Context: an optimization exercise on an open-source flow, tuned for small area. The choices shown serve that exercise and are no tape-out recipe.
The RTL was checked by simulation tests, not by an equivalence proof against the original design.
Some runs may be left out. An edit can pass the tests and still lose a function that they never use.

**design.v**
```verilog
`timescale 1ns / 1ps
module Top(
    input clk,
    input rst,
    input key_jump,
    input key_low,
    input key_restart,
    output hs,
    output vs,
    output [3:0] r,
    output [3:0] g,
    output [3:0] b,
    output [15:0] score
  );
  wire crash_signal;
  wire [9:0] x;
  wire [8:0] y;
  wire [11:0] vga1_data;
  wire [11:0] vga_data;
  wire [11:0] vga2_data;
  wire [11:0] vga3_data;
  wire [11:0] vga4_data;
  wire [11:0] vga5_data;
  wire [9:0] col_addr;
  wire [8:0] row_addr;
  wire jump;
  wire jump_start;
  wire jump_all;
  wire show;
  wire reset1;
  wire [20:0] speed;
  wire [31:0] segTestData;
  assign reset1 = show||key_restart;
  assign jump_all = jump||jump_start;
  vgac v0 (
         .vga_clk(clk), .clrn(~rst), .d_in(vga_data), .row_addr(row_addr), .col_addr(col_addr), .r(r), .g(g), .b(b), .hs(hs), .vs(vs)
       );
  Load_Gen lg(clk,rst,key_jump,jump);
  speedup speedup(clk,rst,reset1,speed);
  ground gnd(clk,rst,~show,12'hfff,key_restart,row_addr,col_addr,speed,vga1_data);
  cloud cld(clk,rst,~show,vga1_data,key_restart,row_addr,col_addr,speed,vga2_data);
  dinosaur dino(clk,rst,1'b1,key_low,jump_all,vga2_data,1'b0,row_addr,col_addr,vga3_data,x,y);
  bird_cactus bc(clk,rst,1'b1,vga3_data,reset1,row_addr,col_addr,speed,vga4_data,crash_signal);
  gameover gameover(show,vga4_data,row_addr,col_addr,vga5_data);
  night night(clk,rst,show,vga5_data,vga_data);
  ctrl ctrl(clk,rst,key_restart,crash_signal,show,jump_start);
  grade grade(clk,rst,show,segTestData);
  assign score = segTestData[15:0];
endmodule
`timescale 1ns / 1ps
module vgac (vga_clk,clrn,d_in,row_addr,col_addr,rdn,r,g,b,hs,vs);  
  input     [11:0] d_in;      
  input            vga_clk;   
  input            clrn;
  output reg [8:0] row_addr;  
  output reg [9:0] col_addr;  
  output reg [3:0] r,g,b;  
  output reg       rdn;       
  output reg       hs,vs;     
  reg [9:0] h_count;  
  always @ (posedge vga_clk)
  begin
    if (!clrn)
    begin
      h_count <= 10'h0;
    end
    else if (h_count == 10'd799)
    begin
      h_count <= 10'h0;
    end
    else
    begin
      h_count <= h_count + 10'h1;
    end
  end
  reg [9:0] v_count;  
  always @ (posedge vga_clk)
  begin
    if (!clrn)
    begin
      v_count <= 10'h0;
    end
    else if (h_count == 10'd799)
    begin
      if (v_count == 10'd524)
      begin
        v_count <= 10'h0;
      end
      else
      begin
        v_count <= v_count + 10'h1;
      end
    end
  end
  wire  [9:0] row    =  v_count - 10'd35;      
  wire  [9:0] col    =  h_count - 10'd143;     
  wire        h_sync = (h_count > 10'd95);     
  wire        v_sync = (v_count > 10'd1);      
  wire        read   = (h_count > 10'd142) &&  
              (h_count < 10'd783) &&  
              (v_count > 10'd34)  &&  
              (v_count < 10'd515);    
  always @ (posedge vga_clk)
  begin
    row_addr <=  row[8:0];  
    col_addr <=  col;       
    rdn      <= ~read;      
    hs       <=  h_sync;    
    vs       <=  v_sync;    
    r        <=  rdn ? 4'h0 : d_in[3:0];  
    g        <=  rdn ? 4'h0 : d_in[7:4];  
    b        <=  rdn ? 4'h0 : d_in[11:8];  
  end
endmodule
`timescale 1ns / 1ps
module ground(input wire clk,
               input wire rst,
               input wire ena,
               input wire [11:0] lastvga_data,
               input wire rstn,
               input wire [8:0] row,
               input wire [9:0] col,
               input wire [20:0] speed,  
               output wire [11:0] vag_data);
  parameter y0 = 9'd311;
  wire [9:0] x;
  wire [8:0] y;
  reg _vga_data;
  reg [1799:0] rom_data [0:19];
  initial $readmemb("ground_rom_data.mem", rom_data);
  reg [20:0] cnt;  
  reg [10:0] bais;
  assign y = row - y0;
  assign x = (col + bais) % 10'd1800;
  assign vag_data = (ena & _vga_data) ? 12'h555 : lastvga_data;
  always @ (posedge clk)
  begin
    if (rst || rstn)
    begin
      cnt <= 0;
      bais <= 0;
      _vga_data <= 1'b0;
    end
    else
    begin
      cnt <= cnt + 1;
      _vga_data <= y < 9'd20 ? rom_data[y][x] : 1'b0;
      if (cnt == speed)
      begin
        bais <= bais + 1;
        cnt <= 0;
      end
    end
  end
endmodule
`timescale 1ns / 1ps
module cloud(input wire clk,
               input wire rst,
               input wire ena,
               input wire [11:0] lastvga_data,
               input wire rstn,
               input wire [8:0] row,
               input wire [9:0] col,
               input wire [20:0] speed,
               output wire [11:0] vga_data);
  parameter color = 12'hddd;
  parameter width = 78;
  parameter height = 24;
  reg [width-1:0] rom_data [0:height-1];
  initial $readmemb("cloud_rom_data.mem", rom_data);
  reg _vga_data;
  reg vga_t;
  reg [9:0] x [0:1];
  reg [8:0] y [0:1];
  reg en [0:1];
  reg [20:0] cnt;
  reg [1:0] i;
  reg [9:0] random;
  assign vga_data = (ena & _vga_data) ? color : lastvga_data;
  always @ (posedge clk)
  begin
    vga_t = _vga_data;
    if (rst)
    begin
      en[0] = 0;
      en[1] = 0;
      cnt <= 0;
      x[0] = 0;
      x[1] = 320;
      y[0] = 0;
      y[1] = 0;
      random = 0;
      vga_t = 0;
    end
    else if (rstn)
    begin
      en[0] = 0;
      en[1] = 0;
      cnt <= 0;
      x[0] = 0;
      x[1] = 320;
    end
    else
    begin
      vga_t = 0;
      for (i = 0; i < 2; i = i + 1)
        if (en[i] && x[i] <= col && col < x[i] + width && y[i] <= row && row < y[i] + height)
          vga_t = vga_t || rom_data[row - y[i]][col - x[i]];
      if (!en[0] && random % 7 == 5)
      begin
        en[0] = 1'b1;
        x[0] = 640 + width;
        y[0] = random % 46 + 146;
        random = random * 13 + 97;
      end
      if (!en[1] && random % 5 == 1)
      begin
        en[1] = 1'b1;
        x[1] = 640 + width + random % width;
        y[1] = random % 46 + 146;
        random = random * 13 + 97;
      end
      if (cnt == speed)
      begin
        cnt <= 0;
        for (i = 0; i < 2; i = i + 1)
        begin
          if (en[i])
          begin
            x[i] = (i == 0) ? x[i] - 10'd1 : x[i] - 10'd2;
            if (x[i] == 0)
              en[i] = 0;
          end
        end
      end
      random = random * 13 + 97;
      cnt <= cnt + 1;
    end
    _vga_data <= vga_t;
  end
endmodule
`timescale 1ns / 1ps
module dinosaur(input clk,
                  input rst,
                  input ena,
                  input down,
                  input jump,
                  input [11:0]lastvga_data,
                  input rstn,
                  input [8:0]row,
                  input [9:0]col,
                  output reg[11:0]vga_data,
                  output reg [9:0]x,
                  output reg [8:0]y
                 );
  wire [9:0]col_add;
  wire [8:0]row_add;
  assign col_add = 10'd72 - col + x;
  assign row_add = 9'd72 - y + row;
  reg [71:0] rom_data [0:71];
  initial $readmemb("dinosaur_rom_data.mem", rom_data);
  reg [71:0] rom2_data [0:71];
  initial $readmemb("dinosaur_rom2_data.mem", rom2_data);
  reg [71:0] down_data [0:71];
  initial $readmemb("dinosaur_down_data.mem", down_data);
  reg tmp;
  reg down_flag;
  reg jump_flag;
  reg up_flag;
  reg [20:0]count;
  reg [7:0] cnt;
  reg [31:0] dino_count;
  reg dino_flag;
  parameter max_height = 9'd200;
  parameter min_height = 9'd329;
  parameter [8:0] state_height0 = 9'd270;
  parameter [8:0] state_height1 = 9'd240;
  parameter [8:0] state_height2 = 9'd215;
  reg [20:0]speed;
  parameter dino_speed = 32'd040000;
  always @(posedge clk)
  begin
    if(rst || rstn)
    begin
      dino_flag = 1'b0;
      up_flag = 1'b1;
      speed = 21'd0400;
      vga_data <= 12'd0;
      x<=10'd41;
      y<=9'd329;
      jump_flag<=1'b0;
      down_flag<=1'b0;
      count <= 9'd0;
      dino_count <= 32'b0;
      cnt <= 0;
    end
    else
    begin
      if (!down)
      begin
        down_flag <= 1'b0;
      end
      if (down && !jump_flag)
      begin
        down_flag <= 1'b1;
      end
      if (jump && !down_flag)
      begin
        jump_flag <= 1'b1;
      end
      dino_count <= dino_count + 1;
      if(dino_count==dino_speed)
      begin
        dino_count<=0;
        dino_flag=~dino_flag;
      end
      if(jump_flag)
      begin
        count <= count + 1;
        if(y <= max_height)
        begin
          up_flag=1'b0;
        end
        if(y >= state_height0)
        begin
          speed = 21'd0300;
        end
        else if(y >= state_height1)
        begin
          speed = 21'd0400;
        end
        else if(y >= state_height2)
        begin
          speed = 21'd0450;
        end
		  else
		  begin
			 speed = 21'd0500;
		  end
        if(count == speed && up_flag )
        begin
          count <= 21'd0;
          y <= y - 1;
        end
        else if(count == speed && y < min_height)
        begin
          count <=21'd0;
          y <= y + 1;
        end
        else if(count == speed)
        begin
          jump_flag <= 1'b0;
          up_flag=1'b1;
          count <= 21'd0;
        end
      end
      if(col_add < 10'd72 && row_add<9'd72 && ena)
      begin
        tmp = dino_flag?rom_data[row_add][col_add]:rom2_data[row_add][col_add];
        if(down_flag)
        begin
          tmp = down_data[row_add][col_add];
        end
        if(tmp)
        begin
          vga_data <= 12'h333;
        end
        else
        begin
          vga_data <= lastvga_data;
        end
      end
      else
      begin
        vga_data <= lastvga_data;
      end
    end
  end
endmodule
module bird_cactus(
    input clk,
    input rst,
    input ena,
    input [11:0] lastvga_data,
    input rstn,
    input [8:0]row,
    input [9:0]col,
    input wire [20:0] speed,
    output reg [11:0]vga_data,
    output reg crash
  );
  parameter tempvga = 12'h999;
  reg [9:0]x[0:1];
  reg [8:0]y[0:1];
  reg [9:0]col_add[0:1];
  reg [8:0]row_add[0:1];
  reg [8:0]random;
  reg [1:0]graph_type[0:1];
  reg bird_flag;
  wire [9:0]bird_width=10'd72;
  wire [8:0]bird_height=9'd49;
  wire [9:0]cactus_width=10'd56;
  wire [8:0]cactus_height=9'd56;
  wire [9:0]cactus2_width=10'd65;
  wire [8:0]cactus2_height=9'd35;
  reg [71:0] bird_data [0:48];
  initial $readmemb("bird_cactus_bird_data.mem", bird_data);
  reg [71:0] bird2_data [0:48];
  initial $readmemb("bird_cactus_bird2_data.mem", bird2_data);
  reg [55:0] cactus_data [0:55];
  initial $readmemb("bird_cactus_cactus_data.mem", cactus_data);
  reg [64:0] cactus2_data [0:34];
  initial $readmemb("bird_cactus_cactus2_data.mem", cactus2_data);
  reg tmp;
  reg crash_t;
  reg [11:0] vga_t;
  reg [20:0] count;
  reg [20:0] bird_count;
  parameter bird_speed = 21'd100;
  always @(posedge clk)
  begin
    crash_t = crash;
      case (graph_type[0])
      2'b00:
      begin
        col_add[0] <= bird_width - col + x[0];
        row_add[0] <= bird_height - y[0] + row;
      end
      2'b01:
      begin
        col_add[0] <= bird_width - col + x[0];
        row_add[0] <= bird_height - y[0] + row;
      end
      2'b10:
      begin
        col_add[0] <= cactus_width - col + x[0];
        row_add[0] <= cactus_height + row - y[0];
      end
      2'b11:
      begin
        col_add[0] <= cactus2_width - col + x[0];
        row_add[0] <= cactus2_height + row - y[0];
      end
      default:
        ;
    endcase
    case (graph_type[1])
      2'b00:
      begin
        col_add[1] <= bird_width - col + x[1];
        row_add[1] <= bird_height - y[1] + row;
      end
      2'b01:
      begin
        col_add[1] <= bird_width - col + x[1];
        row_add[1] <= bird_height - y[1] + row;
      end
      2'b10:
      begin
        col_add[1] <= cactus_width - col + x[1];
        row_add[1] <= cactus_height + row - y[1];
      end
      2'b11:
      begin
        col_add[1] <= cactus2_width - col + x[1];
        row_add[1] <= cactus2_height + row - y[1];
      end
      default:
        ;
    endcase
    if(rst)
    begin
      count <= 0;
      crash_t = 1'b0;
      x[0]<=10'd640;
      x[1]<=10'd640+10'd320;
      graph_type[0]=2'b11;
      graph_type[1]=2'b11;
      bird_flag<=1'b0;
      bird_count<=21'd0;
      random=9'd0;
    end
    else if(rstn)
    begin
      count <= 0;
      crash_t = 1'b0;
      x[0]<=10'd640;
      x[1]<=10'd640+10'd320;
    end
    else
    begin
      count <= count+1;
		 case(graph_type[0])
        2'b00:
        begin
          y[0]<=9'd223;
        end
        2'b01:
        begin
          y[0]<=9'd280;
        end
        2'b10:
        begin
          y[0]<=9'd331;
        end
        2'b11:
        begin
          y[0]<=9'd331;
        end
      endcase
      case(graph_type[1])
        2'b00:
        begin
          y[1]<=9'd223;
        end
        2'b01:
        begin
          y[1]<=9'd280;
        end
        2'b10:
        begin
          y[1]<=9'd331;
        end
        2'b11:
        begin
          y[1]<=9'd331;
        end
      endcase
      if(count==speed)
      begin
        x[0]<=x[0]-10'b1;
        x[1]<=x[1]-10'b1;
        count<=0;
        bird_count <= bird_count + 1;
      end
      if(bird_count==bird_speed)
      begin
        bird_count <= 0;
        bird_flag <= ~bird_flag;
      end
      if(x[0]==10'b0)
      begin
        x[0]<=x[0]+10'd640+random%200;
        random=random*17+47;
        graph_type[0]=random[1:0];
      end
      if(x[1]==10'b0)
      begin
        x[1]<=x[1]+10'd640+random%200;
        random=random*17+47;
        graph_type[1]=random[3:2];
      end
    end
    case (graph_type[0])
      2'b00:
      begin
        if(col_add[0] < bird_width && row_add[0] < bird_height && ena)
        begin
          tmp = bird_flag?bird_data[row_add[0]][col_add[0]]:bird2_data[row_add[0]][col_add[0]];
          if(tmp && lastvga_data==12'h333 )
          begin
            crash_t=1'b1;
          end
          if(tmp)
          begin
            vga_t = 12'h333;
          end
          else
          begin
            vga_t = tempvga;
          end
        end
        else
        begin
          vga_t = tempvga;
        end
      end
      2'b01:
      begin
        if(col_add[0] < bird_width && row_add[0] < bird_height && ena)
        begin
          tmp = bird_flag?bird_data[row_add[0]][col_add[0]]:bird2_data[row_add[0]][col_add[0]];
          if(tmp && lastvga_data==12'h333 )
            crash_t=1'b1;
          if(tmp)
          begin
            vga_t = 12'h333;
          end
          else
          begin
            vga_t = tempvga;
          end
        end
        else
        begin
          vga_t = tempvga;
        end
      end
      2'b10:
      begin
        if(col_add[0] < cactus_width && row_add[0] < cactus_height && ena)
        begin
          tmp = cactus_data[row_add[0]][col_add[0]];
          if(tmp && lastvga_data==12'h333 )
            crash_t=1'b1;
          if(tmp)
          begin
            vga_t = 12'h333;
          end
          else
          begin
            vga_t = tempvga;
          end
        end
        else
        begin
          vga_t = tempvga;
        end
      end
      2'b11:
      begin
        if(col_add[0] < cactus2_width && row_add[0] < cactus2_height && ena)
        begin
          tmp = cactus2_data[row_add[0]][col_add[0]];
          if(tmp && lastvga_data==12'h333 )
            crash_t=1'b1;
          if(tmp)
          begin
            vga_t = 12'h333;
          end
          else
          begin
            vga_t = tempvga;
          end
        end
        else
        begin
          vga_t = tempvga;
        end
      end
      default:
        ;
    endcase
    case (graph_type[1])
      2'b00:
      begin
        begin
          if(col_add[1] < bird_width && row_add[1] < bird_height && ena)
          begin
            tmp = bird_flag?bird_data[row_add[1]][col_add[1]]:bird2_data[row_add[1]][col_add[1]];
            if(tmp && lastvga_data==12'h333 )
              crash_t=1'b1;
            if(tmp)
            begin
              vga_t = 12'h333;
            end
          end
        end
      end
      2'b01:
      begin
        begin
          if(col_add[1] < bird_width && row_add[1] < bird_height && ena)
          begin
            tmp = bird_flag?bird_data[row_add[1]][col_add[1]]:bird2_data[row_add[1]][col_add[1]];
            if(tmp && lastvga_data==12'h333 )
              crash_t=1'b1;
            if(tmp)
            begin
              vga_t = 12'h333;
            end
          end
        end
      end
      2'b10:
      begin
        if(col_add[1] < cactus_width && row_add[1] < cactus_height && ena)
        begin
          tmp = cactus_data[row_add[1]][col_add[1]];
          if(tmp && lastvga_data==12'h333 )
            crash_t=1'b1;
          if(tmp)
          begin
            vga_t = 12'h333;
          end
        end
      end
      2'b11:
      begin
        if(col_add[1] < cactus2_width && row_add[1] < cactus2_height && ena)
        begin
          tmp = cactus2_data[row_add[1]][col_add[1]];
          if(tmp && lastvga_data==12'h333 )
            crash_t=1'b1;
          if(tmp)
          begin
            vga_t = 12'h333;
          end
        end
      end
      default:
        ;
    endcase
    if(vga_t==tempvga)
      vga_t=lastvga_data;
    vga_data <= vga_t;
    crash <= crash_t;
  end
endmodule
`timescale 1ns / 1ps
module gameover(input ena,
                  input [11:0]lastvga_data,
                  input [8:0]row,
                  input [9:0]col,
                  output reg [11:0]vga_data
                 );
  wire [9:0]x;
  wire [8:0]y;
  wire [9:0]col_add;
  wire [8:0]row_add;
  assign x = 10'd200;
  assign y = 9'd120;
  assign col_add = 10'd400 - col + x;
  assign row_add = -y + row;
  reg [399:0] rom_data [0:199];
  initial $readmemb("gameover_rom_data.mem", rom_data);
  reg tmp;
  always @(*)
  begin
    tmp = 1'b0;
    if(col_add < 10'd400 && row_add<9'd200 && ena)
    begin
      tmp = rom_data[row_add][col_add];
      if(tmp)
      begin
        vga_data <= 12'h000;
      end
      else
      begin
        vga_data <= lastvga_data;
      end
    end
    else
    begin
      vga_data <= lastvga_data;
    end
  end
endmodule
`timescale 1ns / 1ps
module night(input clk,
                input rst,
                input rstn,
                input [11:0]lastvga_data,
                output reg [11:0]vga_data
                 );
    reg [20:0]grade;
    reg [31:0]count;
    reg night;
    always @(posedge clk)
    begin
      if(rst)
      begin
        night <= 1'b0;
        grade <= 21'd0;
        count <= 32'd0;
        vga_data <= 12'd0;
      end
      else
      begin
        count <= count + 32'd1;
        if(rstn)
        begin
            night <= 1'b0;
            grade <= 21'd0;
				count <= 32'd0;
        end
        if(count>32'd5000)
        begin
            count <= 32'd0;
            grade <= grade + 21'd1;
        end
        if(grade>21'd50)
        begin
            grade <= 21'd0;
            night <= ~night;
        end
        if(night)
            vga_data <= ~lastvga_data;
        else vga_data <= lastvga_data;
      end
    end
endmodule
`timescale 1ns / 1ps
module ctrl(input clk,
                input rst,
                input restart,
                input crash,
                output reg show,
                output reg jump
                 );
  reg crash_flag;
  reg [31:0]count;
  reg show_t;
  reg jump_t;
  always @(posedge clk)
  begin
   show_t = show;
   jump_t = jump;
   if(rst)
   begin
    crash_flag = 1'b1;
    show_t = 1'b0;
    jump_t = 1'b0;
    count = 32'd0;
   end
   else
   begin
    if(crash)
    begin
      crash_flag = 1'b1;    
      show_t = 1'b1;
    end
	 if(restart && crash_flag)
	 begin
		 crash_flag = 1'b0;
		 jump_t = 1'b1;
		 count = 32'd1;
	 end
	 if(count>32'd0)
	 begin
		 count = count + 32'd1;
		 if(count>32'd1000)
		 begin
			jump_t = 1'b0;
		 end
		 if(count>32'd50000)
		 begin
			count = 32'd0;
			show_t = 1'b0;
		 end
     end
   end
   show <= show_t;
   jump <= jump_t;
  end
endmodule
`timescale 1ns / 1ps
module grade(input clk,
                input rst,
                input rstn,
                output [31:0]bcdgrade
                 );
    reg [20:0]grade;
    reg [31:0]count;
    always @(posedge clk)
    begin
      if(rst)
      begin
        grade <= 21'd0;
        count <= 32'd0;
      end
      else
      begin
        count <= count + 32'd1;
        if(rstn)
        begin
            grade <= 21'd0;
        end
        if(count>32'd100)
        begin
            count <= 32'd0;
            grade <= grade + 21'd1;
        end
      end
    end
    assign bcdgrade[3:0] = grade%10;
    assign bcdgrade[7:4] = grade/10%10;
    assign bcdgrade[11:8] = grade/100%10;
    assign bcdgrade[15:12] = grade/1000%10;
    assign bcdgrade[19:16] = 4'b0;
    assign bcdgrade[23:20] = 4'b0;
    assign bcdgrade[27:24] = 4'b0;
    assign bcdgrade[31:28] = 4'b0;  
endmodule
`timescale 1ns / 1ps
module speedup(input clk,
                input rst,
                input rstn,
                output reg [20:0]speed
                 );
    reg [31:0]count;
    always @(posedge clk)
    begin
      if(rst)
      begin
        count = 32'd0;
        speed <= 21'd450;
      end
      else
      begin
        count = count + 32'd1;
        if(rstn)
        begin
            speed <= 21'd450;
        end
        if(count>32'd500000)
        begin
            count = 32'd0;
            speed <= speed - 21'd20;
        end
      end
    end
endmodule
`timescale 1ns / 1ps
module Load_Gen(
    input wire clk,
    input wire rst,
    input wire btn_in,
    output reg Load_out
  );
  wire btn_out;
  reg old_btn;
  assign btn_out = btn_in;
  always@(posedge clk)
  begin
    if (rst)
      Load_out <= 1'b0;
    else if ((old_btn == 1'b0) && (btn_out == 1'b1))
      Load_out <= 1'b1;
    else
      Load_out <= 1'b0;
  end
  always@(posedge clk)
  begin
    if (rst)
      old_btn <= 1'b0;
    else
      old_btn <= btn_out;
  end
endmodule
```
**bird_cactus_bird2_data.mem**
```
000000000000000000000000000000000000000000000000000000000000000000000000
000000000000000000000000000000000000000000000000000000000000000000000000
000000000000000000000000000000000000000000000000000000000000000000000000
000000000000000000000000000000000000000000000000000000000000000000000000
000000000000000011111000000000000000000000000000000000000000000000000000
000000000000000011111000000000000000000000000000000000000000000000000000
000000000000000011111000000000000000000000000000000000000000000000000000
000000000000001111111000000000000000000000000000000000000000000000000000
000000000000111111111000000000000000000000000000000000000000000000000000
000000000001111111111100000000000000000000000000000000000000000000000000
000000000011111111111110000000000000000000000000000000000000000000000000
000000000011111111111110000000000000000000000000000000000000000000000000
000000000111111111111110000000000000000000000000000000000000000000000000
000000111111111111111110000000000000000000000000000000000000000000000000
000000111111111111111111000000000000000000000000000000000000000000000000
000001111111111111111111110000000000000000000000000000000000000000000000
000011111111111111111111111111111111111111111000000000000000000000000000
000011111111111111111111111111111111111111111000000000000000000000000000
000000000000000000000011111111111111111111111111000000000000000000000000
000000000000000000000011111111111111111111111111000000000000000000000000
000000000000000000000001111111111111111111111111100000000000000000000000
000000000000000000000000011111111111111111111111100000000000000010000000
000000000000000000000000011111111111111111111111111111111111111111000000
000000000000000000000000000111111111111111111111111111111100000000000000
000000000000000000000000000011111111111111111111111111111100000000000000
000000000000000000000000000011111111111111111111111111111100000000000000
000000000000000000000000000011111111111111111111111111111100000000000000
000000000000000000000000000011111111111111111111111111111111111100000000
000000000000000000000000000011111111111111111111111111111111111100000000
000000000000000000000000000011111111111111111111111111000000000000000000
000000000000000000000000000011111111111111111111111111000000000000000000
000000000000000000000000000011111111111111111111111111000000000000000000
000000000000000000000000000011111111111000000000000000000000000000000000
000000000000000000000000000011111111111000000000000000000000000000000000
000000000000000000000000000011111111100000000000000000000000000000000000
000000000000000000000000000011111111100000000000000000000000000000000000
000000000000000000000000000011111111100000000000000000000000000000000000
000000000000000000000000000011111111000000000000000000000000000000000000
000000000000000000000000000011111000000000000000000000000000000000000000
000000000000000000000000000011111000000000000000000000000000000000000000
000000000000000000000000000011111000000000000000000000000000000000000000
000000000000000000000000000011111000000000000000000000000000000000000000
000000000000000000000000000011111000000000000000000000000000000000000000
000000000000000000000000000011100000000000000000000000000000000000000000
000000000000000000000000000011000000000000000000000000000000000000000000
000000000000000000000000000010000000000000000000000000000000000000000000
000000000000000000000000000000000000000000000000000000000000000000000000
000000000000000000000000000000000000000000000000000000000000000000000000
000000000000000000000000000000000000000000000000000000000000000000000000
```
**bird_cactus_bird_data.mem**
```
000000000000000000000000000000000000000000000000000000000000000000000000
000000000000000000000000000000000000000000000000000000000000000000000000
000000000000000000000000001100000000000000000000000000000000000000000000
000000000000000000000000011100000000000000000000000000000000000000000000
000000000000000000000000011100000000000000000000000000000000000000000000
000000000000000000000000011110000000000000000000000000000000000000000000
000000000000000000000000011111100000000000000000000000000000000000000000
000000000000000000000000011111100000000000000000000000000000000000000000
000000000000000000000000011111110000000000000000000000000000000000000000
000000000000000000000000011111111100000000000000000000000000000000000000
000000000000000000000000011111111100000000000000000000000000000000000000
000000000000000000000000001111111100000000000000000000000000000000000000
000000000000000000000000000001111110000000000000000000000000000000000000
000000000000000011111100000001111111100000000000000000000000000000000000
000000000000000011111100000001111111100000000000000000000000000000000000
000000000000000011111100000001111111100000000000000000000000000000000000
000000000000011111111100000001111111111110000000000000000000000000000000
000000000000011111111100000001111111111100000000000000000000000000000000
000000000000011111111100000001111111111110000000000000000000000000000000
000000000011111111111111100001111111111111110000000000000000000000000000
000000000011111111111111100001111111111111110000000000000000000000000000
000000000011111111111111100001111111111111110000000000000000000000000000
000000000111111111111111100001111111111111110000000000000000000000000000
000000011111111111111111100001111111111111111110000000000000000000000000
000000011111111111111111100001111111111111111110000000000000000000000000
000000011111111111111111100001111111111111111110000000000000000000000000
000011111111111111111111111111111111111111111110000000000000000000000000
000011111111111111111111111111111111111111111110000000000000000000000000
000011111111111111111111111111111111111111111110000000000000000000000000
000000000000000000000011111111111111111111111111110000000000000000000000
000000000000000000000011111111111111111111111111110000000000000000000000
000000000000000000000011111111111111111111111111110000000000000000000000
000000000000000000000000011111111111111111111111110000000000000000000000
000000000000000000000000011111111111111111111111111111111111111111111000
000000000000000000000000011111111111111111111111111111111111111111111000
000000000000000000000000001111111111111111111111111111111111011111110000
000000000000000000000000000001111111111111111111111111111110000000000000
000000000000000000000000000001111111111111111111111111111110000000000000
000000000000000000000000000001111111111111111111111111111110000000000000
000000000000000000000000000000001111111111111111111111111111000000000000
000000000000000000000000000000001111111111111111111111111111111111000000
000000000000000000000000000000001111111111111111111111111111111110000000
000000000000000000000000000000001111111111111111111111111111111110000000
000000000000000000000000000000000001111111111111111111110000000000000000
000000000000000000000000000000000001111111111111111111110000000000000000
000000000000000000000000000000000001111111111111111111110000000000000000
000000000000000000000000000000000000000000000000000000000000000000000000
000000000000000000000000000000000000000000000000000000000000000000000000
000000000000000000000000000000000000000000000000000000000000000000000000
```
**bird_cactus_cactus2_data.mem**
```
00000000000000000000000000000000000000000000000000000000000000000
00000000000000000000000000000000000000000000000000000000000000000
00000000111110000000000000000111110000000000000000011110000000000
00000001111110000000000000000111111000000000000000111111000000000
00000001111110000000000000000111110000000000000000111111000000000
00000001111110000000000110000111110000000000110000111111000000000
00000001111110000110001111000111110000000000111000111111000011000
00000001111110001111001111000111110000000000111000111111000111000
00000001111110001110001111000111110000000000111000111111000111000
00000001111110001110001111000111110000110000111000111111000111000
00110001111110001110001111000111110000111000111000111111000111000
01110001111110001110001111000111110000111000111000111111000111000
01110001111110001110001111000111110000111000111000111111000111000
01110001111110001110001111000111110000111000111000111111000111000
01110001111110001110001111000111110000111000111000111111000111000
01110001111110001110001111000111110000111000111000111111000111000
01110001111111001111001111000111110000111000111100111111000111000
01110001111111111100001111000111110000111000011111111111000111000
01110001111111111000001111000111110000111000001111111111001111000
01110001111110000000001111000111110000111000000000111111111110000
01111001111110000000001111000111110000111000000000111111111100000
00111111111110000000000011001111110000111000000000111111000000000
00011111111110000000000001111111110000111000000000111111000000000
00000001111110000000000000111111111001111000000000111111000000000
00000001111110000000000000000111111111110000000000111111000000000
00000001111110000000000000000111111111100000000000111111000000000
00000001111110000000000000000111111000000000000000111111000000000
00000001111110000000000000000111110000000000000000111111000000000
00000001111110000000000000000111110000000000000000111111000000000
00000001111110000000000000000111110000000000000000111111000000000
00000001111110000000000000000111110000000000000000111111000000000
00000001111110000000000000000111110000000000000000111111000000000
00000001111110000000000000000111110000000000000000111111000000000
00000001111110000000000000000111111000000000000000111111000000000
00000000000000000000000000000000000000000000000000000000000000000
```
**bird_cactus_cactus_data.mem**
```
00000000000000000000000000000000000000000000000000000000
00000000000000000000000000000000000000000000000000000000
00000000000001110000000000000000000000011100000000000000
00000000000011110000000000000000000000011110000000000000
00000000001111111100000000000000000001111111100000000000
00000000000111111100000000000000000001111111000000000000
00000000000111111100000000000000000001111111000000000000
00000000000111111100000000000000000001111111000000000000
00000000000111111100000000000000000001111111000000000000
00000000000111111100000100000000000001111111000000100000
00000000000111111100001110000000000001111111000001110000
00000000000111111100011111000000000001111111000011111000
00000000000111111100011111000000000001111111000011110000
00000000000111111100011111000000000001111111000011110000
00000000000111111100011111000000000001111111000011110000
00001000000111111100011111000001000001111111000011110000
00001100000111111100011111000011000001111111000011110000
00111110000111111100011111000111100001111111000011110000
00111110000111111100011111000111100001111111000011110000
00111110000111111100011111000111100001111111000011110000
00111110000111111100011111000111100001111111000011110000
00111110000111111100011111000111100001111111000011110000
00111110000111111100011111000111100001111111000011110000
00111110000111111100011111000111100001111111000011110000
00111110000111111100011111000111100001111111000011110000
00111110000111111100011111000111100001111111100011110000
00111110000111111111111111000111100001111111111111111000
00111110000111111111111110000111100001111111111111100000
00111110000111111111111100000111100001111111111111100000
00111110000111111111111000000111100001111111111110000000
00111110000111111100000000000111100001111111100000000000
00111110000111111100000000000111100001111111100000000000
00111111111111111100000000000111111111111111000000000000
00011111111111111100000000000011111111111111000000000000
00001111111111111100000000000001111111111111000000000000
00000111111111111100000000000000111111111111000000000000
00000011111111111100000000000000111111111111000000000000
00000000000111111100000000000000000001111111000000000000
00000000000111111100000000000000000001111111000000000000
00000000000111111100000000000000000001111111000000000000
00000000000111111100000000000000000001111111000000000000
00000000000111111100000000000000000001111111000000000000
00000000000111111100000000000000000001111111000000000000
00000000000111111100000000000000000001111111000000000000
00000000000111111100000000000000000001111111000000000000
00000000000111111100000000000000000001111111000000000000
00000000000111111100000000000000000001111111000000000000
00000000000111111100000000000000000001111111000000000000
00000000000111111100000000000000000001111111000000000000
00000000000111111100000000000000000001111111000000000000
00000000000111111100000000000000000001111111000000000000
00000000000111111100000000000000000001111111000000000000
00000000000111111100000000000000000001111111000000000000
00000000000111111100000000000000000001111111100000000000
00000000000000000000000000000000000000000000000000000000
00000000000000000000000000000000000000000000000000000000
```
**cloud_rom_data.mem**
```
000000000000000000000000000000000000000001111111111000000000000000000000000000
000000000000000000000000000000000111111111111111111110000000000000000000000000
000000000000000000000000000000000111111111111111111110000000000000000000000000
000000000000000000000000000000001111111111111111111111100000000000000000000000
000000000000000000000000000000001111111111111001111111110000000000000000000000
000000000000000000000000000011111111100000000000000111110000000000000000000000
000000000000000000000000000011111111000000000000001111110000000000000000000000
000000000000000000000000000011111111000000000000000111110000000000000000000000
000000000000000000000000000011111110000000000000000011111111000000000000000000
000000000000000000000000000011110000000000000000000011111111111111111000000000
000000000000000000000000111111110000000000000000000111111111111111111000000000
000000000000000000000000111111110000000000000000001111110111111111111000000000
000000000000000000000111111111110000000000000000001111110111111111111111110000
000000000011111111111111110000000000000000000000001110000000000001111111110000
000000000011111111111111110000000000000000000000000110000000000001111111111000
000000011111111111111111110000000000000000000000000000000000000001111111110000
000000011111111111111111100000000000000000000000000000000000000000000001111111
000000011111111111111111100000000000000000000000000000000000000000000001111111
000000011111100000000000000000000000000000000000000000000000000000000001111111
011111111110001111000000000000000000000000000000000000000000000000000001111111
011111111111001111000000000000000000000000000000000000000000000000000000011111
011111111111001111000000000000000000000000000000000000000000000000000000001111
111111111111001111111111111111111111111111111111111111111111111111111111111111
111110000000000001111111111111111111111111111111111111111111111111111111111111
```
**dinosaur_down_data.mem**
```
000000000000000000000000000000000000000000000000000000000000000000000000
000000000000000000000000000000000000000000000000000000000000000000000000
000000000000000000000000000000000000000000000000000000000000000000000000
000000000000000000000000000000000000000000000000000000000000000000000000
000000000000000000000000000000000000000000000000000000000000000000000000
000000000000000000000000000000000000000000000000000000000000000000000000
000000000000000000000000000000000000000000000000000000000000000000000000
000000000000000000000000000000000000000000000000000000000000000000000000
000000000000000000000000000000000000000000000000000000000000000000000000
000000000000000000000000000000000000000000000000000000000000000000000000
000000000000000000000000000000000000000000000000000000000000000000000000
000000000000000000000000000000000000000000000000000000000000000000000000
000000000000000000000000000000000000000000000000000000000000000000000000
000000000000000000000000000000000000000000000000000000000000000000000000
000000000000000000000000000000000000000000000000000000000000000000000000
000000000000000000000000000000000000000000000000000000000000000000000000
000000000000000000000000000000000000000000000000000000000000000000000000
000000000000000000000000000000000000000000000000000000000000000000000000
000000000000000000000000000000000000000000000000000000000000000000000000
000000000000000000000000000000000000000000000000000000000000000000000000
000000000000000000000000000000000000000000000000000000000000000000000000
000000000000000000000000000000000000000000000000000000000000000000000000
000000000000000000000000000000000000000000000000000000000000000000000000
000110000000000000000000000000000000000000000000000000000000000000000000
000110000000000000000000000000000000000000000001111111111111111111000000
000110000000000000001000000000000000000000000000111111111111111111000000
000111111100000000001111111111111111111100000001111111111111111111000000
000111111000000000001111111111111111111100000111111111111111111111110000
000111111100000000001111111111111111111100000111111111111111111111111000
000111111111111111111111111111111111111111111111100011111111111111111000
000111111111111111111111111111111111111111111111100011111111111111111000
000111111111111111111111111111111111111111111111100011111111111111111000
000001111111111111111111111111111111111111111111110011111111111111111000
000001111111111111111111111111111111111111111111111111111111111111111000
000001111111111111111111111111111111111111111111111111111111111111111000
000001111111111111111111111111111111111111111111111111111111111111111000
000000011111111111111111111111111111111111111111111111111111111111111000
000000001111111111111111111111111111111111111111111111111111111111111000
000000001111111111111111111111111111111111111111111111111111111111111000
000000001111111111111111111111111111111111111111111111111111111111111000
000000000011111111111111111111111111111111111111111111111111111111111000
000000000011111111111111111111111111111111111111111111111111111111111000
000000000011111111111111111111111111111111111111111111111111111111111000
000000000000111111111111111111111111111111111111111111111000000000000000
000000000000111111111111111111111111111111111111111111111000000000000000
000000000000111111111111111111111111111111111111111111111000000000000000
000000000000111111111111111111111111111111111111111111111000000000000000
000000000000000111111111111111111111111111000001111111111000000000000000
000000000000000111111111111111111111111111000000111111111111111100000000
000000000000000111111111111111111111111111000001111111111111111100000000
000000000000000111111111111111111111111111000000111111111111111100000000
000000000000000001111111111111111111111111000000000000000000000000000000
000000000000000001111111111111111111111111000000000000000000000000000000
000000000000000001111111111111100000001100000000000000000000000000000000
000000000000000001111111111111100000001100000000000000000000000000000000
000000000000000011000001111111000000001100000000000000000000000000000000
000000000000000011000001111111000000001100000000000000000000000000000000
000000000000000011000001111111000000001111000000000000000000000000000000
000000000000000011000001111100000000001111000000000000000000000000000000
000000000000000011110001111100000000001111000000000000000000000000000000
000000000000000011110001111100000000000000000000000000000000000000000000
000000000000000011110001111100000000000000000000000000000000000000000000
000000000000000000000001100000000000000000000000000000000000000000000000
000000000000000000000001100000000000000000000000000000000000000000000000
000000000000000000000001100000000000000000000000000000000000000000000000
000000000000000000000001100000000000000000000000000000000000000000000000
000000000000000000000001111000000000000000000000000000000000000000000000
000000000000000000000001111100000000000000000000000000000000000000000000
000000000000000000000001111100000000000000000000000000000000000000000000
000000000000000000000000000000000000000000000000000000000000000000000000
000000000000000000000000000000000000000000000000000000000000000000000000
000000000000000000000000000000000000000000000000000000000000000000000000
```
**dinosaur_rom2_data.mem**
```
000000000000000000000000000000000000000000000000000000000000000000000000
000000000000000000000000000000000000000000000000000000000000000000000000
000000000000000000000000000000000000000000000000000000000000000000000000
000000000000000000000000000000000000000000000000000000000000000000000000
000000000000000000000000000000000000000011111111111111111111111111000000
000000000000000000000000000000000000000011111111111111111111111111000000
000000000000000000000000000000000000000011111111111111111111111111000000
000000000000000000000000000000000000011111111111111111111111111111111000
000000000000000000000000000000000000011111100011111111111111111111111000
000000000000000000000000000000000000011111100001111111111111111111111000
000000000000000000000000000000000000011111100001111111111111111111111000
000000000000000000000000000000000000011111100011111111111111111111111000
000000000000000000000000000000000000011111111111111111111111111111111000
000000000000000000000000000000000000011111111111111111111111111111111000
000000000000000000000000000000000000011111111111111111111111111111111000
000000000000000000000000000000000000011111111111111111111111111111111000
000000000000000000000000000000000000011111111111111111111111111111111000
000000000000000000000000000000000000011111111111111111111111111111111000
000000000000000000000000000000000000011111111111111111111111111111111000
000000000000000000000000000000000000011111111111111111111111111111111000
000000000000000000000000000000000000011111111111111110000000000000000000
000000000000000000000000000000000000011111111111111110000000000000000000
000000000000000000000000000000000000011111111111111110000000000000000000
000000000000000000000000000000000000011111111111111111111111110000000000
000000000000000000000000000000000000011111111111111111111111111000000000
000000000000000000000000000000000000011111111111111111111111110000000000
000011000000000000000000000000000011111111111111100000000000000000000000
000011100000000000000000000000000111111111111111100000000000000000000000
000011100000000000000000000000000111111111111111100000000000000000000000
000011100000000000000000000001111111111111111111100000000000000000000000
000011100000000000000000000001111111111111111111100000000000000000000000
000011100000000000000000000001111111111111111111100000000000000000000000
000011111100000000000000111111111111111111111111111111110000000000000000
000011111100000000000000111111111111111111111111111111110000000000000000
000011111100000000000000111111111111111111111111111111110000000000000000
000011111111100000001111111111111111111111111111100001110000000000000000
000011111111100000001111111111111111111111111111100001110000000000000000
000011111111100000001111111111111111111111111111100001110000000000000000
000011111111111111111111111111111111111111111111100000000000000000000000
000011111111111111111111111111111111111111111111100000000000000000000000
000011111111111111111111111111111111111111111111100000000000000000000000
000011111111111111111111111111111111111111111111100000000000000000000000
000011111111111111111111111111111111111111111111100000000000000000000000
000011111111111111111111111111111111111111111111100000000000000000000000
000000011111111111111111111111111111111111111111100000000000000000000000
000000011111111111111111111111111111111111111100000000000000000000000000
000000000011111111111111111111111111111111111100000000000000000000000000
000000000001111111111111111111111111111111111100000000000000000000000000
000000000011111111111111111111111111111111111100000000000000000000000000
000000000000011111111111111111111111111111100000000000000000000000000000
000000000000001111111111111111111111111111100000000000000000000000000000
000000000000001111111111111111111111111111100000000000000000000000000000
000000000000000001111111111111111111111100000000000000000000000000000000
000000000000000001111111111111111111111000000000000000000000000000000000
000000000000000001111111111111111111111000000000000000000000000000000000
000000000000000000001111111111000111111000000000000000000000000000000000
000000000000000000001111111111000011111000000000000000000000000000000000
000000000000000000001111111111000111111000000000000000000000000000000000
000000000000000000001110000000000000111000000000000000000000000000000000
000000000000000000001110000000000000011000000000000000000000000000000000
000000000000000000001110000000000000011000000000000000000000000000000000
000000000000000000001110000000000000011000000000000000000000000000000000
000000000000000000001110000000000000011111100000000000000000000000000000
000000000000000000001110000000000000011111100000000000000000000000000000
000000000000000000001110000000000000000000000000000000000000000000000000
000000000000000000001111110000000000000000000000000000000000000000000000
000000000000000000001111110000000000000000000000000000000000000000000000
000000000000000000000000000000000000000000000000000000000000000000000000
000000000000000000000000000000000000000000000000000000000000000000000000
000000000000000000000000000000000000000000000000000000000000000000000000
000000000000000000000000000000000000000000000000000000000000000000000000
000000000000000000000000000000000000000000000000000000000000000000000000
```
**dinosaur_rom_data.mem**
```
000000000000000000000000000000000000000000000000000000000000000000000000
000000000000000000000000000000000000000000000000000000000000000000000000
000000000000000000000000000000000000000000000000000000000000000000000000
000000000000000000000000000000000000000000000000000000000000000000000000
000000000000000000000000000000000000000011111111111111111111111111000000
000000000000000000000000000000000000000011111111111111111111111111000000
000000000000000000000000000000000000000011111111111111111111111111000000
000000000000000000000000000000000000011111111111111111111111111111111000
000000000000000000000000000000000000011111100011111111111111111111111000
000000000000000000000000000000000000011111100001111111111111111111111000
000000000000000000000000000000000000011111100001111111111111111111111000
000000000000000000000000000000000000011111100011111111111111111111111000
000000000000000000000000000000000000011111111111111111111111111111111000
000000000000000000000000000000000000011111111111111111111111111111111000
000000000000000000000000000000000000011111111111111111111111111111111000
000000000000000000000000000000000000011111111111111111111111111111111000
000000000000000000000000000000000000011111111111111111111111111111111000
000000000000000000000000000000000000011111111111111111111111111111111000
000000000000000000000000000000000000011111111111111111111111111111111000
000000000000000000000000000000000000011111111111111111111111111111111000
000000000000000000000000000000000000011111111111111110000000000000000000
000000000000000000000000000000000000011111111111111110000000000000000000
000000000000000000000000000000000000011111111111111110000000000000000000
000000000000000000000000000000000000011111111111111111111111110000000000
000000000000000000000000000000000000011111111111111111111111111000000000
000000000000000000000000000000000000011111111111111111111111110000000000
000011000000000000000000000000000011111111111111100000000000000000000000
000011100000000000000000000000000111111111111111100000000000000000000000
000011100000000000000000000000000111111111111111100000000000000000000000
000011100000000000000000000001111111111111111111100000000000000000000000
000011100000000000000000000001111111111111111111100000000000000000000000
000011100000000000000000000001111111111111111111100000000000000000000000
000011111100000000000000111111111111111111111111111111110000000000000000
000011111100000000000000111111111111111111111111111111110000000000000000
000011111100000000000000111111111111111111111111111111110000000000000000
000011111111100000001111111111111111111111111111100001110000000000000000
000011111111100000001111111111111111111111111111100001110000000000000000
000011111111100000001111111111111111111111111111100001110000000000000000
000011111111111111111111111111111111111111111111100000000000000000000000
000011111111111111111111111111111111111111111111100000000000000000000000
000011111111111111111111111111111111111111111111100000000000000000000000
000011111111111111111111111111111111111111111111100000000000000000000000
000011111111111111111111111111111111111111111111100000000000000000000000
000011111111111111111111111111111111111111111111100000000000000000000000
000000011111111111111111111111111111111111111111100000000000000000000000
000000011111111111111111111111111111111111111100000000000000000000000000
000000000011111111111111111111111111111111111100000000000000000000000000
000000000001111111111111111111111111111111111100000000000000000000000000
000000000011111111111111111111111111111111111100000000000000000000000000
000000000000011111111111111111111111111111100000000000000000000000000000
000000000000001111111111111111111111111111100000000000000000000000000000
000000000000001111111111111111111111111111100000000000000000000000000000
000000000000000001111111111111111111111100000000000000000000000000000000
000000000000000001111111111111111111111000000000000000000000000000000000
000000000000000001111111111111111111111000000000000000000000000000000000
000000000000000000001111111111000111111000000000000000000000000000000000
000000000000000000001111111111000011111000000000000000000000000000000000
000000000000000000001111111111000111111000000000000000000000000000000000
000000000000000000001110000000000000111000000000000000000000000000000000
000000000000000000001110000000000000011000000000000000000000000000000000
000000000000000000001110000000000000011000000000000000000000000000000000
000000000000000000001110000000000000011000000000000000000000000000000000
000000000000000000001111111000000000011000000000000000000000000000000000
000000000000000000001111111000000000011000000000000000000000000000000000
000000000000000000000000000000000000011100000000000000000000000000000000
000000000000000000000000000000000000011111100000000000000000000000000000
000000000000000000000000000000000000011111100000000000000000000000000000
000000000000000000000000000000000000000000000000000000000000000000000000
000000000000000000000000000000000000000000000000000000000000000000000000
000000000000000000000000000000000000000000000000000000000000000000000000
000000000000000000000000000000000000000000000000000000000000000000000000
000000000000000000000000000000000000000000000000000000000000000000000000
```
**gameover_rom_data.mem**
```
0000000000000000000000000000000000000000000000000000000000000000000000000000000000000000000000000000000000000000000000000000000000000000000000000000000000000000000000000000000000000000000000000000000000000000000000000000000000000000000000000000000000000000000000000000000000000000000000000000000000000000000000000000000000000000000000000000000000000000000000000000000000000000000000000000000000000000
0000000000000000000000000000000000000000000000000000000000000000000000000000000000000000000000000000000000000000000000000000000000000000000000000000000000000000000000000000000000000000000000000000000000000000000000000000000000000000000000000000000000000000000000000000000000000000000000000000000000000000000000000000000000000000000000000000000000000000000000000000000000000000000000000000000000000000
0000000000000000000000000000000000000000000000000000000000000000000000000000000000000000000000000000000000000000000000000000000000000000000000000000000000000000000000000000000000000000000000000000000000000000000000000000000000000000000000000000000000000000000000000000000000000000000000000000000000000000000000000000000000000000000000000000000000000000000000000000000000000000000000000000000000000000
0000000000000000000000000000000000000000000000000000000000000000000000000000000000000000000000000000000000000000000000000000000000000000000000000000000000000000000000000000000000000000000000000000000000000000000000000000000000000000000000000000000000000000000000000000000000000000000000000000000000000000000000000000000000000000000000000000000000000000000000000000000000000000000000000000000000000000
0000000000000000000000000000000000000000000000000000000000000000000000000000000000000000000000000000000000000000000000000000000000000000000000000000000000000000000000000000000000000000000000000000000000000000000000000000000000000000000000000000000000000000000000000000000000000000000000000000000000000000000000000000000000000000000000000000000000000000000000000000000000000000000000000000000000000000
0000000000000000000000000000011111111111111111000000000000000000000000000000000000000000000000000000000000000000000000000000000000000000000000000000000000000000000000000000000000000000000000000000000000000000000000000000000000000000000000000000000000000000000000000000000000000000000000000000000000000000000000000000000000000000000000000000000000000000000000000000000000000000000000000000000000000000
0000000000000000000000000000111111111111111111100000000000000000000000000000000000000000000000000000000000000000000000000000000000000000000000000000000000000000000000000000000000000000000000000000000000000000000000000000000000000000000000000000000000000000000000000000000000000000000000000000000000000000000000000000000000000000000000000000000000000000000000000000000000000000000000000000000000000000
0000000000000000000000000001111111111111111111110000000000000000000000000000000000000000000000000000000000000000000000000000000000000000000000000000000000000000000000000000000000000000000000000000000000000000000000000000000000000000000000000000000000000000000000000000000000000000000000000000000000000000000000000000000000000000000000000000000000000000000000000000000000000000000000000000000000000000
0000000000000000000000000001111100111111111111110000000000000000000000000000000000000000000000000000000000000000000000000000000000000000000000000000000000000000000000000000000000000000000000000000000000000000000000000000000000000000000000000000000000000000000000000000000000000000000000000000000000000000000000000000000000000000000000000000000000000000000000000000000000000000000000000000000000000000
0000000000000000000000000001111100111111111111110000000000000000000000000000000000000000000000000000000000000000000000000000000000000000000000000000000000000000000000000000000000000000000000000000000000000000000000000000000000000000000000000000000000000000000000000000000000000000000000000000000000000000000000000000000000000000000000000000000000000000000000000000000000000000000000000000000000000000
0000000000000000000000000001111111111111111111110000000000000000000000000000000000000000000000000000000000000000000000000000000000000000000000000000000000000000000000000000000000000000000000000000000000000000000000000000000000000000000000000000000000000000000000000000000000000000000000000000000000000000000000000000000000000000000000000000000000000000000000000000000000000000000000000000000000000000
0000000000000000000000000001111111111111111111110000000000000000000000000000000000000000000000000000000000000000000000000000000000000000000000000000000000000000000000000000000000000000000000000000000000000000000000000000000000000000000000000000000000000000000000000000000000000000000000000000000000000000000000000000000000000000000000000000000000000000000000000000000000000000000000000000000000000000
0000000000000000000000000001111111111111111111110000000000000000000000000000000000000000000000000000000000000000000000000000000000000000000000000000000000000000000000000000000000000000000000000000000000000000000000000000000000000000000000000000000000000000000000000000000000000000000000000000000000000000000000000000000000000000000000000000000000000000000000000000000000000000000000000000000000000000
0000000000000000000000000001111111111111111111110000000000000000000000000000000000000000000000000000000000000000000000000000000000000000000000000000000000000000000000000000000000000000000000000000000000000000000000000000000000000000000000000000000000000000000000000000000000000000000000000000000000000000000000000000000000000000000000000000000000000000000000000000000000000000000000000000000000000000
0000000000000000000000000001111111111111111111110000000000000000000000000000000000000000000000000000000000000000000000000000000000000000000000000000000000000000000000000000000000000000000000000000000000000000000000000000000000000000000000000000000000000000000000000000000000000000000000000000000000000000000000000000000000000000000000000000000000000000000000000000000000000000000000000000000000000000
0000000000000000000000000001111111111100000000000000000000000000000000000000000000000000000000000000000000000000000000000000000000000000000000000000000000000000000000000000000000000000000000000000000000000000000000000000000000000000000000000000000000000000000000000000000000000000000000000000000000000000000000000000000000000000000000000000000000000000000000000000000000000000000000000000000000000000
0000000000000000000000000001111111111111111100000000000000000000000000000000000000000000000000000000000000000000000000000000000000000000000000000000000000000000000000000000000000000000000000000000000000000000000000000000000000000000000000000000000000000000000000000000000000000000000000000000000000000000000000000000000000000000000000000000000000000000000000000000000000000000000000000000000000000000
0000000000000000000000000001111111111111111100000000000000000000000000000000000000000000000000000000000000000000000000000000000000000000000000000000000000000000000000000000000000000000000000000000000000000000000000000000000000000000000000000000000000000000000000000000000000000000000000000000000000000000000000000000000000000000000000000000000000000000000000000000000000000000000000000000000000000000
0000001110000000000000000111111111110000000000000000000000000000000000000000000000000000000000000000000000000000000000000000000000000000000000000000000000000000000000000000000000000000000000000000000000000000000000000000000000000000000000000000000000000000000000000000000000000000000000000000000000000000000000000000000000000000000000000000000000000000000000000000000000000000000000000000000000000000
0000001110000000000000011111111111110000000000000000000000000000000000000000000000000000000000000000000000000000000000000000000000000000000000000000000000000000000000000000000000000000000000000000000000000000000000000000000000000000000000000000000000000000000000000000000000000000000000000000000000000000000000000000000000000000000000000000000000000000000000000000000000000000000000000000000000000000
0000001110000000000000111111111111110000000000000000000000000000000000000000000000000000000000000000000000000000000000000000000000000000000000000000000000000000000000000000000000000000000000000000000000000000000000000000000000000000000000000000000000000000000000000000000000000000000000000000000000000000000000000000000000000000000000000000000000000000000000000000000000000000000000000000000000000000
0000001111000000000111111111111111111110000000000000000000000000000000000000000000000000000000000000000000000000000000000000000000000000000000000000000000000000000000000000000000000000000000000000000000000000000000000000000000000000000000000000000000000000000000000000000000000000000000000000000000000000000000000000000000000000000000000000000000000000000000000000000000000000000000000000000000000000
0000001111100000001111111111111111111111000000000000000000000000000000000000000000000000000000000000000000000000000000000000000000000000000000000000000000000000000000000000000000000000000000000000000000000000000000000000000000000000000000000000000000000000000000000000000000000000000000000000000000000000000000000000000000000000000000000000000000000000000000000000000000000000000000000000000000000000
0000001111111000011111111111111111111111000000000000000000000000000000000000000000000000000000000000000000000000000000000000000000000000000000000000000000000000000000000000000000000000000000000000000000000000000000000000000000000000000000000000000000000000000000000000000000000000000000000000000000000000000000000000000000000000000000000000000000000000000000000000000000000000000000000000000000000000
0000001111111000111111111111111111110111000000000000000000000000000000000000000000000000000000000000000000000000000000000000000000000000000000000000000000000000000000000000000000000000000000000000000000000000000000000000000000000000000000000000000000000000000000000000000000000000000000000000000000000000000000000000000000000000000000000000000000000000000000000000000000000000000000000000000000000000
0000001111111111111111111111111111110000000000000000000000000000000000000000000000000000000000000000000000000000000000000000000000000000000000000000000000000000000000000000000000000000000000000000000000000000000000000000000000000000000000000000000000000000000000000000000000000000000000000000000000000000000000000000000000000000000000000000000000000000000000000000000000000000000000000000000000000000
0000001111111111111111111111111111110000000000000000000000000000000000000000000000000000000000000000000000000000000000000000000000000000000000000000000000000000000000000000000000000000000000000000000000000000000000000000000000000000000000000000000000000000000000000000000000000000000000000000000000000000000000000000000000000000000000000000000000000000000000000000000000000000000000000000000000000000
0000001111111111111111111111111111110000000000000000000000000000000000000000000000000000000000000000000000000000000000000000000000000000000000000000000000000000000000000000000000000000000000000000000000000000000000000000000000000000000000000000000000000000000000000000000000000000000000000000000000000000000000000000000000000000000000000000000000000000000000000000000000000000000000000000000000000000
0000000111111111111111111111111111110000000000000000000000000000000000000000000000000000000000000000000000000000000000000000000000000000000000000000000000000000000000000000000000000000000000000000000000000000000000000000000000000000000000000000000000000000000000000000000000000000000000000000000000000000000000000000000000000000000000000000000000000000000000000000000000000000000000000000000000000000
0000000011111111111111111111111111100000000000000000000000000000000000000000000000000000000000000000000000000000000000000000000000000000000000000000000000000000000000000000000000000000000000000000000000000000000000000000000000000000000000000000000000000000000000000000000000000000000000000000000000000000000000000000000000000000000000000000000000000000000000000000000000000000000000000000000000000000
0000000000111111111111111111111111000000000000000000000000000000000000000000000000000000000000000000000000000000000000000000000000000000000000000000000000000000000000000000000000000000000000000000000000000000000000000000000000000000000000000000000000000000000000000000000000000000000000000000000000000000000000000000000000000000000000000000000000000000000000000000000000000000000000000000000000000000
0000000000111111111111111111111110000000000000000000000000000000000000000000000000000000000000000000000000000000000000000000000000000000000000000000000000000000000000000000000000000000000000000000000000000000000000000000000000000000000000000000000000000000000000000000000000000000000000000000000000000000000000000000000000000000000000000000000000000000000000000000000000000000000000000000000000000000
0000000000001111111111111111111100000000000000000000000000000000000000000000000000000000000000000000000000000000000000000000000000000000000000000000000000000000000000000000000000000000000000000000000000000000000000000000000000000000000000000000000000000000000000000000000000000000000000000000000000000000000000000000000000000000000000000000000000000000000000000000000000000000000000000000000000000000
0000000000000111111111111111111000000000000000000000000000000000000000000000000000000000000000000000000000000000000000000000000000000000000000000000000000000000000000000000000000000000000000000000000000000000000000000000000000000000000000000000000000000000000000000000000000000000000000000000000000000000000000000000000000000000000000000000000000000000000000000000000000000000000000000000000000000000
0000000000000011111111111111110000000000000000000000000000000000000000000000000000000000000000000000000000000000000000000000000000000000000000000000000000000000000000000000000000000000000000000000000000000000000000000000000000000000000000000000000000000000000000000000000000000000000000000000000000000000000000000000000000000000000000000000000000000000000000000000000000000000000000000000000000000000
0000000000000001111111111111100000000000000000000000000000000000000000000000000000000000000000000000000000000000000000000000000000000000000000000000000000000000000000000000000000000000000000000000000000000000000000000000000000000000000000000000000000000000000000000000000000000000000000000000000000000000000000000000000000000000000000000000000000000000000000000000000000000000000000000000000000000000
0000111111110000111111100111100001111111111111111100000000000000000000000000000000000000000000000000000000000000000000000000000000000000000000000000000000000000000000000000000000000000000000000000000000000000000000000000000000000000000000000000000000000000000000000000000000000000000000000000000000000000000000000000000000000000000000000000000000000000000000000000000000000000000000000000000000000000
0000000000000000111111000011100000000000000000000000000000000000000000000000000000000000000000000000000000000000000000000000000000000000000000000000000000000000000000000000000000000000000000000000000000000000000000000000000000000000000000000000000000000000000000000000000000000000000000000000000000000000000000000000000000000000000000000000000000000000000000000000000000000000000000000000000000000000
0000000000000000111110000001100000000000000000000000000000000000000000000000000000000000000000000000000000000000000000000000000000000000000000000000000000000000000000000000000000000000000000000000000000000000000000000000000000000000000000000000000000000000000000000000000000000000000000000000000000000000000000000000000000000000000000000000000000000000000000000000000000000000000000000000000000000000
0000000000001100111000000001100000000000000000000000000000000000000000000000000000000000000000000000000000000000000000000000000000000000000000000000000000000000000000000000000000000000000000000000000000000000000000000000000000000000000000000000000000000000000000000000000000000000000000000000000000000000000000000000000000000000000000000000000000000000000000000000000000000000000000000000000000000000
0000000000011100111100000001111000000000000000000000000000000000000000000000000000000000000000000000000000000000000000000000000000000000000000000000000000000000000000000000000000000000000000000000000000000000000000000000000000000000000000000000000000000000000000000000000000000000000000000000000000000000000000000000000000000000000000000000000000000000000000000000000000000000000000000000000000000000
0000000000000000111110000001111100000000000000000000000000000000000000000000000000000000000000000000000000000000000000000000000000000000000000000000000000000000000000000000000000000000000000000000000000000000000000000000000000000000000000000000000000000000000000000000000000000000000000000000000000000000000000000000000000000000000000000000000000000000000000000000000000000000000000000000000000000000
0000111100000000011100000000111000000000000000000000000000000000000000000000000000000000000000000000000000000000000000000000000000000000000000000000000000000000000000000000000000000000000000000000000000000000000000000000000000000000000000000000000000000000000000000000000000000000000000000000000000000000000000000000000000000000000000000000000000000000000000000000000000000000000000000000000000000000
0000000000000000000000000000000000000000000000000000000000000000000000000000000000000000000000000000000000000000000000000000000000000000000000000000000000000000000000000000000000000000000000000000000000000000000000000000000000000000000000000000000000000000000000000000000000000000000000000000000000000000000000000000000000000000000000000000000000000000000000000000000000000000000000000000000000000000
0000000000000000000000000000000000000000000000000000000000000000000000000000000000000000000000000000000000000000000000000000000000000000000000000000000000000000000000000000000000000000000000000000000000000000000000000000000000000000000000000000000000000000000000000000000000000000000000000000000000000000000000000000000000000000000000000000000000000000000000000000000000000000000000000000000000000000
0000000000000000000000000000000000000000000000000000000000000000000000000000000000000000000000000000000000000000000000000000000000000000000000000000000000000000000000000000000000000000000000000000000000000000000000000000000000000000000000000000000000000000000000000000000000000000000000000000000000000000000000000000000000000000000000000000000000000000000000000000000000000000000000000000000000000000
0000000000000000000000000000000000000000000000000000000000000000000000000000000000000000000000000000000000000000000000000000000000000000000000000000000000000000000000000000000000000000000000000000000000000000000000000000000000000000000000000000000000000000000000000000000000000000000000000000000000000000000000000000000000000000000000000000000000000000000000000000000000000000000000000000000000000000
0000000000000000000000000000000000000000000000000000000000000000000000000000000000000000000000000000000000000000000000000000000000000000000000000000000000000000000000000000000000000000000000000000000000000000000000000000000000000000000000000000000000000000000000000000000000000000000000000000000000000000000000000000000000000000000000000000000000000000000000000000000000000000000000000000000000000000
0000000000000000000000000000000000000000000000000000000000000000000000000000000000000000000000000000000000000000000000000000000000000000000000000000000000000000000000000000000000000000000000000000000000000000000000000000000000000000000000000000000000000000000000000000000000000000000000000000000000000000000000000000000000000000000000000000000000000000000000000000000000000000000000000000000000000000
0000000000000000000000000000000000000000000000000000000000000000000000000000000000000000000000000000000000000000000000000000000000000000000000000000000000000000000000000000000000000000000000000000000000000000000000000000000000000000000000000000000000000000000000000000000000000000000000000000000000000000000000000000000000000000000000000000000000000000000000000000000000000000000000000000000000000000
0000000000000000000000000000000000000000000000000000000000000000000000000000000000000000000000000000000000000000000000000000000000000000000000000000000000000000000000000000000000000000000000000000000000000000000000000000000000000000000000000000000000000000000000000000000000000000000000000000000000000000000000000000000000000000000000000000000000000000000000000000000000000000000000000000000000000000
0000000000000000000000000000000000000000000000000000000000000000000000000000000000000000000000000000000000000000000000000000000000000000000000000000000000000000000000000000000000000000000000000000000000000000000000000000000000000000000000000000000000000000000000000000000000000000000000000000000000000000000000000000000000000000000000000000000000000000000000000000000000000000000000000000000000000000
0000000000000000000000000000000000000000000000000000000000000000000000000000000000000000000000000000000000000000000000000000000000000000000000000000000000000000000000000000000000000000000000000000000000000000000000000000000000000000000000000000000000000000000000000000000000000000000000000000000000000000000000000000000000000000000000000000000000000000000000000000000000000000000000000000000000000000
0000000000000000000000000000000000000000000000000000000000000000000000000000000000000000000000000000000000000000000000000000000000000000000000000000000000000000000000000000000000000000000000000000000000000000000000000000000000000000000000000000000000000000000000000000000000000000000000000000000000000000000000000000000000000000000000000000000000000000000000000000000000000000000000000000000000000000
0000000000000000000000000000000000000000000000000000000000000000000000000000000000000000000000000000000000000000000000000000000000000000000000000000000000000000000000000000000000000000000000000000000000000000000000000000000000000000000000000000000000000000000000000000000000000000000000000000000000000000000000000000000000000000000000000000000000000000000000000000000000000000000000000000000000000000
0000000000000000000000000000000000000000000000000000000000000000000000000000000000000000000000000000000000000000000000000000000000000000000000000000000000000000000000000000000000000000000000000000000000000000000000000000000000000000000000000000000000000000000000000000000000000000000000000000000000000000000000000000000000000000000000000000000000000000000000000000000000000000000000000000000000000000
0000000000000000000000000000000000000000000000000000000000000000000000000000000000000000000000000000000000000000000000000000000000000000000000000000000000000000000000000000000000000000000000000000000000000000000000000000000000000000000000000000000000000000000000000000000000000000000000000000000000000000000000000000000000000000000000000000000000000000000000000000000000000000000000000000000000000000
0000000000000000000000000000000000000000000000000000000000000000000000000000000000000000000000000000000000000000000000000000000000000000000000000000000000000000000000000000000000000000000000000000000000000000000000000000000000000000000000000000000000000000000000000000000000000000000000000000000000000000000000000000000000000000000000000000000000000000000000000000000000000000000000000000000000000000
0000000000000000000000000000000000000000000000000000000000000000000000000000000000000000000000000000000000000000000000000000000000000000000000000000000000000000000000000000000000000000000000000000000000000000000000000000000000000000000000000000000000000000000000000000000000000000000000000000000000000000000000000000000000000000000000000000000000000000000000000000000000000000000000000000000000000000
0000000000000000000000000000000000000000000000000000000000000000000000000000000000000000000000000000000000000000000000000000000000000000000000000000000000000000000000000000000000000000000000000000000000000000000000000000000000000000000000000000000000000000000000000000000000000000000000000000000000000000000000000000000000000000000000000000000000000000000000000000000000000000000000000000000000000000
0000000000000000000000000000000000000000000000000000000000000000000000000000000000000000000000000000000000000000000000000000000000000000000000000000000000000000000000000000000000000000000000000000000000000000000000000000000000000000000000000000000000000000000000000000000000000000000000000000000000000000000000000000000000000000000000000000000000000000000000000000000000000000000000000000000000000000
0000000000000000000000000000000000000000000000000000000000000000000000000000000000000000000000000000000000000000000000000000000000000000000000000000000000000000000000000000000000000000000000000000000000000000000000000000000000000000000000000000000000000000000000000000000000000000000000000000000000000000000000000000000000000000000000000000000000000000000000000000000000000000000000000000000000000000
0000000000000000000000000000000000000000000000000000000000000000000000000000000000000000000000000000000000000000000000000000000000000000000000000000000000000000000000000000000000000000000000000000000000000000000000000000000000000000000000000000000000000000000000000000000000000000000000000000000000000000000000000000000000000000000000000000000000000000000000000000000000000000000000000000000000000000
0000000000000000000000000000000000000000000000000000000000000000000000000000000000000000000000000000000000000000000000000000000000000000000000000000000000000000000000000000000000000000000000000000000000000000000000000000000000000000000000000000000000000000000000000000000000000000000000000000000000000000000000000000000000000000000000000000000000000000000000000000000000000000000000000000000000000000
0000000000000000000000000000000000000000000000000000000000000000000000000000000000000000000000000000000000000000000000000000000000000000000000000000000000000000000000000000000000000000000000000000000000000000000000000000000000000000000000000000000000000000000000000000000000000000000000000000000000000000000000000000000000000000000000000000000000000000000000000000000000000000000000000000000000000000
0000000000000000000000000000000000000000000000000000000000000000000000000000000000000000000000000000000000000000000000000000000000000000000000000000000000000000000000000000000000000000000000000000000000000000000000000000000000000000000000000000000000000000000000000000000000000000000000000000000000000000000000000000000000000000000000000000000000000000000000000000000000000000000000000000000000000000
0000000000000000000000000000000000000000000000000000000000000000000000000000000000000000000000000000000000000000000000000000000000000000000000000000000000000000000000000000000000000000000000000000000000000000000000000000000000000000000000000000000000000000000000000000000000000000000000000000000000000000000000000000000000000000000000000000000000000000000000000000000000000000000000000000000000000000
0000000000000000000000000000000000000000000000000000000000000000000000000000000000000000000000000000000000000000000000000000000000000000000000000000000000000000000000000000000000000000000000000000000000000000000000000000000000000000000000000000000000000000000000000000000000000000000000000000000000000000000000000000000000000000000000000000000000000000000000000000000000000000000000000000000000000000
0000000000000000000000000000000000000000000000000000000000000000000000000000000000000000000000000000000000000000000000000000000000000000000000000000000000000000000000000000000000000000000000000000000000000000000000000000000000000000000000000000000000000000000000000000000000000000000000000000000000000000000000000000000000000000000000000000000000000000000000000000000000000000000000000000000000000000
0000000000000000000000000000000000000000000000000000000000000000000000000000000000000000000000000000000000000000000000000000000000000000000000000000000000000000000000000000000000000000000000000000000000000000000000000000000000000000000000000000000000000000000000000000000000000000000000000000000000000000000000000000000000000000000000000000000000000000000000000000000000000000000000000000000000000000
0000000000000000000000000000000000000000000000000000000000000000000000000000000000000000000000000000000000000000000000000000000000000000000000000000000000000000000000000000000000000000000000000000000000000000000000000000000000000000000000000000000000000000000000000000000000000000000000000000000000000000000000000000000000000000000000000000000000000000000000000000000000000000000000000000000000000000
0000000000000000000000000000000000000000000000000000000000000000000000000000000000000000000000000000000000000000000000000000000000000000000000000000000000000000000000000000000000000000000000000000000000000000000000000000000000000000000000000000000000000000000000000000000000000000000000000000000000000000000000000000000000000000000000000000000000000000000000000000000000000000000000000000000000000000
0000000000000000000000000000000000000000000000000000000000000000000000000000000000000000000000000000000000000000000000000000000000000000000000000000000000000000000000000000000000000000000000000000000000000000000000000000000000000000000000000000000000000000000000000000000000000000000000000000000000000000000000000000000000000000000000000000000000000000000000000000000000000000000000000000000000000000
0000000000000000000000000000000000000000000000000000000000000000000000000000000000000000000000000000000000000000000000000000000000000000000000000000000000000000000000000000000000000000000000000000000000000000000000000000000000000000000000000000000000000000000000000000000000000000000000000000000000000000000000000000000000000000000000000000000000000000000000000000000000000000000000000000000000000000
0000000000000000000000000000000000000000000000000000000000000000000000000000000000000000000000000000000000000000000000000000000000000000000000000000000000000000000000000000000000000000000000000000000000000000000000000000000000000000000000000000000000000000000000000000000000000000000000000000000000000000000000000000000000000000000000000000000000000000000000000000000000000000000000000000000000000000
0000000000000000000000000000000000000000000000000000000000000000000000000000000000000000000000000000000000000000000000000000000000000000000000000000000000000000000000000000000000000000000000000000000000000000000000000000000000000000000000000000000000000000000000000000000000000000000000000000000000000000000000000000000000000000000000000000000000000000000000000000000000000000000000000000000000000000
0000000000000000000000000000000000000000000110000000000000000000000000000000000000000000000000000000000000000000000000000000000000000000000000000000000000000000000000000000000000000000000000000000000000000000000000000000000000000000000000000000000000000000000000000000000000000000000000000000000000000000000000000000000000000000000000000000000000000000000000000000000000000000000000000000000000000000
0000011110000000011100000000000000000000001111000000000000000000000000000000000000000000000000000000000000000000000000000000000000000000000000000000000000000000000000000000000000000000000000000000000000000000000000000000000000000000000000000000000000000000000000000000000000000000000000000000000000000000000000000000000000000000000000000000000000000000000000000000000000000000000000000000000000000000
0000011111000000011100000000000000000000001111000000000000000001110000000000000000000000000000000000000000000000000000001111000000000000000000000000000000000000000000000000000000000000000000000000000000000000000000000000000000000000000000000000000000000000000000000000000000000000000000000000000000000000000000000000000000000000000000000000000000000000000000000000000000000000000000000000000000000000
0000011111100000011100000000000000000000000110000000000000000001110000000000000000000000000000000000000000000000000000001111000000000000000000000000000000000000000000000000000000000000000000000000000000000000000000000000000000000000000000000000000000000000000000000000000000000000000000000000000000000000000000000000000000000000000000000000000000000000000000000000000000000000000000000000000000000000
0000011111110000011100000001110000000000000000000000001100000011111000000011100000000000010000000011000000000011100000001111100000000000000000000000000000000000000000000000000000000000000000000000000000000000000000000000000000000000000000000000000000000000000000000000000000000000000000000000000000000000000000000000000000000000000000000000000000000000000000000000000000000000000000000000000000000000
0000011111110000011100000111111110000000001111001111111111000111111110001111111100011111111011111111111000001111111100111111110000000000000000000000000000000000000000000000000000000000000000000000000000000000000000000000000000000000000000000000000000000000000000000000000000000000000000000000000000000000000000000000000000000000000000000000000000000000000000000000000000000000000000000000000000000000
0000011111111000011100011111111111000000001111001111111111100111111110011111111110011111111011111111111000011111111110111111110000000000000000000000000000000000000000000000000000000000000000000000000000000000000000000000000000000000000000000000000000000000000000000000000000000000000000000000000000000000000000000000000000000000000000000000000000000000000000000000000000000000000000000000000000000000
0000011110111100011100011111001111100000001111001111100111110011111000111110011110011111100011111001111100111110011111001111000000000000000000000000000000000000000000000000000000000000000000000000000000000000000000000000000000000000000000000000000000000000000000000000000000000000000000000000000000000000000000000000000000000000000000000000000000000000000000000000000000000000000000000000000000000000
0000011110111110011100111100000111100000001111001111000011110001110000111100001111011111000011110000111100111100001111001111000000000000000000000000000000000000000000000000000000000000000000000000000000000000000000000000000000000000000000000000000000000000000000000000000000000000000000000000000000000000000000000000000000000000000000000000000000000000000000000000000000000000000000000000000000000000
0000011110011111111100111100000111100000001111001111000011110011110001111111111111011110000011110000111101111111111111001111000000000000000000000000000000000000000000000000000000000000000000000000000000000000000000000000000000000000000000000000000000000000000000000000000000000000000000000000000000000000000000000000000000000000000000000000000000000000000000000000000000000000000000000000000000000000
0000011110001111111100111100000011100000001111001110000011110011110001111111111111011110000011110000111101111111111111001111000000000000000000000000000000000000000000000000000000000000000000000000000000000000000000000000000000000000000000000000000000000000000000000000000000000000000000000000000000000000000000000000000000000000000000000000000000000000000000000000000000000000000000000000000000000000
0000011110000111111100111100000111100000001111001110000011110011110001111111111110011110000011110000111101111111111110001111000000000000000000000000000000000000000000000000000000000000000000000000000000000000000000000000000000000000000000000000000000000000000000000000000000000000000000000000000000000000000000000000000000000000000000000000000000000000000000000000000000000000000000000000000000000000
0000011110000011111100111110000111100000001111001110000011110011110000111100000110011110000011110000111100111100001110001111000000000000000000000000000000000000000000000000000000000000000000000000000000000000000000000000000000000000000000000000000000000000000000000000000000000000000000000000000000000000000000000000000000000000000000000000000000000000000000000000000000000000000000000000000000000000
0000011110000001111100011111011111100000001111001110000011110001111000111110011111011110000011110000111100111110011111001111100000000000000000000000000000000000000000000000000000000000000000000000000000000000000000000000000000000000000000000000000000000000000000000000000000000000000000000000000000000000000000000000000000000000000000000000000000000000000000000000000000000000000000000000000000000000
0000011110000001111100001111111111000000001111001110000011110001111110011111111110011110000011110000111100011111111110001111110000000000000000000000000000000000000000000000000000000000000000000000000000000000000000000000000000000000000000000000000000000000000000000000000000000000000000000000000000000000000000000000000000000000000000000000000000000000000000000000000000000000000000000000000000000000
0000011110000000111100000111111110000000001111001110000011110000111110001111111100011110000011110000111100001111111100000111110000000000000000000000000000000000000000000000000000000000000000000000000000000000000000000000000000000000000000000000000000000000000000000000000000000000000000000000000000000000000000000000000000000000000000000000000000000000000000000000000000000000000000000000000000000000
0000000000000000000000000000000000000000000000000000000000000000000000000000000000000000000000000000000000000000000000000000000000000000000000000000000000000000000000000000000000000000000000000000000000000000000000000000000000000000000000000000000000000000000000000000000000000000000000000000000000000000000000000000000000000000000000000000000000000000000000000000000000000000000000000000000000000000
0000000000000000000000000000000000000000000000000000000000000000000000000000000000000000000000000000000000000000000000000000000000000000000000000000000000000000000000000000000000000000000000000000000000000000000000000000000000000000000000000000000000000000000000000000000000000000000000000000000000000000000000000000000000000000000000000000000000000000000000000000000000000000000000000000000000000000
0000000000000000000000000000000000000000000000000000000000000000000000000000000000000000000000000000000000000000000000000000000000000000000000000000000000000000000000000000000000000000000000000000000000000000000000000000000000000000000000000000000000000000000000000000000000000000000000000000000000000000000000000000000000000000000000000000000000000000000000000000000000000000000000000000000000000000
0000000000000000000000000000000000000000000000000000000000000000000000000000000000000000000000000000000000000000000000000000000000000000000000000000000000000000000000000000000000000000000000000000000000000000000000000000000000000000000000000000000000000000000000000000000000000000000000000000000000000000000000000000000000000000000000000000000000000000000000000000000000000000000000000000000000000000
0000000000000000000000000000000000000000000000000000000000000000000000000000000000000000000000000000000000000000000000000000000000000000000000000000000000000000000000000000000000000000000000000000000000000000000000000000000000000000000000000000000000000000000000000000000000000000000000000000000000000000000000000000000000000000000000000000000000000000000000000000000000000000000000000000000000000000
0000000000000000000000000000000000000000000000000000000000000000000000000000000000000000000000000000000000000000000000000000000000000000000000000000000000000000000000000000000000000000000000000000000000000000000000000000000000000000000000000000000000000000000000000000000000000000000000000000000000000000000000000000000000000000000000000000000000000000000000000000000000000000000000000000000000000000
0000000000000000000000000000000000000000000000000000000000000000000000000000000000000000000000000000000000000000000000000000000000000000000000000000000000000000000000000000000000000000000000000000000000000000000000000000000000000000000000000000000000000000000000000000000000000000000000000000000000000000000000000000000000000000000000000000000000000000000000000000000000000000000000000000000000000000
0000000000000000000000000000000000000000000000000000000000000000000000000000000000000000000000000000000000000000000000000000000000000000000000000000000000000000000000000000000000000000000000000000000000000000000000000000000000000000000000000000000000000000000000000000000000000000000000000000000000000000000000000000000000000000000000000000000000000000000000000000000000000000000000000000000000000000
0000000000000000000000000000000000000000000000000000000000000000000000000000000000000000000000000000000000000000000000000000000000000000000000000000000000000000000000000000000000000000000000000000000000000000000000000000000000000000000000000000000000000000000000000000000000000000000000000000000000000000000000000000000000000000000000000000000000000000000000000000000000000000000000000000000000000000
0000000000000000000000000000000000000000000000000000000000000000000000000000000000000000000000000000000000000000000000000000000000000000000000000000000000000000000000000000000000000000000000000000000000000000000000000000000000000000000000000000000000000000000000000000000000000000000000000000000000000000000000000000000000000000000000000000000000000000000000000000000000000000000000000000000000000000
0000000000000000000000000000000000000000000000000000000000000000000000000000000000000000000000000000000000000000000000000000000000000000000000000000000000000000000000000000000000000000000000000000000000000000000000000000000000000000000000000000000000000000000000000000000000000000000000000000000000000000000000000000000000000000000000000000000000000000000000000000000000000000000000000000000000000000
0000000000000000000000000000000000000000000000000000000000000000000000000000000000000000000000000000000000000000000000000000000000000000000000000000000000000000000000000000000000000000000000000000000000000000000000000000000000000000000000000000000000000000000000000000000000000000000000000000000000000000000000000000000000000000000000000000000000000000000000000000000000000000000000000000000000000000
0000000000000000000000000000000000000000000000000000000000000000000000000000000000000000000000000000000000000000000000000000000000000000000000000000000000000000000000000000000000000000000000000000000000000000000000000000000000000000000000000000000000000000000000000000000000000000000000000000000000000000000000000000000000000000000000000000000000000000000000000000000000000000000000000000000000000000
0000000000000000000000000000000000000000000000000000000000000000000000000000000000000000000000000000000000000000000000000000000000000000000000000000000000000000000000000000000000000000000000000000000000000000000000000000000000000000000000000000000000000000000000000000000000000000000000000000000000000000000000000000000000000000000000000000000000000000000000000000000000000000000000000000000000000000
0000000000000000000000000000000000000000000000000000000000000000000000000000000000000000000000000000000000000000000000000000000000000000000000000000000000000000000000000000000000000000000000000000000000000000000000000000000000000000000000000000000000000000000000000000000000000000000000000000000000000000000000000000000000000000000000000000000000000000000000000000000000000000000000000000000000000000
0000000000000000000000000000000000000000000000000000000000000000000000000000000000000000000000000000000000000000000000000000000000000000000000000000000000000000000000000000000000000000000000000000000000000000000000000000000000000000000000000000000000000000000000000000000000000000000000000000000000000000000000000000000000000000000000000000000000000000000000000000000000000000000000000000000000000000
0000000000000000000000000000000000000000000000000000000000000000000000000000000000000000000000000000000000000000000000000000000000000000000000000000000000000000000000000000000000000000000000000000000000000000000000000000000000000000000000000000000000000000000000000000000000000000000000000000000000000000000000000000000000000000000000000000000000000000000000000000000000000000000000000000000000000000
0000000000000000000000000000000000000000000000000000000000000000000000000000000000000000000000000000000000000000000000000000000000000000000000000000000000000000000000000000000000000000000000000000000000000000000000000000000000000000000000000000000000000000000000000000000000000000000000000000000000000000000000000000000000000000000000000000000000000000000000000000000000000000000000000000000000000000
0000000000000000000000000000000000000000000000000000000000000000000000000000000000000000000000000000000000000000000000000000000000000000000000000000000000000000000000000000000000000000000000000000000000000000000000000000000000000000000000000000000000000000000000000000000000000000000000000000000000000000000000000000000000000000000000000000000000000000000000000000000000000000000000000000000000000000
0000000000000000000000000000000000000000000000000000000000000000000000000000000000000000000000000000000000000000000000000000000000000000000000000000000000000000000000000000000000000000000000000000000000000000000000000000000000000000000000000000000000000000000000000000000000000000000000000000000000000000000000000000000000000000000000000000000000000000000000000000000000000000000000000000000000000000
0000000000000000000000000000000000000000000000000000000000000000000000000000000000000000000000000000000000000000000000000000000000000000000000000000000000000000000000000000000000000000000000000000000000000000000000000000000000000000000000000000000000000000000000000000000000000000000000000000000000000000000000000000000000000000000000000000000000000000000000000000000000000000000000000000000000000000
0000000000000000000000000000000000000000000000000000000000000000000000000000000000000000000000000000000000000000000000000000000000000000000000000000000000000000000000000000000000000000000000000000000000000000000000000000000000000000000000000000000000000000000000000000000000000000000000000000000000000000000000000000000000000000000000000000000000000000000000000000000000000000000000000000000000000000
0000000000000000000000000000000000000000000000000000000000000000000000000000000000000000000000000000000000000000000000000000000000000000000000000000000000000000000000000000000000000000000000000000000000000000000000000000000000000000000000000000000000000000000000000000000000000000000000000000000000000000000000000000000000000000000000000000000000000000000000000000000000000000000000000000000000000000
0000011111110000000000000000000000000000000000000000000000000000000000000000000000000000000000000000000000000000000000000000000000000000000000000000000000000000000000000000000000000000000000000000000000000000000000000000000000000000000000000000000000000000000000000000000000000000000000000000000000000000000000000000000000000000000000000000000000000000000000000000000000000000000000000000000000000000
0000111111111000000000000000000000000000000000000000000000000000000000000000000000000000000000000000000000000000000000000000000000000000000000000000000000000000000000000000000000000000000000000000000000000000000000000000000000000000000000000000000000000000000000000000000000000000000000000000000000000000000000000000000000000000000000000000000000000000000000000000000000000000000000000000000000000000
0000000111000000000000000000000000000000000000000000000000000000000000000000000000000000000000000000000000000000000000000000000000000000000000000000000000000000000000000000000000000000000000000000000000000000000000000000000000000000000000000000000000000000000000000000000000000000000000000000000000000000000000000000000000000000000000000000000000000000000000000000000000000000000000000000000000000000
0000000111000111111100001100100000000000000000000000000000000000000000000000000000000000000000000000000000000000000000000000000000000000000000000000000000000000000000000000000000000000000000000000000000000000000000000000000000000000000000000000000000000000000000000000000000000000000000000000000000000000000000000000000000000000000000000000000000000000000000000000000000000000000000000000000000000000
0000000111000111001110011001100000000000000000000000000000000000000000000000000000000000000000000000000000000000000000000000000000000000000000000000000000000000000000000000000000000000000000000000000000000000000000000000000000000000000000000000000000000000000000000000000000000000000000000000000000000000000000000000000000000000000000000000000000000000000000000000000000000000000000000000000000000000
0000000111000110000110011000000000000000000000000000000000000000000000000000000000000000000000000000000000000000000000000000000000000000000000000000000000000000000000000000000000000000000000000000000000000000000000000000000000000000000000000000000000000000000000000000000000000000000000000000000000000000000000000000000000000000000000000000000000000000000000000000000000000000000000000000000000000000
0000000111000110000111011000000000000000000000000000000000000000000000000000000000000000000000000000000000000000000000000000000000000000000000000000000000000000000000000000000000000000000000000000000000000000000000000000000000000000000000000000000000000000000000000000000000000000000000000000000000000000000000000000000000000000000000000000000000000000000000000000000000000000000000000000000000000000
0000000111000110000011110000000000000000000000000000000000000000000000000000000000000000000000000000000000000000000000000000000000000000000000000000000000000000000000000000000000000000000000000000000000000000000000000000000000000000000000000000000000000000000000000000000000000000000000000000000000000000000000000000000000000000000000000000000000000000000000000000000000000000000000000000000000000000
0000000111000110000011110000100000000000000000000000000000000000000000000000000000000000000000000000000000000000000000000000000000000000000000000000000000000000000000000000000000000000000000000000000000000000000000000000000000000000000000000000000000000000000000000000000000000000000000000000000000000000000000000000000000000000000000000000000000000000000000000000000000000000000000000000000000000000
0000000011000110000001100001100000000000000000000000000000000000000000000000000000000000000000000000000000000000000000000000000000000000000000000000000000000000000000000000000000000000000000000000000000000000000000000000000000000000000000000000000000000000000000000000000000000000000000000000000000000000000000000000000000000000000000000000000000000000000000000000000000000000000000000000000000000000
0000000000000000000011100000000000000000000000000000000000000000000000000000000000000000000000000000000000000000000000000000000000000000000000000000000000000000000000000000000000000000000000000000000000000000000000000000000000000000000000000000000000000000000000000000000000000000000000000000000000000000000000000000000000000000000000000000000000000000000000000000000000000000000000000000000000000000
0000000000000000000111000000000000000000000000000000000000000000000000000000000000000000000000000000000000000000000000000000000000000000000000000000000000000000000000000000000000000000000000000000000000000000000000000000000000000000000000000000000000000000000000000000000000000000000000000000000000000000000000000000000000000000000000000000000000000000000000000000000000000000000000000000000000000000
0000000000000000000110000000000000000000000000000000000000000000000000000000000000000000000000000000000000000000000000000000000000000000000000000000000000000000000000000000000000000000000000000000000000000000000000000000000000000000000000000000000000000000000000000000000000000000000000000000000000000000000000000000000000000000000000000000000000000000000000000000000000000000000000000000000000000000
0000000000000000000000000000000000000000000000000000000000000000000000000000000000000000000000000000000000000000000000000000000000000000000000000000000000000000000000000000000000000000000000000000000000000000000000000000000000000000000000000000000000000000000000000000000000000000000000000000000000000000000000000000000000000000000000000000000000000000000000000000000000000000000000000000000000000000
0000000000000000000000000000000000000000000000000000000000000000000000000000000000000000000000000000000000000000000000000000000000000000000000000000000000000000000000000000000000000000000000000000000000000000000000000000000000000000000000000000000000000000000000000000000000000000000000000000000000000000000000000000000000000000000000000000000000000000000000000000000000000000000000000000000000000000
0000000000000000000000000000000000000000000000000000000000000000000000000000000000000000000000000000000000000000000000000000000000000000000000000000000000000000000000000000000000000000000000000000000000000000000000000000000000000000000000000000000000000000000000000000000000000000000000000000000000000000000000000000000000000000000000000000000000000000000000000000000000000000000000000000000000000000
0000000000000000000000000000000000000000000000000000000000000000000000000000000000000000000000000000000000000000000000000000000000000000000000000000000000000000000000000000000000000000000000000000000000000000000000000000000000000000000000000000000000000000000000000000000000000000000000000000000000000000000000000000000000000000000000000000000000000000000000000000000000000000000000000000000000000000
0000000000000000000000000000000000000000000000000000000000000000000000000000000000000000000000000000000000000000000000000000000000000000000000000000000000000000000000000000000000000000000000000000000000000000000000000000000000000000000000000000000000000000000000000000000000000000000000000000000000000000000000000000000000000000000000000000000000000000000000000000000000000000000000000000000000000000
0000000000000000000000000000000000000000000000000000000000000000000000000000000000000000000000000000000000000000000000000000000000000000000000000000000000000000000000000000000000000000000000000000000000000000000000000000000000000000000000000000000000000000000000000000000000000000000000000000000000000000000000000000000000000000000000000000000000000000000000000000000000000000000000000000000000000000
0000000000000000000000000000000000000000000000000000000000000000000000000000000000000000000000000000000000000000000000000000000000000000000000000000000000000000000000000000000000000000000000000000000000000000000000000000000000000000000000000000000000000000000000000000000000000000000000000000000000000000000000000000000000000000000000000000000000000000000000000000000000000000000000000000000000000000
0000000000000000000000000000000000000000000000000111100001100000000000000000000000011000000110000000000000000000000000000001000000000000000000000000000000000000000000000000000000000000000000000010000000000000000000000000000110000000110000000000000000000000000000000000000000000000000000000110000000000000000000000000000000000000000000000000000000110000000000000000000000000000000000000000000000000000
0000000000000000000000000000000000000000000000011111111001100000000000000000000000011000000010000000000000000000000000110001100000000000000000000000000000000000000100000000000000000000000000000011000000000000000000000000000110000000110000000000000000000000000000000000000000000000000000000110000000000000000000000000000000000000000000000000000000110000000000000000000000000000001000000000000000000000
0000000000000000000000000000000000000000000000011000011001100000000000000000000000011000000000000000000000000000000001110001100000000000000000000000000000000000001110000000000000000000000000000011000000000000000000000000000110000000110000000000000000000000000000000000000000000000000000000110000000000000000000000000000000000000000000000000000000110000000000000000000000000000011100000000000000000000
0000000000000000000000000000011110000000000000110000001001111111000111110000111110011001110110011111110001111110000001111001111110000111110000000111111000111111011111011001110011001111100011111011001100000001111100011111000111111100110001111100011111000000000001111111111100011111100011111110011111100111111111110000000000001111100011111100011111110000001111101111110011000010011110011111100111110000
0000000000000000000000000000111110000000000000110000000001110011001110111001110111011011100111011101110011101111000000110001110111001100111000001111011101110011101110011001110011011101110011100011011000000011101110011001100111001110110011101110111001100000000001110111101110111001110111001110011001110111011110111000000000011001110111001110111001110000001110011100111011000111011100111001100111000000
0000000000000000000000000000111110000000000000110000000001100011101110111111100000011111000111011000110111000111000000110001100011011110111000001110001101110011100110011101110011011000111011000011110000000011000000000011100110000110110011101110111100000000000001100011000110110000110110000110111001110110001100011000000000000001110111000110110000110000001100011000011011000111001100111001110110000000
0000000000000000000000000000011110000000000000110000000001100011111111111011000000011111000111011000110110000111000000110001100011011111111000001110001101111111101110001111111110011000011011000011110000000011000000011111100110000110110111111110011111000000000001100011000110110000110110000110111111110110001100011000000000011111110110000110110000110000001100011000011011000111001100111111110110000000
0000000000000000000000000000000000000000000000111000001001100011101100000011100000011111100111011000110011000111000000110001100011011100000000001110001101110000001110001111011110011000111011000011111000000011000000111001100110000110110011000000000011100000000001100011000110110000110110000110111000000110001100011000000000011001110110000110110000110000001100011000011011000111001100111000000110000000
0000000000000000000000000000000000000000000000011100111001100011101110111001111111011001110111011000110011111110000000111001100011001110111000001110001100111011000110001111001110011111110011000011011100000011111110111011100111111100110011101110111011100100000001100011000110111111110111111110011101100110001100011000100000011111110110000110111111110000001100011111110011111111001100111101100110000000
0000000000000000000000000000000000000000000000001111110001100001000111110000111110011000110110011000110001111111000000111001100011000111110000000100001100111111000111000110001100001111100011000011001110000001111100011111100111111100110001111100011111000110000001100011000110011111100011111110001111100110001100011001100000011111110010000110011111110000001100001111110001111110001110011111100110000000
0000000000000000000000000000000000000000000000000000000000000000000000000000000000000000000000000000000011000110000000000000000000000000000000000000000000000000000000000000000000000000000000000000000000000000000000000000000000000000000000000000000000001110000000000000000000000000000000000000000000000000000000000001100000000000000000000000000000000000000000000000000000000000000000000000000000000000
0000000000000000000000000000000000000000000000000000000000000000000000000000000000000000000000000000000011111110000000000000000000000000000000000000000000000000000000000000000000000000000000000000000000000000000000000000000000000000000000000000000000001100000000000000000000000000000000000000000000000000000000000001000000000000000000000000000000000000000000000000000000000000000000000000000000000000
0000000000000000000000000000000000000000000000000000000000000000000000000000000000000000000000000000000000111000000000000000000000000000000000000000000000000000000000000000000000000000000000000000000000000000000000000000000000000000000000000000000000000000000000000000000000000000000000000000000000000000000000000000000000000000000000000000000000000000000000000000000000000000000000000000000000000000
0000000000000000000000000000000000000000000000000000000000000000000000000000000000000000000000000000000000000000000000000000000000000000000000000000000000000000000000000000000000000000000000000000000000000000000000000000000000000000000000000000000000000000000000000000000000000000000000000000000000000000000000000000000000000000000000000000000000000000000000000000000000000000000000000000000000000000
0000000000000000000000000000000000000000000000000000000000000000000000000000000000000000000000000000000000000000000000000000000000000000000000000000000000000000000000000000000000000000000000000000000000000000000000000000000000000000000000000000000000000000000000000000000000000000000000000000000000000000000000000000000000000000000000000000000000000000000000000000000000000000000000000000000000000000
0000000000000000000000000000000000000000000000000000000000000000000000000000000000000000000000000000000000000000000000000000000000000000000000000000000000000000000000000000000000000000000000000000000000000000000000000000000000000000000000000000000000000000000000000000000000000000000000000000000000000000000000000000000000000000000000000000000000000000000000000000000000000000000000000000000000000000
0000000000000000000000000000000000000000000000000000000000000000000000000000000000000000000000000000000000000000000000000000000000000000000000000000000000000000000000000000000000000000000000000000000000000000000000000000000000000000000000000000000000000000000000000000000000000000000000000000000000000000000000000000000000000000000000000000000000000000000000000000000000000000000000000000000000000000
0000000000000000000000000000000000000000000000000000000000000000000000000000000000000000000000000000000000000000000000000000000000000000000000000000000000000000000000000000000000000000000000000000000000000000000000000000000000000000000000000000000000000000000000000000000000000000000000000000000000000000000000000000000000000000000000000000000000000000000000000000000000000000000000000000000000000000
0000000000000000000000000000000000000000000000000000000000000000000000000000000000000000000000000000000000000000000000000000000000000000000000000000000000000000000000000000000000000000000000000000000000000000000000000000000000000000000000000000000000000000000000000000000000000000000000000000000000000000000000000000000000000000000000000000000000000000000000000000000000000000000000000000000000000000
0000000000000000000000000000000000000000000000000000000000000000000000000000000000000000000000000000000000000000000000000000000000000000000000000000000000000000000000000000000000000000000000000000000000000000000000000000000000000000000000000000000000000000000000000000000000000000000000000000000000000000000000000000000000000000000000000000000000000000000000000000000000000000000000000000000000000000
0000000000000000000000000000000000000000000000011111000000000000000000000000000000000000000000000000000000000000000000000011000000000000000000000000000000000000000000000000010000000010000000000111111001100000000000000000000000000000000000000000000000000000000000000000000000000000000000000000000000000000000000000000000000000000000000000000000000000000000000000000000000000000000000000000000000000000
0000000000000000000000000000000000000000000000111111110000000000000000000000000000000000000000000000000000000000000000100001000000000000000000000000011000000000000000110000111000110010000000001111111001100000000000000000000000000000000000000000000000000000000000000000000000000000000000000000000000000000000000000000000000000000000000000000000000000000000000000000000000000000000000000000000000000000
0000000000000000000000000000000000000000000000110000110000000000000000000000000000000000000000000000000000000000000001110000000000000000000000000000111000000000000000011000111000110000000000001110000000000000000000000000000000000000000000000000000000000000000000000000000000000000000000000000000000000000000000000000000000000000000000000000000000000000000000000000000000000000000000000000000000000000
0000000000000000000000000000011110000000000000110000111001111100011111100011111100111111100111111000011111000111111011111011001111111000111111000000111100111111000000011001111001110010000000001100000001100000000000000000000000000000000000000000000000000000000000000000000000000000000000000000000000000000000000000000000000000000000000000000000000000000000000000000000000000000000000000000000000000000
0000000000000000000000000000111110000000000000111000110011101110011001110111011100111001100111011100110011101110011001110011001110011001110111100000111000110011100000011001111101100110000000001110000001100000000000000000000000000000000000000000000000000000000000000000000000000000000000000000000000000000000000000000000000000000000000000000000000000000000000000000000000000000000000000000000000000000
0000000000000000000000000000111111000000000000111111110011101110111000000110001110110001100110001101111011101100000001100011001100011011100011100000011001100001100000001101101101100110001111001111111001100000000000000000000000000000000000000000000000000000000000000000000000000000000000000000000000000000000000000000000000000000000000000000000000000000000000000000000000000000000000000000000000000000
0000000000000000000000000000011110000000000000111111100111111110110000000110000110110001100110001101111111101100000001100011001100011011100011100000011001100001100000001111001111100110011111001110000001100000000000000000000000000000000000000000000000000000000000000000000000000000000000000000000000000000000000000000000000000000000000000000000000000000000000000000000000000000000000000000000000000000
0000000000000000000000000000000000000000000000110001100011000000111000000110001110110001100110001101110000001100000001110011001100011001100011100000011001100001100000001111000111000110000000001100000001100000000000000000000000000000000000000000000000000000000000000000000000000000000000000000000000000000000000000000000000000000000000000000000000000000000000000000000000000000000000000000000000000000
0000000000000000000000000000000000000000000000110000110011101110011111110111111100110001100110001100111011001111111001110011001100011001111111100000011100111111100000000111000111000110000000001100000001100000000000000000000000000000000000000000000000000000000000000000000000000000000000000000000000000000000000000000000000000000000000000000000000000000000000000000000000000000000000000000000000000000
0000000000000000000000000000000000000000000000110000111001111100001111100011111000110001100110001100011111000111111000111001001100011000111111100000011100011111000000000110000111000010000000001100000001100000000000000000000000000000000000000000000000000000000000000000000000000000000000000000000000000000000000000000000000000000000000000000000000000000000000000000000000000000000000000000000000000000
0000000000000000000000000000000000000000000000000000000000000000000000000000000000000000000000000000000000000000000000000000000000000000100011000000000000000000000000000000000000000000000000000000000000000000000000000000000000000000000000000000000000000000000000000000000000000000000000000000000000000000000000000000000000000000000000000000000000000000000000000000000000000000000000000000000000000000
0000000000000000000000000000000000000000000000000000000000000000000000000000000000000000000000000000000000000000000000000000000000000001111111000000000000000000000000000000000000000000000000000000000000000000000000000000000000000000000000000000000000000000000000000000000000000000000000000000000000000000000000000000000000000000000000000000000000000000000000000000000000000000000000000000000000000000
0000000000000000000000000000000000000000000000000000000000000000000000000000000000000000000000000000000000000000000000000000000000000000011100000000000000000000000000000000000000000000000000000000000000000000000000000000000000000000000000000000000000000000000000000000000000000000000000000000000000000000000000000000000000000000000000000000000000000000000000000000000000000000000000000000000000000000
0000000000000000000000000000000000000000000000000000000000000000000000000000000000000000000000000000000000000000000000000000000000000000000000000000000000000000000000000000000000000000000000000000000000000000000000000000000000000000000000000000000000000000000000000000000000000000000000000000000000000000000000000000000000000000000000000000000000000000000000000000000000000000000000000000000000000000
0000000000000000000000000000000000000000000000000000000000000000000000000000000000000000000000000000000000000000000000000000000000000000000000000000000000000000000000000000000000000000000000000000000000000000000000000000000000000000000000000000000000000000000000000000000000000000000000000000000000000000000000000000000000000000000000000000000000000000000000000000000000000000000000000000000000000000
0000000000000000000000000000000000000000000000000000000000000000000000000000000000000000000000000000000000000000000000000000000000000000000000000000000000000000000000000000000000000000000000000000000000000000000000000000000000000000000000000000000000000000000000000000000000000000000000000000000000000000000000000000000000000000000000000000000000000000000000000000000000000000000000000000000000000000
0000000000000000000000000000000000000000000000000000000000000000000000000000000000000000000000000000000000000000000000000000000000000000000000000000000000000000000000000000000000000000000000000000000000000000000000000000000000000000000000000000000000000000000000000000000000000000000000000000000000000000000000000000000000000000000000000000000000000000000000000000000000000000000000000000000000000000
0000000000000000000000000000000000000000000000000000000000000000000000000000000000000000000000000000000000000000000000000000000000000000000000000000000000000000000000000000000000000000000000000000000000000000000000000000000000000000000000000000000000000000000000000000000000000000000000000000000000000000000000000000000000000000000000000000000000000000000000000000000000000000000000000000000000000000
0000000000000000000000000000000000000000000000000000000000000000000000000000000000000000000000000000000000000000000000000000000000000000000000000000000000000000000000000000000000000000000000000000000000000000000000000000000000000000000000000000000000000000000000000000000000000000000000000000000000000000000000000000000000000000000000000000000000000000000000000000000000000000000000000000000000000000
0000000000000000000000000000000000000000000000000000000000000000000000000000000000000000000000000000000000000000000000000000000000000000000000000000000000000000000000000000000000000000000000000000000000000000000000000000000000000000000000000000000000000000000000000000000000000000000000000000000000000000000000000000000000000000000000000000000000000000000000000000000000000000000000000000000000000000
0000000000000000000000000000000000000000000000000000000000000000000000000000000000000000000000000000000000000000000000000000000000000000000000000000000000000000000000000000000000000000000000000000000000000000000000000000000000000000000000000000000000000000000000000000000000000000000000000000000000000000000000000000000000000000000000000000000000000000000000000000000000000000000000000000000000000000
0000000000000000000000000000000000000000000000000000000000000000000000000000000000000000000000000000000000000000000000000000000000000000000000000000000000000000000000000000000000000000000000000000000000000000000000000000000000000000000000000000000000000000000000000000000000000000000000000000000000000000000000000000000000000000000000000000000000000000000000000000000000000000000000000000000000000000
0000000000000000000000000000000000000000000000000000000000000000000000000000000000000000000000000000000000000000000000000000000000000000000000000000000000000000000000000000000000000000000000000000000000000000000000000000000000000000000000000000000000000000000000000000000000000000000000000000000000000000000000000000000000000000000000000000000000000000000000000000000000000000000000000000000000000000
0000000000000000000000000000000000000000000000000000000000000000000000000000000000000000000000000000000000000000000000000000000000000000000000000000000000000000000000000000000000000000000000000000000000000000000000000000000000000000000000000000000000000000000000000000000000000000000000000000000000000000000000000000000000000000000000000000000000000000000000000000000000000000000000000000000000000000
0000000000000000000000000000000000000000000000000000000000000000000000000000000000000000000000000000000000000000000000000000000000000000000000000000000000000000000000000000000000000000000000000000000000000000000000000000000000000000000000000000000000000000000000000000000000000000000000000000000000000000000000000000000000000000000000000000000000000000000000000000000000000000000000000000000000000000
0000000000000000000000000000000000000000000000000000000000000000000000000000000000000000000000000000000000000000000000000000000000000000000000000000000000000000000000000000000000000000000000000000000000000000000000000000000000000000000000000000000000000000000000000000000000000000000000000000000000000000000000000000000000000000000000000000000000000000000000000000000000000000000000000000000000000000
0000000000000000000000000000000000000000000000000000000000000000000000000000000000000000000000000000000000000000000000000000000000000000000000000000000000000000000000000000000000000000000000000000000000000000000000000000000000000000000000000000000000000000000000000000000000000000000000000000000000000000000000000000000000000000000000000000000000000000000000000000000000000000000000000000000000000000
0000000000000000000000000000000000000000000000000000000000000000000000000000000000000000000000000000000000000000000000000000000000000000000000000000000000000000000000000000000000000000000000000000000000000000000000000000000000000000000000000000000000000000000000000000000000000000000000000000000000000000000000000000000000000000000000000000000000000000000000000000000000000000000000000000000000000000
0000000000000000000000000000000000000000000000000000000000000000000000000000000000000000000000000000000000000000000000000000000000000000000000000000000000000000000000000000000000000000000000000000000000000000000000000000000000000000000000000000000000000000000000000000000000000000000000000000000000000000000000000000000000000000000000000000000000000000000000000000000000000000000000000000000000000000
0000000000000000000000000000000000000000000000000000000000000000000000000000000000000000000000000000000000000000000000000000000000000000000000000000000000000000000000000000000000000000000000000000000000000000000000000000000000000000000000000000000000000000000000000000000000000000000000000000000000000000000000000000000000000000000000000000000000000000000000000000000000000000000000000000000000000000
0000000000000000000000000000000000000000000000000000000000000000000000000000000000000000000000000000000000000000000000000000000000000000000000000000000000000000000000000000000000000000000000000000000000000000000000000000000000000000000000000000000000000000000000000000000000000000000000000000000000000000000000000000000000000000000000000000000000000000000000000000000000000000000000000000000000000000
0000000000000000000000000000000000000000000000000000000000000000000000000000000000000000000000000000000000000000000000000000000000000000000000000000000000000000000000000000000000000000000000000000000000000000000000000000000000000000000000000000000000000000000000000000000000000000000000000000000000000000000000000000000000000000000000000000000000000000000000000000000000000000000000000000000000000000
0000011111001111110011111100000000100110000110111111101111110011111100110000100111111001111110000000111110000100011111000111110000111111001110001100110000100111110001111110011111100111110011111100000000000000000000000000000000000000000000000000000000000000000000000000000000000000000000000000000000000000000000000000000000000000000000000000000000000000000000000000000000000000000000000000000000000000
0000011000001100111011001110000000110111000110001110001100000011001100111000110110000000111000000001100011001100110011001110011001110011001110001100111001100110000011100111000110000110000011101110000000000000000000000000000000000000000000000000000000000000000000000000000000000000000000000000000000000000000000000000000000000000000000000000000000000000000000000000000000000000000000000000000000000000
0000010000001100011011000110000000110111100110000110001100000011000110111100110110000000011000000001100001101100110000001100000001100001101111001100111001100110000011000000000110000110000011000011000000000000000000000000000000000000000000000000000000000000000000000000000000000000000000000000000000000000000000000000000000000000000000000000000000000000000000000000000000000000000000000000000000000000
0000011111001111110011111110000000110111110110000110001111110011111100111110110111111000011000000001100001101100011110011000000011000001101111101100111101100111110011000000000110000111110011000011000000000000000000000000000000000000000000000000000000000000000000000000000000000000000000000000000000000000000000000000000000000000000000000000000000000000000000000000000000000000000000000000000000000000
0000011000001111110011111100000000110110011110000110001110000011111100110111110111000000011000000001100001101100000111011000000011000001101100111100100111100110000011000000000110000110000011000011000000000000000000000000000000000000000000000000000000000000000000000000000000000000000000000000000000000000000000000000000000000000000000000000000000000000000000000000000000000000000000000000000000000000
0000010000001100110011001100000000110110011110000110001100000011001100110011110110000000011000000001100001101100100011101100001001100001101100011100100011100110000011000010000110000110000011000111000000000000000000000000000000000000000000000000000000000000000000000000000000000000000000000000000000000000000000000000000000000000000000000000000000000000000000000000000000000000000000000000000000000000
0000011111001100110011000110000000110110001110000110001111110011001100110001110111111000011000000001111111001100111111001111111001111111001100011100100001100111110001111110000110000111110011111110000000000000000000000000000000000000000000000000000000000000000000000000000000000000000000000000000000000000000000000000000000000000000000000000000000000000000000000000000000000000000000000000000000000000
0000011111000000010000000000000000000000000100000000000111110000000100000000100011111000000000000000111100000000011110000011110000011110000000000000000000100111110000111100000000000111110001111000000000000000000000000000000000000000000000000000000000000000000000000000000000000000000000000000000000000000000000000000000000000000000000000000000000000000000000000000000000000000000000000000000000000000
0000000000000000000000000000111110000000000000000000000000000000000000000000000000000000000001111100000000000000000000000000000000000000000000000000000000000000000000000000000000000000000000000000000000000000000000000000000000000000000000000000000000000000000000000000000000000000000000000000000000000000000000000000000000000000000000000000000000000000000000000000000000000000000000000000000000000000
0000000000000000000000000000000000000000000000000000000000000000000000000000000000000000000000000000000000000000000000000000000000000000000000000000000000000000000000000000000000000000000000000000000000000000000000000000000000000000000000000000000000000000000000000000000000000000000000000000000000000000000000000000000000000000000000000000000000000000000000000000000000000000000000000000000000000000
0000000000000000000000000000000000000000000000000000000000000000000000000000000000000000000000000000000000000000000000000000000000000000000000000000000000000000000000000000000000000000000000000000000000000000000000000000000000000000000000000000000000000000000000000000000000000000000000000000000000000000000000000000000000000000000000000000000000000000000000000000000000000000000000000000000000000000
0000000000000000000000000000000000000000000000000000000000000000000000000000000000000000000000000000000000000000000000000000000000000000000000000000000000000000000000000000000000000000000000000000000000000000000000000000000000000000000000000000000000000000000000000000000000000000000000000000000000000000000000000000000000000000000000000000000000000000000000000000000000000000000000000000000000000000
0000000000000000000000000000000000000000000000000000000000000000000000000000000000000000000000000000000000000000000000000000000000000000000000000000000000000000000000000000000000000000000000000000000000000000000000000000000000000000000000000000000000000000000000000000000000000000000000000000000000000000000000000000000000000000000000000000000000000000000000000000000000000000000000000000000000000000
```
**ground_rom_data.mem**
```
000000000000000000000000000000000000000000000000000000000000000000000000000000000000000000000000000000000000000000000000000000000000000000000000000000000000000000000000000000000000000000000000000000000000000000000000000000000000000000000000000000000000000000000000000000000000000000000000000000000000000000000000000000000000000000000000000000000000000000000000000000000000000000000000000000000000000000000000000000000000000000000000000000000000000000000000000000000000000000000000000000000000000000000000000000000000000000000000000000000000000000000000000000000000000000000000000000000000000000000000000000000000000000000000000000000000000000000000000000000000000000000000000000000000000000000000000000000000000000000000000000000000000000000000000000000000000000000000000000000000000000000000000000000000000000000000000000000000000000000000000000000000000000000000000000000000000000000000000000000000000000000000000000000000000000000000000000000000000000000000000000000000000000000000000000000000000000000000000000000000000000000000000000000000000000000000000000000000000000000000000000000000000000000000000000000000000000000000000000000000000000000000000000000000000000000000000000000000000000000000000000000000000000000000000000000000000000000000000000000000000000000000000000000000000000000000000000000000000000000000000000000000000000000000000000000000000000000000000000000000000000000000000000000000000000000000000000000000000000000000000000000000000000000000000000000000000000000000000000000000000000000000000000000000000000000000000000000000000000000000000000000000000000000000000000000000000000000000000000000000000000000000000000000000000000000000000000000000000000000000000000000000000000000000000000000000000000000000000000000000000000000000000000000000000000000000000000000000000000000000
000000000000000000000000000000000000000000000000000000000000000000000000000000000000000000000000000000000000000000000000000000000000000000000000000000000000000000000000000000000000000000000000000000000000000000000000000000000000000000000000000000000000000000000000000000000000000000000000000000000000000000000000000000000000000000000000000000000000000000000000000000000000000000000000000000000000000000000000000000000000000000000000000000000000000000000000000000000000000000000000000000000000000000000000000000000000000000000000000000000000000000000000000000000000000000000000000000000000000000000000000000000000000000000000000000000000000000000000000000000000000000000000000000000000000000000000000000000000000000000000000000000000000000000000000000000000000000000000000000000000000000000000000000000000000000000000000000000000000000000000000000000000000000000000000000000000000000000000000000000000000000000000000000000000000000000000000000000000000000000000000000000000000000000000000000000000000000000000000000000000000000000000000000000000000000000000000000000000000000000000000000000000000000001111111111000000000000000000000000000000000000000000000000000000000000000000000000000000000000000000000000000000000000000000000000000000000000000000000000000000000000000000000000000000000000000000000000000000000000000000000000000000000000000000000000000000000000000000000000000000000000000000000000000000000000000000000000000000000000000000000000000000000000000000000000000000000000000000000000000000000000000000000000000000000000000000000000000000000000000000000000000000000000001111111111110000000000000000000000000111111111110000000000000000000000000000000000000000000000000000000000000000000000000000000000000000000000000000000000000000000000000000000000000000000000000000000000000000000000000000
000000000000000000000000000000000000000000000000000000000000000000000000000000000000000000000000000000000000000000000000000000000000000000000000000000000000000000000000000000000000000000000000000000000000000000000000000000000000000000000000000000000000000000000000000000000000000000000000000000000000000000000000000000000000000000000000000000000000000000000000000000000000000000000000000000000000000000000000000000000000000000000000000000000000000000000000000000000000000000000000000000000000000000000000000000000000000000000000000000000000000000000000000000000000000000000000000000000000000000000000000000000000000000000000000000000000000000000000000000000000000000000000000000000000000000000000000000000000000000000000000000000000000000000000000000000000000000000000000000000000000000000000000000000000000000000000000000000000000000000000000000000000000000000000000000000000000000000000000000000000000000000000000000000000000000000000000000000000000000000000000000000000000000000000000000000000000000000000000000000000000000000000000000000000000000000000000000000000000000000000000000000000000000111111111111100000000000000000000000000000000000000000000000000000000000000000000000000000000000000000000000000000000000000000000000000000000000000000000000000000000000000000000000000000000000000000000000000000000000000000000000000000000000000000000000000000000000000000000000000000000000000000000000000000000000000000000000000000000000000000000000000000000000000000000000000000000000000000000000000000000000000000000000000000000000000000000000000000000000000000000000000000000000001111111111111000000000000000000000011111111111111000000000000000000000000000000000000000000000000000000000000000000000000000000000000000000000000000000000000000000000000000000000000000000000000000000000000000000000000000
000000000000000000000000000000000000000000000000000000000000000000000000000000000000000000000000000000000000000000000000000000000000000000000000000000000000000000000000000000000000000000000000000000000000000000000000000000000000000000000000000000000000000000000000000000000000000000000000000000000000000000000000000000000000000000000000000000000000000000000000000000000000000000000000000000000000000000000000000000000000000000000000000000000000000000000000000000000000000000000000000000000000000000000000000000000000000000000000000000000000000000000000000000000000000000000000000000000000000000000000000000000000000000000000000000000000000000000000000000000000000000000000000000000000000000000000000000000000000000000000000000000000000000000000000000000000000000000000000000000000000000000000000000000000000000000000000000000000000000000000000000000000000000000000000000000000000000000000000000000000000000000000000000000000000000000000000000000000000000000000000000000000000000000000000000000000000000000000000000000000000000000000000000000000000000000000000000000000000000000000000000000000000000111111111111110000000000000000000000000000000000000000000000000000000000000000000000000000000000000000000000000000000000000000000000000000000000000000000000000000000000000000000000000000000000000000000000000000000000000000000000000000000000000000000000000000000000000000000000000000000000000000000000000000000000000000000000000000000000000000000000000000000000000000000000000000000000000000000000000000000000000000000000000000000000000000000000000000000000000000000000000000000000011111111111111100000000000000000000001111111111111000000000000000000000000000000000000000000000000000000000000000000000000000000000000000000000000000000000000000000000000000000000000000000000000000000000000000000000000000
000000000000000000000000000000000000000000000000000000000000000000000000000000000000000000000000000000000000000000000000000000000000000000000000000000000000000000000000000000000000000000000000000000000000000000000000000000000000000000000000000000000000000000000000000000000000000000000000000000000000000000000000000000000000000000000000000000000000000000000000000000000000000000000000000000000000000000000000000000000000000000000000000000000000000000000000000000000000000000000000000000000000000000000000000000000000000000000000000000000000000000000000000000000000000000000000000000000000000000000000000000000000000000000000000000000000000000000000000000000000000000000000000000000000000000000000000000000000000000000000000000000000000000000000000000000000000000000000000000000000000000000000000000000000000000000000000000000000000000000000000000000000000000000000000000000000000000000000000000000000000000000000000000000000000000000000000000000000000000000000000000000000000000000000000000000000000000000000000000000000000000000000000000000000000000000000000000000000000000000000000000000000000111111100000011111100000000000000000000000000000000000000000000000000000000000000000000000000000000000000000000000000000000000000000000000000000000000000000000000000000000000000000000000000000000000000000000000000000000000000000000000000000000000000000000000000000000000000000000000000000000000000000000000000000000000000000000000000000000000000000000000000000000000000000000000000000000000000000000000000000000000000000000000000000000000000000000000000000000000000000000000000000011111111000001111110000000000000000011111111000001111110000000000000000000000000000000000000000000000000000000000000000000000000000000000000000000000000000000000000000000000000000000000000000000000000000000000000000000000000
000000000000000000000000000000000000000000000000000000000000000000000000000000000000000000000000000000000000000000000000000000000000000000000000000000000000000000000000000000000000000000000000000000000000000000000000000000000000000000000000000000000000000000000000000000000000000000000000000000000000000000000000000000000000000000000000000000000000000000000000000000000000000000000000000000000000000000000000000000000000000000000000000000000000000000000000000000000000000000000000000000000000000000000000000000000000000000000000000000000000000000000000000000000000000000000000000000000000000000000000000000000000000000000000000000000000000000000000000000000000000000000000000000000000000000000000000000000000000000000000000000000000000000000000000000000000000000000000000000000000000000000000000000000000000000000000000000000000000000000000000000000000000000000000000000000000000000000000000000000000000000000000000000000000000000000000000000000000000000000000000000000000000000000000000000000000000000000000000000000000000000000000000000000000000000000000000000000000000000000000000000000000001111111000000001111111000000000000000000000000000000000000000000000000000000000000000000000000000000000000000000000000000000000000000000000000000000000000000000000000000000000000000000000000000000000000000000000000000000000000000000000000000000000000000000000000000000000000000000000000000000000000000000000000000000000000000000000000000000000000000000000000000000000000000000000000000000000000000000000000000000000000000000000000000000000000000000000000000000000000000000000000000111111100000000111111110000000000000111111100000000111111100000000000000000000000000000000000000000000000000000000000000000000000000000000000000000000000000000000000000000000000000000000000000000000000000000000000000000000000
111111111111111111111111111111111111111111111111111111111111111111111111111111111111111111111111111111111111111111111111111111111111111111111111111111111111111111111111111111111111111111111111111111111111111111111111111111111111111111111111111111111111111111111111111111111111111111111111111111111111111111111111111111111111111111111111111111111111111111111111111111111111111111111111111111111111111111111111111111111111111111111111111111111111111111111111111111111111111111111111111111111111111111111111111111111111111111111111111111111111111111111111111111111111111111111111111111111111111111111111111111111111111111111111111111111111111111111111111111111111111111111111111111111111111111111111111111111111111111111111111111111111111111111111111111111111111111111111111111111111111111111111111111111111111111111111111111111111111111111111111111111111111111111111111111111111111111111111111111111111111111111111111111111111111111111111111111111111111111111111111111111111111111111111111111111111111111111111111111111111111111111111111111111111111111111111111111111111111111111111111111111111111111000000000000111111111111111111111111111110000000000000000000001111111111111111111111111111111111111111111111111111111111111111111111111111111111111111111111111111111111111111111111111111111111111111111111111111111111111111111111111111111111111111111111111111111111111111111111111111111111111111111111111111111111111111111111111111111111111111111111111111111111111111111111111111111111111111111111111111111111111111111111111111111111111111111111111111111111111111111111111111111111110000000000001111111111111111111111100000000000011111111111111111111111111111111111111111111111111111111111111111111111111111111111111111111111111111111111111111111111111111111111111111111111111111111111111111111111111111
111111111111111111111111111111111111111111111111111111111111111111111111111111111111111111111111111111111111111111111111111111111111111111111111111111111111111111111111111111111111111111111111111111111111111111111111111111111111111111111111111111111111111111111111111111111111111111111111111111111111111111111111111111111111111111111111111111111111111111111111111111111111111111111111111111111111111111111111111111111111111111111111111111111111111111111111111111111111111111111111111111111111111111111111111111111111111111111111111111111111111111111111111111111111111111111111111111111111111111111111111111111111111111111111111111111111111111111111111111111111111111111111111111111111111111111111111111111111111111111111111111111111111111111111111111111111111111111111111111111111111111111111111111111111111111111111111111111111111111111111111111111111111111111111111111111111111111111111111111111111111111111111111111111111111111111111111111111111111111111111111111111111111111111111111111111111111111111111111111111111111111111111111111111111111111111111111111111111111111111111111111111111111111000000000000011111111111111111111111111111000000000000000000011111111111111111111111111111111111111111111111111111111111111111111111111111111111111111111111111111111111111111111111111111111111111111111111111111111111111111111111111111111111111111111111111111111111111111111111111111111111111111111111111111111111111111111111111111111111111111111111111111111111111111111111111111111111111111111111111111111111111111111111111111111111111111111111111111111111111111111111111111111111100000000000001111111111111111111111100000000000001111111111111111111111111111111111111111111111111111111111111111111111111111111111111111111111111111111111111111111111111111111111111111111111111111111111111111111111111111
111111111111111111111111111111111111111111111111111111111111111111111111111111111111111111111111111111111111111111111111111111111111111111111111111111111111111111111111111111111111111111111111111111111111111111111111111111111111111111111111111111111111111111111111111111111111111111111111111111111111111111111111111111111111111111111111111111111111111111111111111111111111111111111111111111111111111111111111111111111111111111111111111111111111111111111111111111111111111111111111111111111111111111111111111111111111111111111111111111111111111111111111111111111111111111111111111111111111111111111111111111111111111111111111111111111111111111111111111111111111111111111111111111111111111111111111111111111111111111111111111111111111111111111111111111111111111111111111111111111111111111111111111111111111111111111111111111111111111111111111111111111111111111111111111111111111111111111111111111111111111111111111111111111111111111111111111111111111111111111111111111111111111111111111111111111111111111111111111111111111111111111111111111111111111111111111111111111111111111111111111111111111111100000000000000011111111111111111111111111111111000000000000010111111111111111111111111111111111111111111111111111111111111111111111111111111111111111111111111111111111111111111111111111111111111111111111111111111111111111111111111111111111111111111111111111111111111111111111111111111111111111111111111111111111111111111111111111111111111111111111111111111111111111111111111111111111111111111111111111111111111111111111111111111111111111111111111111111111111111111111111111111111111100000000000001111111111111111111111000000000000000011111111111111111111111111111111111111111111111111111111111111111111111111111111111111111111111111111111111111111111111111111111111111111111111111111111111111111111111111
111111111111111111111111111111111111111111111111111111111111111111111111111111111111111111111111111111111111111111111111111111111111111111111111111111111111111111111111111111111111111111111111111111111111111111111111111111111111111111111111111111111111111111111111111111111111111111111111111111111111111111111111111111111111111111111111111111111111111111111111111111111111111111111111111111111111111111111111111111111111111111111111111111111111111111111111111111111111111111111111111111111111111111111111111111111111111111111111111111111111111111111111111111111111111111111111111111111111111111111111111111111111111111111111111111111111111111111111111111111111111111111111111111111111111111111111111111111111111111111111111111111111111111111111111111111111111111111111111111111111111111111111111111111111111111111111111111111111111111111111111111111111111111111111111111111111111111111111111111111111111111111111111111111111111111111111111111111111111111111111111111111111111111111111111111111111111111111111111111111111111111111111111111111111111111111111111111111111111111111111111111111111111100000000000000000011111111111111111111111111111000000000000001111111111111111111111111111111111111111111111111111111111111111111111111111111111111111111111111111111111111111111111111111111111111111111111111111111111111111111111111111111111111111111111111111111111111111111111111111111111111111111111111111111111111111111111111111111111111111111111111111111111111111111111111111111111111111111111111111111111111111111111111111111111111111111111111111111111111111111111111111111111111000000000000000001111111111111111111000000000000000001111111111111111111111111111111111111111111111111111111111111111111111111111111111111111111111111111111111111111111111111111111111111111111111111111111111111111111111111
000000000000000000000000000000000000000000000000000000000000000000000000000000000000000000000000000000000000000000000000000000000000000000000000000000000000000000000000000000000000000000000000000000000000000000000000000000000000000000000000000000000000000000000000000000000000000000000000000000000000000000000000000000000000000000000000000000000000000000000000000000000000000000000000000000000000000000000000000000000000000000000000000000000000000000000000000000000000000000000000000000000000000000000000000000000000000000000000000000000000000000000000000000000000000000000000000000000000000000000000000000000000000000000000000000000000000000000000000000000000000000000000000000000000000000000000000000000000000000000000000000000000000000000000000000000000000000000000000000000000000000000000000000000000000000000000000000000000000000000000000000000000000000000000000000000000000000000000000000000000000000000000000000000000000000000000000000000000000000000000000000000000000000000000000000000000000000000000000000000000000000000000000000000000000000000000000000000000000000000000000000000000000000000000000000000000000000000000000000001111111111111111111111111110000000000000000000000000000000000000000000000000000000000000000000000000000000000000000000000000000000000000000000000000000000000000000000000000000000000000000000000000000000000000000000000000000000000000000000000000000000000000000000000000000000000000000000000000000000000000000000000000000000000000000000000000000000000000000000000000000000000000000000000000000000000000000000000000000000000000000000000000000000000000000000000000000000000000000000000000000000000000000000000000000000000000000000000000000000000000000000000000000000000000000000000000000000000000000000000000000000000000000000000000000000000000000000000000000000000000
000000000000000000000000000000000000000000000000000000000000000000000000000000000011111100000000000000000000000000000000000000000000000000000000000000000000000000000000000000000000000000000000000000000000000000000000000000000011111111000000000000000000000000000000000000000000000000000000000000000000000000000000000000000000000000000000001111111000000000000000000000000000000000000000000000000000000000000000000000000000000000000000000000000000000000000000000000000000000000000000000000000000000000000000000000000000000000000000111111111000000000000000000000000000000000000000000000000000000000000000000000000000000000000000000000000000000000000000000000000000000000000000000000000000000000000000000000000000000000000000000000000000000000000000000000000000000000000000000000000000000000000000000000000000000000000000000000000000000000000000000000000000000000000011111111000000000000000000000000000000000000000000000000000000000000000000000000000000000000000000000000000000000000000001111100000000000000000000000000000000000000000000000000000000000000000000000000000000000000000000000000000000000000000000000000000000000000000011111111000001111111111111111111110000000000000000000000000000000000000000000000000000000000000000000000000000001111111000000000000000000000000000000000000000000000000000000000000000000000000000000000000000000000000000000000000000000000000000000000000000000000000000000000000000000000000000000000000000011111110000000000000000000000000000000000000000000000000000000000000000000000000000000000000000000000000000000000000000000000000000000000000000000000000000000000000000000000000000000000000000000000000000000000000000000000000000000000000000000000000000000000000000000000000000000000000000000000000000000000000000000000000000000000000011111111000000000000000000000000000000
000000000111111000000000000000000000000000000000000000000000000000000000000000000011111100000000000000000000000000000000000000001100000000000000000000000111100000000000000000000000000000000000000000000000000000000000000000000011111111000000000000000000000000000000000000000111100000000000000000000000000000000000000000000011100000000000001111111000000000000000000000000101000000000000000000000000000000000000000000000000000000000000000000000000000000000000000000000000000000000000011111000000000000000000000000000000000000000000111111111000000010000000000000000000000000011111100000000000000000000000000000000000000000000000000000000000000000000000000000001111111000000000000000000000000000000000000000000000000000000000000000000000000000000000011111100000000000000000000000000000000000000000000000000000000000000000011100011110000000000000000001111100000000000011111111000000000000000000000000000000000000000111111100000000000000000000000000000000000000000000000000000000000000000001111100000000000000000000000000000000000000001000000000000000000000000011100000000000000000000000000000000000000000000000000000000000000000000011111111000000000000000000000000000000000000000111100000000000000000000000000000000000000000000001100000000000001111111000000000000000000000000111000000000000000000000000000000000000000000000000000000000000000000000000000000000000000000000000000000000000011111000000000000000000000000000000000000000000011111110000001110000000000000000000000000011111100000000000000000000000000000000000000000000000000000000000000000000000000000000111111000000000000000000000000000000000000000000000000000000000000000000000000000000000001111010000000000000000000000000000000000000000000000000000000000000000011110011111000000000000000011111100000000000011111111000000000000000000000000000000
000000000111111100000000000000000000000000000000000000000000000000000000000000000011111000000000000000000000000000000000000000011100000000000000000000001111110000000000000000000000000000000000000000000000000000000000000000000011111110000000000000000000000000000000000000001111110000000000000000000000000000000000000000000011100000000000000111111000000000000000000000000111000000000000000000000000000000000000000000000000000000000000000000000000000000000000000000000000000000000000011111000000000000000000000000000000000000000000111111110000000110000000000000000000000000011111100000000000000000000000000000000000000000000000000000000000000000000000000000001111111000000000000000000000000000000000000000000000000000000000000000000000000000000000011111100000000000000000000000000000000000000000000000000000000000000000011100011111000000000000000111111100000000000011111111000000000000000000000000000000000000001111111110000000000000000000000000000000000000000000000000000000000000000001111100000000000000000000000000000000000000111110000000000000000000000111100000000000000000000000000000000000000000000000000000000000000000000011111111000000000000000000000000000000000000001111100000000000000000000000000000000000000000000001100000000000001111110000000000000000000000000111000000000000000000000000000000000000000000000000000000000000000000000000000000000000000000000000000000000000011111000000000000000000000000000000000000000000011111110000001111000000000000000000000000011111100000000000000000000000000000000000000000000000000000000000000000000000000000000111111000000000000000000000000000000000000000000000000000000000000000000000000000000000011111110000000000000000000000000000000000000000000000000000000000000000111110011111000000000000000011111100000000000011111111000000000000000000000000000000
000000000111111100000000000000000000000000000000000000000000000000000000000000000001111000000000000000000000000000000000000000011100000000000000000000001111110000000000000000000000000000000000000000000000000000000000000000000000111110000000000000000000000000000000000000001111110000000000000000000000000000000000000000000011100000000000000011101111110000000000000000000111000000000000000000000000000000000000000000000000000000000000000000000000000011000000000000000000000000000000011111000000000000000000000000000000000000000000010111101000000110000000000000000000000000011111100000000000000000000000000000000000000111100000000000000000000000000000000000001111111000000000000000000000000000000000000000000000000000000000000000000000000001100000011111100000000000000000000011111110000000000000000000000000000000000000011100011111000000000000000111111100000000000011111100000000000000000000000000000000000000001111111110000000000000000000000000000000000000000000000000000000000000000001111000000000000000000000000000000000000000011110000000000000000000000111100000000000000000000000000000000000000000000000000000000000000000000011111100000000000000000000000000000000000000001111100000000000000000000000000000000000000000000001100000000000000111100011000000000000000000000111000000000000000000000000000000000000000000000000000000000000000000000000000001110000000000000000000000000000011111000000000000000000000000000000000000000000011111100000001111000000000000000000000000011111100000000000000000000000000000000000000111100000000000000000000000000000000000000111111000000000000000000000000000000000000000000000000000000000000000000000000111000000011111110000000000000000000011111110000000000000000000000000000000000000011110011111000000000000000011111100000000000011111110000000000000000000000000000000
000000000111111100000000000000000000000000000000000000000000000000000000000000000000000000000000000000000000000000000000000000011100000000000000000000001111110000000000000000000000000000000000000000000000000000000000000000000000000000000000000000000000000000000000000000000111110000000000000000000000000000000000000000000011100000000000000000000011110000000000000000000111000000000000000000000000000000000000000000000000000000000000000000000000000011000000000000000000000000000000011111000000000000000000000000000000000000000000000000000000000110000000000000000000000000011111100000000000000000000000000000000000000111100000000000000000000000000000000000001111110000000000000000000000000000000000000000000000000000000000000000000000000001100000011111000000000000000000000011111110000000000000000000000000000000000000011100001110000000000000000111111100000000000000000000000000000000000000000000000000000000000111111100000000000000000000000000000000000000000000000000000000000000000000000000000000000000000000000000000000000000111110000000000000000000000111100000000000000000000000000000000000000000000000000000000000000000000000000000000000000000000000000000000000000000000111100000000000000000000000000000000000000000000001100000000000000000000011100000000000000000000110000000000000000000000000000000000000000000000000000000000000000000000000000011110000000000000000000000000000011111000000000000000000000000000000000000000000000000000000001111000000000000000000000000001111100000000000000000000000000000000000000111110000000000000000000000000000000000000111110000000000000000000000000000000000000000000000000000000000000000000000000111110000011111110000000000000000000011111110000000000000000000000000000000000000011110011111000000000000000001111100000000000000000000000000000000000000000000000000
000000000000000000000000000000000000000000000000000000000000011100000000000000000000000000000000000000001111100000000000000000000000001111111100000000000000000000000000000000000000000000000000000000000000011111000000000000000000000000000000000000000000000000000000000111000000000001111111000000000000000000000000000000000000000000000000000000000111110000000000000000000000000000000000000000001111101111100000000000000000001111110000000000000000000011100000000000000000000000000000000000000000000000000000000000000000000000000000000000000000000000000000000000000000000000000000000000000000000000000000000000000000000111100000000000000000000000000000000000000000000000000000000000000000000000000000111100000000000000000000000000000000000001100000000000000000000000000000000011111110000000000000000000000000000000000000000000000000000000000000000000000000000000111000000000000000000000000000000000000000000000000000000000000000000000000000000000000000000000000000011110000000000000000000000000000000000000001111000000000000000000000000000111111100000000000000000000000000000000000000000000000000000000000000001111000000000000000000000000000000000000000000000000000000000111000000000000111111000000000000000000000000000000000000000000000000000000000011100000000000000000000000000000000000000000000110000111110000000000000000001111111000000000000000000011110000000000000000000000000000000000000000000000000000000000000000000000000000000000000000000000000000000000000000000000000000000000000000000000000000000000000000001111110000000000000000000000000000000000000000000000000000000000000000000000000000111100000000000000000000000000000000000011110000000000000000000000000000000011111110000000000000000000000000000000000000000000000000000000000000000000000000000001111100000000000000000000000000000000000000
111111000000000000000111110000000000000000000000000000000000001100000001111111100000000000000000000000001111100000000000000000000000001111111100000000000000000000000000000000000000001111000000000000000000011111000000000000000000000000000000000000000000000000000000000110000000000001111111000000000000000000000000000000000000000000000000000000000000000000000000000000000000000000000000000000001111101111110000000000000000001111110000000000000000000000000000000000000000000000000000000000000000000000000011111100000000000000000000000000000000000000000000000000000000000000000000000000000000000000000000000000000000000000000000111111100000000000111000000000000000000000000000000000000000000000000000111100000000000000000000000000000000000000000000000000000000000000000000000000000000000001111100000000000000000000000000000000000000000000000000000000000000000000111000000000000000000000110000000000000000111111100000000000000111100000000000000000000000000000000000011110000001111111100000000000000000000000000111100000000000000000000000000111111100000000000000000000000000000000000000001111000000000000000000001111000000000000000000000000000000000000000000000000000000000111000000000000111111000000000000000000000000000000000000000000000000000000000000000000000000000000000000000000000000000000000110000111110000000000000000001111111000000000000000000000000000000000000000000000000000000000000000000000000111111110000000000000000000000000000000000000000000000000000000000000000000000000000000000000000000000000000000000000000001111111100000000000111000000000000000000000000000000000000000000000000000111100000000000000000000000000000000000000000000000000000000000000000000000000000000000000111100000000000000000000000000000000000000000000000000000000000000000001111100000000000000000000111000000000000000
111111100000000000000111110000000000000000000000000000000000001000000001111111100000000000000000000000000010000000000000000000000000000011111000000000000000000000000000000000000000001111000000000000000000001110000000000000000000000000000000000000000000000000000000000100000000000000001110000000000000000000000000000000000000000000000000000000000000000000000000000000000000000000000000000000000000000011000000000000000000000101110000000000000000000000000000000000000000000000000000000000000000000000000011111100000000000000000000000000000000000000000000000000000000000000000000000000000000000000000000000000000000000000000000111111100000000000111000000000000000000000000000000000000000000000000000110000000000000000000000000000000000000000000000000000000000000000000000000000000000000001111100000000000000000000000000000000000000000000000000000000000000000000010000000000000000000000110000000000000000111111110000000000000111100000000000000000000000000000000000000000000000111111100000000000000000000000000011000000000000000000000000000011111100000000000000000000000000000000000000001111000000000000000000000110000000000000000000000000000000000000000000000000000000000001000000000000111100000000000000000000000000000000000000000000000000000000000000000000000000000000000000000000000000000000000010000111000000000000000000000011100000000000000000000000000000000000000000000000000000000000000000000000000111111110000000000000000000000000000000000000000000000000000000000000000000000000000000000000000000000000000000000000000001111111100000000000111000000000000000000000000000000000000000000000000000011000000000000000000000000000000000000000000000000000000000000000000000000000000000000000111100000000000000000000000000000000000000000000000000000000000000000000000000000000000000000000111000000000000000
111111000000000000000111110000000000000000000000000000000000000000000001111111100000000000000000000000000000000000000000000000000000000000000000000000000000000000000000000000000000001111000000000000000000000000000000000000000000000000000000000000000000000000000000000000000000000000000000000000000000000000000000000000000000000000000000000000000000000000000000000000000000000000000000000000000000000000000000000000000000000000000000000000000000000000000000000000000000000000000000000000000000000000000011111100000000000000000000000000000000000000000000000000000000000000000000000000000000000000000000000000000000000000000000111111100000000000111000000000000000000000000000000000000000000000000000000000000000000000000000000000000000000000000000000000000000000000000000000000000000000000111100000000000000000000000000000000000000000000000000000000000000000000000000000000000000000000110000000000000001111111100000000000000111100000000000000000000000000000000000000000000001111111100000000000000000000000000000000000000000000000000000000000000000000000000000000000000000000000000000000110000000000000000000000000000000000000000000000000000000000000000000000000000000000000000000000000000000000000000000000000000000000000000000000000000000000000000000000000000000000000000000000000000000000000000000000000000000000000000000000000000000000000000000000000000000000000000000000000000000000000000000000000000111111100000000000000000000000000000000000000000000000000000000000000000000000000000000000000000000000000000000000000000001111111100000000000111000000000000000000000000000000000000000000000000000000000000000000000000000000000000000000000000000000000000000000000000000000000000000000000111100000000000000000000000000000000000000000000000000000000000000000000000000000000000000000000111000000000000000
```
**run.sh**
```bash
#!/bin/bash
# synth_recipe.tcl (not shown) runs the flow's synth.tcl, then flattens the netlist and writes it again
# the make line also repeats each setting of config.mk as NAME=value (left out here)
make -C /OpenROAD-flow-scripts/flow DESIGN_CONFIG=/design/flow/config.mk WORK_HOME=/design/flow/orfs CLKGATE_MAP_FILE= SYNTH_SCRIPT=/design/flow/synth_recipe.tcl finish
```
**config.mk**
```make
export PLATFORM = sky130hd
export DESIGN_NAME = Top
export DESIGN_NICKNAME = Top
export VERILOG_FILES = /design/flow/design.v
export SDC_FILE = /design/flow/constraint.sdc
export NUM_CORES = 4
export LEC_CHECK = 0
export CAP_MARGIN = 20
export CORE_MARGIN = 2
export CORE_UTILIZATION = 40
export SLEW_MARGIN = 20
export SYNTH_MEMORY_MAX_BITS = 131072
```
**constraint.sdc**
```tcl
create_clock -name core_clock -period 25.0 [get_ports {clk}]
set_input_delay 5.0000 -clock core_clock [delete_from_list [all_inputs] [get_ports {clk}]]
set_output_delay 5.0000 -clock core_clock [all_outputs]
set_load 0.01 [all_outputs]
```
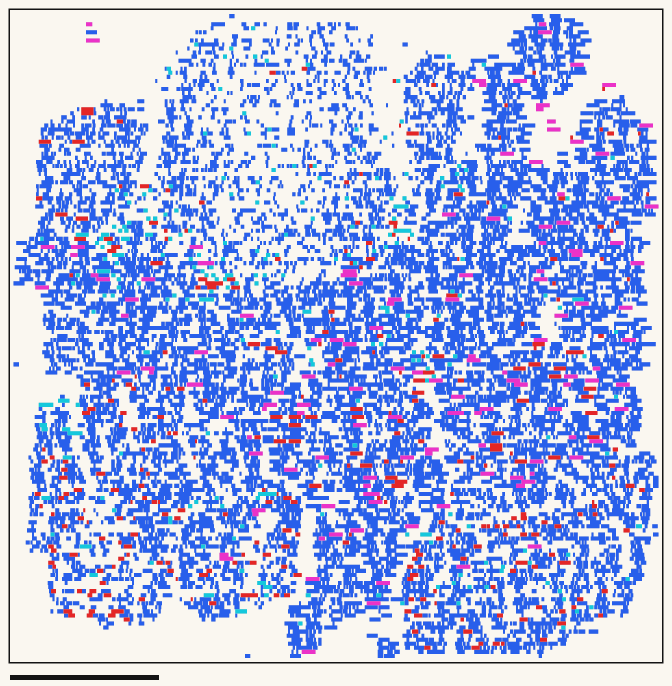
Fig. 1. Sizing map (run 1).
The bar under the picture is 100 um long.
Key: drive 3 to 4 = cyan [cells 242, share 2.3%, most used buf_4]; drive 2 = red [cells 320, share 3.1%, most used mux2_2]; drive 6 and up = magenta [cells 132, share 1.3%, most used clkbuf_16]; drive 1 or less = blue [cells 9634, share 93%, most used nor2_1]
Non-clock buffers: 236
design area: 81350 sq um
slack of the critical path: 2.090 ns
Layout area overhead: 7.998%

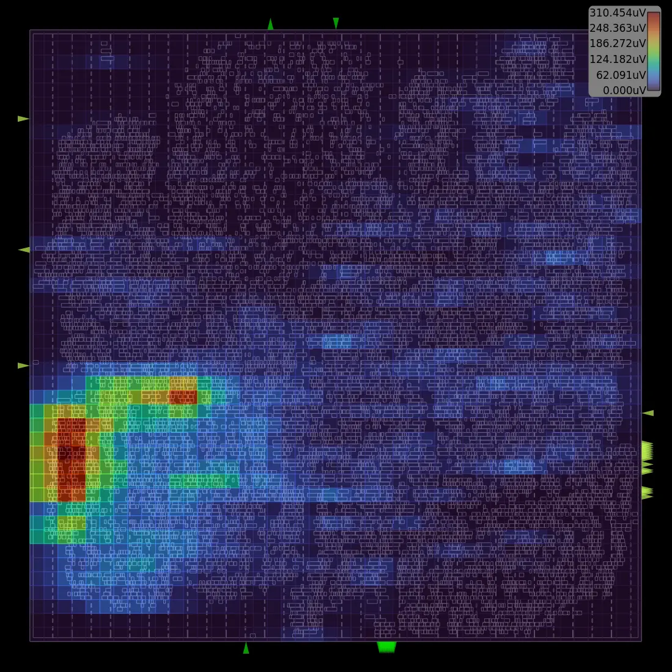
Fig. 2. Static IR drop (run 1).

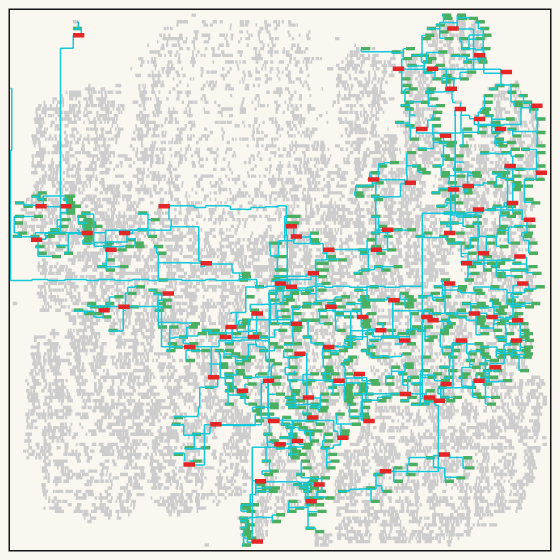
Fig. 3. Clock network drawn from the DEF (run 1).
Key: cells driving clock nets = red [count 93]; flip-flops = green [count 764]; clock wires = cyan [length 11400 um]
There are 94 routed clock nets.

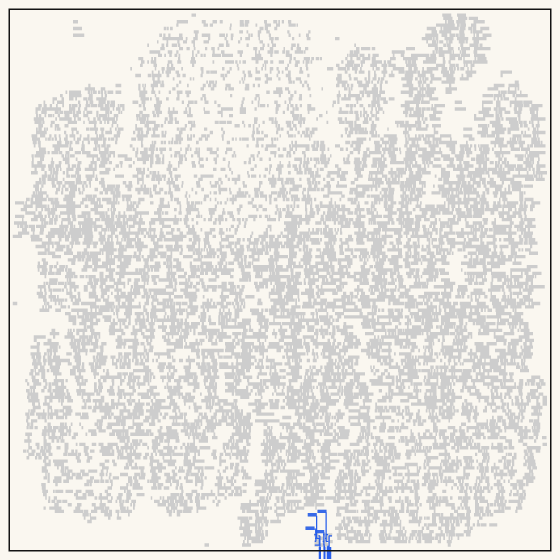
Fig. 4. I/O nets highlighted (run 1).
Key: `g` = blue [direction output, end cells 4, buffers 4, wire 118 um]

==> flow_metrics.py, run 1 <==
metrics = {
    "run_status": {
        "outcome": "finished clean",
    },
    "min_path": {
        "hold_end": "bc.vga_data[8]$_SDFF_PN1_",
        "hp-start": "dino.vga_data[8]$_SDFF_PP0_",
    },
    "finish": {
        "num_antenna_cells": 6,
        "drive_above_1_share_pct": 6.720,
        "multi_input_area_share_pct": 69.34,
        "seq_share_pct": 18.92,
        "fin_cells": 12829,
    },
    "detailed_routing": {
        "dr_wl_met3_um": 22940,
        "drtIter0Drc": 9085,
        "wl_per_cell_um": 22.21,
        "wl_um": 284900,
        "top_layer_used": "met4",
        "wl_met1_um": 123300,
    },
    "sta": {
        "tns_ns": 0,
        "slew_violations": 0,
        "min_period_ns": 22.91,
        "rsz0062_at_grt": "false",
        "hold_viol_final": 0,
        "fin_skew_ns": 0.08118,
    },
    "synth": {
        "synth_most_common_cell": "nor2_1",
        "syn-cell-area_sq_um": 75330,
        "synthTopCellsByArea": "dfxtp_1 (20%), ha_1 (7.5%), a21oi_1 (6.5%), nor2_1 (5.8%), nand2_1 (5.6%)",
        "synthMuxAreaShare_pct": 4.632,
        "async_reset_ff_share_pct": 0,
    },
    "worst_setup_path": {
        "critical_path_required_ns": 25.62,
        "rr_startpoint": "cld.random[6]$_SDFFE_PP0N_",
        "cp.depth": 81,
        "r2r_cells": 81,
        "reg2reg_slack_ns": 2.09,
        "cp-start-kind": "register",
        "critPathLaunch": "cld.random[6]$_SDFFE_PP0N_",
    },
    "global_routing": {
        "grt_pass1_wl_um": 441700,
        "grt_busiest_layer": "met2",
        "grt.met2_usage_pct": 44.88,
    },
    "cts": {
        "cts_tree": "built",
        "cts.sinks": 764,
    },
    "placed_design": {
        "placed_cells": 12653,
    },
}
--- run 2: outline of the changes from run 1 ---
design.v: 940 -> 1188 lines; modules unchanged: 0
  Top: edited, 48 -> 48 lines
  vgac: edited, 64 -> 45 lines
  ground: edited, 40 -> 36 lines
  ground_rom: new, 27 lines
  cloud: edited, 85 -> 91 lines
  cloud_rom: new, 86 lines
  dinosaur: edited, 137 -> 66 lines
  dino_rom: new, 180 lines
  bird_cactus: edited, 330 -> 102 lines
  obs_rom: new, 196 lines
  gameover: edited, 38 -> 153 lines
  night: edited, 43 -> 30 lines
  ctrl: edited, 53 -> 50 lines
  grade: edited, 37 -> 41 lines
  speedup: edited, 28 -> 23 lines
  Load_Gen: edited, 26 -> 13 lines
==> module Load_Gen as of run 2 <==
module Load_Gen(
    input wire clk,
    input wire rst,
    input wire btn_in,
    output reg Load_out
  );
  reg old_btn;
  always @(posedge clk)
  begin
    Load_out <= !rst && !old_btn && btn_in;
    old_btn <= !rst && btn_in;
  end
endmodule
==> module cloud as of run 2 <==
module cloud(input wire clk,
              input wire rst,
              input wire rstn,
              input wire [8:0] row,
              input wire [9:0] col,
              input wire [20:0] speed,
              output reg c);
  reg [20:0] cnt;
  reg [9:0] random;
  reg owe;
  reg en0, en1;
  reg [9:0] x0, x1;
  reg [9:0] y0, y1;
  wire [10:0] d0 = {1'b0, col} - {1'b0, x0};
  wire [10:0] d1 = {1'b0, col} - {1'b0, x1};
  wire [9:0] rowm = {1'b0, row} - 10'd146;
  wire [9:0] e0 = rowm - y0;
  wire [9:0] e1 = rowm - y1;
  wire w0, w1;
  cloud_rom rom0(.r(e0[4:0]), .c(d0[6:0]), .o(w0));
  cloud_rom rom1(.r(e1[4:0]), .c(d1[6:0]), .o(w1));
  wire p0 = en0 && d0[10:7] == 4'd0 && e0[9:5] == 5'd0 && w0;
  wire p1 = en1 && d1[10:7] == 4'd0 && e1[9:5] == 5'd0 && w1;
  function [9:0] step(input [9:0] x);
    step = x + ((x + (x << 1)) << 2) + 10'd97;
  endfunction
  wire [9:0] u1 = step(random);
  wire [9:0] u2 = step(u1);
  wire emit0 = !en0 && (random % 10'd7 == 10'd5);
  wire [9:0] ra = emit0 ? u1 : random;
  wire emit1 = !en1 && (ra % 10'd5 == 10'd1);
  wire mv = (cnt == speed);
  wire [9:0] nx0 = emit0 ? 10'd718 : x0;
  wire [9:0] nx1 = emit1 ? 10'd718 + ra % 10'd78 : x1;
  wire ne0 = en0 | emit0;
  wire ne1 = en1 | emit1;
  wire [9:0] mx0 = nx0 - 10'd1;
  wire [9:0] mx1 = nx1 - 10'd2;
  always @(posedge clk)
  begin
    if (y0 >= 10'd46)
      y0 <= y0 - 10'd46;
    if (y1 >= 10'd46)
      y1 <= y1 - 10'd46;
    if (rst || rstn)
    begin
      en0 <= 1'b0;
      en1 <= 1'b0;
      cnt <= 21'd0;
      owe <= 1'b0;
      if (rst)
      begin
        random <= 10'd0;
        c <= 1'b0;
      end
      else if (owe)
        random <= u1;
    end
    else
    begin
      c <= p0 | p1;
      cnt <= cnt + 21'd1;
      random <= (owe || emit0 || emit1) ? u2 : u1;
      owe <= !owe && emit0 && emit1;
      if (emit0)
        y0 <= random;
      if (emit1)
        y1 <= ra;
      if (mv && ne0)
      begin
        x0 <= mx0;
        en0 <= (mx0 != 10'd0);
      end
      else
      begin
        x0 <= nx0;
        en0 <= ne0;
      end
      if (mv && ne1)
      begin
        x1 <= mx1;
        en1 <= (mx1 != 10'd0);
      end
      else
      begin
        x1 <= nx1;
        en1 <= ne1;
      end
    end
  end
endmodule
==> module speedup as of run 2 <==
module speedup(input clk,
                input rst,
                input rstn,
                output [20:0] speed
               );
  reg [18:0] count;
  reg [18:0] sp;
  wire tick = (count == 19'd186189);
  always @(posedge clk)
  begin
    if (rst || tick)
      count <= 19'd1;
    else
      count <= {count[17:0], count[18] ^ count[5] ^ count[1] ^ count[0]};
    if (rst)
      sp <= 19'd112;
    else if (tick)
      sp <= sp - 19'd5;
    else if (rstn)
      sp <= 19'd112;
  end
  assign speed = {sp, 2'b10};
endmodule
==> module ground_rom as of run 2 <==
module ground_rom(input [8:0] row, input [9:0] x, output o);
  reg [775:0] w;
  always @(*)
    case (row)
      9'd312: w = 776'b00000000000000000000000000000000000000000000000000000000000000000000000000001111111111000000000000000000000000000000000000000000000000000000000000000000000000000000000000000000000000000000000000000000000000000000000000000000000000000000000000000000000000000000000000000000000000000000000000000000000000000000000000000000000000000000000000000000000000000000000000000000000000000000000000000000000000000000000000000000000000000000000000000000000000000000000000000000000000000000000000000000000000000000000000000000000000000000000000000000000000000000000000001111111111110000000000000000000000000111111111110000000000000000000000000000000000000000000000000000000000000000000000000000000000000000000000000000000000000000000000000000000000000000000000000000000000000000000000000000;
      9'd313: w = 776'b00000000000000000000000000000000000000000000000000000000000000000000000000111111111111100000000000000000000000000000000000000000000000000000000000000000000000000000000000000000000000000000000000000000000000000000000000000000000000000000000000000000000000000000000000000000000000000000000000000000000000000000000000000000000000000000000000000000000000000000000000000000000000000000000000000000000000000000000000000000000000000000000000000000000000000000000000000000000000000000000000000000000000000000000000000000000000000000000000000000000000000000000000001111111111111000000000000000000000011111111111111000000000000000000000000000000000000000000000000000000000000000000000000000000000000000000000000000000000000000000000000000000000000000000000000000000000000000000000000000;
      9'd314: w = 776'b00000000000000000000000000000000000000000000000000000000000000000000000000111111111111110000000000000000000000000000000000000000000000000000000000000000000000000000000000000000000000000000000000000000000000000000000000000000000000000000000000000000000000000000000000000000000000000000000000000000000000000000000000000000000000000000000000000000000000000000000000000000000000000000000000000000000000000000000000000000000000000000000000000000000000000000000000000000000000000000000000000000000000000000000000000000000000000000000000000000000000000000000000011111111111111100000000000000000000001111111111111000000000000000000000000000000000000000000000000000000000000000000000000000000000000000000000000000000000000000000000000000000000000000000000000000000000000000000000000000;
      9'd315: w = 776'b00000000000000000000000000000000000000000000000000000000000000000000000111111100000011111100000000000000000000000000000000000000000000000000000000000000000000000000000000000000000000000000000000000000000000000000000000000000000000000000000000000000000000000000000000000000000000000000000000000000000000000000000000000000000000000000000000000000000000000000000000000000000000000000000000000000000000000000000000000000000000000000000000000000000000000000000000000000000000000000000000000000000000000000000000000000000000000000000000000000000000000000000011111111000001111110000000000000000011111111000001111110000000000000000000000000000000000000000000000000000000000000000000000000000000000000000000000000000000000000000000000000000000000000000000000000000000000000000000000000;
      9'd316: w = 776'b00000000000000000000000000000000000000000000000000000000000000000000001111111000000001111111000000000000000000000000000000000000000000000000000000000000000000000000000000000000000000000000000000000000000000000000000000000000000000000000000000000000000000000000000000000000000000000000000000000000000000000000000000000000000000000000000000000000000000000000000000000000000000000000000000000000000000000000000000000000000000000000000000000000000000000000000000000000000000000000000000000000000000000000000000000000000000000000000000000000000000000000000111111100000000111111110000000000000111111100000000111111100000000000000000000000000000000000000000000000000000000000000000000000000000000000000000000000000000000000000000000000000000000000000000000000000000000000000000000000;
      9'd317: w = 776'b11111111111111111111111111111111111111111111111111111111111111111111111111000000000000111111111111111111111111111110000000000000000000001111111111111111111111111111111111111111111111111111111111111111111111111111111111111111111111111111111111111111111111111111111111111111111111111111111111111111111111111111111111111111111111111111111111111111111111111111111111111111111111111111111111111111111111111111111111111111111111111111111111111111111111111111111111111111111111111111111111111111111111111111111111111111111111111111111111111111111111111111111111110000000000001111111111111111111111100000000000011111111111111111111111111111111111111111111111111111111111111111111111111111111111111111111111111111111111111111111111111111111111111111111111111111111111111111111111111111;
      9'd318: w = 776'b11111111111111111111111111111111111111111111111111111111111111111111111111000000000000011111111111111111111111111111000000000000000000011111111111111111111111111111111111111111111111111111111111111111111111111111111111111111111111111111111111111111111111111111111111111111111111111111111111111111111111111111111111111111111111111111111111111111111111111111111111111111111111111111111111111111111111111111111111111111111111111111111111111111111111111111111111111111111111111111111111111111111111111111111111111111111111111111111111111111111111111111111111100000000000001111111111111111111111100000000000001111111111111111111111111111111111111111111111111111111111111111111111111111111111111111111111111111111111111111111111111111111111111111111111111111111111111111111111111111;
      9'd319: w = 776'b11111111111111111111111111111111111111111111111111111111111111111111111100000000000000011111111111111111111111111111111000000000000010111111111111111111111111111111111111111111111111111111111111111111111111111111111111111111111111111111111111111111111111111111111111111111111111111111111111111111111111111111111111111111111111111111111111111111111111111111111111111111111111111111111111111111111111111111111111111111111111111111111111111111111111111111111111111111111111111111111111111111111111111111111111111111111111111111111111111111111111111111111111100000000000001111111111111111111111000000000000000011111111111111111111111111111111111111111111111111111111111111111111111111111111111111111111111111111111111111111111111111111111111111111111111111111111111111111111111111;
      9'd320: w = 776'b11111111111111111111111111111111111111111111111111111111111111111111111100000000000000000011111111111111111111111111111000000000000001111111111111111111111111111111111111111111111111111111111111111111111111111111111111111111111111111111111111111111111111111111111111111111111111111111111111111111111111111111111111111111111111111111111111111111111111111111111111111111111111111111111111111111111111111111111111111111111111111111111111111111111111111111111111111111111111111111111111111111111111111111111111111111111111111111111111111111111111111111111111000000000000000001111111111111111111000000000000000001111111111111111111111111111111111111111111111111111111111111111111111111111111111111111111111111111111111111111111111111111111111111111111111111111111111111111111111111;
      9'd321: w = 776'b00000000000000000000000000000000000000000000000000000000000000000000000000000000000000000000000000000000000000001111111111111111111111111110000000000000000000000000000000000000000000000000000000000000000000000000000000000000000000000000000000000000000000000000000000000000000000000000000000000000000000000000000000000000000000000000000000000000000000000000000000000000000000000000000000000000000000000000000000000000000000000000000000000000000000000000000000000000000000000000000000000000000000000000000000000000000000000000000000000000000000000000000000000000000000000000000000000000000000000000000000000000000000000000000000000000000000000000000000000000000000000000000000000000000000000000000000000000000000000000000000000000000000000000000000000000000000000000000000000000;
      9'd322: w = 776'b00000000000000000000000000000000000000000000000000000000000000000000000000000000000000000000000000000011111111000001111111111111111111110000000000000000000000000000000000000000000000000000000000000000000000000000001111111000000000000000000000000000000000000000000000000000000000000000000000000000000000000000000000000000000000000000000000000000000000000000000000000000000000000000000000000000000000000000011111110000000000000000000000000000000000000000000000000000000000000000000000000000000000000000000000000000000000000000000000000000000000000000000000000000000000000000000000000000000000000000000000000000000000000000000000000000000000000000000000000000000000000000000000000000000000000000000000000000000000000000000000000000000000000011111111000000000000000000000000000000;
      9'd323: w = 776'b00001000000000000000000000000011100000000000000000000000000000000000000000000000000000000000000000000011111111000000000000000000000000000000000000000111100000000000000000000000000000000000000000000001100000000000001111111000000000000000000000000111000000000000000000000000000000000000000000000000000000000000000000000000000000000000000000000000000000000000011111000000000000000000000000000000000000000000011111110000001110000000000000000000000000011111100000000000000000000000000000000000000000000000000000000000000000000000000000000111111000000000000000000000000000000000000000000000000000000000000000000000000000000000001111010000000000000000000000000000000000000000000000000000000000000000011110011111000000000000000011111100000000000011111111000000000000000000000000000000;
      9'd324: w = 776'b00111110000000000000000000000111100000000000000000000000000000000000000000000000000000000000000000000011111111000000000000000000000000000000000000001111100000000000000000000000000000000000000000000001100000000000001111110000000000000000000000000111000000000000000000000000000000000000000000000000000000000000000000000000000000000000000000000000000000000000011111000000000000000000000000000000000000000000011111110000001111000000000000000000000000011111100000000000000000000000000000000000000000000000000000000000000000000000000000000111111000000000000000000000000000000000000000000000000000000000000000000000000000000000011111110000000000000000000000000000000000000000000000000000000000000000111110011111000000000000000011111100000000000011111111000000000000000000000000000000;
      9'd325: w = 776'b00011110000000000000000000000111100000000000000000000000000000000000000000000000000000000000000000000011111100000000000000000000000000000000000000001111100000000000000000000000000000000000000000000001100000000000000111100011000000000000000000000111000000000000000000000000000000000000000000000000000000000000000000000000000001110000000000000000000000000000011111000000000000000000000000000000000000000000011111100000001111000000000000000000000000011111100000000000000000000000000000000000000111100000000000000000000000000000000000000111111000000000000000000000000000000000000000000000000000000000000000000000000111000000011111110000000000000000000011111110000000000000000000000000000000000000011110011111000000000000000011111100000000000011111110000000000000000000000000000000;
      9'd326: w = 776'b00111110000000000000000000000111100000000000000000000000000000000000000000000000000000000000000000000000000000000000000000000000000000000000000000000111100000000000000000000000000000000000000000000001100000000000000000000011100000000000000000000110000000000000000000000000000000000000000000000000000000000000000000000000000011110000000000000000000000000000011111000000000000000000000000000000000000000000000000000000001111000000000000000000000000001111100000000000000000000000000000000000000111110000000000000000000000000000000000000111110000000000000000000000000000000000000000000000000000000000000000000000000111110000011111110000000000000000000011111110000000000000000000000000000000000000011110011111000000000000000001111100000000000000000000000000000000000000000000000000;
      9'd327: w = 776'b00000000000111111100000000000000000000000000000000000000000000000000000000000000001111000000000000000000000000000000000000000000000000000000000111000000000000111111000000000000000000000000000000000000000000000000000000000011100000000000000000000000000000000000000000000110000111110000000000000000001111111000000000000000000011110000000000000000000000000000000000000000000000000000000000000000000000000000000000000000000000000000000000000000000000000000000000000000000000000000000000000000001111110000000000000000000000000000000000000000000000000000000000000000000000000000111100000000000000000000000000000000000011110000000000000000000000000000000011111110000000000000000000000000000000000000000000000000000000000000000000000000000001111100000000000000000000000000000000000000;
      9'd328: w = 776'b00000000000111111100000000000000000000000000000000000000001111000000000000000000001111000000000000000000000000000000000000000000000000000000000111000000000000111111000000000000000000000000000000000000000000000000000000000000000000000000000000000000000000000000000000000110000111110000000000000000001111111000000000000000000000000000000000000000000000000000000000000000000000000111111110000000000000000000000000000000000000000000000000000000000000000000000000000000000000000000000000000000000000000001111111100000000000111000000000000000000000000000000000000000000000000000111100000000000000000000000000000000000000000000000000000000000000000000000000000000000000111100000000000000000000000000000000000000000000000000000000000000000001111100000000000000000000111000000000000000;
      9'd329: w = 776'b00000000000011111100000000000000000000000000000000000000001111000000000000000000000110000000000000000000000000000000000000000000000000000000000001000000000000111100000000000000000000000000000000000000000000000000000000000000000000000000000000000000000000000000000000000010000111000000000000000000000011100000000000000000000000000000000000000000000000000000000000000000000000000111111110000000000000000000000000000000000000000000000000000000000000000000000000000000000000000000000000000000000000000001111111100000000000111000000000000000000000000000000000000000000000000000011000000000000000000000000000000000000000000000000000000000000000000000000000000000000000111100000000000000000000000000000000000000000000000000000000000000000000000000000000000000000000111000000000000000;
      9'd330: w = 776'b00000000000000000000000000000000000000000000000000000000000110000000000000000000000000000000000000000000000000000000000000000000000000000000000000000000000000000000000000000000000000000000000000000000000000000000000000000000000000000000000000000000000000000000000000000000000000000000000000000000000000000000000000000000000000000000000000000000000000000000000000000000000000000111111100000000000000000000000000000000000000000000000000000000000000000000000000000000000000000000000000000000000000000001111111100000000000111000000000000000000000000000000000000000000000000000000000000000000000000000000000000000000000000000000000000000000000000000000000000000000000111100000000000000000000000000000000000000000000000000000000000000000000000000000000000000000000111000000000000000;
      default: w = 776'b0;
    endcase
  assign o = w[x];
endmodule
==> module bird_cactus as of run 2 <==
module bird_cactus(
    input clk,
    input rst,
    input rstn,
    input [1:0] lastvga_data,
    input [8:0] row,
    input [9:0] col,
    input wire [20:0] speed,
    output reg [1:0] vga_data,
    output reg crash
  );
  reg [9:0] xw0, xw1;
  reg [1:0] yc0, yc1;        
  reg [1:0] gt0, gt1;
  reg [3:0] pb0, pb1;
  reg [8:0] random;
  reg bird_flag;
  reg [20:0] count;
  reg [6:0] bird_count;    
  function [8:0] yval(input [1:0] c);
    yval = (c == 2'd0) ? 9'd223 : (c == 2'd1) ? 9'd280 : 9'd331;
  endfunction
  function [9:0] wval(input [1:0] t);
    wval = (t[1] == 1'b0) ? 10'd72 : (t == 2'd2) ? 10'd56 : 10'd65;
  endfunction
  function [8:0] hval(input [1:0] t);
    hval = (t[1] == 1'b0) ? 9'd49 : (t == 2'd2) ? 9'd56 : 9'd35;
  endfunction
  function [1:0] sprite(input [1:0] t, input flag);
    sprite = t[1] ? t : {1'b0, ~flag};
  endfunction
  function [8:0] step(input [8:0] x);
    step = {x[8:4] + x[4:0], x[3:0]} + 9'd47;
  endfunction
  wire [8:0] rnd1 = step(random);
  wire z0 = (xw0 == wval(gt0));    
  wire z1 = (xw1 == wval(gt1));    
  wire [8:0] rmid = z0 ? rnd1 : random;
  wire [8:0] rnd2 = step(rmid);
  wire [8:0] rfin = z1 ? rnd2 : rmid;
  wire [1:0] ngt0 = rst ? 2'd3 : (!rstn && z0) ? rnd1[1:0] : gt0;
  wire [1:0] ngt1 = rst ? 2'd3 : (!rstn && z1) ? rfin[3:2] : gt1;
  wire mv = (count == speed);
  wire ob0 = pb0[sprite(ngt0, bird_flag)];
  wire ob1 = pb1[sprite(ngt1, bird_flag)];
  wire [9:0] nca0 = xw0 - col;
  wire [8:0] nra0 = hval(gt0) - yval(yc0) + row;
  wire [9:0] nca1 = xw1 - col;
  wire [8:0] nra1 = hval(gt1) - yval(yc1) + row;
  wire [3:0] o0, o1;
  obs_rom rom0(.r(nra0[5:0]), .c(nca0[6:0]), .o(o0));
  obs_rom rom1(.r(nra1[5:0]), .c(nca1[6:0]), .o(o1));
  wire ob = ob0 | ob1;
  always @(posedge clk)
  begin
    pb0 <= (nca0[9:7] == 3'd0 && nra0[8:6] == 3'd0) ? o0 : 4'd0;
    pb1 <= (nca1[9:7] == 3'd0 && nra1[8:6] == 3'd0) ? o1 : 4'd0;
    gt0 <= ngt0;
    gt1 <= ngt1;
    if (rst)
    begin
      count <= 21'd0;
      xw0 <= 10'd705;    
      xw1 <= 10'd1;      
      bird_flag <= 1'b0;
      bird_count <= 7'd1;
      random <= 9'd0;
    end
    else if (rstn)
    begin
      count <= 21'd0;
      xw0 <= 10'd640 + wval(gt0);
      xw1 <= 10'd960 + wval(gt1);
    end
    else
    begin
      yc0 <= gt0;
      yc1 <= gt1;
      if (mv)
        count <= 21'd0;
      else
        count <= count + 21'd1;
      if (bird_count == 7'd59)
        bird_count <= 7'd1;
      else if (mv)
        bird_count <= {bird_count[5:0], bird_count[6] ^ bird_count[5]};
      if (bird_count == 7'd59)
        bird_flag <= ~bird_flag;
      if (z0)
        xw0 <= 10'd640 + wval(ngt0) + random % 9'd200;
      else if (mv)
        xw0 <= xw0 - 10'd1;
      if (z1)
        xw1 <= 10'd640 + wval(ngt1) + rmid % 9'd200;
      else if (mv)
        xw1 <= xw1 - 10'd1;
      random <= rfin;
    end
    vga_data <= ob ? 2'd3 : lastvga_data;
    crash <= (rst || rstn) ? (ob && lastvga_data == 2'd3) : (crash || (ob && lastvga_data == 2'd3));
  end
endmodule
==> flow/run.sh (new file) <==
#!/bin/bash
# Own layout flow: the standard synthesis (unchanged), then only the
# combinational cells re-mapped for area with stronger ABC scripts (every
# register cell kept with its name and type; the smallest of the scripts'
# results is used), then the standard layout from the floorplan on.
# Each tool's output goes to a log file here.
set -euo pipefail
W=$(pwd)
bash standard.sh synth > "$W/log_1_standard_synth.txt" 2>&1
R="$W/orfs/results/$FLOW_PLATFORM/Top/base"
cp "$R/1_2_yosys.v" "$W/standard_1_2_yosys.v"
YOSYS="$FLOW_HOME/../tools/install/yosys/bin/yosys"
[ -x "$YOSYS" ] || YOSYS=yosys
LIB="$FLOW_HOME/platforms/$FLOW_PLATFORM/lib/sky130_fd_sc_hd__tt_025C_1v80.lib"
best=""; besta=""
for i in 1 2 3 4; do
  mkdir -p "$W/reabc$i"
  LIB="$LIB" IN="$W/standard_1_2_yosys.v" OUTDIR="$W/reabc$i" TOP="$FLOW_TOP" ABCSCRIPT="$W/flow/area$i.abc" \
    "$YOSYS" -c "$W/flow/reabc.tcl" > "$W/log_2_reabc$i.txt" 2>&1 &
done
wait || true
for i in 1 2 3 4; do
  f="$W/reabc$i/reabc.v"
  [ -s "$f" ] || continue
  if LIB="$LIB" IN="$f" TOP="$FLOW_TOP" "$YOSYS" -c "$W/flow/check.tcl" > "$W/log_2b_check$i.txt" 2>&1; then
    a=$(awk '/Chip area for module/ {print $NF}' "$W/reabc$i/reabc_stat.txt")
    echo "script $i area $a" >> "$W/log_2c_choice.txt"
    if [ -z "$besta" ] || awk -v a="$a" -v b="$besta" 'BEGIN {exit !(a < b)}'; then best=$f; besta=$a; fi
  fi
done
if [ -z "$best" ]; then best="$W/standard_1_2_yosys.v"; fi
echo "chosen $best" >> "$W/log_2c_choice.txt"
cp "$best" "$R/1_2_yosys.v"
touch "$R/1_2_yosys.v"
# ports get the smallest buffer instead of clkdlybuf4s50_1
bash standard.sh finish "BUFFER_PORTS_ARGS=-buffer_cell sky130_fd_sc_hd__buf_1" > "$W/log_3_layout.txt" 2>&1
==> flow/area1.abc (new file) <==
strash; &get -n; &deepsyn -T 300 -S 1; &put; dch -f; amap; topo
==> flow/area2.abc (new file) <==
strash; &get -n; &deepsyn -T 300 -S 2; &put; dch -f; amap; topo
==> flow/area3.abc (new file) <==
strash; &get -n; &deepsyn -T 300 -S 3 -o; &put; dch -f; amap; topo
==> flow/area4.abc (new file) <==
strash; &get -n; &deepsyn -T 300 -S 4; &put; dch -f; amap; topo
==> flow/check.tcl (new file) <==
# Fresh read of the re-mapped netlist: every cell a library cell, nothing undriven.
yosys -import
read_liberty -lib $::env(LIB)
read_verilog $::env(IN)
hierarchy -top $::env(TOP)
check -assert -mapped
==> flow/reabc.tcl (new file) <==
# Re-map the combinational logic of the standard synthesis netlist for area.
# Register cells (and tie cells) are kept as they are, with their names.
yosys -import
set lib $::env(LIB)
read_liberty -ignore_miss_func $lib
read_verilog -defer $::env(IN)
hierarchy -top $::env(TOP)
blackbox sky130_fd_sc_hd__df* sky130_fd_sc_hd__edf* sky130_fd_sc_hd__sdf* sky130_fd_sc_hd__dl* sky130_fd_sc_hd__conb_1
flatten
yosys rename -hide w:*.*
opt_clean -purge
tee -o $::env(OUTDIR)/reabc_pre_stat.txt stat
abc -script $::env(ABCSCRIPT) -liberty $lib -dont_use sky130_fd_sc_hd__probe_p_8 -dont_use sky130_fd_sc_hd__probec_p_8 -dont_use sky130_fd_sc_hd__lpflow_*
opt_clean -purge
hilomap -singleton -hicell sky130_fd_sc_hd__conb_1 HI -locell sky130_fd_sc_hd__conb_1 LO
splitnets
opt_clean -purge
insbuf -buf sky130_fd_sc_hd__buf_1 A X

tee -o $::env(OUTDIR)/reabc_stat.txt stat -liberty $lib
write_verilog -noattr -nohex -nodec $::env(OUTDIR)/reabc.v
==> standard.sh (new file) <==
#!/bin/bash
# synth_recipe.tcl (not shown) runs the flow's synth.tcl, then flattens the netlist and writes it again
# the make line also repeats each setting of config.mk as NAME=value (left out here)
make -C /OpenROAD-flow-scripts/flow DESIGN_CONFIG=/design/flow/config.mk WORK_HOME=/design/flow/orfs CLKGATE_MAP_FILE= SYNTH_SCRIPT=/design/flow/synth_recipe.tcl "${@:-finish}"
--- a/config.mk
+++ b/config.mk
@@ -6,7 +6,10 @@
 export NUM_CORES = 4
 export LEC_CHECK = 0
+export ABC_AREA = 1
 export CAP_MARGIN = 20
 export CORE_MARGIN = 2
 export CORE_UTILIZATION = 40
+export CTS_BUF_LIST = sky130_fd_sc_hd__clkbuf_4 sky130_fd_sc_hd__clkbuf_8
+export GPL_TIMING_DRIVEN = 0
 export SLEW_MARGIN = 20
 export SYNTH_MEMORY_MAX_BITS = 131072
removed: bird_cactus_bird2_data.mem
removed: bird_cactus_bird_data.mem
removed: bird_cactus_cactus2_data.mem
removed: bird_cactus_cactus_data.mem
removed: cloud_rom_data.mem
removed: dinosaur_down_data.mem
removed: dinosaur_rom2_data.mem
removed: dinosaur_rom_data.mem
removed: gameover_rom_data.mem
removed: ground_rom_data.mem
removed: run.sh
==> run 2 against run 1 <==
  * Clock-buffer cell count decreased by 28
  * Sequential share of layout area is 3.1 points higher
  * Core utilization increased by 1.6 points
  * Largest cell class unchanged
  * Non-clock buffer count is 160 lower
  * Fmax is 50% higher
==> flow_metrics.py, run 2 <==
metrics = {
    "run_status": {
        "outcome": "finished clean",
    },
    "worst_setup_path": {
        "critPathLaunch": "cld.random[3]$_DFFE_PP_",
        "critPathSlowestCell": "o21ai_0",
        "reg2reg_slack_ns": 9.70,
        "cp-start-kind": "register",
        "r2r_cells": 64,
        "rr_startpoint": "cld.random[3]$_DFFE_PP_",
    },
    "sta": {
        "setup_ws_ns": 9.697,
        "rsz0062_at_grt": "false",
        "slew_violations": 0,
        "fin_skew_ns": 0.06211,
        "hold_viol_final": 0,
        "tns_ns": 0,
        "min_period_ns": 15.30,
    },
    "detailed_routing": {
        "dr_wl_met3_um": 23370,
        "wl_per_cell_um": 27.40,
        "top_layer_used": "met5",
        "wl_met1_um": 67000,
        "drtIter0Drc": 6412,
        "wl_um": 173900,
    },
    "finish": {
        "area_growth_pct": 11.56,
        "seq_share_pct": 22.00,
        "num_antenna_cells": 6,
        "fin_cells": 6347,
        "buffers_excl_clock": 76,
        "fin_area_sq_um": 34820,
    },
    "min_path": {
        "hp-start": "lg.old_btn$_DFF_P_",
        "hold_end": "lg.Load_out$_DFF_P_",
        "min_path_cells": 1,
    },
    "global_routing": {
        "grt.met2_usage_pct": 60.58,
        "grt_pass1_wl_um": 252400,
        "met3_usage_pct": 14.14,
    },
    "cts": {
        "cts.sinks": 363,
        "cts_tree": "built",
    },
    "placed_design": {
        "place_congestion": 1.140,
        "placed_cells": 6222,
    },
    "synth": {
        "syn-cell-area_sq_um": 31220,
        "yosys_warnings": 16,
    },
}
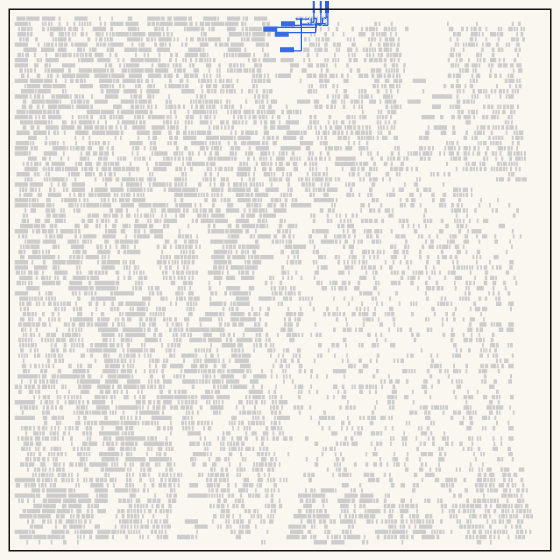
Fig. 5. I/O nets highlighted (run 2).
Key: `g` = blue [direction output, end cells 4, buffers 8, wire 141 um]
IO buf count: 34
IO Pins: 35

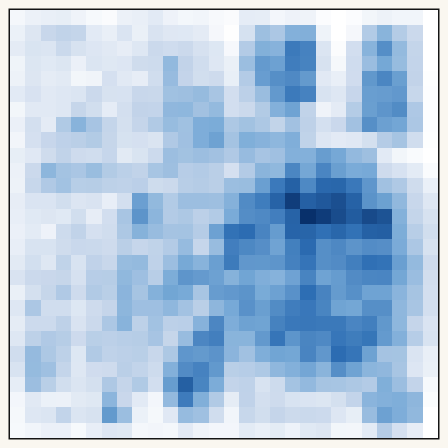
Fig. 6. Wiring heat map (run 2).
The die is cut into 28 by 28 equal tiles; white is low, dark blue is high, scaled to the fullest tile. Values are wire area over tile area, all layers added.
The fullest tile reaches 1.2. The densest ninth of the die: middle right. 2.3% of the tiles are nearly empty. The emptiest ninth of the die: upper left. The mean over all tiles is 0.39.

==> run 3: changes to the inputs <==
--- a/config.mk
+++ b/config.mk
@@ -9,7 +9,6 @@
 export CAP_MARGIN = 20
 export CORE_MARGIN = 2
 export CORE_UTILIZATION = 40
-export CTS_BUF_LIST = sky130_fd_sc_hd__clkbuf_4 sky130_fd_sc_hd__clkbuf_8
 export GPL_TIMING_DRIVEN = 0
 export SLEW_MARGIN = 20
 export SYNTH_MEMORY_MAX_BITS = 131072
==> run 3 against run 2 <==
  * Still clean
  * Clock-buffer cell count fell by 44
  * Non-clock buffer count grew 1
  * Highest routed layer unchanged
==> flow_metrics.py, run 3 <==
metrics = {
    "cts": {
        "cts.sinks": 363,
        "cts_tree": "built",
    },
    "global_routing": {
        "grt_pass1_wl_um": 253000,
        "grt.met2_usage_pct": 60.58,
        "met3_usage_pct": 13.24,
    },
    "finish": {
        "fin_area_sq_um": 34830,
        "fin_cells": 6306,
        "buffers_excl_clock": 77,
        "area_growth_pct": 11.57,
    },
    "worst_setup_path": {
        "critPathSlowestCell": "o21ai_0",
        "reg2reg_slack_ns": 9.71,
        "rr_startpoint": "cld.random[3]$_DFFE_PP_",
        "endpoint_kind": "register",
    },
    "min_path": {
        "min_path_cells": 1,
        "hold_end": "lg.Load_out$_DFF_P_",
        "hp-start": "lg.old_btn$_DFF_P_",
    },
    "sta": {
        "slew_violations": 0,
        "min_period_ns": 15.29,
        "tns_ns": 0,
        "rsz0062_at_grt": "false",
        "fin_skew_ns": 0.04262,
        "setup_ws_ns": 9.709,
    },
    "run_status": {
        "outcome": "finished clean",
    },
    "die": {
        "pin_count": 35,
    },
    "detailed_routing": {
        "dr_wl_met3_um": 22990,
    },
    "synth": {
        "yosys_warnings": 16,
    },
}
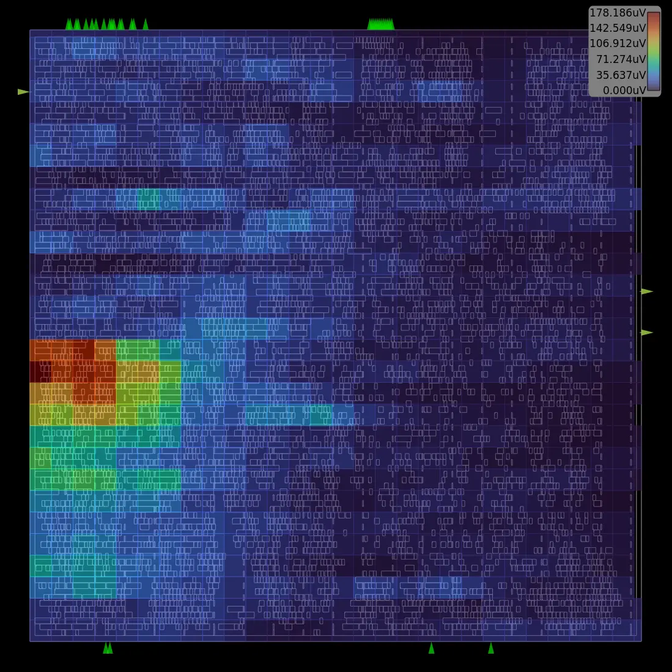
Fig. 7. Static IR drop (run 3).

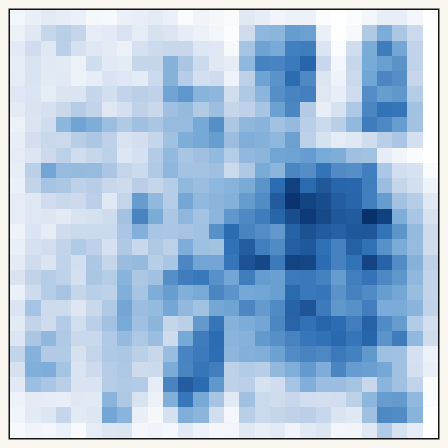
Fig. 8. Wiring heat map (run 3).
The die is cut into 28 by 28 equal tiles; white is low, dark blue is high, scaled to the fullest tile. Values are wire area over tile area, all layers added.
WL/cell: 27.63 um
final WL: 174200 um
Vias: 42186
GRT Util Overall: 41.34%

==> run 4: changes to the inputs <==
--- a/config.mk
+++ b/config.mk
@@ -6,9 +6,10 @@
 export NUM_CORES = 4
 export LEC_CHECK = 0
 export ABC_AREA = 1
-export CAP_MARGIN = 20
+export CAP_MARGIN = 10
 export CORE_MARGIN = 2
 export CORE_UTILIZATION = 40
+export CTS_BUF_LIST = sky130_fd_sc_hd__clkbuf_4 sky130_fd_sc_hd__clkbuf_8
 export GPL_TIMING_DRIVEN = 0
-export SLEW_MARGIN = 20
+export SLEW_MARGIN = 10
 export SYNTH_MEMORY_MAX_BITS = 131072
==> run 4 against run 3 <==
  * Now fails the layout checks on max-capacitance violations
  * Global-route usage down 0.17 points
  * Sequential cell count unchanged
  * Clock-buffer cell count rose by 47
  * Clock skew is 0.011 ns higher
  * Synthesized cell count did not move
  * Fmax shrank 0.24%
  * Register-to-register slack worse by 0.04 ns
  * Critical path type unchanged
==> flow_metrics.py, run 4 <==
metrics = {
    "global_routing": {
        "grt.met2_usage_pct": 60.62,
        "met3_usage_pct": 13.60,
        "grt_pass1_wl_um": 251500,
    },
    "placed_design": {
        "portBuffers": 34,
        "place_ws_ns": 10.09,
        "place_congestion": 1.140,
    },
    "worst_setup_path": {
        "reg2reg_slack_ns": 9.67,
        "rr_startpoint": "cld.random[3]$_DFFE_PP_",
        "critPathSlowestCell": "o21ai_0",
        "endpoint_kind": "register",
    },
    "min_path": {
        "hp-start": "lg.old_btn$_DFF_P_",
        "min_path_cells": 1,
        "hold_end": "lg.Load_out$_DFF_P_",
    },
    "job": {
        "drv_cap": 1,
    },
    "finish": {
        "area_growth_pct": 11.56,
        "num-multi-input-gates": 4050,
        "fin_area_sq_um": 34820,
        "buffers_excl_clock": 83,
        "multi_input_area_share_pct": 60.49,
    },
    "detailed_routing": {
        "drc": 0,
        "top_layer_used": "met5",
        "dr_wl_met3_um": 22490,
        "wl_met1_um": 67170,
        "drtIter0Drc": 6445,
        "wl_per_cell_um": 27.19,
    },
    "sta": {
        "fin_skew_ns": 0.05389,
        "hold_viol_final": 0,
        "min_period_ns": 15.33,
        "slew_violations": 0,
        "tns_ns": 0,
        "setup_ws_ns": 9.672,
    },
    "cts": {
        "cts_tree": "built",
        "cts.sinks": 363,
    },
    "die": {
        "pin_count": 35,
    },
    "run_status": {
        "outcome": "failed layout checks",
        "failed_checks": "max-capacitance violations",
    },
}
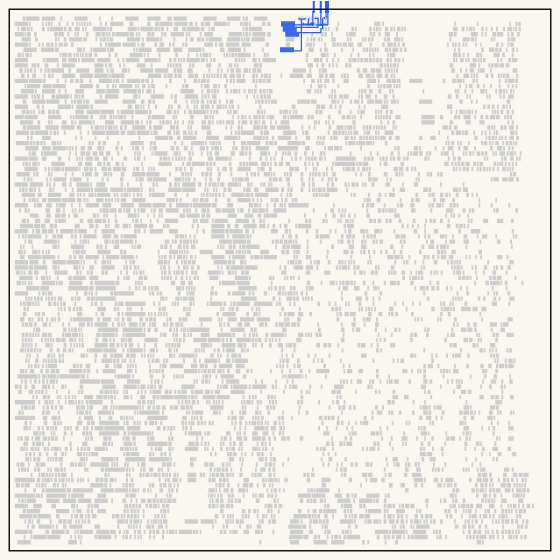
Fig. 9. I/O nets highlighted (run 4).

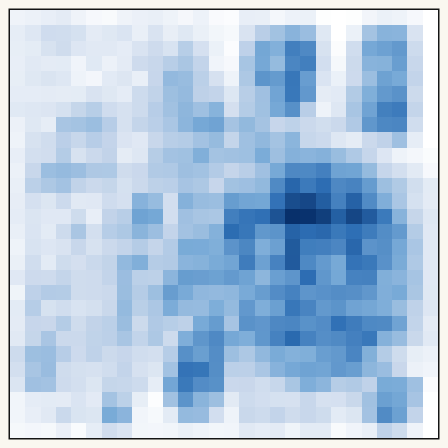
Fig. 10. Wiring heat map (run 4).
The die is cut into 28 by 28 equal tiles; white is low, dark blue is high, scaled to the fullest tile. Values are wire area over tile area, all layers added.
The mean over all tiles is 0.39. The fullest tile reaches 1.2. 2.4% of the tiles are nearly empty. The emptiest ninth of the die: upper left. 22% of the tiles are over half the peak.
final WL: 172800 um
Vias: 42360
GRT Util Overall: 41.17%

==> run 5: too many edits to list; what changed since run 4 <==
design.v: 1188 -> 1921 lines; modules unchanged: 3
  vgac: edited, 45 -> 48 lines
  ground: edited, 36 -> 34 lines
  ground_rom: edited, 27 -> 784 lines
  cloud: edited, 91 -> 80 lines
  dinosaur: edited, 66 -> 65 lines
  dino_rom: edited, 180 -> 74 lines
  bird_cactus: edited, 102 -> 97 lines
  obs_rom: edited, 196 -> 73 lines
  gameover: edited, 153 -> 360 lines
  night: edited, 30 -> 37 lines
  ctrl: edited, 50 -> 52 lines
  grade: edited, 41 -> 41 lines
  speedup: edited, 23 -> 28 lines
==> module obs_rom as of run 5 <==
module obs_rom(input [5:0] r, input [6:0] c, output [3:0] o);
  reg [255:0] w;
  always @(*)
    case (c)
      7'd3: w = 256'b0000000000000000000000000000000000000000000001111111111111000000000000000000000000000000000000000000010000000000000010000000000000000000000000000000000000000000000000000000000000000000000000000000000000000000000000000000011000000000000000000000000000000000;
      7'd4: w = 256'b0000000000000000000000000000000000000000000011111111111111000000000000000000000000000000000000000000011111111111111111000000000000000000000000000000000000000000000000000000000000000000000000000000000000000000000000000000111000000000000000000000000000000000;
      7'd5: w = 256'b0000000000000000000000000000000000000000000111111111111110000000000000000000000000000000000000000001111111111111111111100000000000000000000000000000000000000000000000000000000000000000000000000000000000000000000000000000111000000000000000000000000000000000;
      7'd6: w = 256'b0000000000000000000000000000000000000000000111000000000000000000000000000000000000000000000000000001111111111111111111000000000000000000000000000000000000000000000000000100000000000000000000000000000000000000000000010000111000000000000000000000000000000000;
      7'd7: w = 256'b0000000000000000000000000000000000000000000110000000000000000000000000000000000000000000000000000011111111111111111110000000000000000000000000000000000000000000000000000110000000000000000000000000000000000000000001110000111000000000000000000000000000000000;
      7'd8: w = 256'b0000000000000000000000000000000000000000000110000000000000000000000000000000000000000000000000000011110000000000000000000000000000000000000000000000000000000000000110000100000000000000000000000000000000000000000001110000111000000000000000000000000000000000;
      7'd9: w = 256'b0000000000000000000000000000001111111111111111111111111111111000000000000000000000000000000000000011110000000000000000000000000000000000000000000000000000000000000110000100000000000000000000000000000000000000000001110000111000000000000000000000000000000000;
      7'd10: w = 256'b0000000000000000000000000000001111111111111111111111111111111100000000000000000000000000000000000011110000000000000000000000000000000000000000000000000000000000000110000100000000000000000000000000000000000000000001110000111000000000000000000000000000000000;
      7'd11: w = 256'b0000000000000000000000000000001111111111111111111111111111111100000000000010000000000000000000001111111000000000000000000001000000000000000000000000000000000000000110000100000000000000000000000000000000000000000001110000011000000000000000000000000000000000;
      7'd12: w = 256'b0000000000000000000000000000001111111111111111111111111111111100000000000011111111111111111111111111111111111111111111111111000000000000000000000000000000000000000110000100000000000000000000000000000000000000000001111000111000000000000000000000000000000000;
      7'd13: w = 256'b0000000000000000000000000000001111111111111111111111111111111100000000000011111111111111111111111111111111111111111111111111100000000000000000000000000000000000000110000100000000000000000000000000000000000000000001111111111000000000000000000000000000000000;
      7'd14: w = 256'b0000000000000000000000000000001111111111111111111111111111111000000000000011111111111111111111111111111111111111111111111111110000000000000000000000000000000000000111111100000000000000000000000000000000000000000001111111111000000000000000000000000000000000;
      7'd15: w = 256'b0000000000000000000000000000000000000000000001100000000000000000000000000011111111111111111111111111111111111111111111111111110000000000000000000000000000000000000111111100000000000000000000000000000000000000000001111111111000000000000000000000000000000000;
      7'd16: w = 256'b0000000000000000000000000000000000000000000001100000000000000000000000000011111111111111111111111111111111111111111111111111110000000000000000000000000000000000000111111100000000000000000000000000000000000000001111111111111000000000000000000000000000000000;
      7'd17: w = 256'b0000000000000000000000000000000000000000000001110000000000000000000000000011111111111111111111111111111111111111111111111111000000000000000000000000000000000000000111111100000000000000000000000000000000000000001111111111111000000000000000000000000000000000;
      7'd18: w = 256'b0000000000000000000000000000000000000000000001111111111111000000000000000011111111111111111111111111111111111111111111111111000000000000000000000000000000000000111111111100000000000000000000000000000000000000001111111111111000000000000000000000000000000000;
      7'd19: w = 256'b0000000000000000000000000000000000000000000000111111111111100000000000000000000000000000000111110000000000000000000000000000000000000000000000000000000000000000111111111100000000000000000000000000000000000000001111111111111000000000000000000000000000000000;
      7'd20: w = 256'b0000000000000000000000000000000000000000000000011111111111100000000000000000000000000000000111110000000000000000000000000000000000000000000000000000000000000000111111111100000000000000000000000000000000000000001111111111111000000000000000000000000000000000;
      7'd21: w = 256'b0000000000000000000000000000000000000000000000000000000000000000000000000000000000000000000111110000000000000000000000000000000000000000000000000000000000000000111111111100000000000000000000000000000000000000001111111111111000000000000000000000000000000000;
      7'd22: w = 256'b0000000000000000000000000000000000000000000000000000000000000000000000000000000000000000000111110000000000000000000000000000000000000000000000000000000000000000111111111100000000000000000000000000000000000000001111111111111111100000000000000000000000000000;
      7'd23: w = 256'b0000000000000000000000000000000000000000000000000000000000000000000000000000000000000000000111111111111111111110000000000000000000000000000000000000000000000000111111111111000000000000000000000000000000000000001111111111111111100000000000000000000000000000;
      7'd24: w = 256'b0000000000000000000000000000000000000000111111111111110000000000000000000000000000000000000001111111111111111111100000000000000000000000000000000000000000000000111111111111110000000000000000000000000000000000001111111111111111100000000000000000000000000000;
      7'd25: w = 256'b0000000000000000000000000000000000000001111111111111111000000000000000000000000000000000000000111111111111111111000000000000000000000000000000000000000000000000111111111111110000000000000000000000000000000000001111111111111111111111100000000000000000000000;
      7'd26: w = 256'b0000000000000000000000000000000000000011111111111111111000000000000000000000000000000000000000011111111111111110000000000000000000000000000000000000000000000000111111111111110000000000000000000000000000000000001111111111111111111111100000000000000000000000;
      7'd27: w = 256'b0000000000000000000000000000000000000011100000000000000000000000000000000000000000000000000000000000000000000000000000000000000000000000000000000000000000000000111111111111111100000000000000000000000000000000001111111111111111111111100000000000000000000000;
      7'd28: w = 256'b0000000000000000000000000000000000000011000000000000000000000000000000000000000000000000000000000000000000000000000000000000000000000000000000000000000000000000111111111111111100000000000000000000000000000000001111111111111111111111111110000000000000000000;
      7'd29: w = 256'b0000000000000000000000000000000000000011000000000000000000000000000000000000000000000000000000000000000000000000000000000000000000000000000000000000000000000000111111111111111100000000000000000000000000000000001111111111111111111111111110000000000000000000;
      7'd30: w = 256'b0000000000000000000000000000001000000111100000000000000000001000000000000000000000000000000000000000011111111111111110000000000000000000000000000000000000000000111111111111111100000000000000000000000000000000001111111111111111111111111110000000000000000000;
      7'd31: w = 256'b0000000000000000000000000000001111111111111111111111111111111100000000000000000000000000000000000000111111111111111111000000000000000000000000000000000000000000111111111111111100000000000000000000000000000000001111111111111111111111111111010000000000000000;
      7'd32: w = 256'b0000000000000000000000000000001111111111111111111111111111111100000000000000000000000000000000000001111111111111111111100000000000000000000000000000000000000000111111111111111100000000000000000000000000000000001111111111111111111111111111110000000000000000;
      7'd33: w = 256'b0000000000000000000000000000001111111111111111111111111111111100000000000000000000000000000000000011111111111111111111000000000000000000000000000000000000000011111111111111111100000000000000000000000000000000001111111111111111111111111111110000000000000000;
      7'd34: w = 256'b0000000000000000000000000000001111111111111111111111111111111100000000000000000000000000000000000011111111111111111110000000000000000000000000000000000000000011111111111111111100000000000000000000000000000000001111111111111111111111111111110000000000000000;
      7'd35: w = 256'b0000000000000000000000000000001111111111111111111111111111111100000000000000000000000000000000000011110000000000000000000000000000000000000000000000000000011111111111111111111100000000000000000000000000000000001111111111111111111111111111111110000000000000;
      7'd36: w = 256'b0000000000000000000000000000000000000000111000000000000000000000000000000000000000000000000000000011110000000000000000000000000000000000000000000000000000111111111111111111111100000000000000000000000000000000001111111111111111111111111111111110000000000000;
      7'd37: w = 256'b0000000000000000000000000000000000000000110000000000000000000000000000000000000000000000000000000011110000000000000000000000000000000000000000000000000000111111111111111111111100000000000000000000000000000000000001111111111111111111111111111111000000000000;
      7'd38: w = 256'b0000000000000000000000000000000000000000110000000000000000000000000000000011111111111111111111111111111111111111111111111111000000000000000000000000000000111111111111111111111100000000000000000000000000000000000001111111111111111111111111111111111000000000;
      7'd39: w = 256'b0000000000000000000000000000000000000000011111111111111111000000000000000011111111111111111111111111111111111111111111111111000000000000000000000000011111111111111111111111111100000000000000000000000000000000000001111111111111111111111111111111111000000000;
      7'd40: w = 256'b0000000000000000000000000000000000000000001111111111111111100000000000000011111111111111111111111111111111111111111111111111110000000000000000000000011111111111111111111111111100000000000000000000000000000000000000000111111111111111111111111111111100000000;
      7'd41: w = 256'b0000000000000000000000000000000000000000000111111111111111100000000000000011111111111111111111111111111111111111111111111111110000000000000000000000111111111111111111111111111100000000000000000000000000000000000000000111111111111111111111111111111111000000;
      7'd42: w = 256'b0000000000000000000000000000000000000000000111111111111111000000000000000011111111111111111111111111111111111111111111111111110000000000000000000001111111111111111111111111111100000000000000000000000000000000000000000111111111111111111111111111111111000000;
      7'd43: w = 256'b0000000000000000000000000000000000000000000000000000000000000000000000000011111111111111111111111111111111111111111111111111100000000000000000000011111111111111111111111111111100000000000000000000000000000000000000000000111111111100000000000000111111100000;
      7'd44: w = 256'b0000000000000000000000000000000000000000000000000000000000000000000000000011111111111111111111111111111111111111111111111111000000000000000000000000000000000000000000001111111100000000000000000000000000000000000000000000111111111100000000000000111111111100;
      7'd45: w = 256'b0000000000000000000000000000000000000000000000010000000010000000000000000000000000000000000111110000000000000000000000000001000000000000000000000000000000000000000000000111111100000000000000000000000000000000000000000000111111111100000000000000111111111100;
      7'd46: w = 256'b0000000000000000000000000000000000000000000000011111111111000000000000000000000000000000000111110000000000000000000000000000000000000000000000000000000000000000000000000111111110000000000000000000000000000000000000000000011111111100000000000000011111111000;
      7'd47: w = 256'b0000000000000000000000000000000000000000000000111111111111000000000000000000000000000000000111110000000000000000000000000000000000000000000000000000000000000000000000000001111110000000000000000000000000000000000000000000000011111111111110000000000000000000;
      7'd48: w = 256'b0000000000000000000000000000000000000000000001111111111110000000000000000000000000000000000111110000000000000000000000000000000000000000000000000000000000000000000000000001111111000000000000000000000000000000000000000000000011111111111110000000000000000000;
      7'd49: w = 256'b0000000000000000000000000000000000000000000001100000000000000000000000000000000000000000000111111111111111111110000000000000000000000000000000000000000000000000000000000000111111111100000000000000000000000000000000000000000011111111111110000000000000000000;
      7'd50: w = 256'b0000000000000000000000000000000000000000000001100000000000000000000000000000000000000000000011111111111111111111000000000000000000000000000000000000000000000000000000000000001111111110000000000000000000000000000000000000000000011111111111111110000000000000;
      7'd51: w = 256'b0000000000000000000000000000000000000000000001110000000000000000000000000000000000000000000001111111111111111111100000000000000000000000000000000000000000000000000000000000001111111111111100000000000000000000000000000000000000011111111111111110000000000000;
      7'd52: w = 256'b0000000000000000000000000000001111111111111111111111111111111100000000000000000000000000000000111111111111111110000000000000000000000000000000000000000000000000000000000000001111111111111100000000000000000000000000000000000000011111111111111110000000000000;
      7'd53: w = 256'b0000000000000000000000000000001111111111111111111111111111111100000000000000000000000000000000011111111111111110000000000000000000000000000000000000000000000000000000000000001111111111111100000000000000000000000000000000000000011111111111111110000000000000;
      7'd54: w = 256'b0000000000000000000000000000001111111111111111111111111111111100000000000000000000000000000000000000000000000000000000000000000000000000000000000000000000000000000000000000001111111111111100000000000000000000000000000000000000011111111111111110000000000000;
      7'd55: w = 256'b0000000000000000000000000000001111111111111111111111111111111100000000000000000000000000000000000000000000000000000000000000000000000000000000000000000000000000000000000000001111111111111100000000000000000000000000000000000000011111111111111110000000000000;
      7'd56: w = 256'b0000000000000000000000000000001111111111111111111111111111111100000000000000000000000000000000000000000000000000000000000000000000000000000000000000000000000000000000000000001111111111100000000000000000000000000000000000000000011111111111110000000000000000;
      7'd57: w = 256'b0000000000000000000000000000001111111111111111111111111111111000000000000000000000000000000000000000000000000000000000000000000000000000000000000000000000000000000000000000001111111111100000000000000000000000000000000000000000011111111111110000000000000000;
      7'd58: w = 256'b0000000000000000000000000000000000000000011000000000000000000000000000000000000000000000000000000000000000000000000000000000000000000000000000000000000000000000000000000000001111111111000000000000000000000000000000000000000000011111111111110000000000000000;
      7'd59: w = 256'b0000000000000000000000000000000000000000011000000000000000000000000000000000000000000000000000000000000000000000000000000000000000000000000000000000000000000000000000000000001111111111000000000000000000000000000000000000000000011111111110000000000000000000;
      7'd60: w = 256'b0000000000000000000000000000000000000000011100000000000000000000000000000000000000000000000000000000000000000000000000000000000000000000000000000000000000000000000000000000001111111110000000000000000000000000000000000000000000011111111110000000000000000000;
      7'd61: w = 256'b0000000000000000000000000000000000000000011111111111110000000000000000000000000000000000000000000000000000000000000000000000000000000000000000000000000000000000000000000000001111111100000000000000000000000000000000000000000000011111111110000000000000000000;
      7'd62: w = 256'b0000000000000000000000000000000000000000001111111111110000000000000000000000000000000000000000000000000000000000000000000000000000000000000000000000000000000000000000000000001111110000000000000000000000000000000000000000000000011111110000000000000000000000;
      7'd63: w = 256'b0000000000000000000000000000000000000000000111111111100000000000000000000000000000000000000000000000000000000000000000000000000000000000000000000000000000000000000000000000001111100000000000000000000000000000000000000000000000011111100000000000000000000000;
      7'd64: w = 256'b0000000000000000000000000000000000000000000000000000000000000000000000000000000000000000000000000000000000000000000000000000000000000000000000000000000000000000000000000000001111100000000000000000000000000000000000000000000000011111100000000000000000000000;
      7'd65: w = 256'b0000000000000000000000000000000000000000000000000000000000000000000000000000000000000000000000000000000000000000000000000000000000000000000000000000000000000000000000000000001111100000000000000000000000000000000000000000000000011100000000000000000000000000;
      7'd66: w = 256'b0000000000000000000000000000000000000000000000000000000000000000000000000000000000000000000000000000000000000000000000000000000000000000000000000000000000000000000000000000001110000000000000000000000000000000000000000000000000011100000000000000000000000000;
      7'd67: w = 256'b0000000000000000000000000000000000000000000000000000000000000000000000000000000000000000000000000000000000000000000000000000000000000000000000000000000000000000000000000000001100000000000000000000000000000000000000000000000000011100000000000000000000000000;
      default: w = 256'b0;
    endcase
  assign o = {w[{2'd3, r}], w[{2'd2, r}], w[{2'd1, r}], w[{2'd0, r}]};
endmodule
==> module speedup as of run 5 <==
module speedup(input clk,
                input rst,
                input rstn,
                output [20:0] speed
               );
  reg [18:0] count;
  reg [18:0] sp;
  always @(posedge clk)
  begin
    if (rst)
    begin
      count <= 19'd0;
      sp <= 19'd112;
    end
    else if (count == 19'd500000)
    begin
      count <= 19'd0;
      sp <= sp - 19'd5;
    end
    else
    begin
      count <= count + 19'd1;
      if (rstn)
        sp <= 19'd112;
    end
  end
  assign speed = {sp, 2'b10};
endmodule
==> module vgac as of run 5 <==
module vgac(
    input clk,
    input rst,
    input [3:0] d_in,
    output reg [9:0] col,
    output reg [8:0] row,
    output reg hs,
    output vs,
    output rdn,
    output reg [3:0] pix
  );
  reg top;   
  wire eol = (col == 10'd656);
  always @(posedge clk)
  begin
    if (rst)
    begin
      col <= 10'd656;
      row <= 9'd476;
      top <= 1'b1;
    end
    else
    begin
      col <= eol ? 10'd881 : col + 10'd1;
      if (eol)
      begin
        if (!top && row == 9'd489)
        begin
          row <= 9'd477;
          top <= 1'b1;
        end
        else
        begin
          row <= row + 9'd1;
          if (row == 9'd511)
            top <= 1'b0;
        end
      end
    end
    if (eol)
      hs <= 1'b0;
    else if (col == 10'd976)
      hs <= 1'b1;
    pix <= rdn ? 4'h0 : d_in;
  end
  assign vs = !(top && (row == 9'd477 || row == 9'd478));
  assign rdn = !(!top && row < 9'd480 && col < 10'd640);
endmodule
==> module ctrl as of run 5 <==
module ctrl(input clk,
             input rst,
             input restart,
             input crash,
             output reg show,
             output reg jump
            );
  reg crash_flag;
  reg [15:0] count;
  reg cf, sh, jp;
  reg [15:0] c;
  always @(posedge clk)
  begin
    cf = crash_flag;
    sh = show;
    jp = jump;
    c = count;
    if (crash)
    begin
      cf = 1'b1;
      sh = 1'b1;
    end
    if (restart && cf)
    begin
      cf = 1'b0;
      jp = 1'b1;
      c = 16'd1;
    end
    if (c != 16'd0)
    begin
      c = c + 16'd1;
      if (c > 16'd1000)
        jp = 1'b0;
      if (c > 16'd50000)
      begin
        c = 16'd0;
        sh = 1'b0;
      end
    end
    if (rst)
    begin
      cf = 1'b1;
      sh = 1'b0;
      jp = 1'b0;
      c = 16'd0;
    end
    crash_flag <= cf;
    show <= sh;
    jump <= jp;
    count <= c;
  end
endmodule
==> module cloud as of run 5 <==
module cloud(input wire clk,
              input wire rst,
              input wire rstn,
              input wire [8:0] row,
              input wire [9:0] col,
              input wire [20:0] speed,
              output reg c);
  reg [20:0] cnt;
  reg [9:0] random;
  reg en0, en1;
  reg [9:0] x0, x1;
  reg [5:0] y0, y1;    
  wire [10:0] d0 = {1'b0, col} - {1'b0, x0};
  wire [10:0] d1 = {1'b0, col} - {1'b0, x1};
  wire [9:0] e0 = {1'b0, row} - 10'd146 - {4'd0, y0};
  wire [9:0] e1 = {1'b0, row} - 10'd146 - {4'd0, y1};
  wire w0, w1;
  cloud_rom rom0(.r(e0[4:0]), .c(d0[6:0]), .o(w0));
  cloud_rom rom1(.r(e1[4:0]), .c(d1[6:0]), .o(w1));
  wire p0 = en0 && d0[10:7] == 4'd0 && e0[9:5] == 5'd0 && w0;
  wire p1 = en1 && d1[10:7] == 4'd0 && e1[9:5] == 5'd0 && w1;
  wire [9:0] r1 = random * 10'd13 + 10'd97;
  wire emit0 = !en0 && (random % 10'd7 == 10'd5);
  wire [9:0] ra = emit0 ? r1 : random;
  wire [9:0] ra1 = ra * 10'd13 + 10'd97;
  wire emit1 = !en1 && (ra % 10'd5 == 10'd1);
  wire [9:0] rb = emit1 ? ra1 : ra;
  wire [9:0] rb1 = rb * 10'd13 + 10'd97;
  wire mv = (cnt == speed);
  wire [9:0] nx0 = emit0 ? 10'd718 : x0;
  wire [9:0] nx1 = emit1 ? 10'd718 + ra % 10'd78 : x1;
  wire ne0 = en0 | emit0;
  wire ne1 = en1 | emit1;
  wire [9:0] mx0 = nx0 - 10'd1;
  wire [9:0] mx1 = nx1 - 10'd2;
  always @(posedge clk)
  begin
    if (rst || rstn)
    begin
      en0 <= 1'b0;
      en1 <= 1'b0;
      cnt <= 21'd0;
      if (rst)
      begin
        random <= 10'd0;
        c <= 1'b0;
      end
    end
    else
    begin
      c <= p0 | p1;
      cnt <= cnt + 21'd1;
      random <= rb1;
      if (emit0)
        y0 <= random % 10'd46;
      if (emit1)
        y1 <= ra % 10'd46;
      if (mv && ne0)
      begin
        x0 <= mx0;
        en0 <= (mx0 != 10'd0);
      end
      else
      begin
        x0 <= nx0;
        en0 <= ne0;
      end
      if (mv && ne1)
      begin
        x1 <= mx1;
        en1 <= (mx1 != 10'd0);
      end
      else
      begin
        x1 <= nx1;
        en1 <= ne1;
      end
    end
  end
endmodule
==> run.sh (new file) <==
#!/bin/bash
# synth_recipe.tcl (not shown) runs the flow's synth.tcl, then flattens the netlist and writes it again
# the make line also repeats each setting of config.mk as NAME=value (left out here)
make -C /OpenROAD-flow-scripts/flow DESIGN_CONFIG=/design/flow/config.mk WORK_HOME=/design/flow/orfs CLKGATE_MAP_FILE= SYNTH_SCRIPT=/design/flow/synth_recipe.tcl finish
==> config.mk (replaced) <==
export PLATFORM = sky130hd
export DESIGN_NAME = Top
export DESIGN_NICKNAME = Top
export VERILOG_FILES = /design/flow/design.v
export SDC_FILE = /design/flow/constraint.sdc
export NUM_CORES = 4
export LEC_CHECK = 0
export ABC_AREA = 1
export CAP_MARGIN = 20
export CORE_MARGIN = 2
export CORE_UTILIZATION = 40
export SLEW_MARGIN = 20
export SYNTH_MEMORY_MAX_BITS = 131072
removed: flow/run.sh
removed: flow/area1.abc
removed: flow/area2.abc
removed: flow/area3.abc
removed: flow/area4.abc
removed: flow/check.tcl
removed: flow/reabc.tcl
removed: standard.sh
==> run 5 against run 4 <==
  * The run now finishes clean
  * Fmax decreased by 11%
  * Sequential cell count fell by 8
  * Final cell count is 53% higher
  * Critical path type unchanged
==> flow_metrics.py, run 5 <==
metrics = {
    "finish": {
        "multi_input_area_share_pct": 67.13,
    },
    "detailed_routing": {
        "dr_wl_met3_um": 28460,
        "wl_per_cell_um": 25.71,
        "top_layer_used": "met5",
        "wl_met1_um": 97640,
        "drc": 0,
        "wl_um": 249600,
    },
    "sta": {
        "slew_violations": 0,
    },
    "placed_design": {
        "place_ws_ns": 7.773,
        "portBuffers": 34,
    },
    "min_path": {
        "hold_end": "lg.Load_out$_DFF_P_",
        "hp-start": "lg.old_btn$_DFF_P_",
    },
    "worst_setup_path": {
        "rr_startpoint": "cld.random[1]$_SDFFCE_PP0P_",
        "reg2reg_slack_ns": 7.73,
        "endpoint_kind": "register",
        "critPathSlowestCell": "edfxtp_1",
    },
    "cts": {
        "cts_tree": "built",
    },
    "die": {
        "pin_count": 35,
    },
    "global_routing": {
        "met3_usage_pct": 11.51,
    },
    "job": {
        "drv_cap": 0,
    },
    "run_status": {
        "outcome": "finished clean",
    },
}
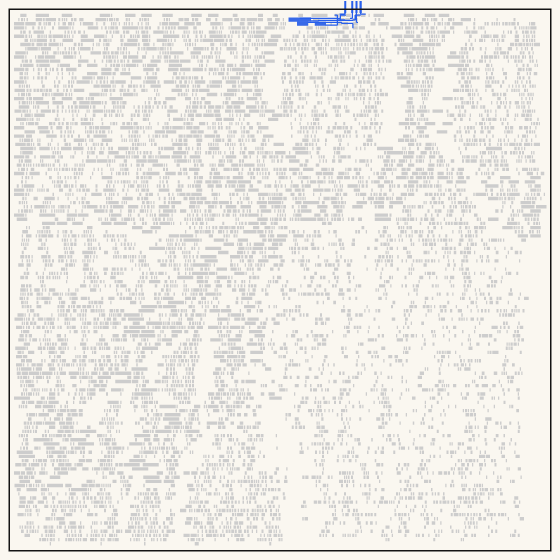
Fig. 11. I/O nets highlighted (run 5).
Key: `g` = blue [direction output, end cells 4, buffers 4, wire 151 um]

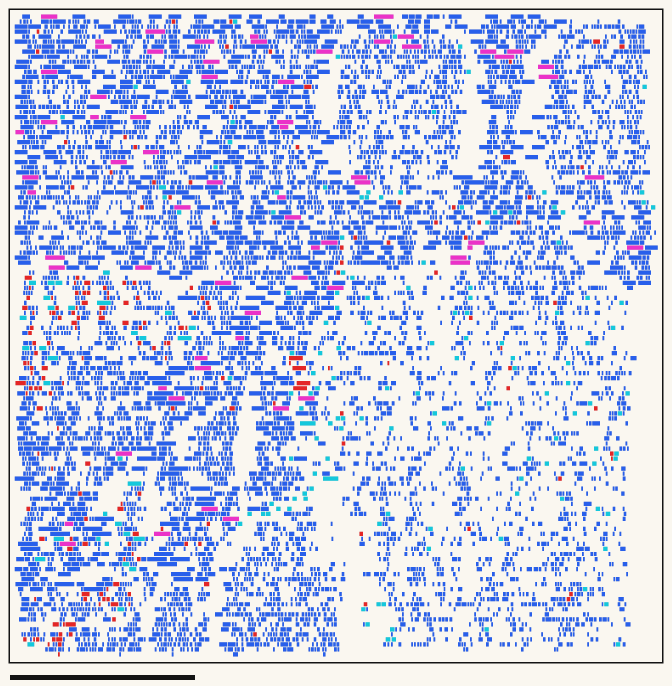
Fig. 12. Sizing map (run 5).
The bar under the picture is 100 um long.
Layout area overhead: 8.276%
Non-clock buffers: 169
design area: 52770 sq um
slack of the critical path: 7.726 ns

==> run 6: changes to the inputs <==
==> flow/run.sh (new file) <==
#!/bin/bash
# Own layout flow: the standard synthesis (unchanged), then only the
# combinational cells re-mapped for area with a stronger ABC script (every
# register cell kept with its name and type), then the standard layout
# from the floorplan on. Each tool's output goes to a log file here.
set -euo pipefail
W=$(pwd)
bash standard.sh synth > "$W/log_1_standard_synth.txt" 2>&1
R="$W/orfs/results/$FLOW_PLATFORM/Top/base"
cp "$R/1_2_yosys.v" "$W/standard_1_2_yosys.v"
YOSYS="$FLOW_HOME/../tools/install/yosys/bin/yosys"
[ -x "$YOSYS" ] || YOSYS=yosys
LIB="$FLOW_HOME/platforms/$FLOW_PLATFORM/lib/sky130_fd_sc_hd__tt_025C_1v80.lib" \
IN="$W/standard_1_2_yosys.v" OUTDIR="$W" TOP="$FLOW_TOP" ABCSCRIPT="$W/flow/area.abc" \
  "$YOSYS" -c "$W/flow/reabc.tcl" > "$W/log_2_reabc.txt" 2>&1
LIB="$FLOW_HOME/platforms/$FLOW_PLATFORM/lib/sky130_fd_sc_hd__tt_025C_1v80.lib" \
IN="$W/reabc.v" TOP="$FLOW_TOP" "$YOSYS" -c "$W/flow/check.tcl" > "$W/log_2b_check.txt" 2>&1
cp "$W/reabc.v" "$R/1_2_yosys.v"
touch "$R/1_2_yosys.v"
bash standard.sh finish > "$W/log_3_layout.txt" 2>&1
==> flow/area.abc (new file) <==
strash; &get -n; &dc2; &dc2; &put; dch -f; map -a; topo
==> flow/check.tcl (new file) <==
# Fresh read of the re-mapped netlist: every cell a library cell, nothing undriven.
yosys -import
read_liberty -lib $::env(LIB)
read_verilog $::env(IN)
hierarchy -top $::env(TOP)
check -assert -mapped
==> flow/reabc.tcl (new file) <==
# Re-map the combinational logic of the standard synthesis netlist for area.
# Register cells (and tie cells) are kept as they are, with their names.
yosys -import
set lib $::env(LIB)
read_liberty -ignore_miss_func $lib
read_verilog -defer $::env(IN)
hierarchy -top $::env(TOP)
blackbox sky130_fd_sc_hd__df* sky130_fd_sc_hd__edf* sky130_fd_sc_hd__sdf* sky130_fd_sc_hd__dl* sky130_fd_sc_hd__conb_1
flatten
opt_clean -purge
tee -o $::env(OUTDIR)/reabc_pre_stat.txt stat
abc -script $::env(ABCSCRIPT) -liberty $lib -dont_use sky130_fd_sc_hd__probe_p_8 -dont_use sky130_fd_sc_hd__probec_p_8 -dont_use sky130_fd_sc_hd__lpflow_*
opt_clean -purge
hilomap -singleton -hicell sky130_fd_sc_hd__conb_1 HI -locell sky130_fd_sc_hd__conb_1 LO
splitnets
opt_clean -purge
insbuf -buf sky130_fd_sc_hd__buf_4 A X

tee -o $::env(OUTDIR)/reabc_stat.txt stat -liberty $lib
write_verilog -noattr -nohex -nodec $::env(OUTDIR)/reabc.v
==> standard.sh (new file) <==
#!/bin/bash
# synth_recipe.tcl (not shown) runs the flow's synth.tcl, then flattens the netlist and writes it again
# the make line also repeats each setting of config.mk as NAME=value (left out here)
make -C /OpenROAD-flow-scripts/flow DESIGN_CONFIG=/design/flow/config.mk WORK_HOME=/design/flow/orfs CLKGATE_MAP_FILE= SYNTH_SCRIPT=/design/flow/synth_recipe.tcl "${@:-finish}"
removed: run.sh
==> run 6 against run 5 <==
  * Still clean on timing, DRC and antenna
  * Via count fell by 9.3%
  * Sequential cell count did not move
  * Routed wire length fell by 10%
  * Area after synthesis fell by 21%
  * Setup slack improved by 3.8 ns
  * Register-to-register slack improved by 3.8 ns
  * Core utilization rose by 1.3 points
  * Clock-buffer cell count fell by 19
  * Fmax rose by 28%
  * Critical path depth fell by 35
==> flow_metrics.py, run 6 <==
metrics = {
    "run_status": {
        "outcome": "finished clean",
    },
    "cts": {
        "clk-insertion-delay-late_ns": 0.58,
        "cts_tree": "built",
    },
    "placed_design": {
        "portBuffers": 34,
        "place_ws_ns": 11.90,
    },
    "detailed_routing": {
        "dr_wl_met3_um": 32120,
        "wl_met1_um": 87350,
        "top_layer_used": "met5",
    },
    "global_routing": {
        "grt.met2_usage_pct": 62.62,
        "met3_usage_pct": 17.65,
    },
    "finish": {
        "layout.nets": 7078,
        "buffers_excl_clock": 196,
        "fin_area_sq_um": 42640,
        "area_growth_pct": 11.01,
    },
    "job": {
        "drv_cap": 0,
    },
    "worst_setup_path": {
        "rr_startpoint": "cld.random[9]$_SDFFCE_PP0P_",
        "endpoint_kind": "register",
        "reg2reg_slack_ns": 11.52,
    },
    "sta": {
        "slew_violations": 0,
        "setup_ws_ns": 11.52,
        "fin_skew_ns": 0.03672,
    },
    "min_path": {
        "hp-start": "lg.old_btn$_DFF_P_",
        "hold_end": "lg.Load_out$_DFF_P_",
    },
    "synth": {
        "syn_avg_cell_area_sq_um": 5.596,
        "syn-cell-area_sq_um": 38420,
    },
    "die": {
        "pin_count": 35,
    },
}
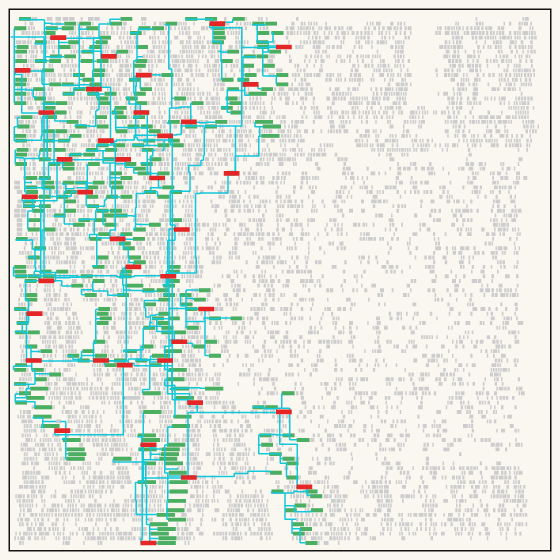
Fig. 13. Clock network drawn from the DEF (run 6).
Key: flip-flops = green [count 355]; clock wires = cyan [length 5200 um]; cells driving clock nets = red [count 38]
There are 39 routed clock nets.

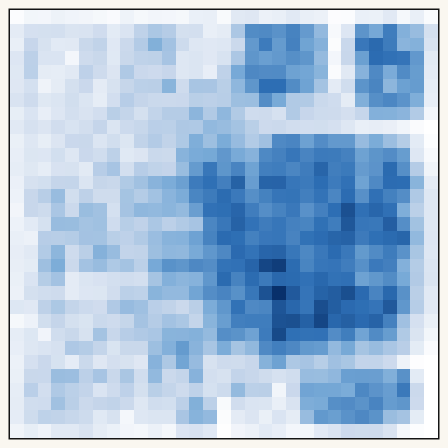
Fig. 14. Wiring heat map (run 6).
The die is cut into 31 by 31 equal tiles; white is low, dark blue is high, scaled to the fullest tile. Values are wire area over tile area, all layers added.
WL/cell: 26.80 um
final WL: 224700 um
Vias: 54111

==> re-timing with driven ports <==
The results above use ideal ports. As a check the final layouts listed here were re-extracted and re-timed, cells and wires unchanged.
Step 1, drivers: a clkbuf_16 drives clk and a buf_2 each remaining input, both assumed.
Step 2 adds t to the input delays and takes it off the output delays; t is the mean of the earliest and latest rising clock arrival at the registers after step 1. Input paths then give back, and output paths get back, about the clock's delay inside the block.
Slacks: no drivers / after step 1 / after step 2; pairs: no drivers / after step 1.
| run | shift t [ns] | setup slack, ns | hold WS [ns] |
|---|---|---|---|
| run 1 | 0.777 | 2.090 / 2.090 / 2.090 | 0.439 / 0.439 / 0.439 |
| run 2 | 0.734 | 9.697 / 9.697 / 9.697 | 0.382 / 0.382 / 0.382 |
| run 3 | 0.652 | 9.709 / 9.709 / 9.709 | 0.383 / 0.383 / 0.383 |
| run 4 | 0.714 | 9.672 / 9.672 / 9.672 | 0.381 / 0.381 / 0.381 |
| run 5 | 0.665 | 7.726 / 7.726 / 7.726 | 0.392 / 0.392 / 0.392 |
| run 6 | 0.625 | 11.517 / 11.517 / 11.517 | 0.403 / 0.403 / 0.403 |
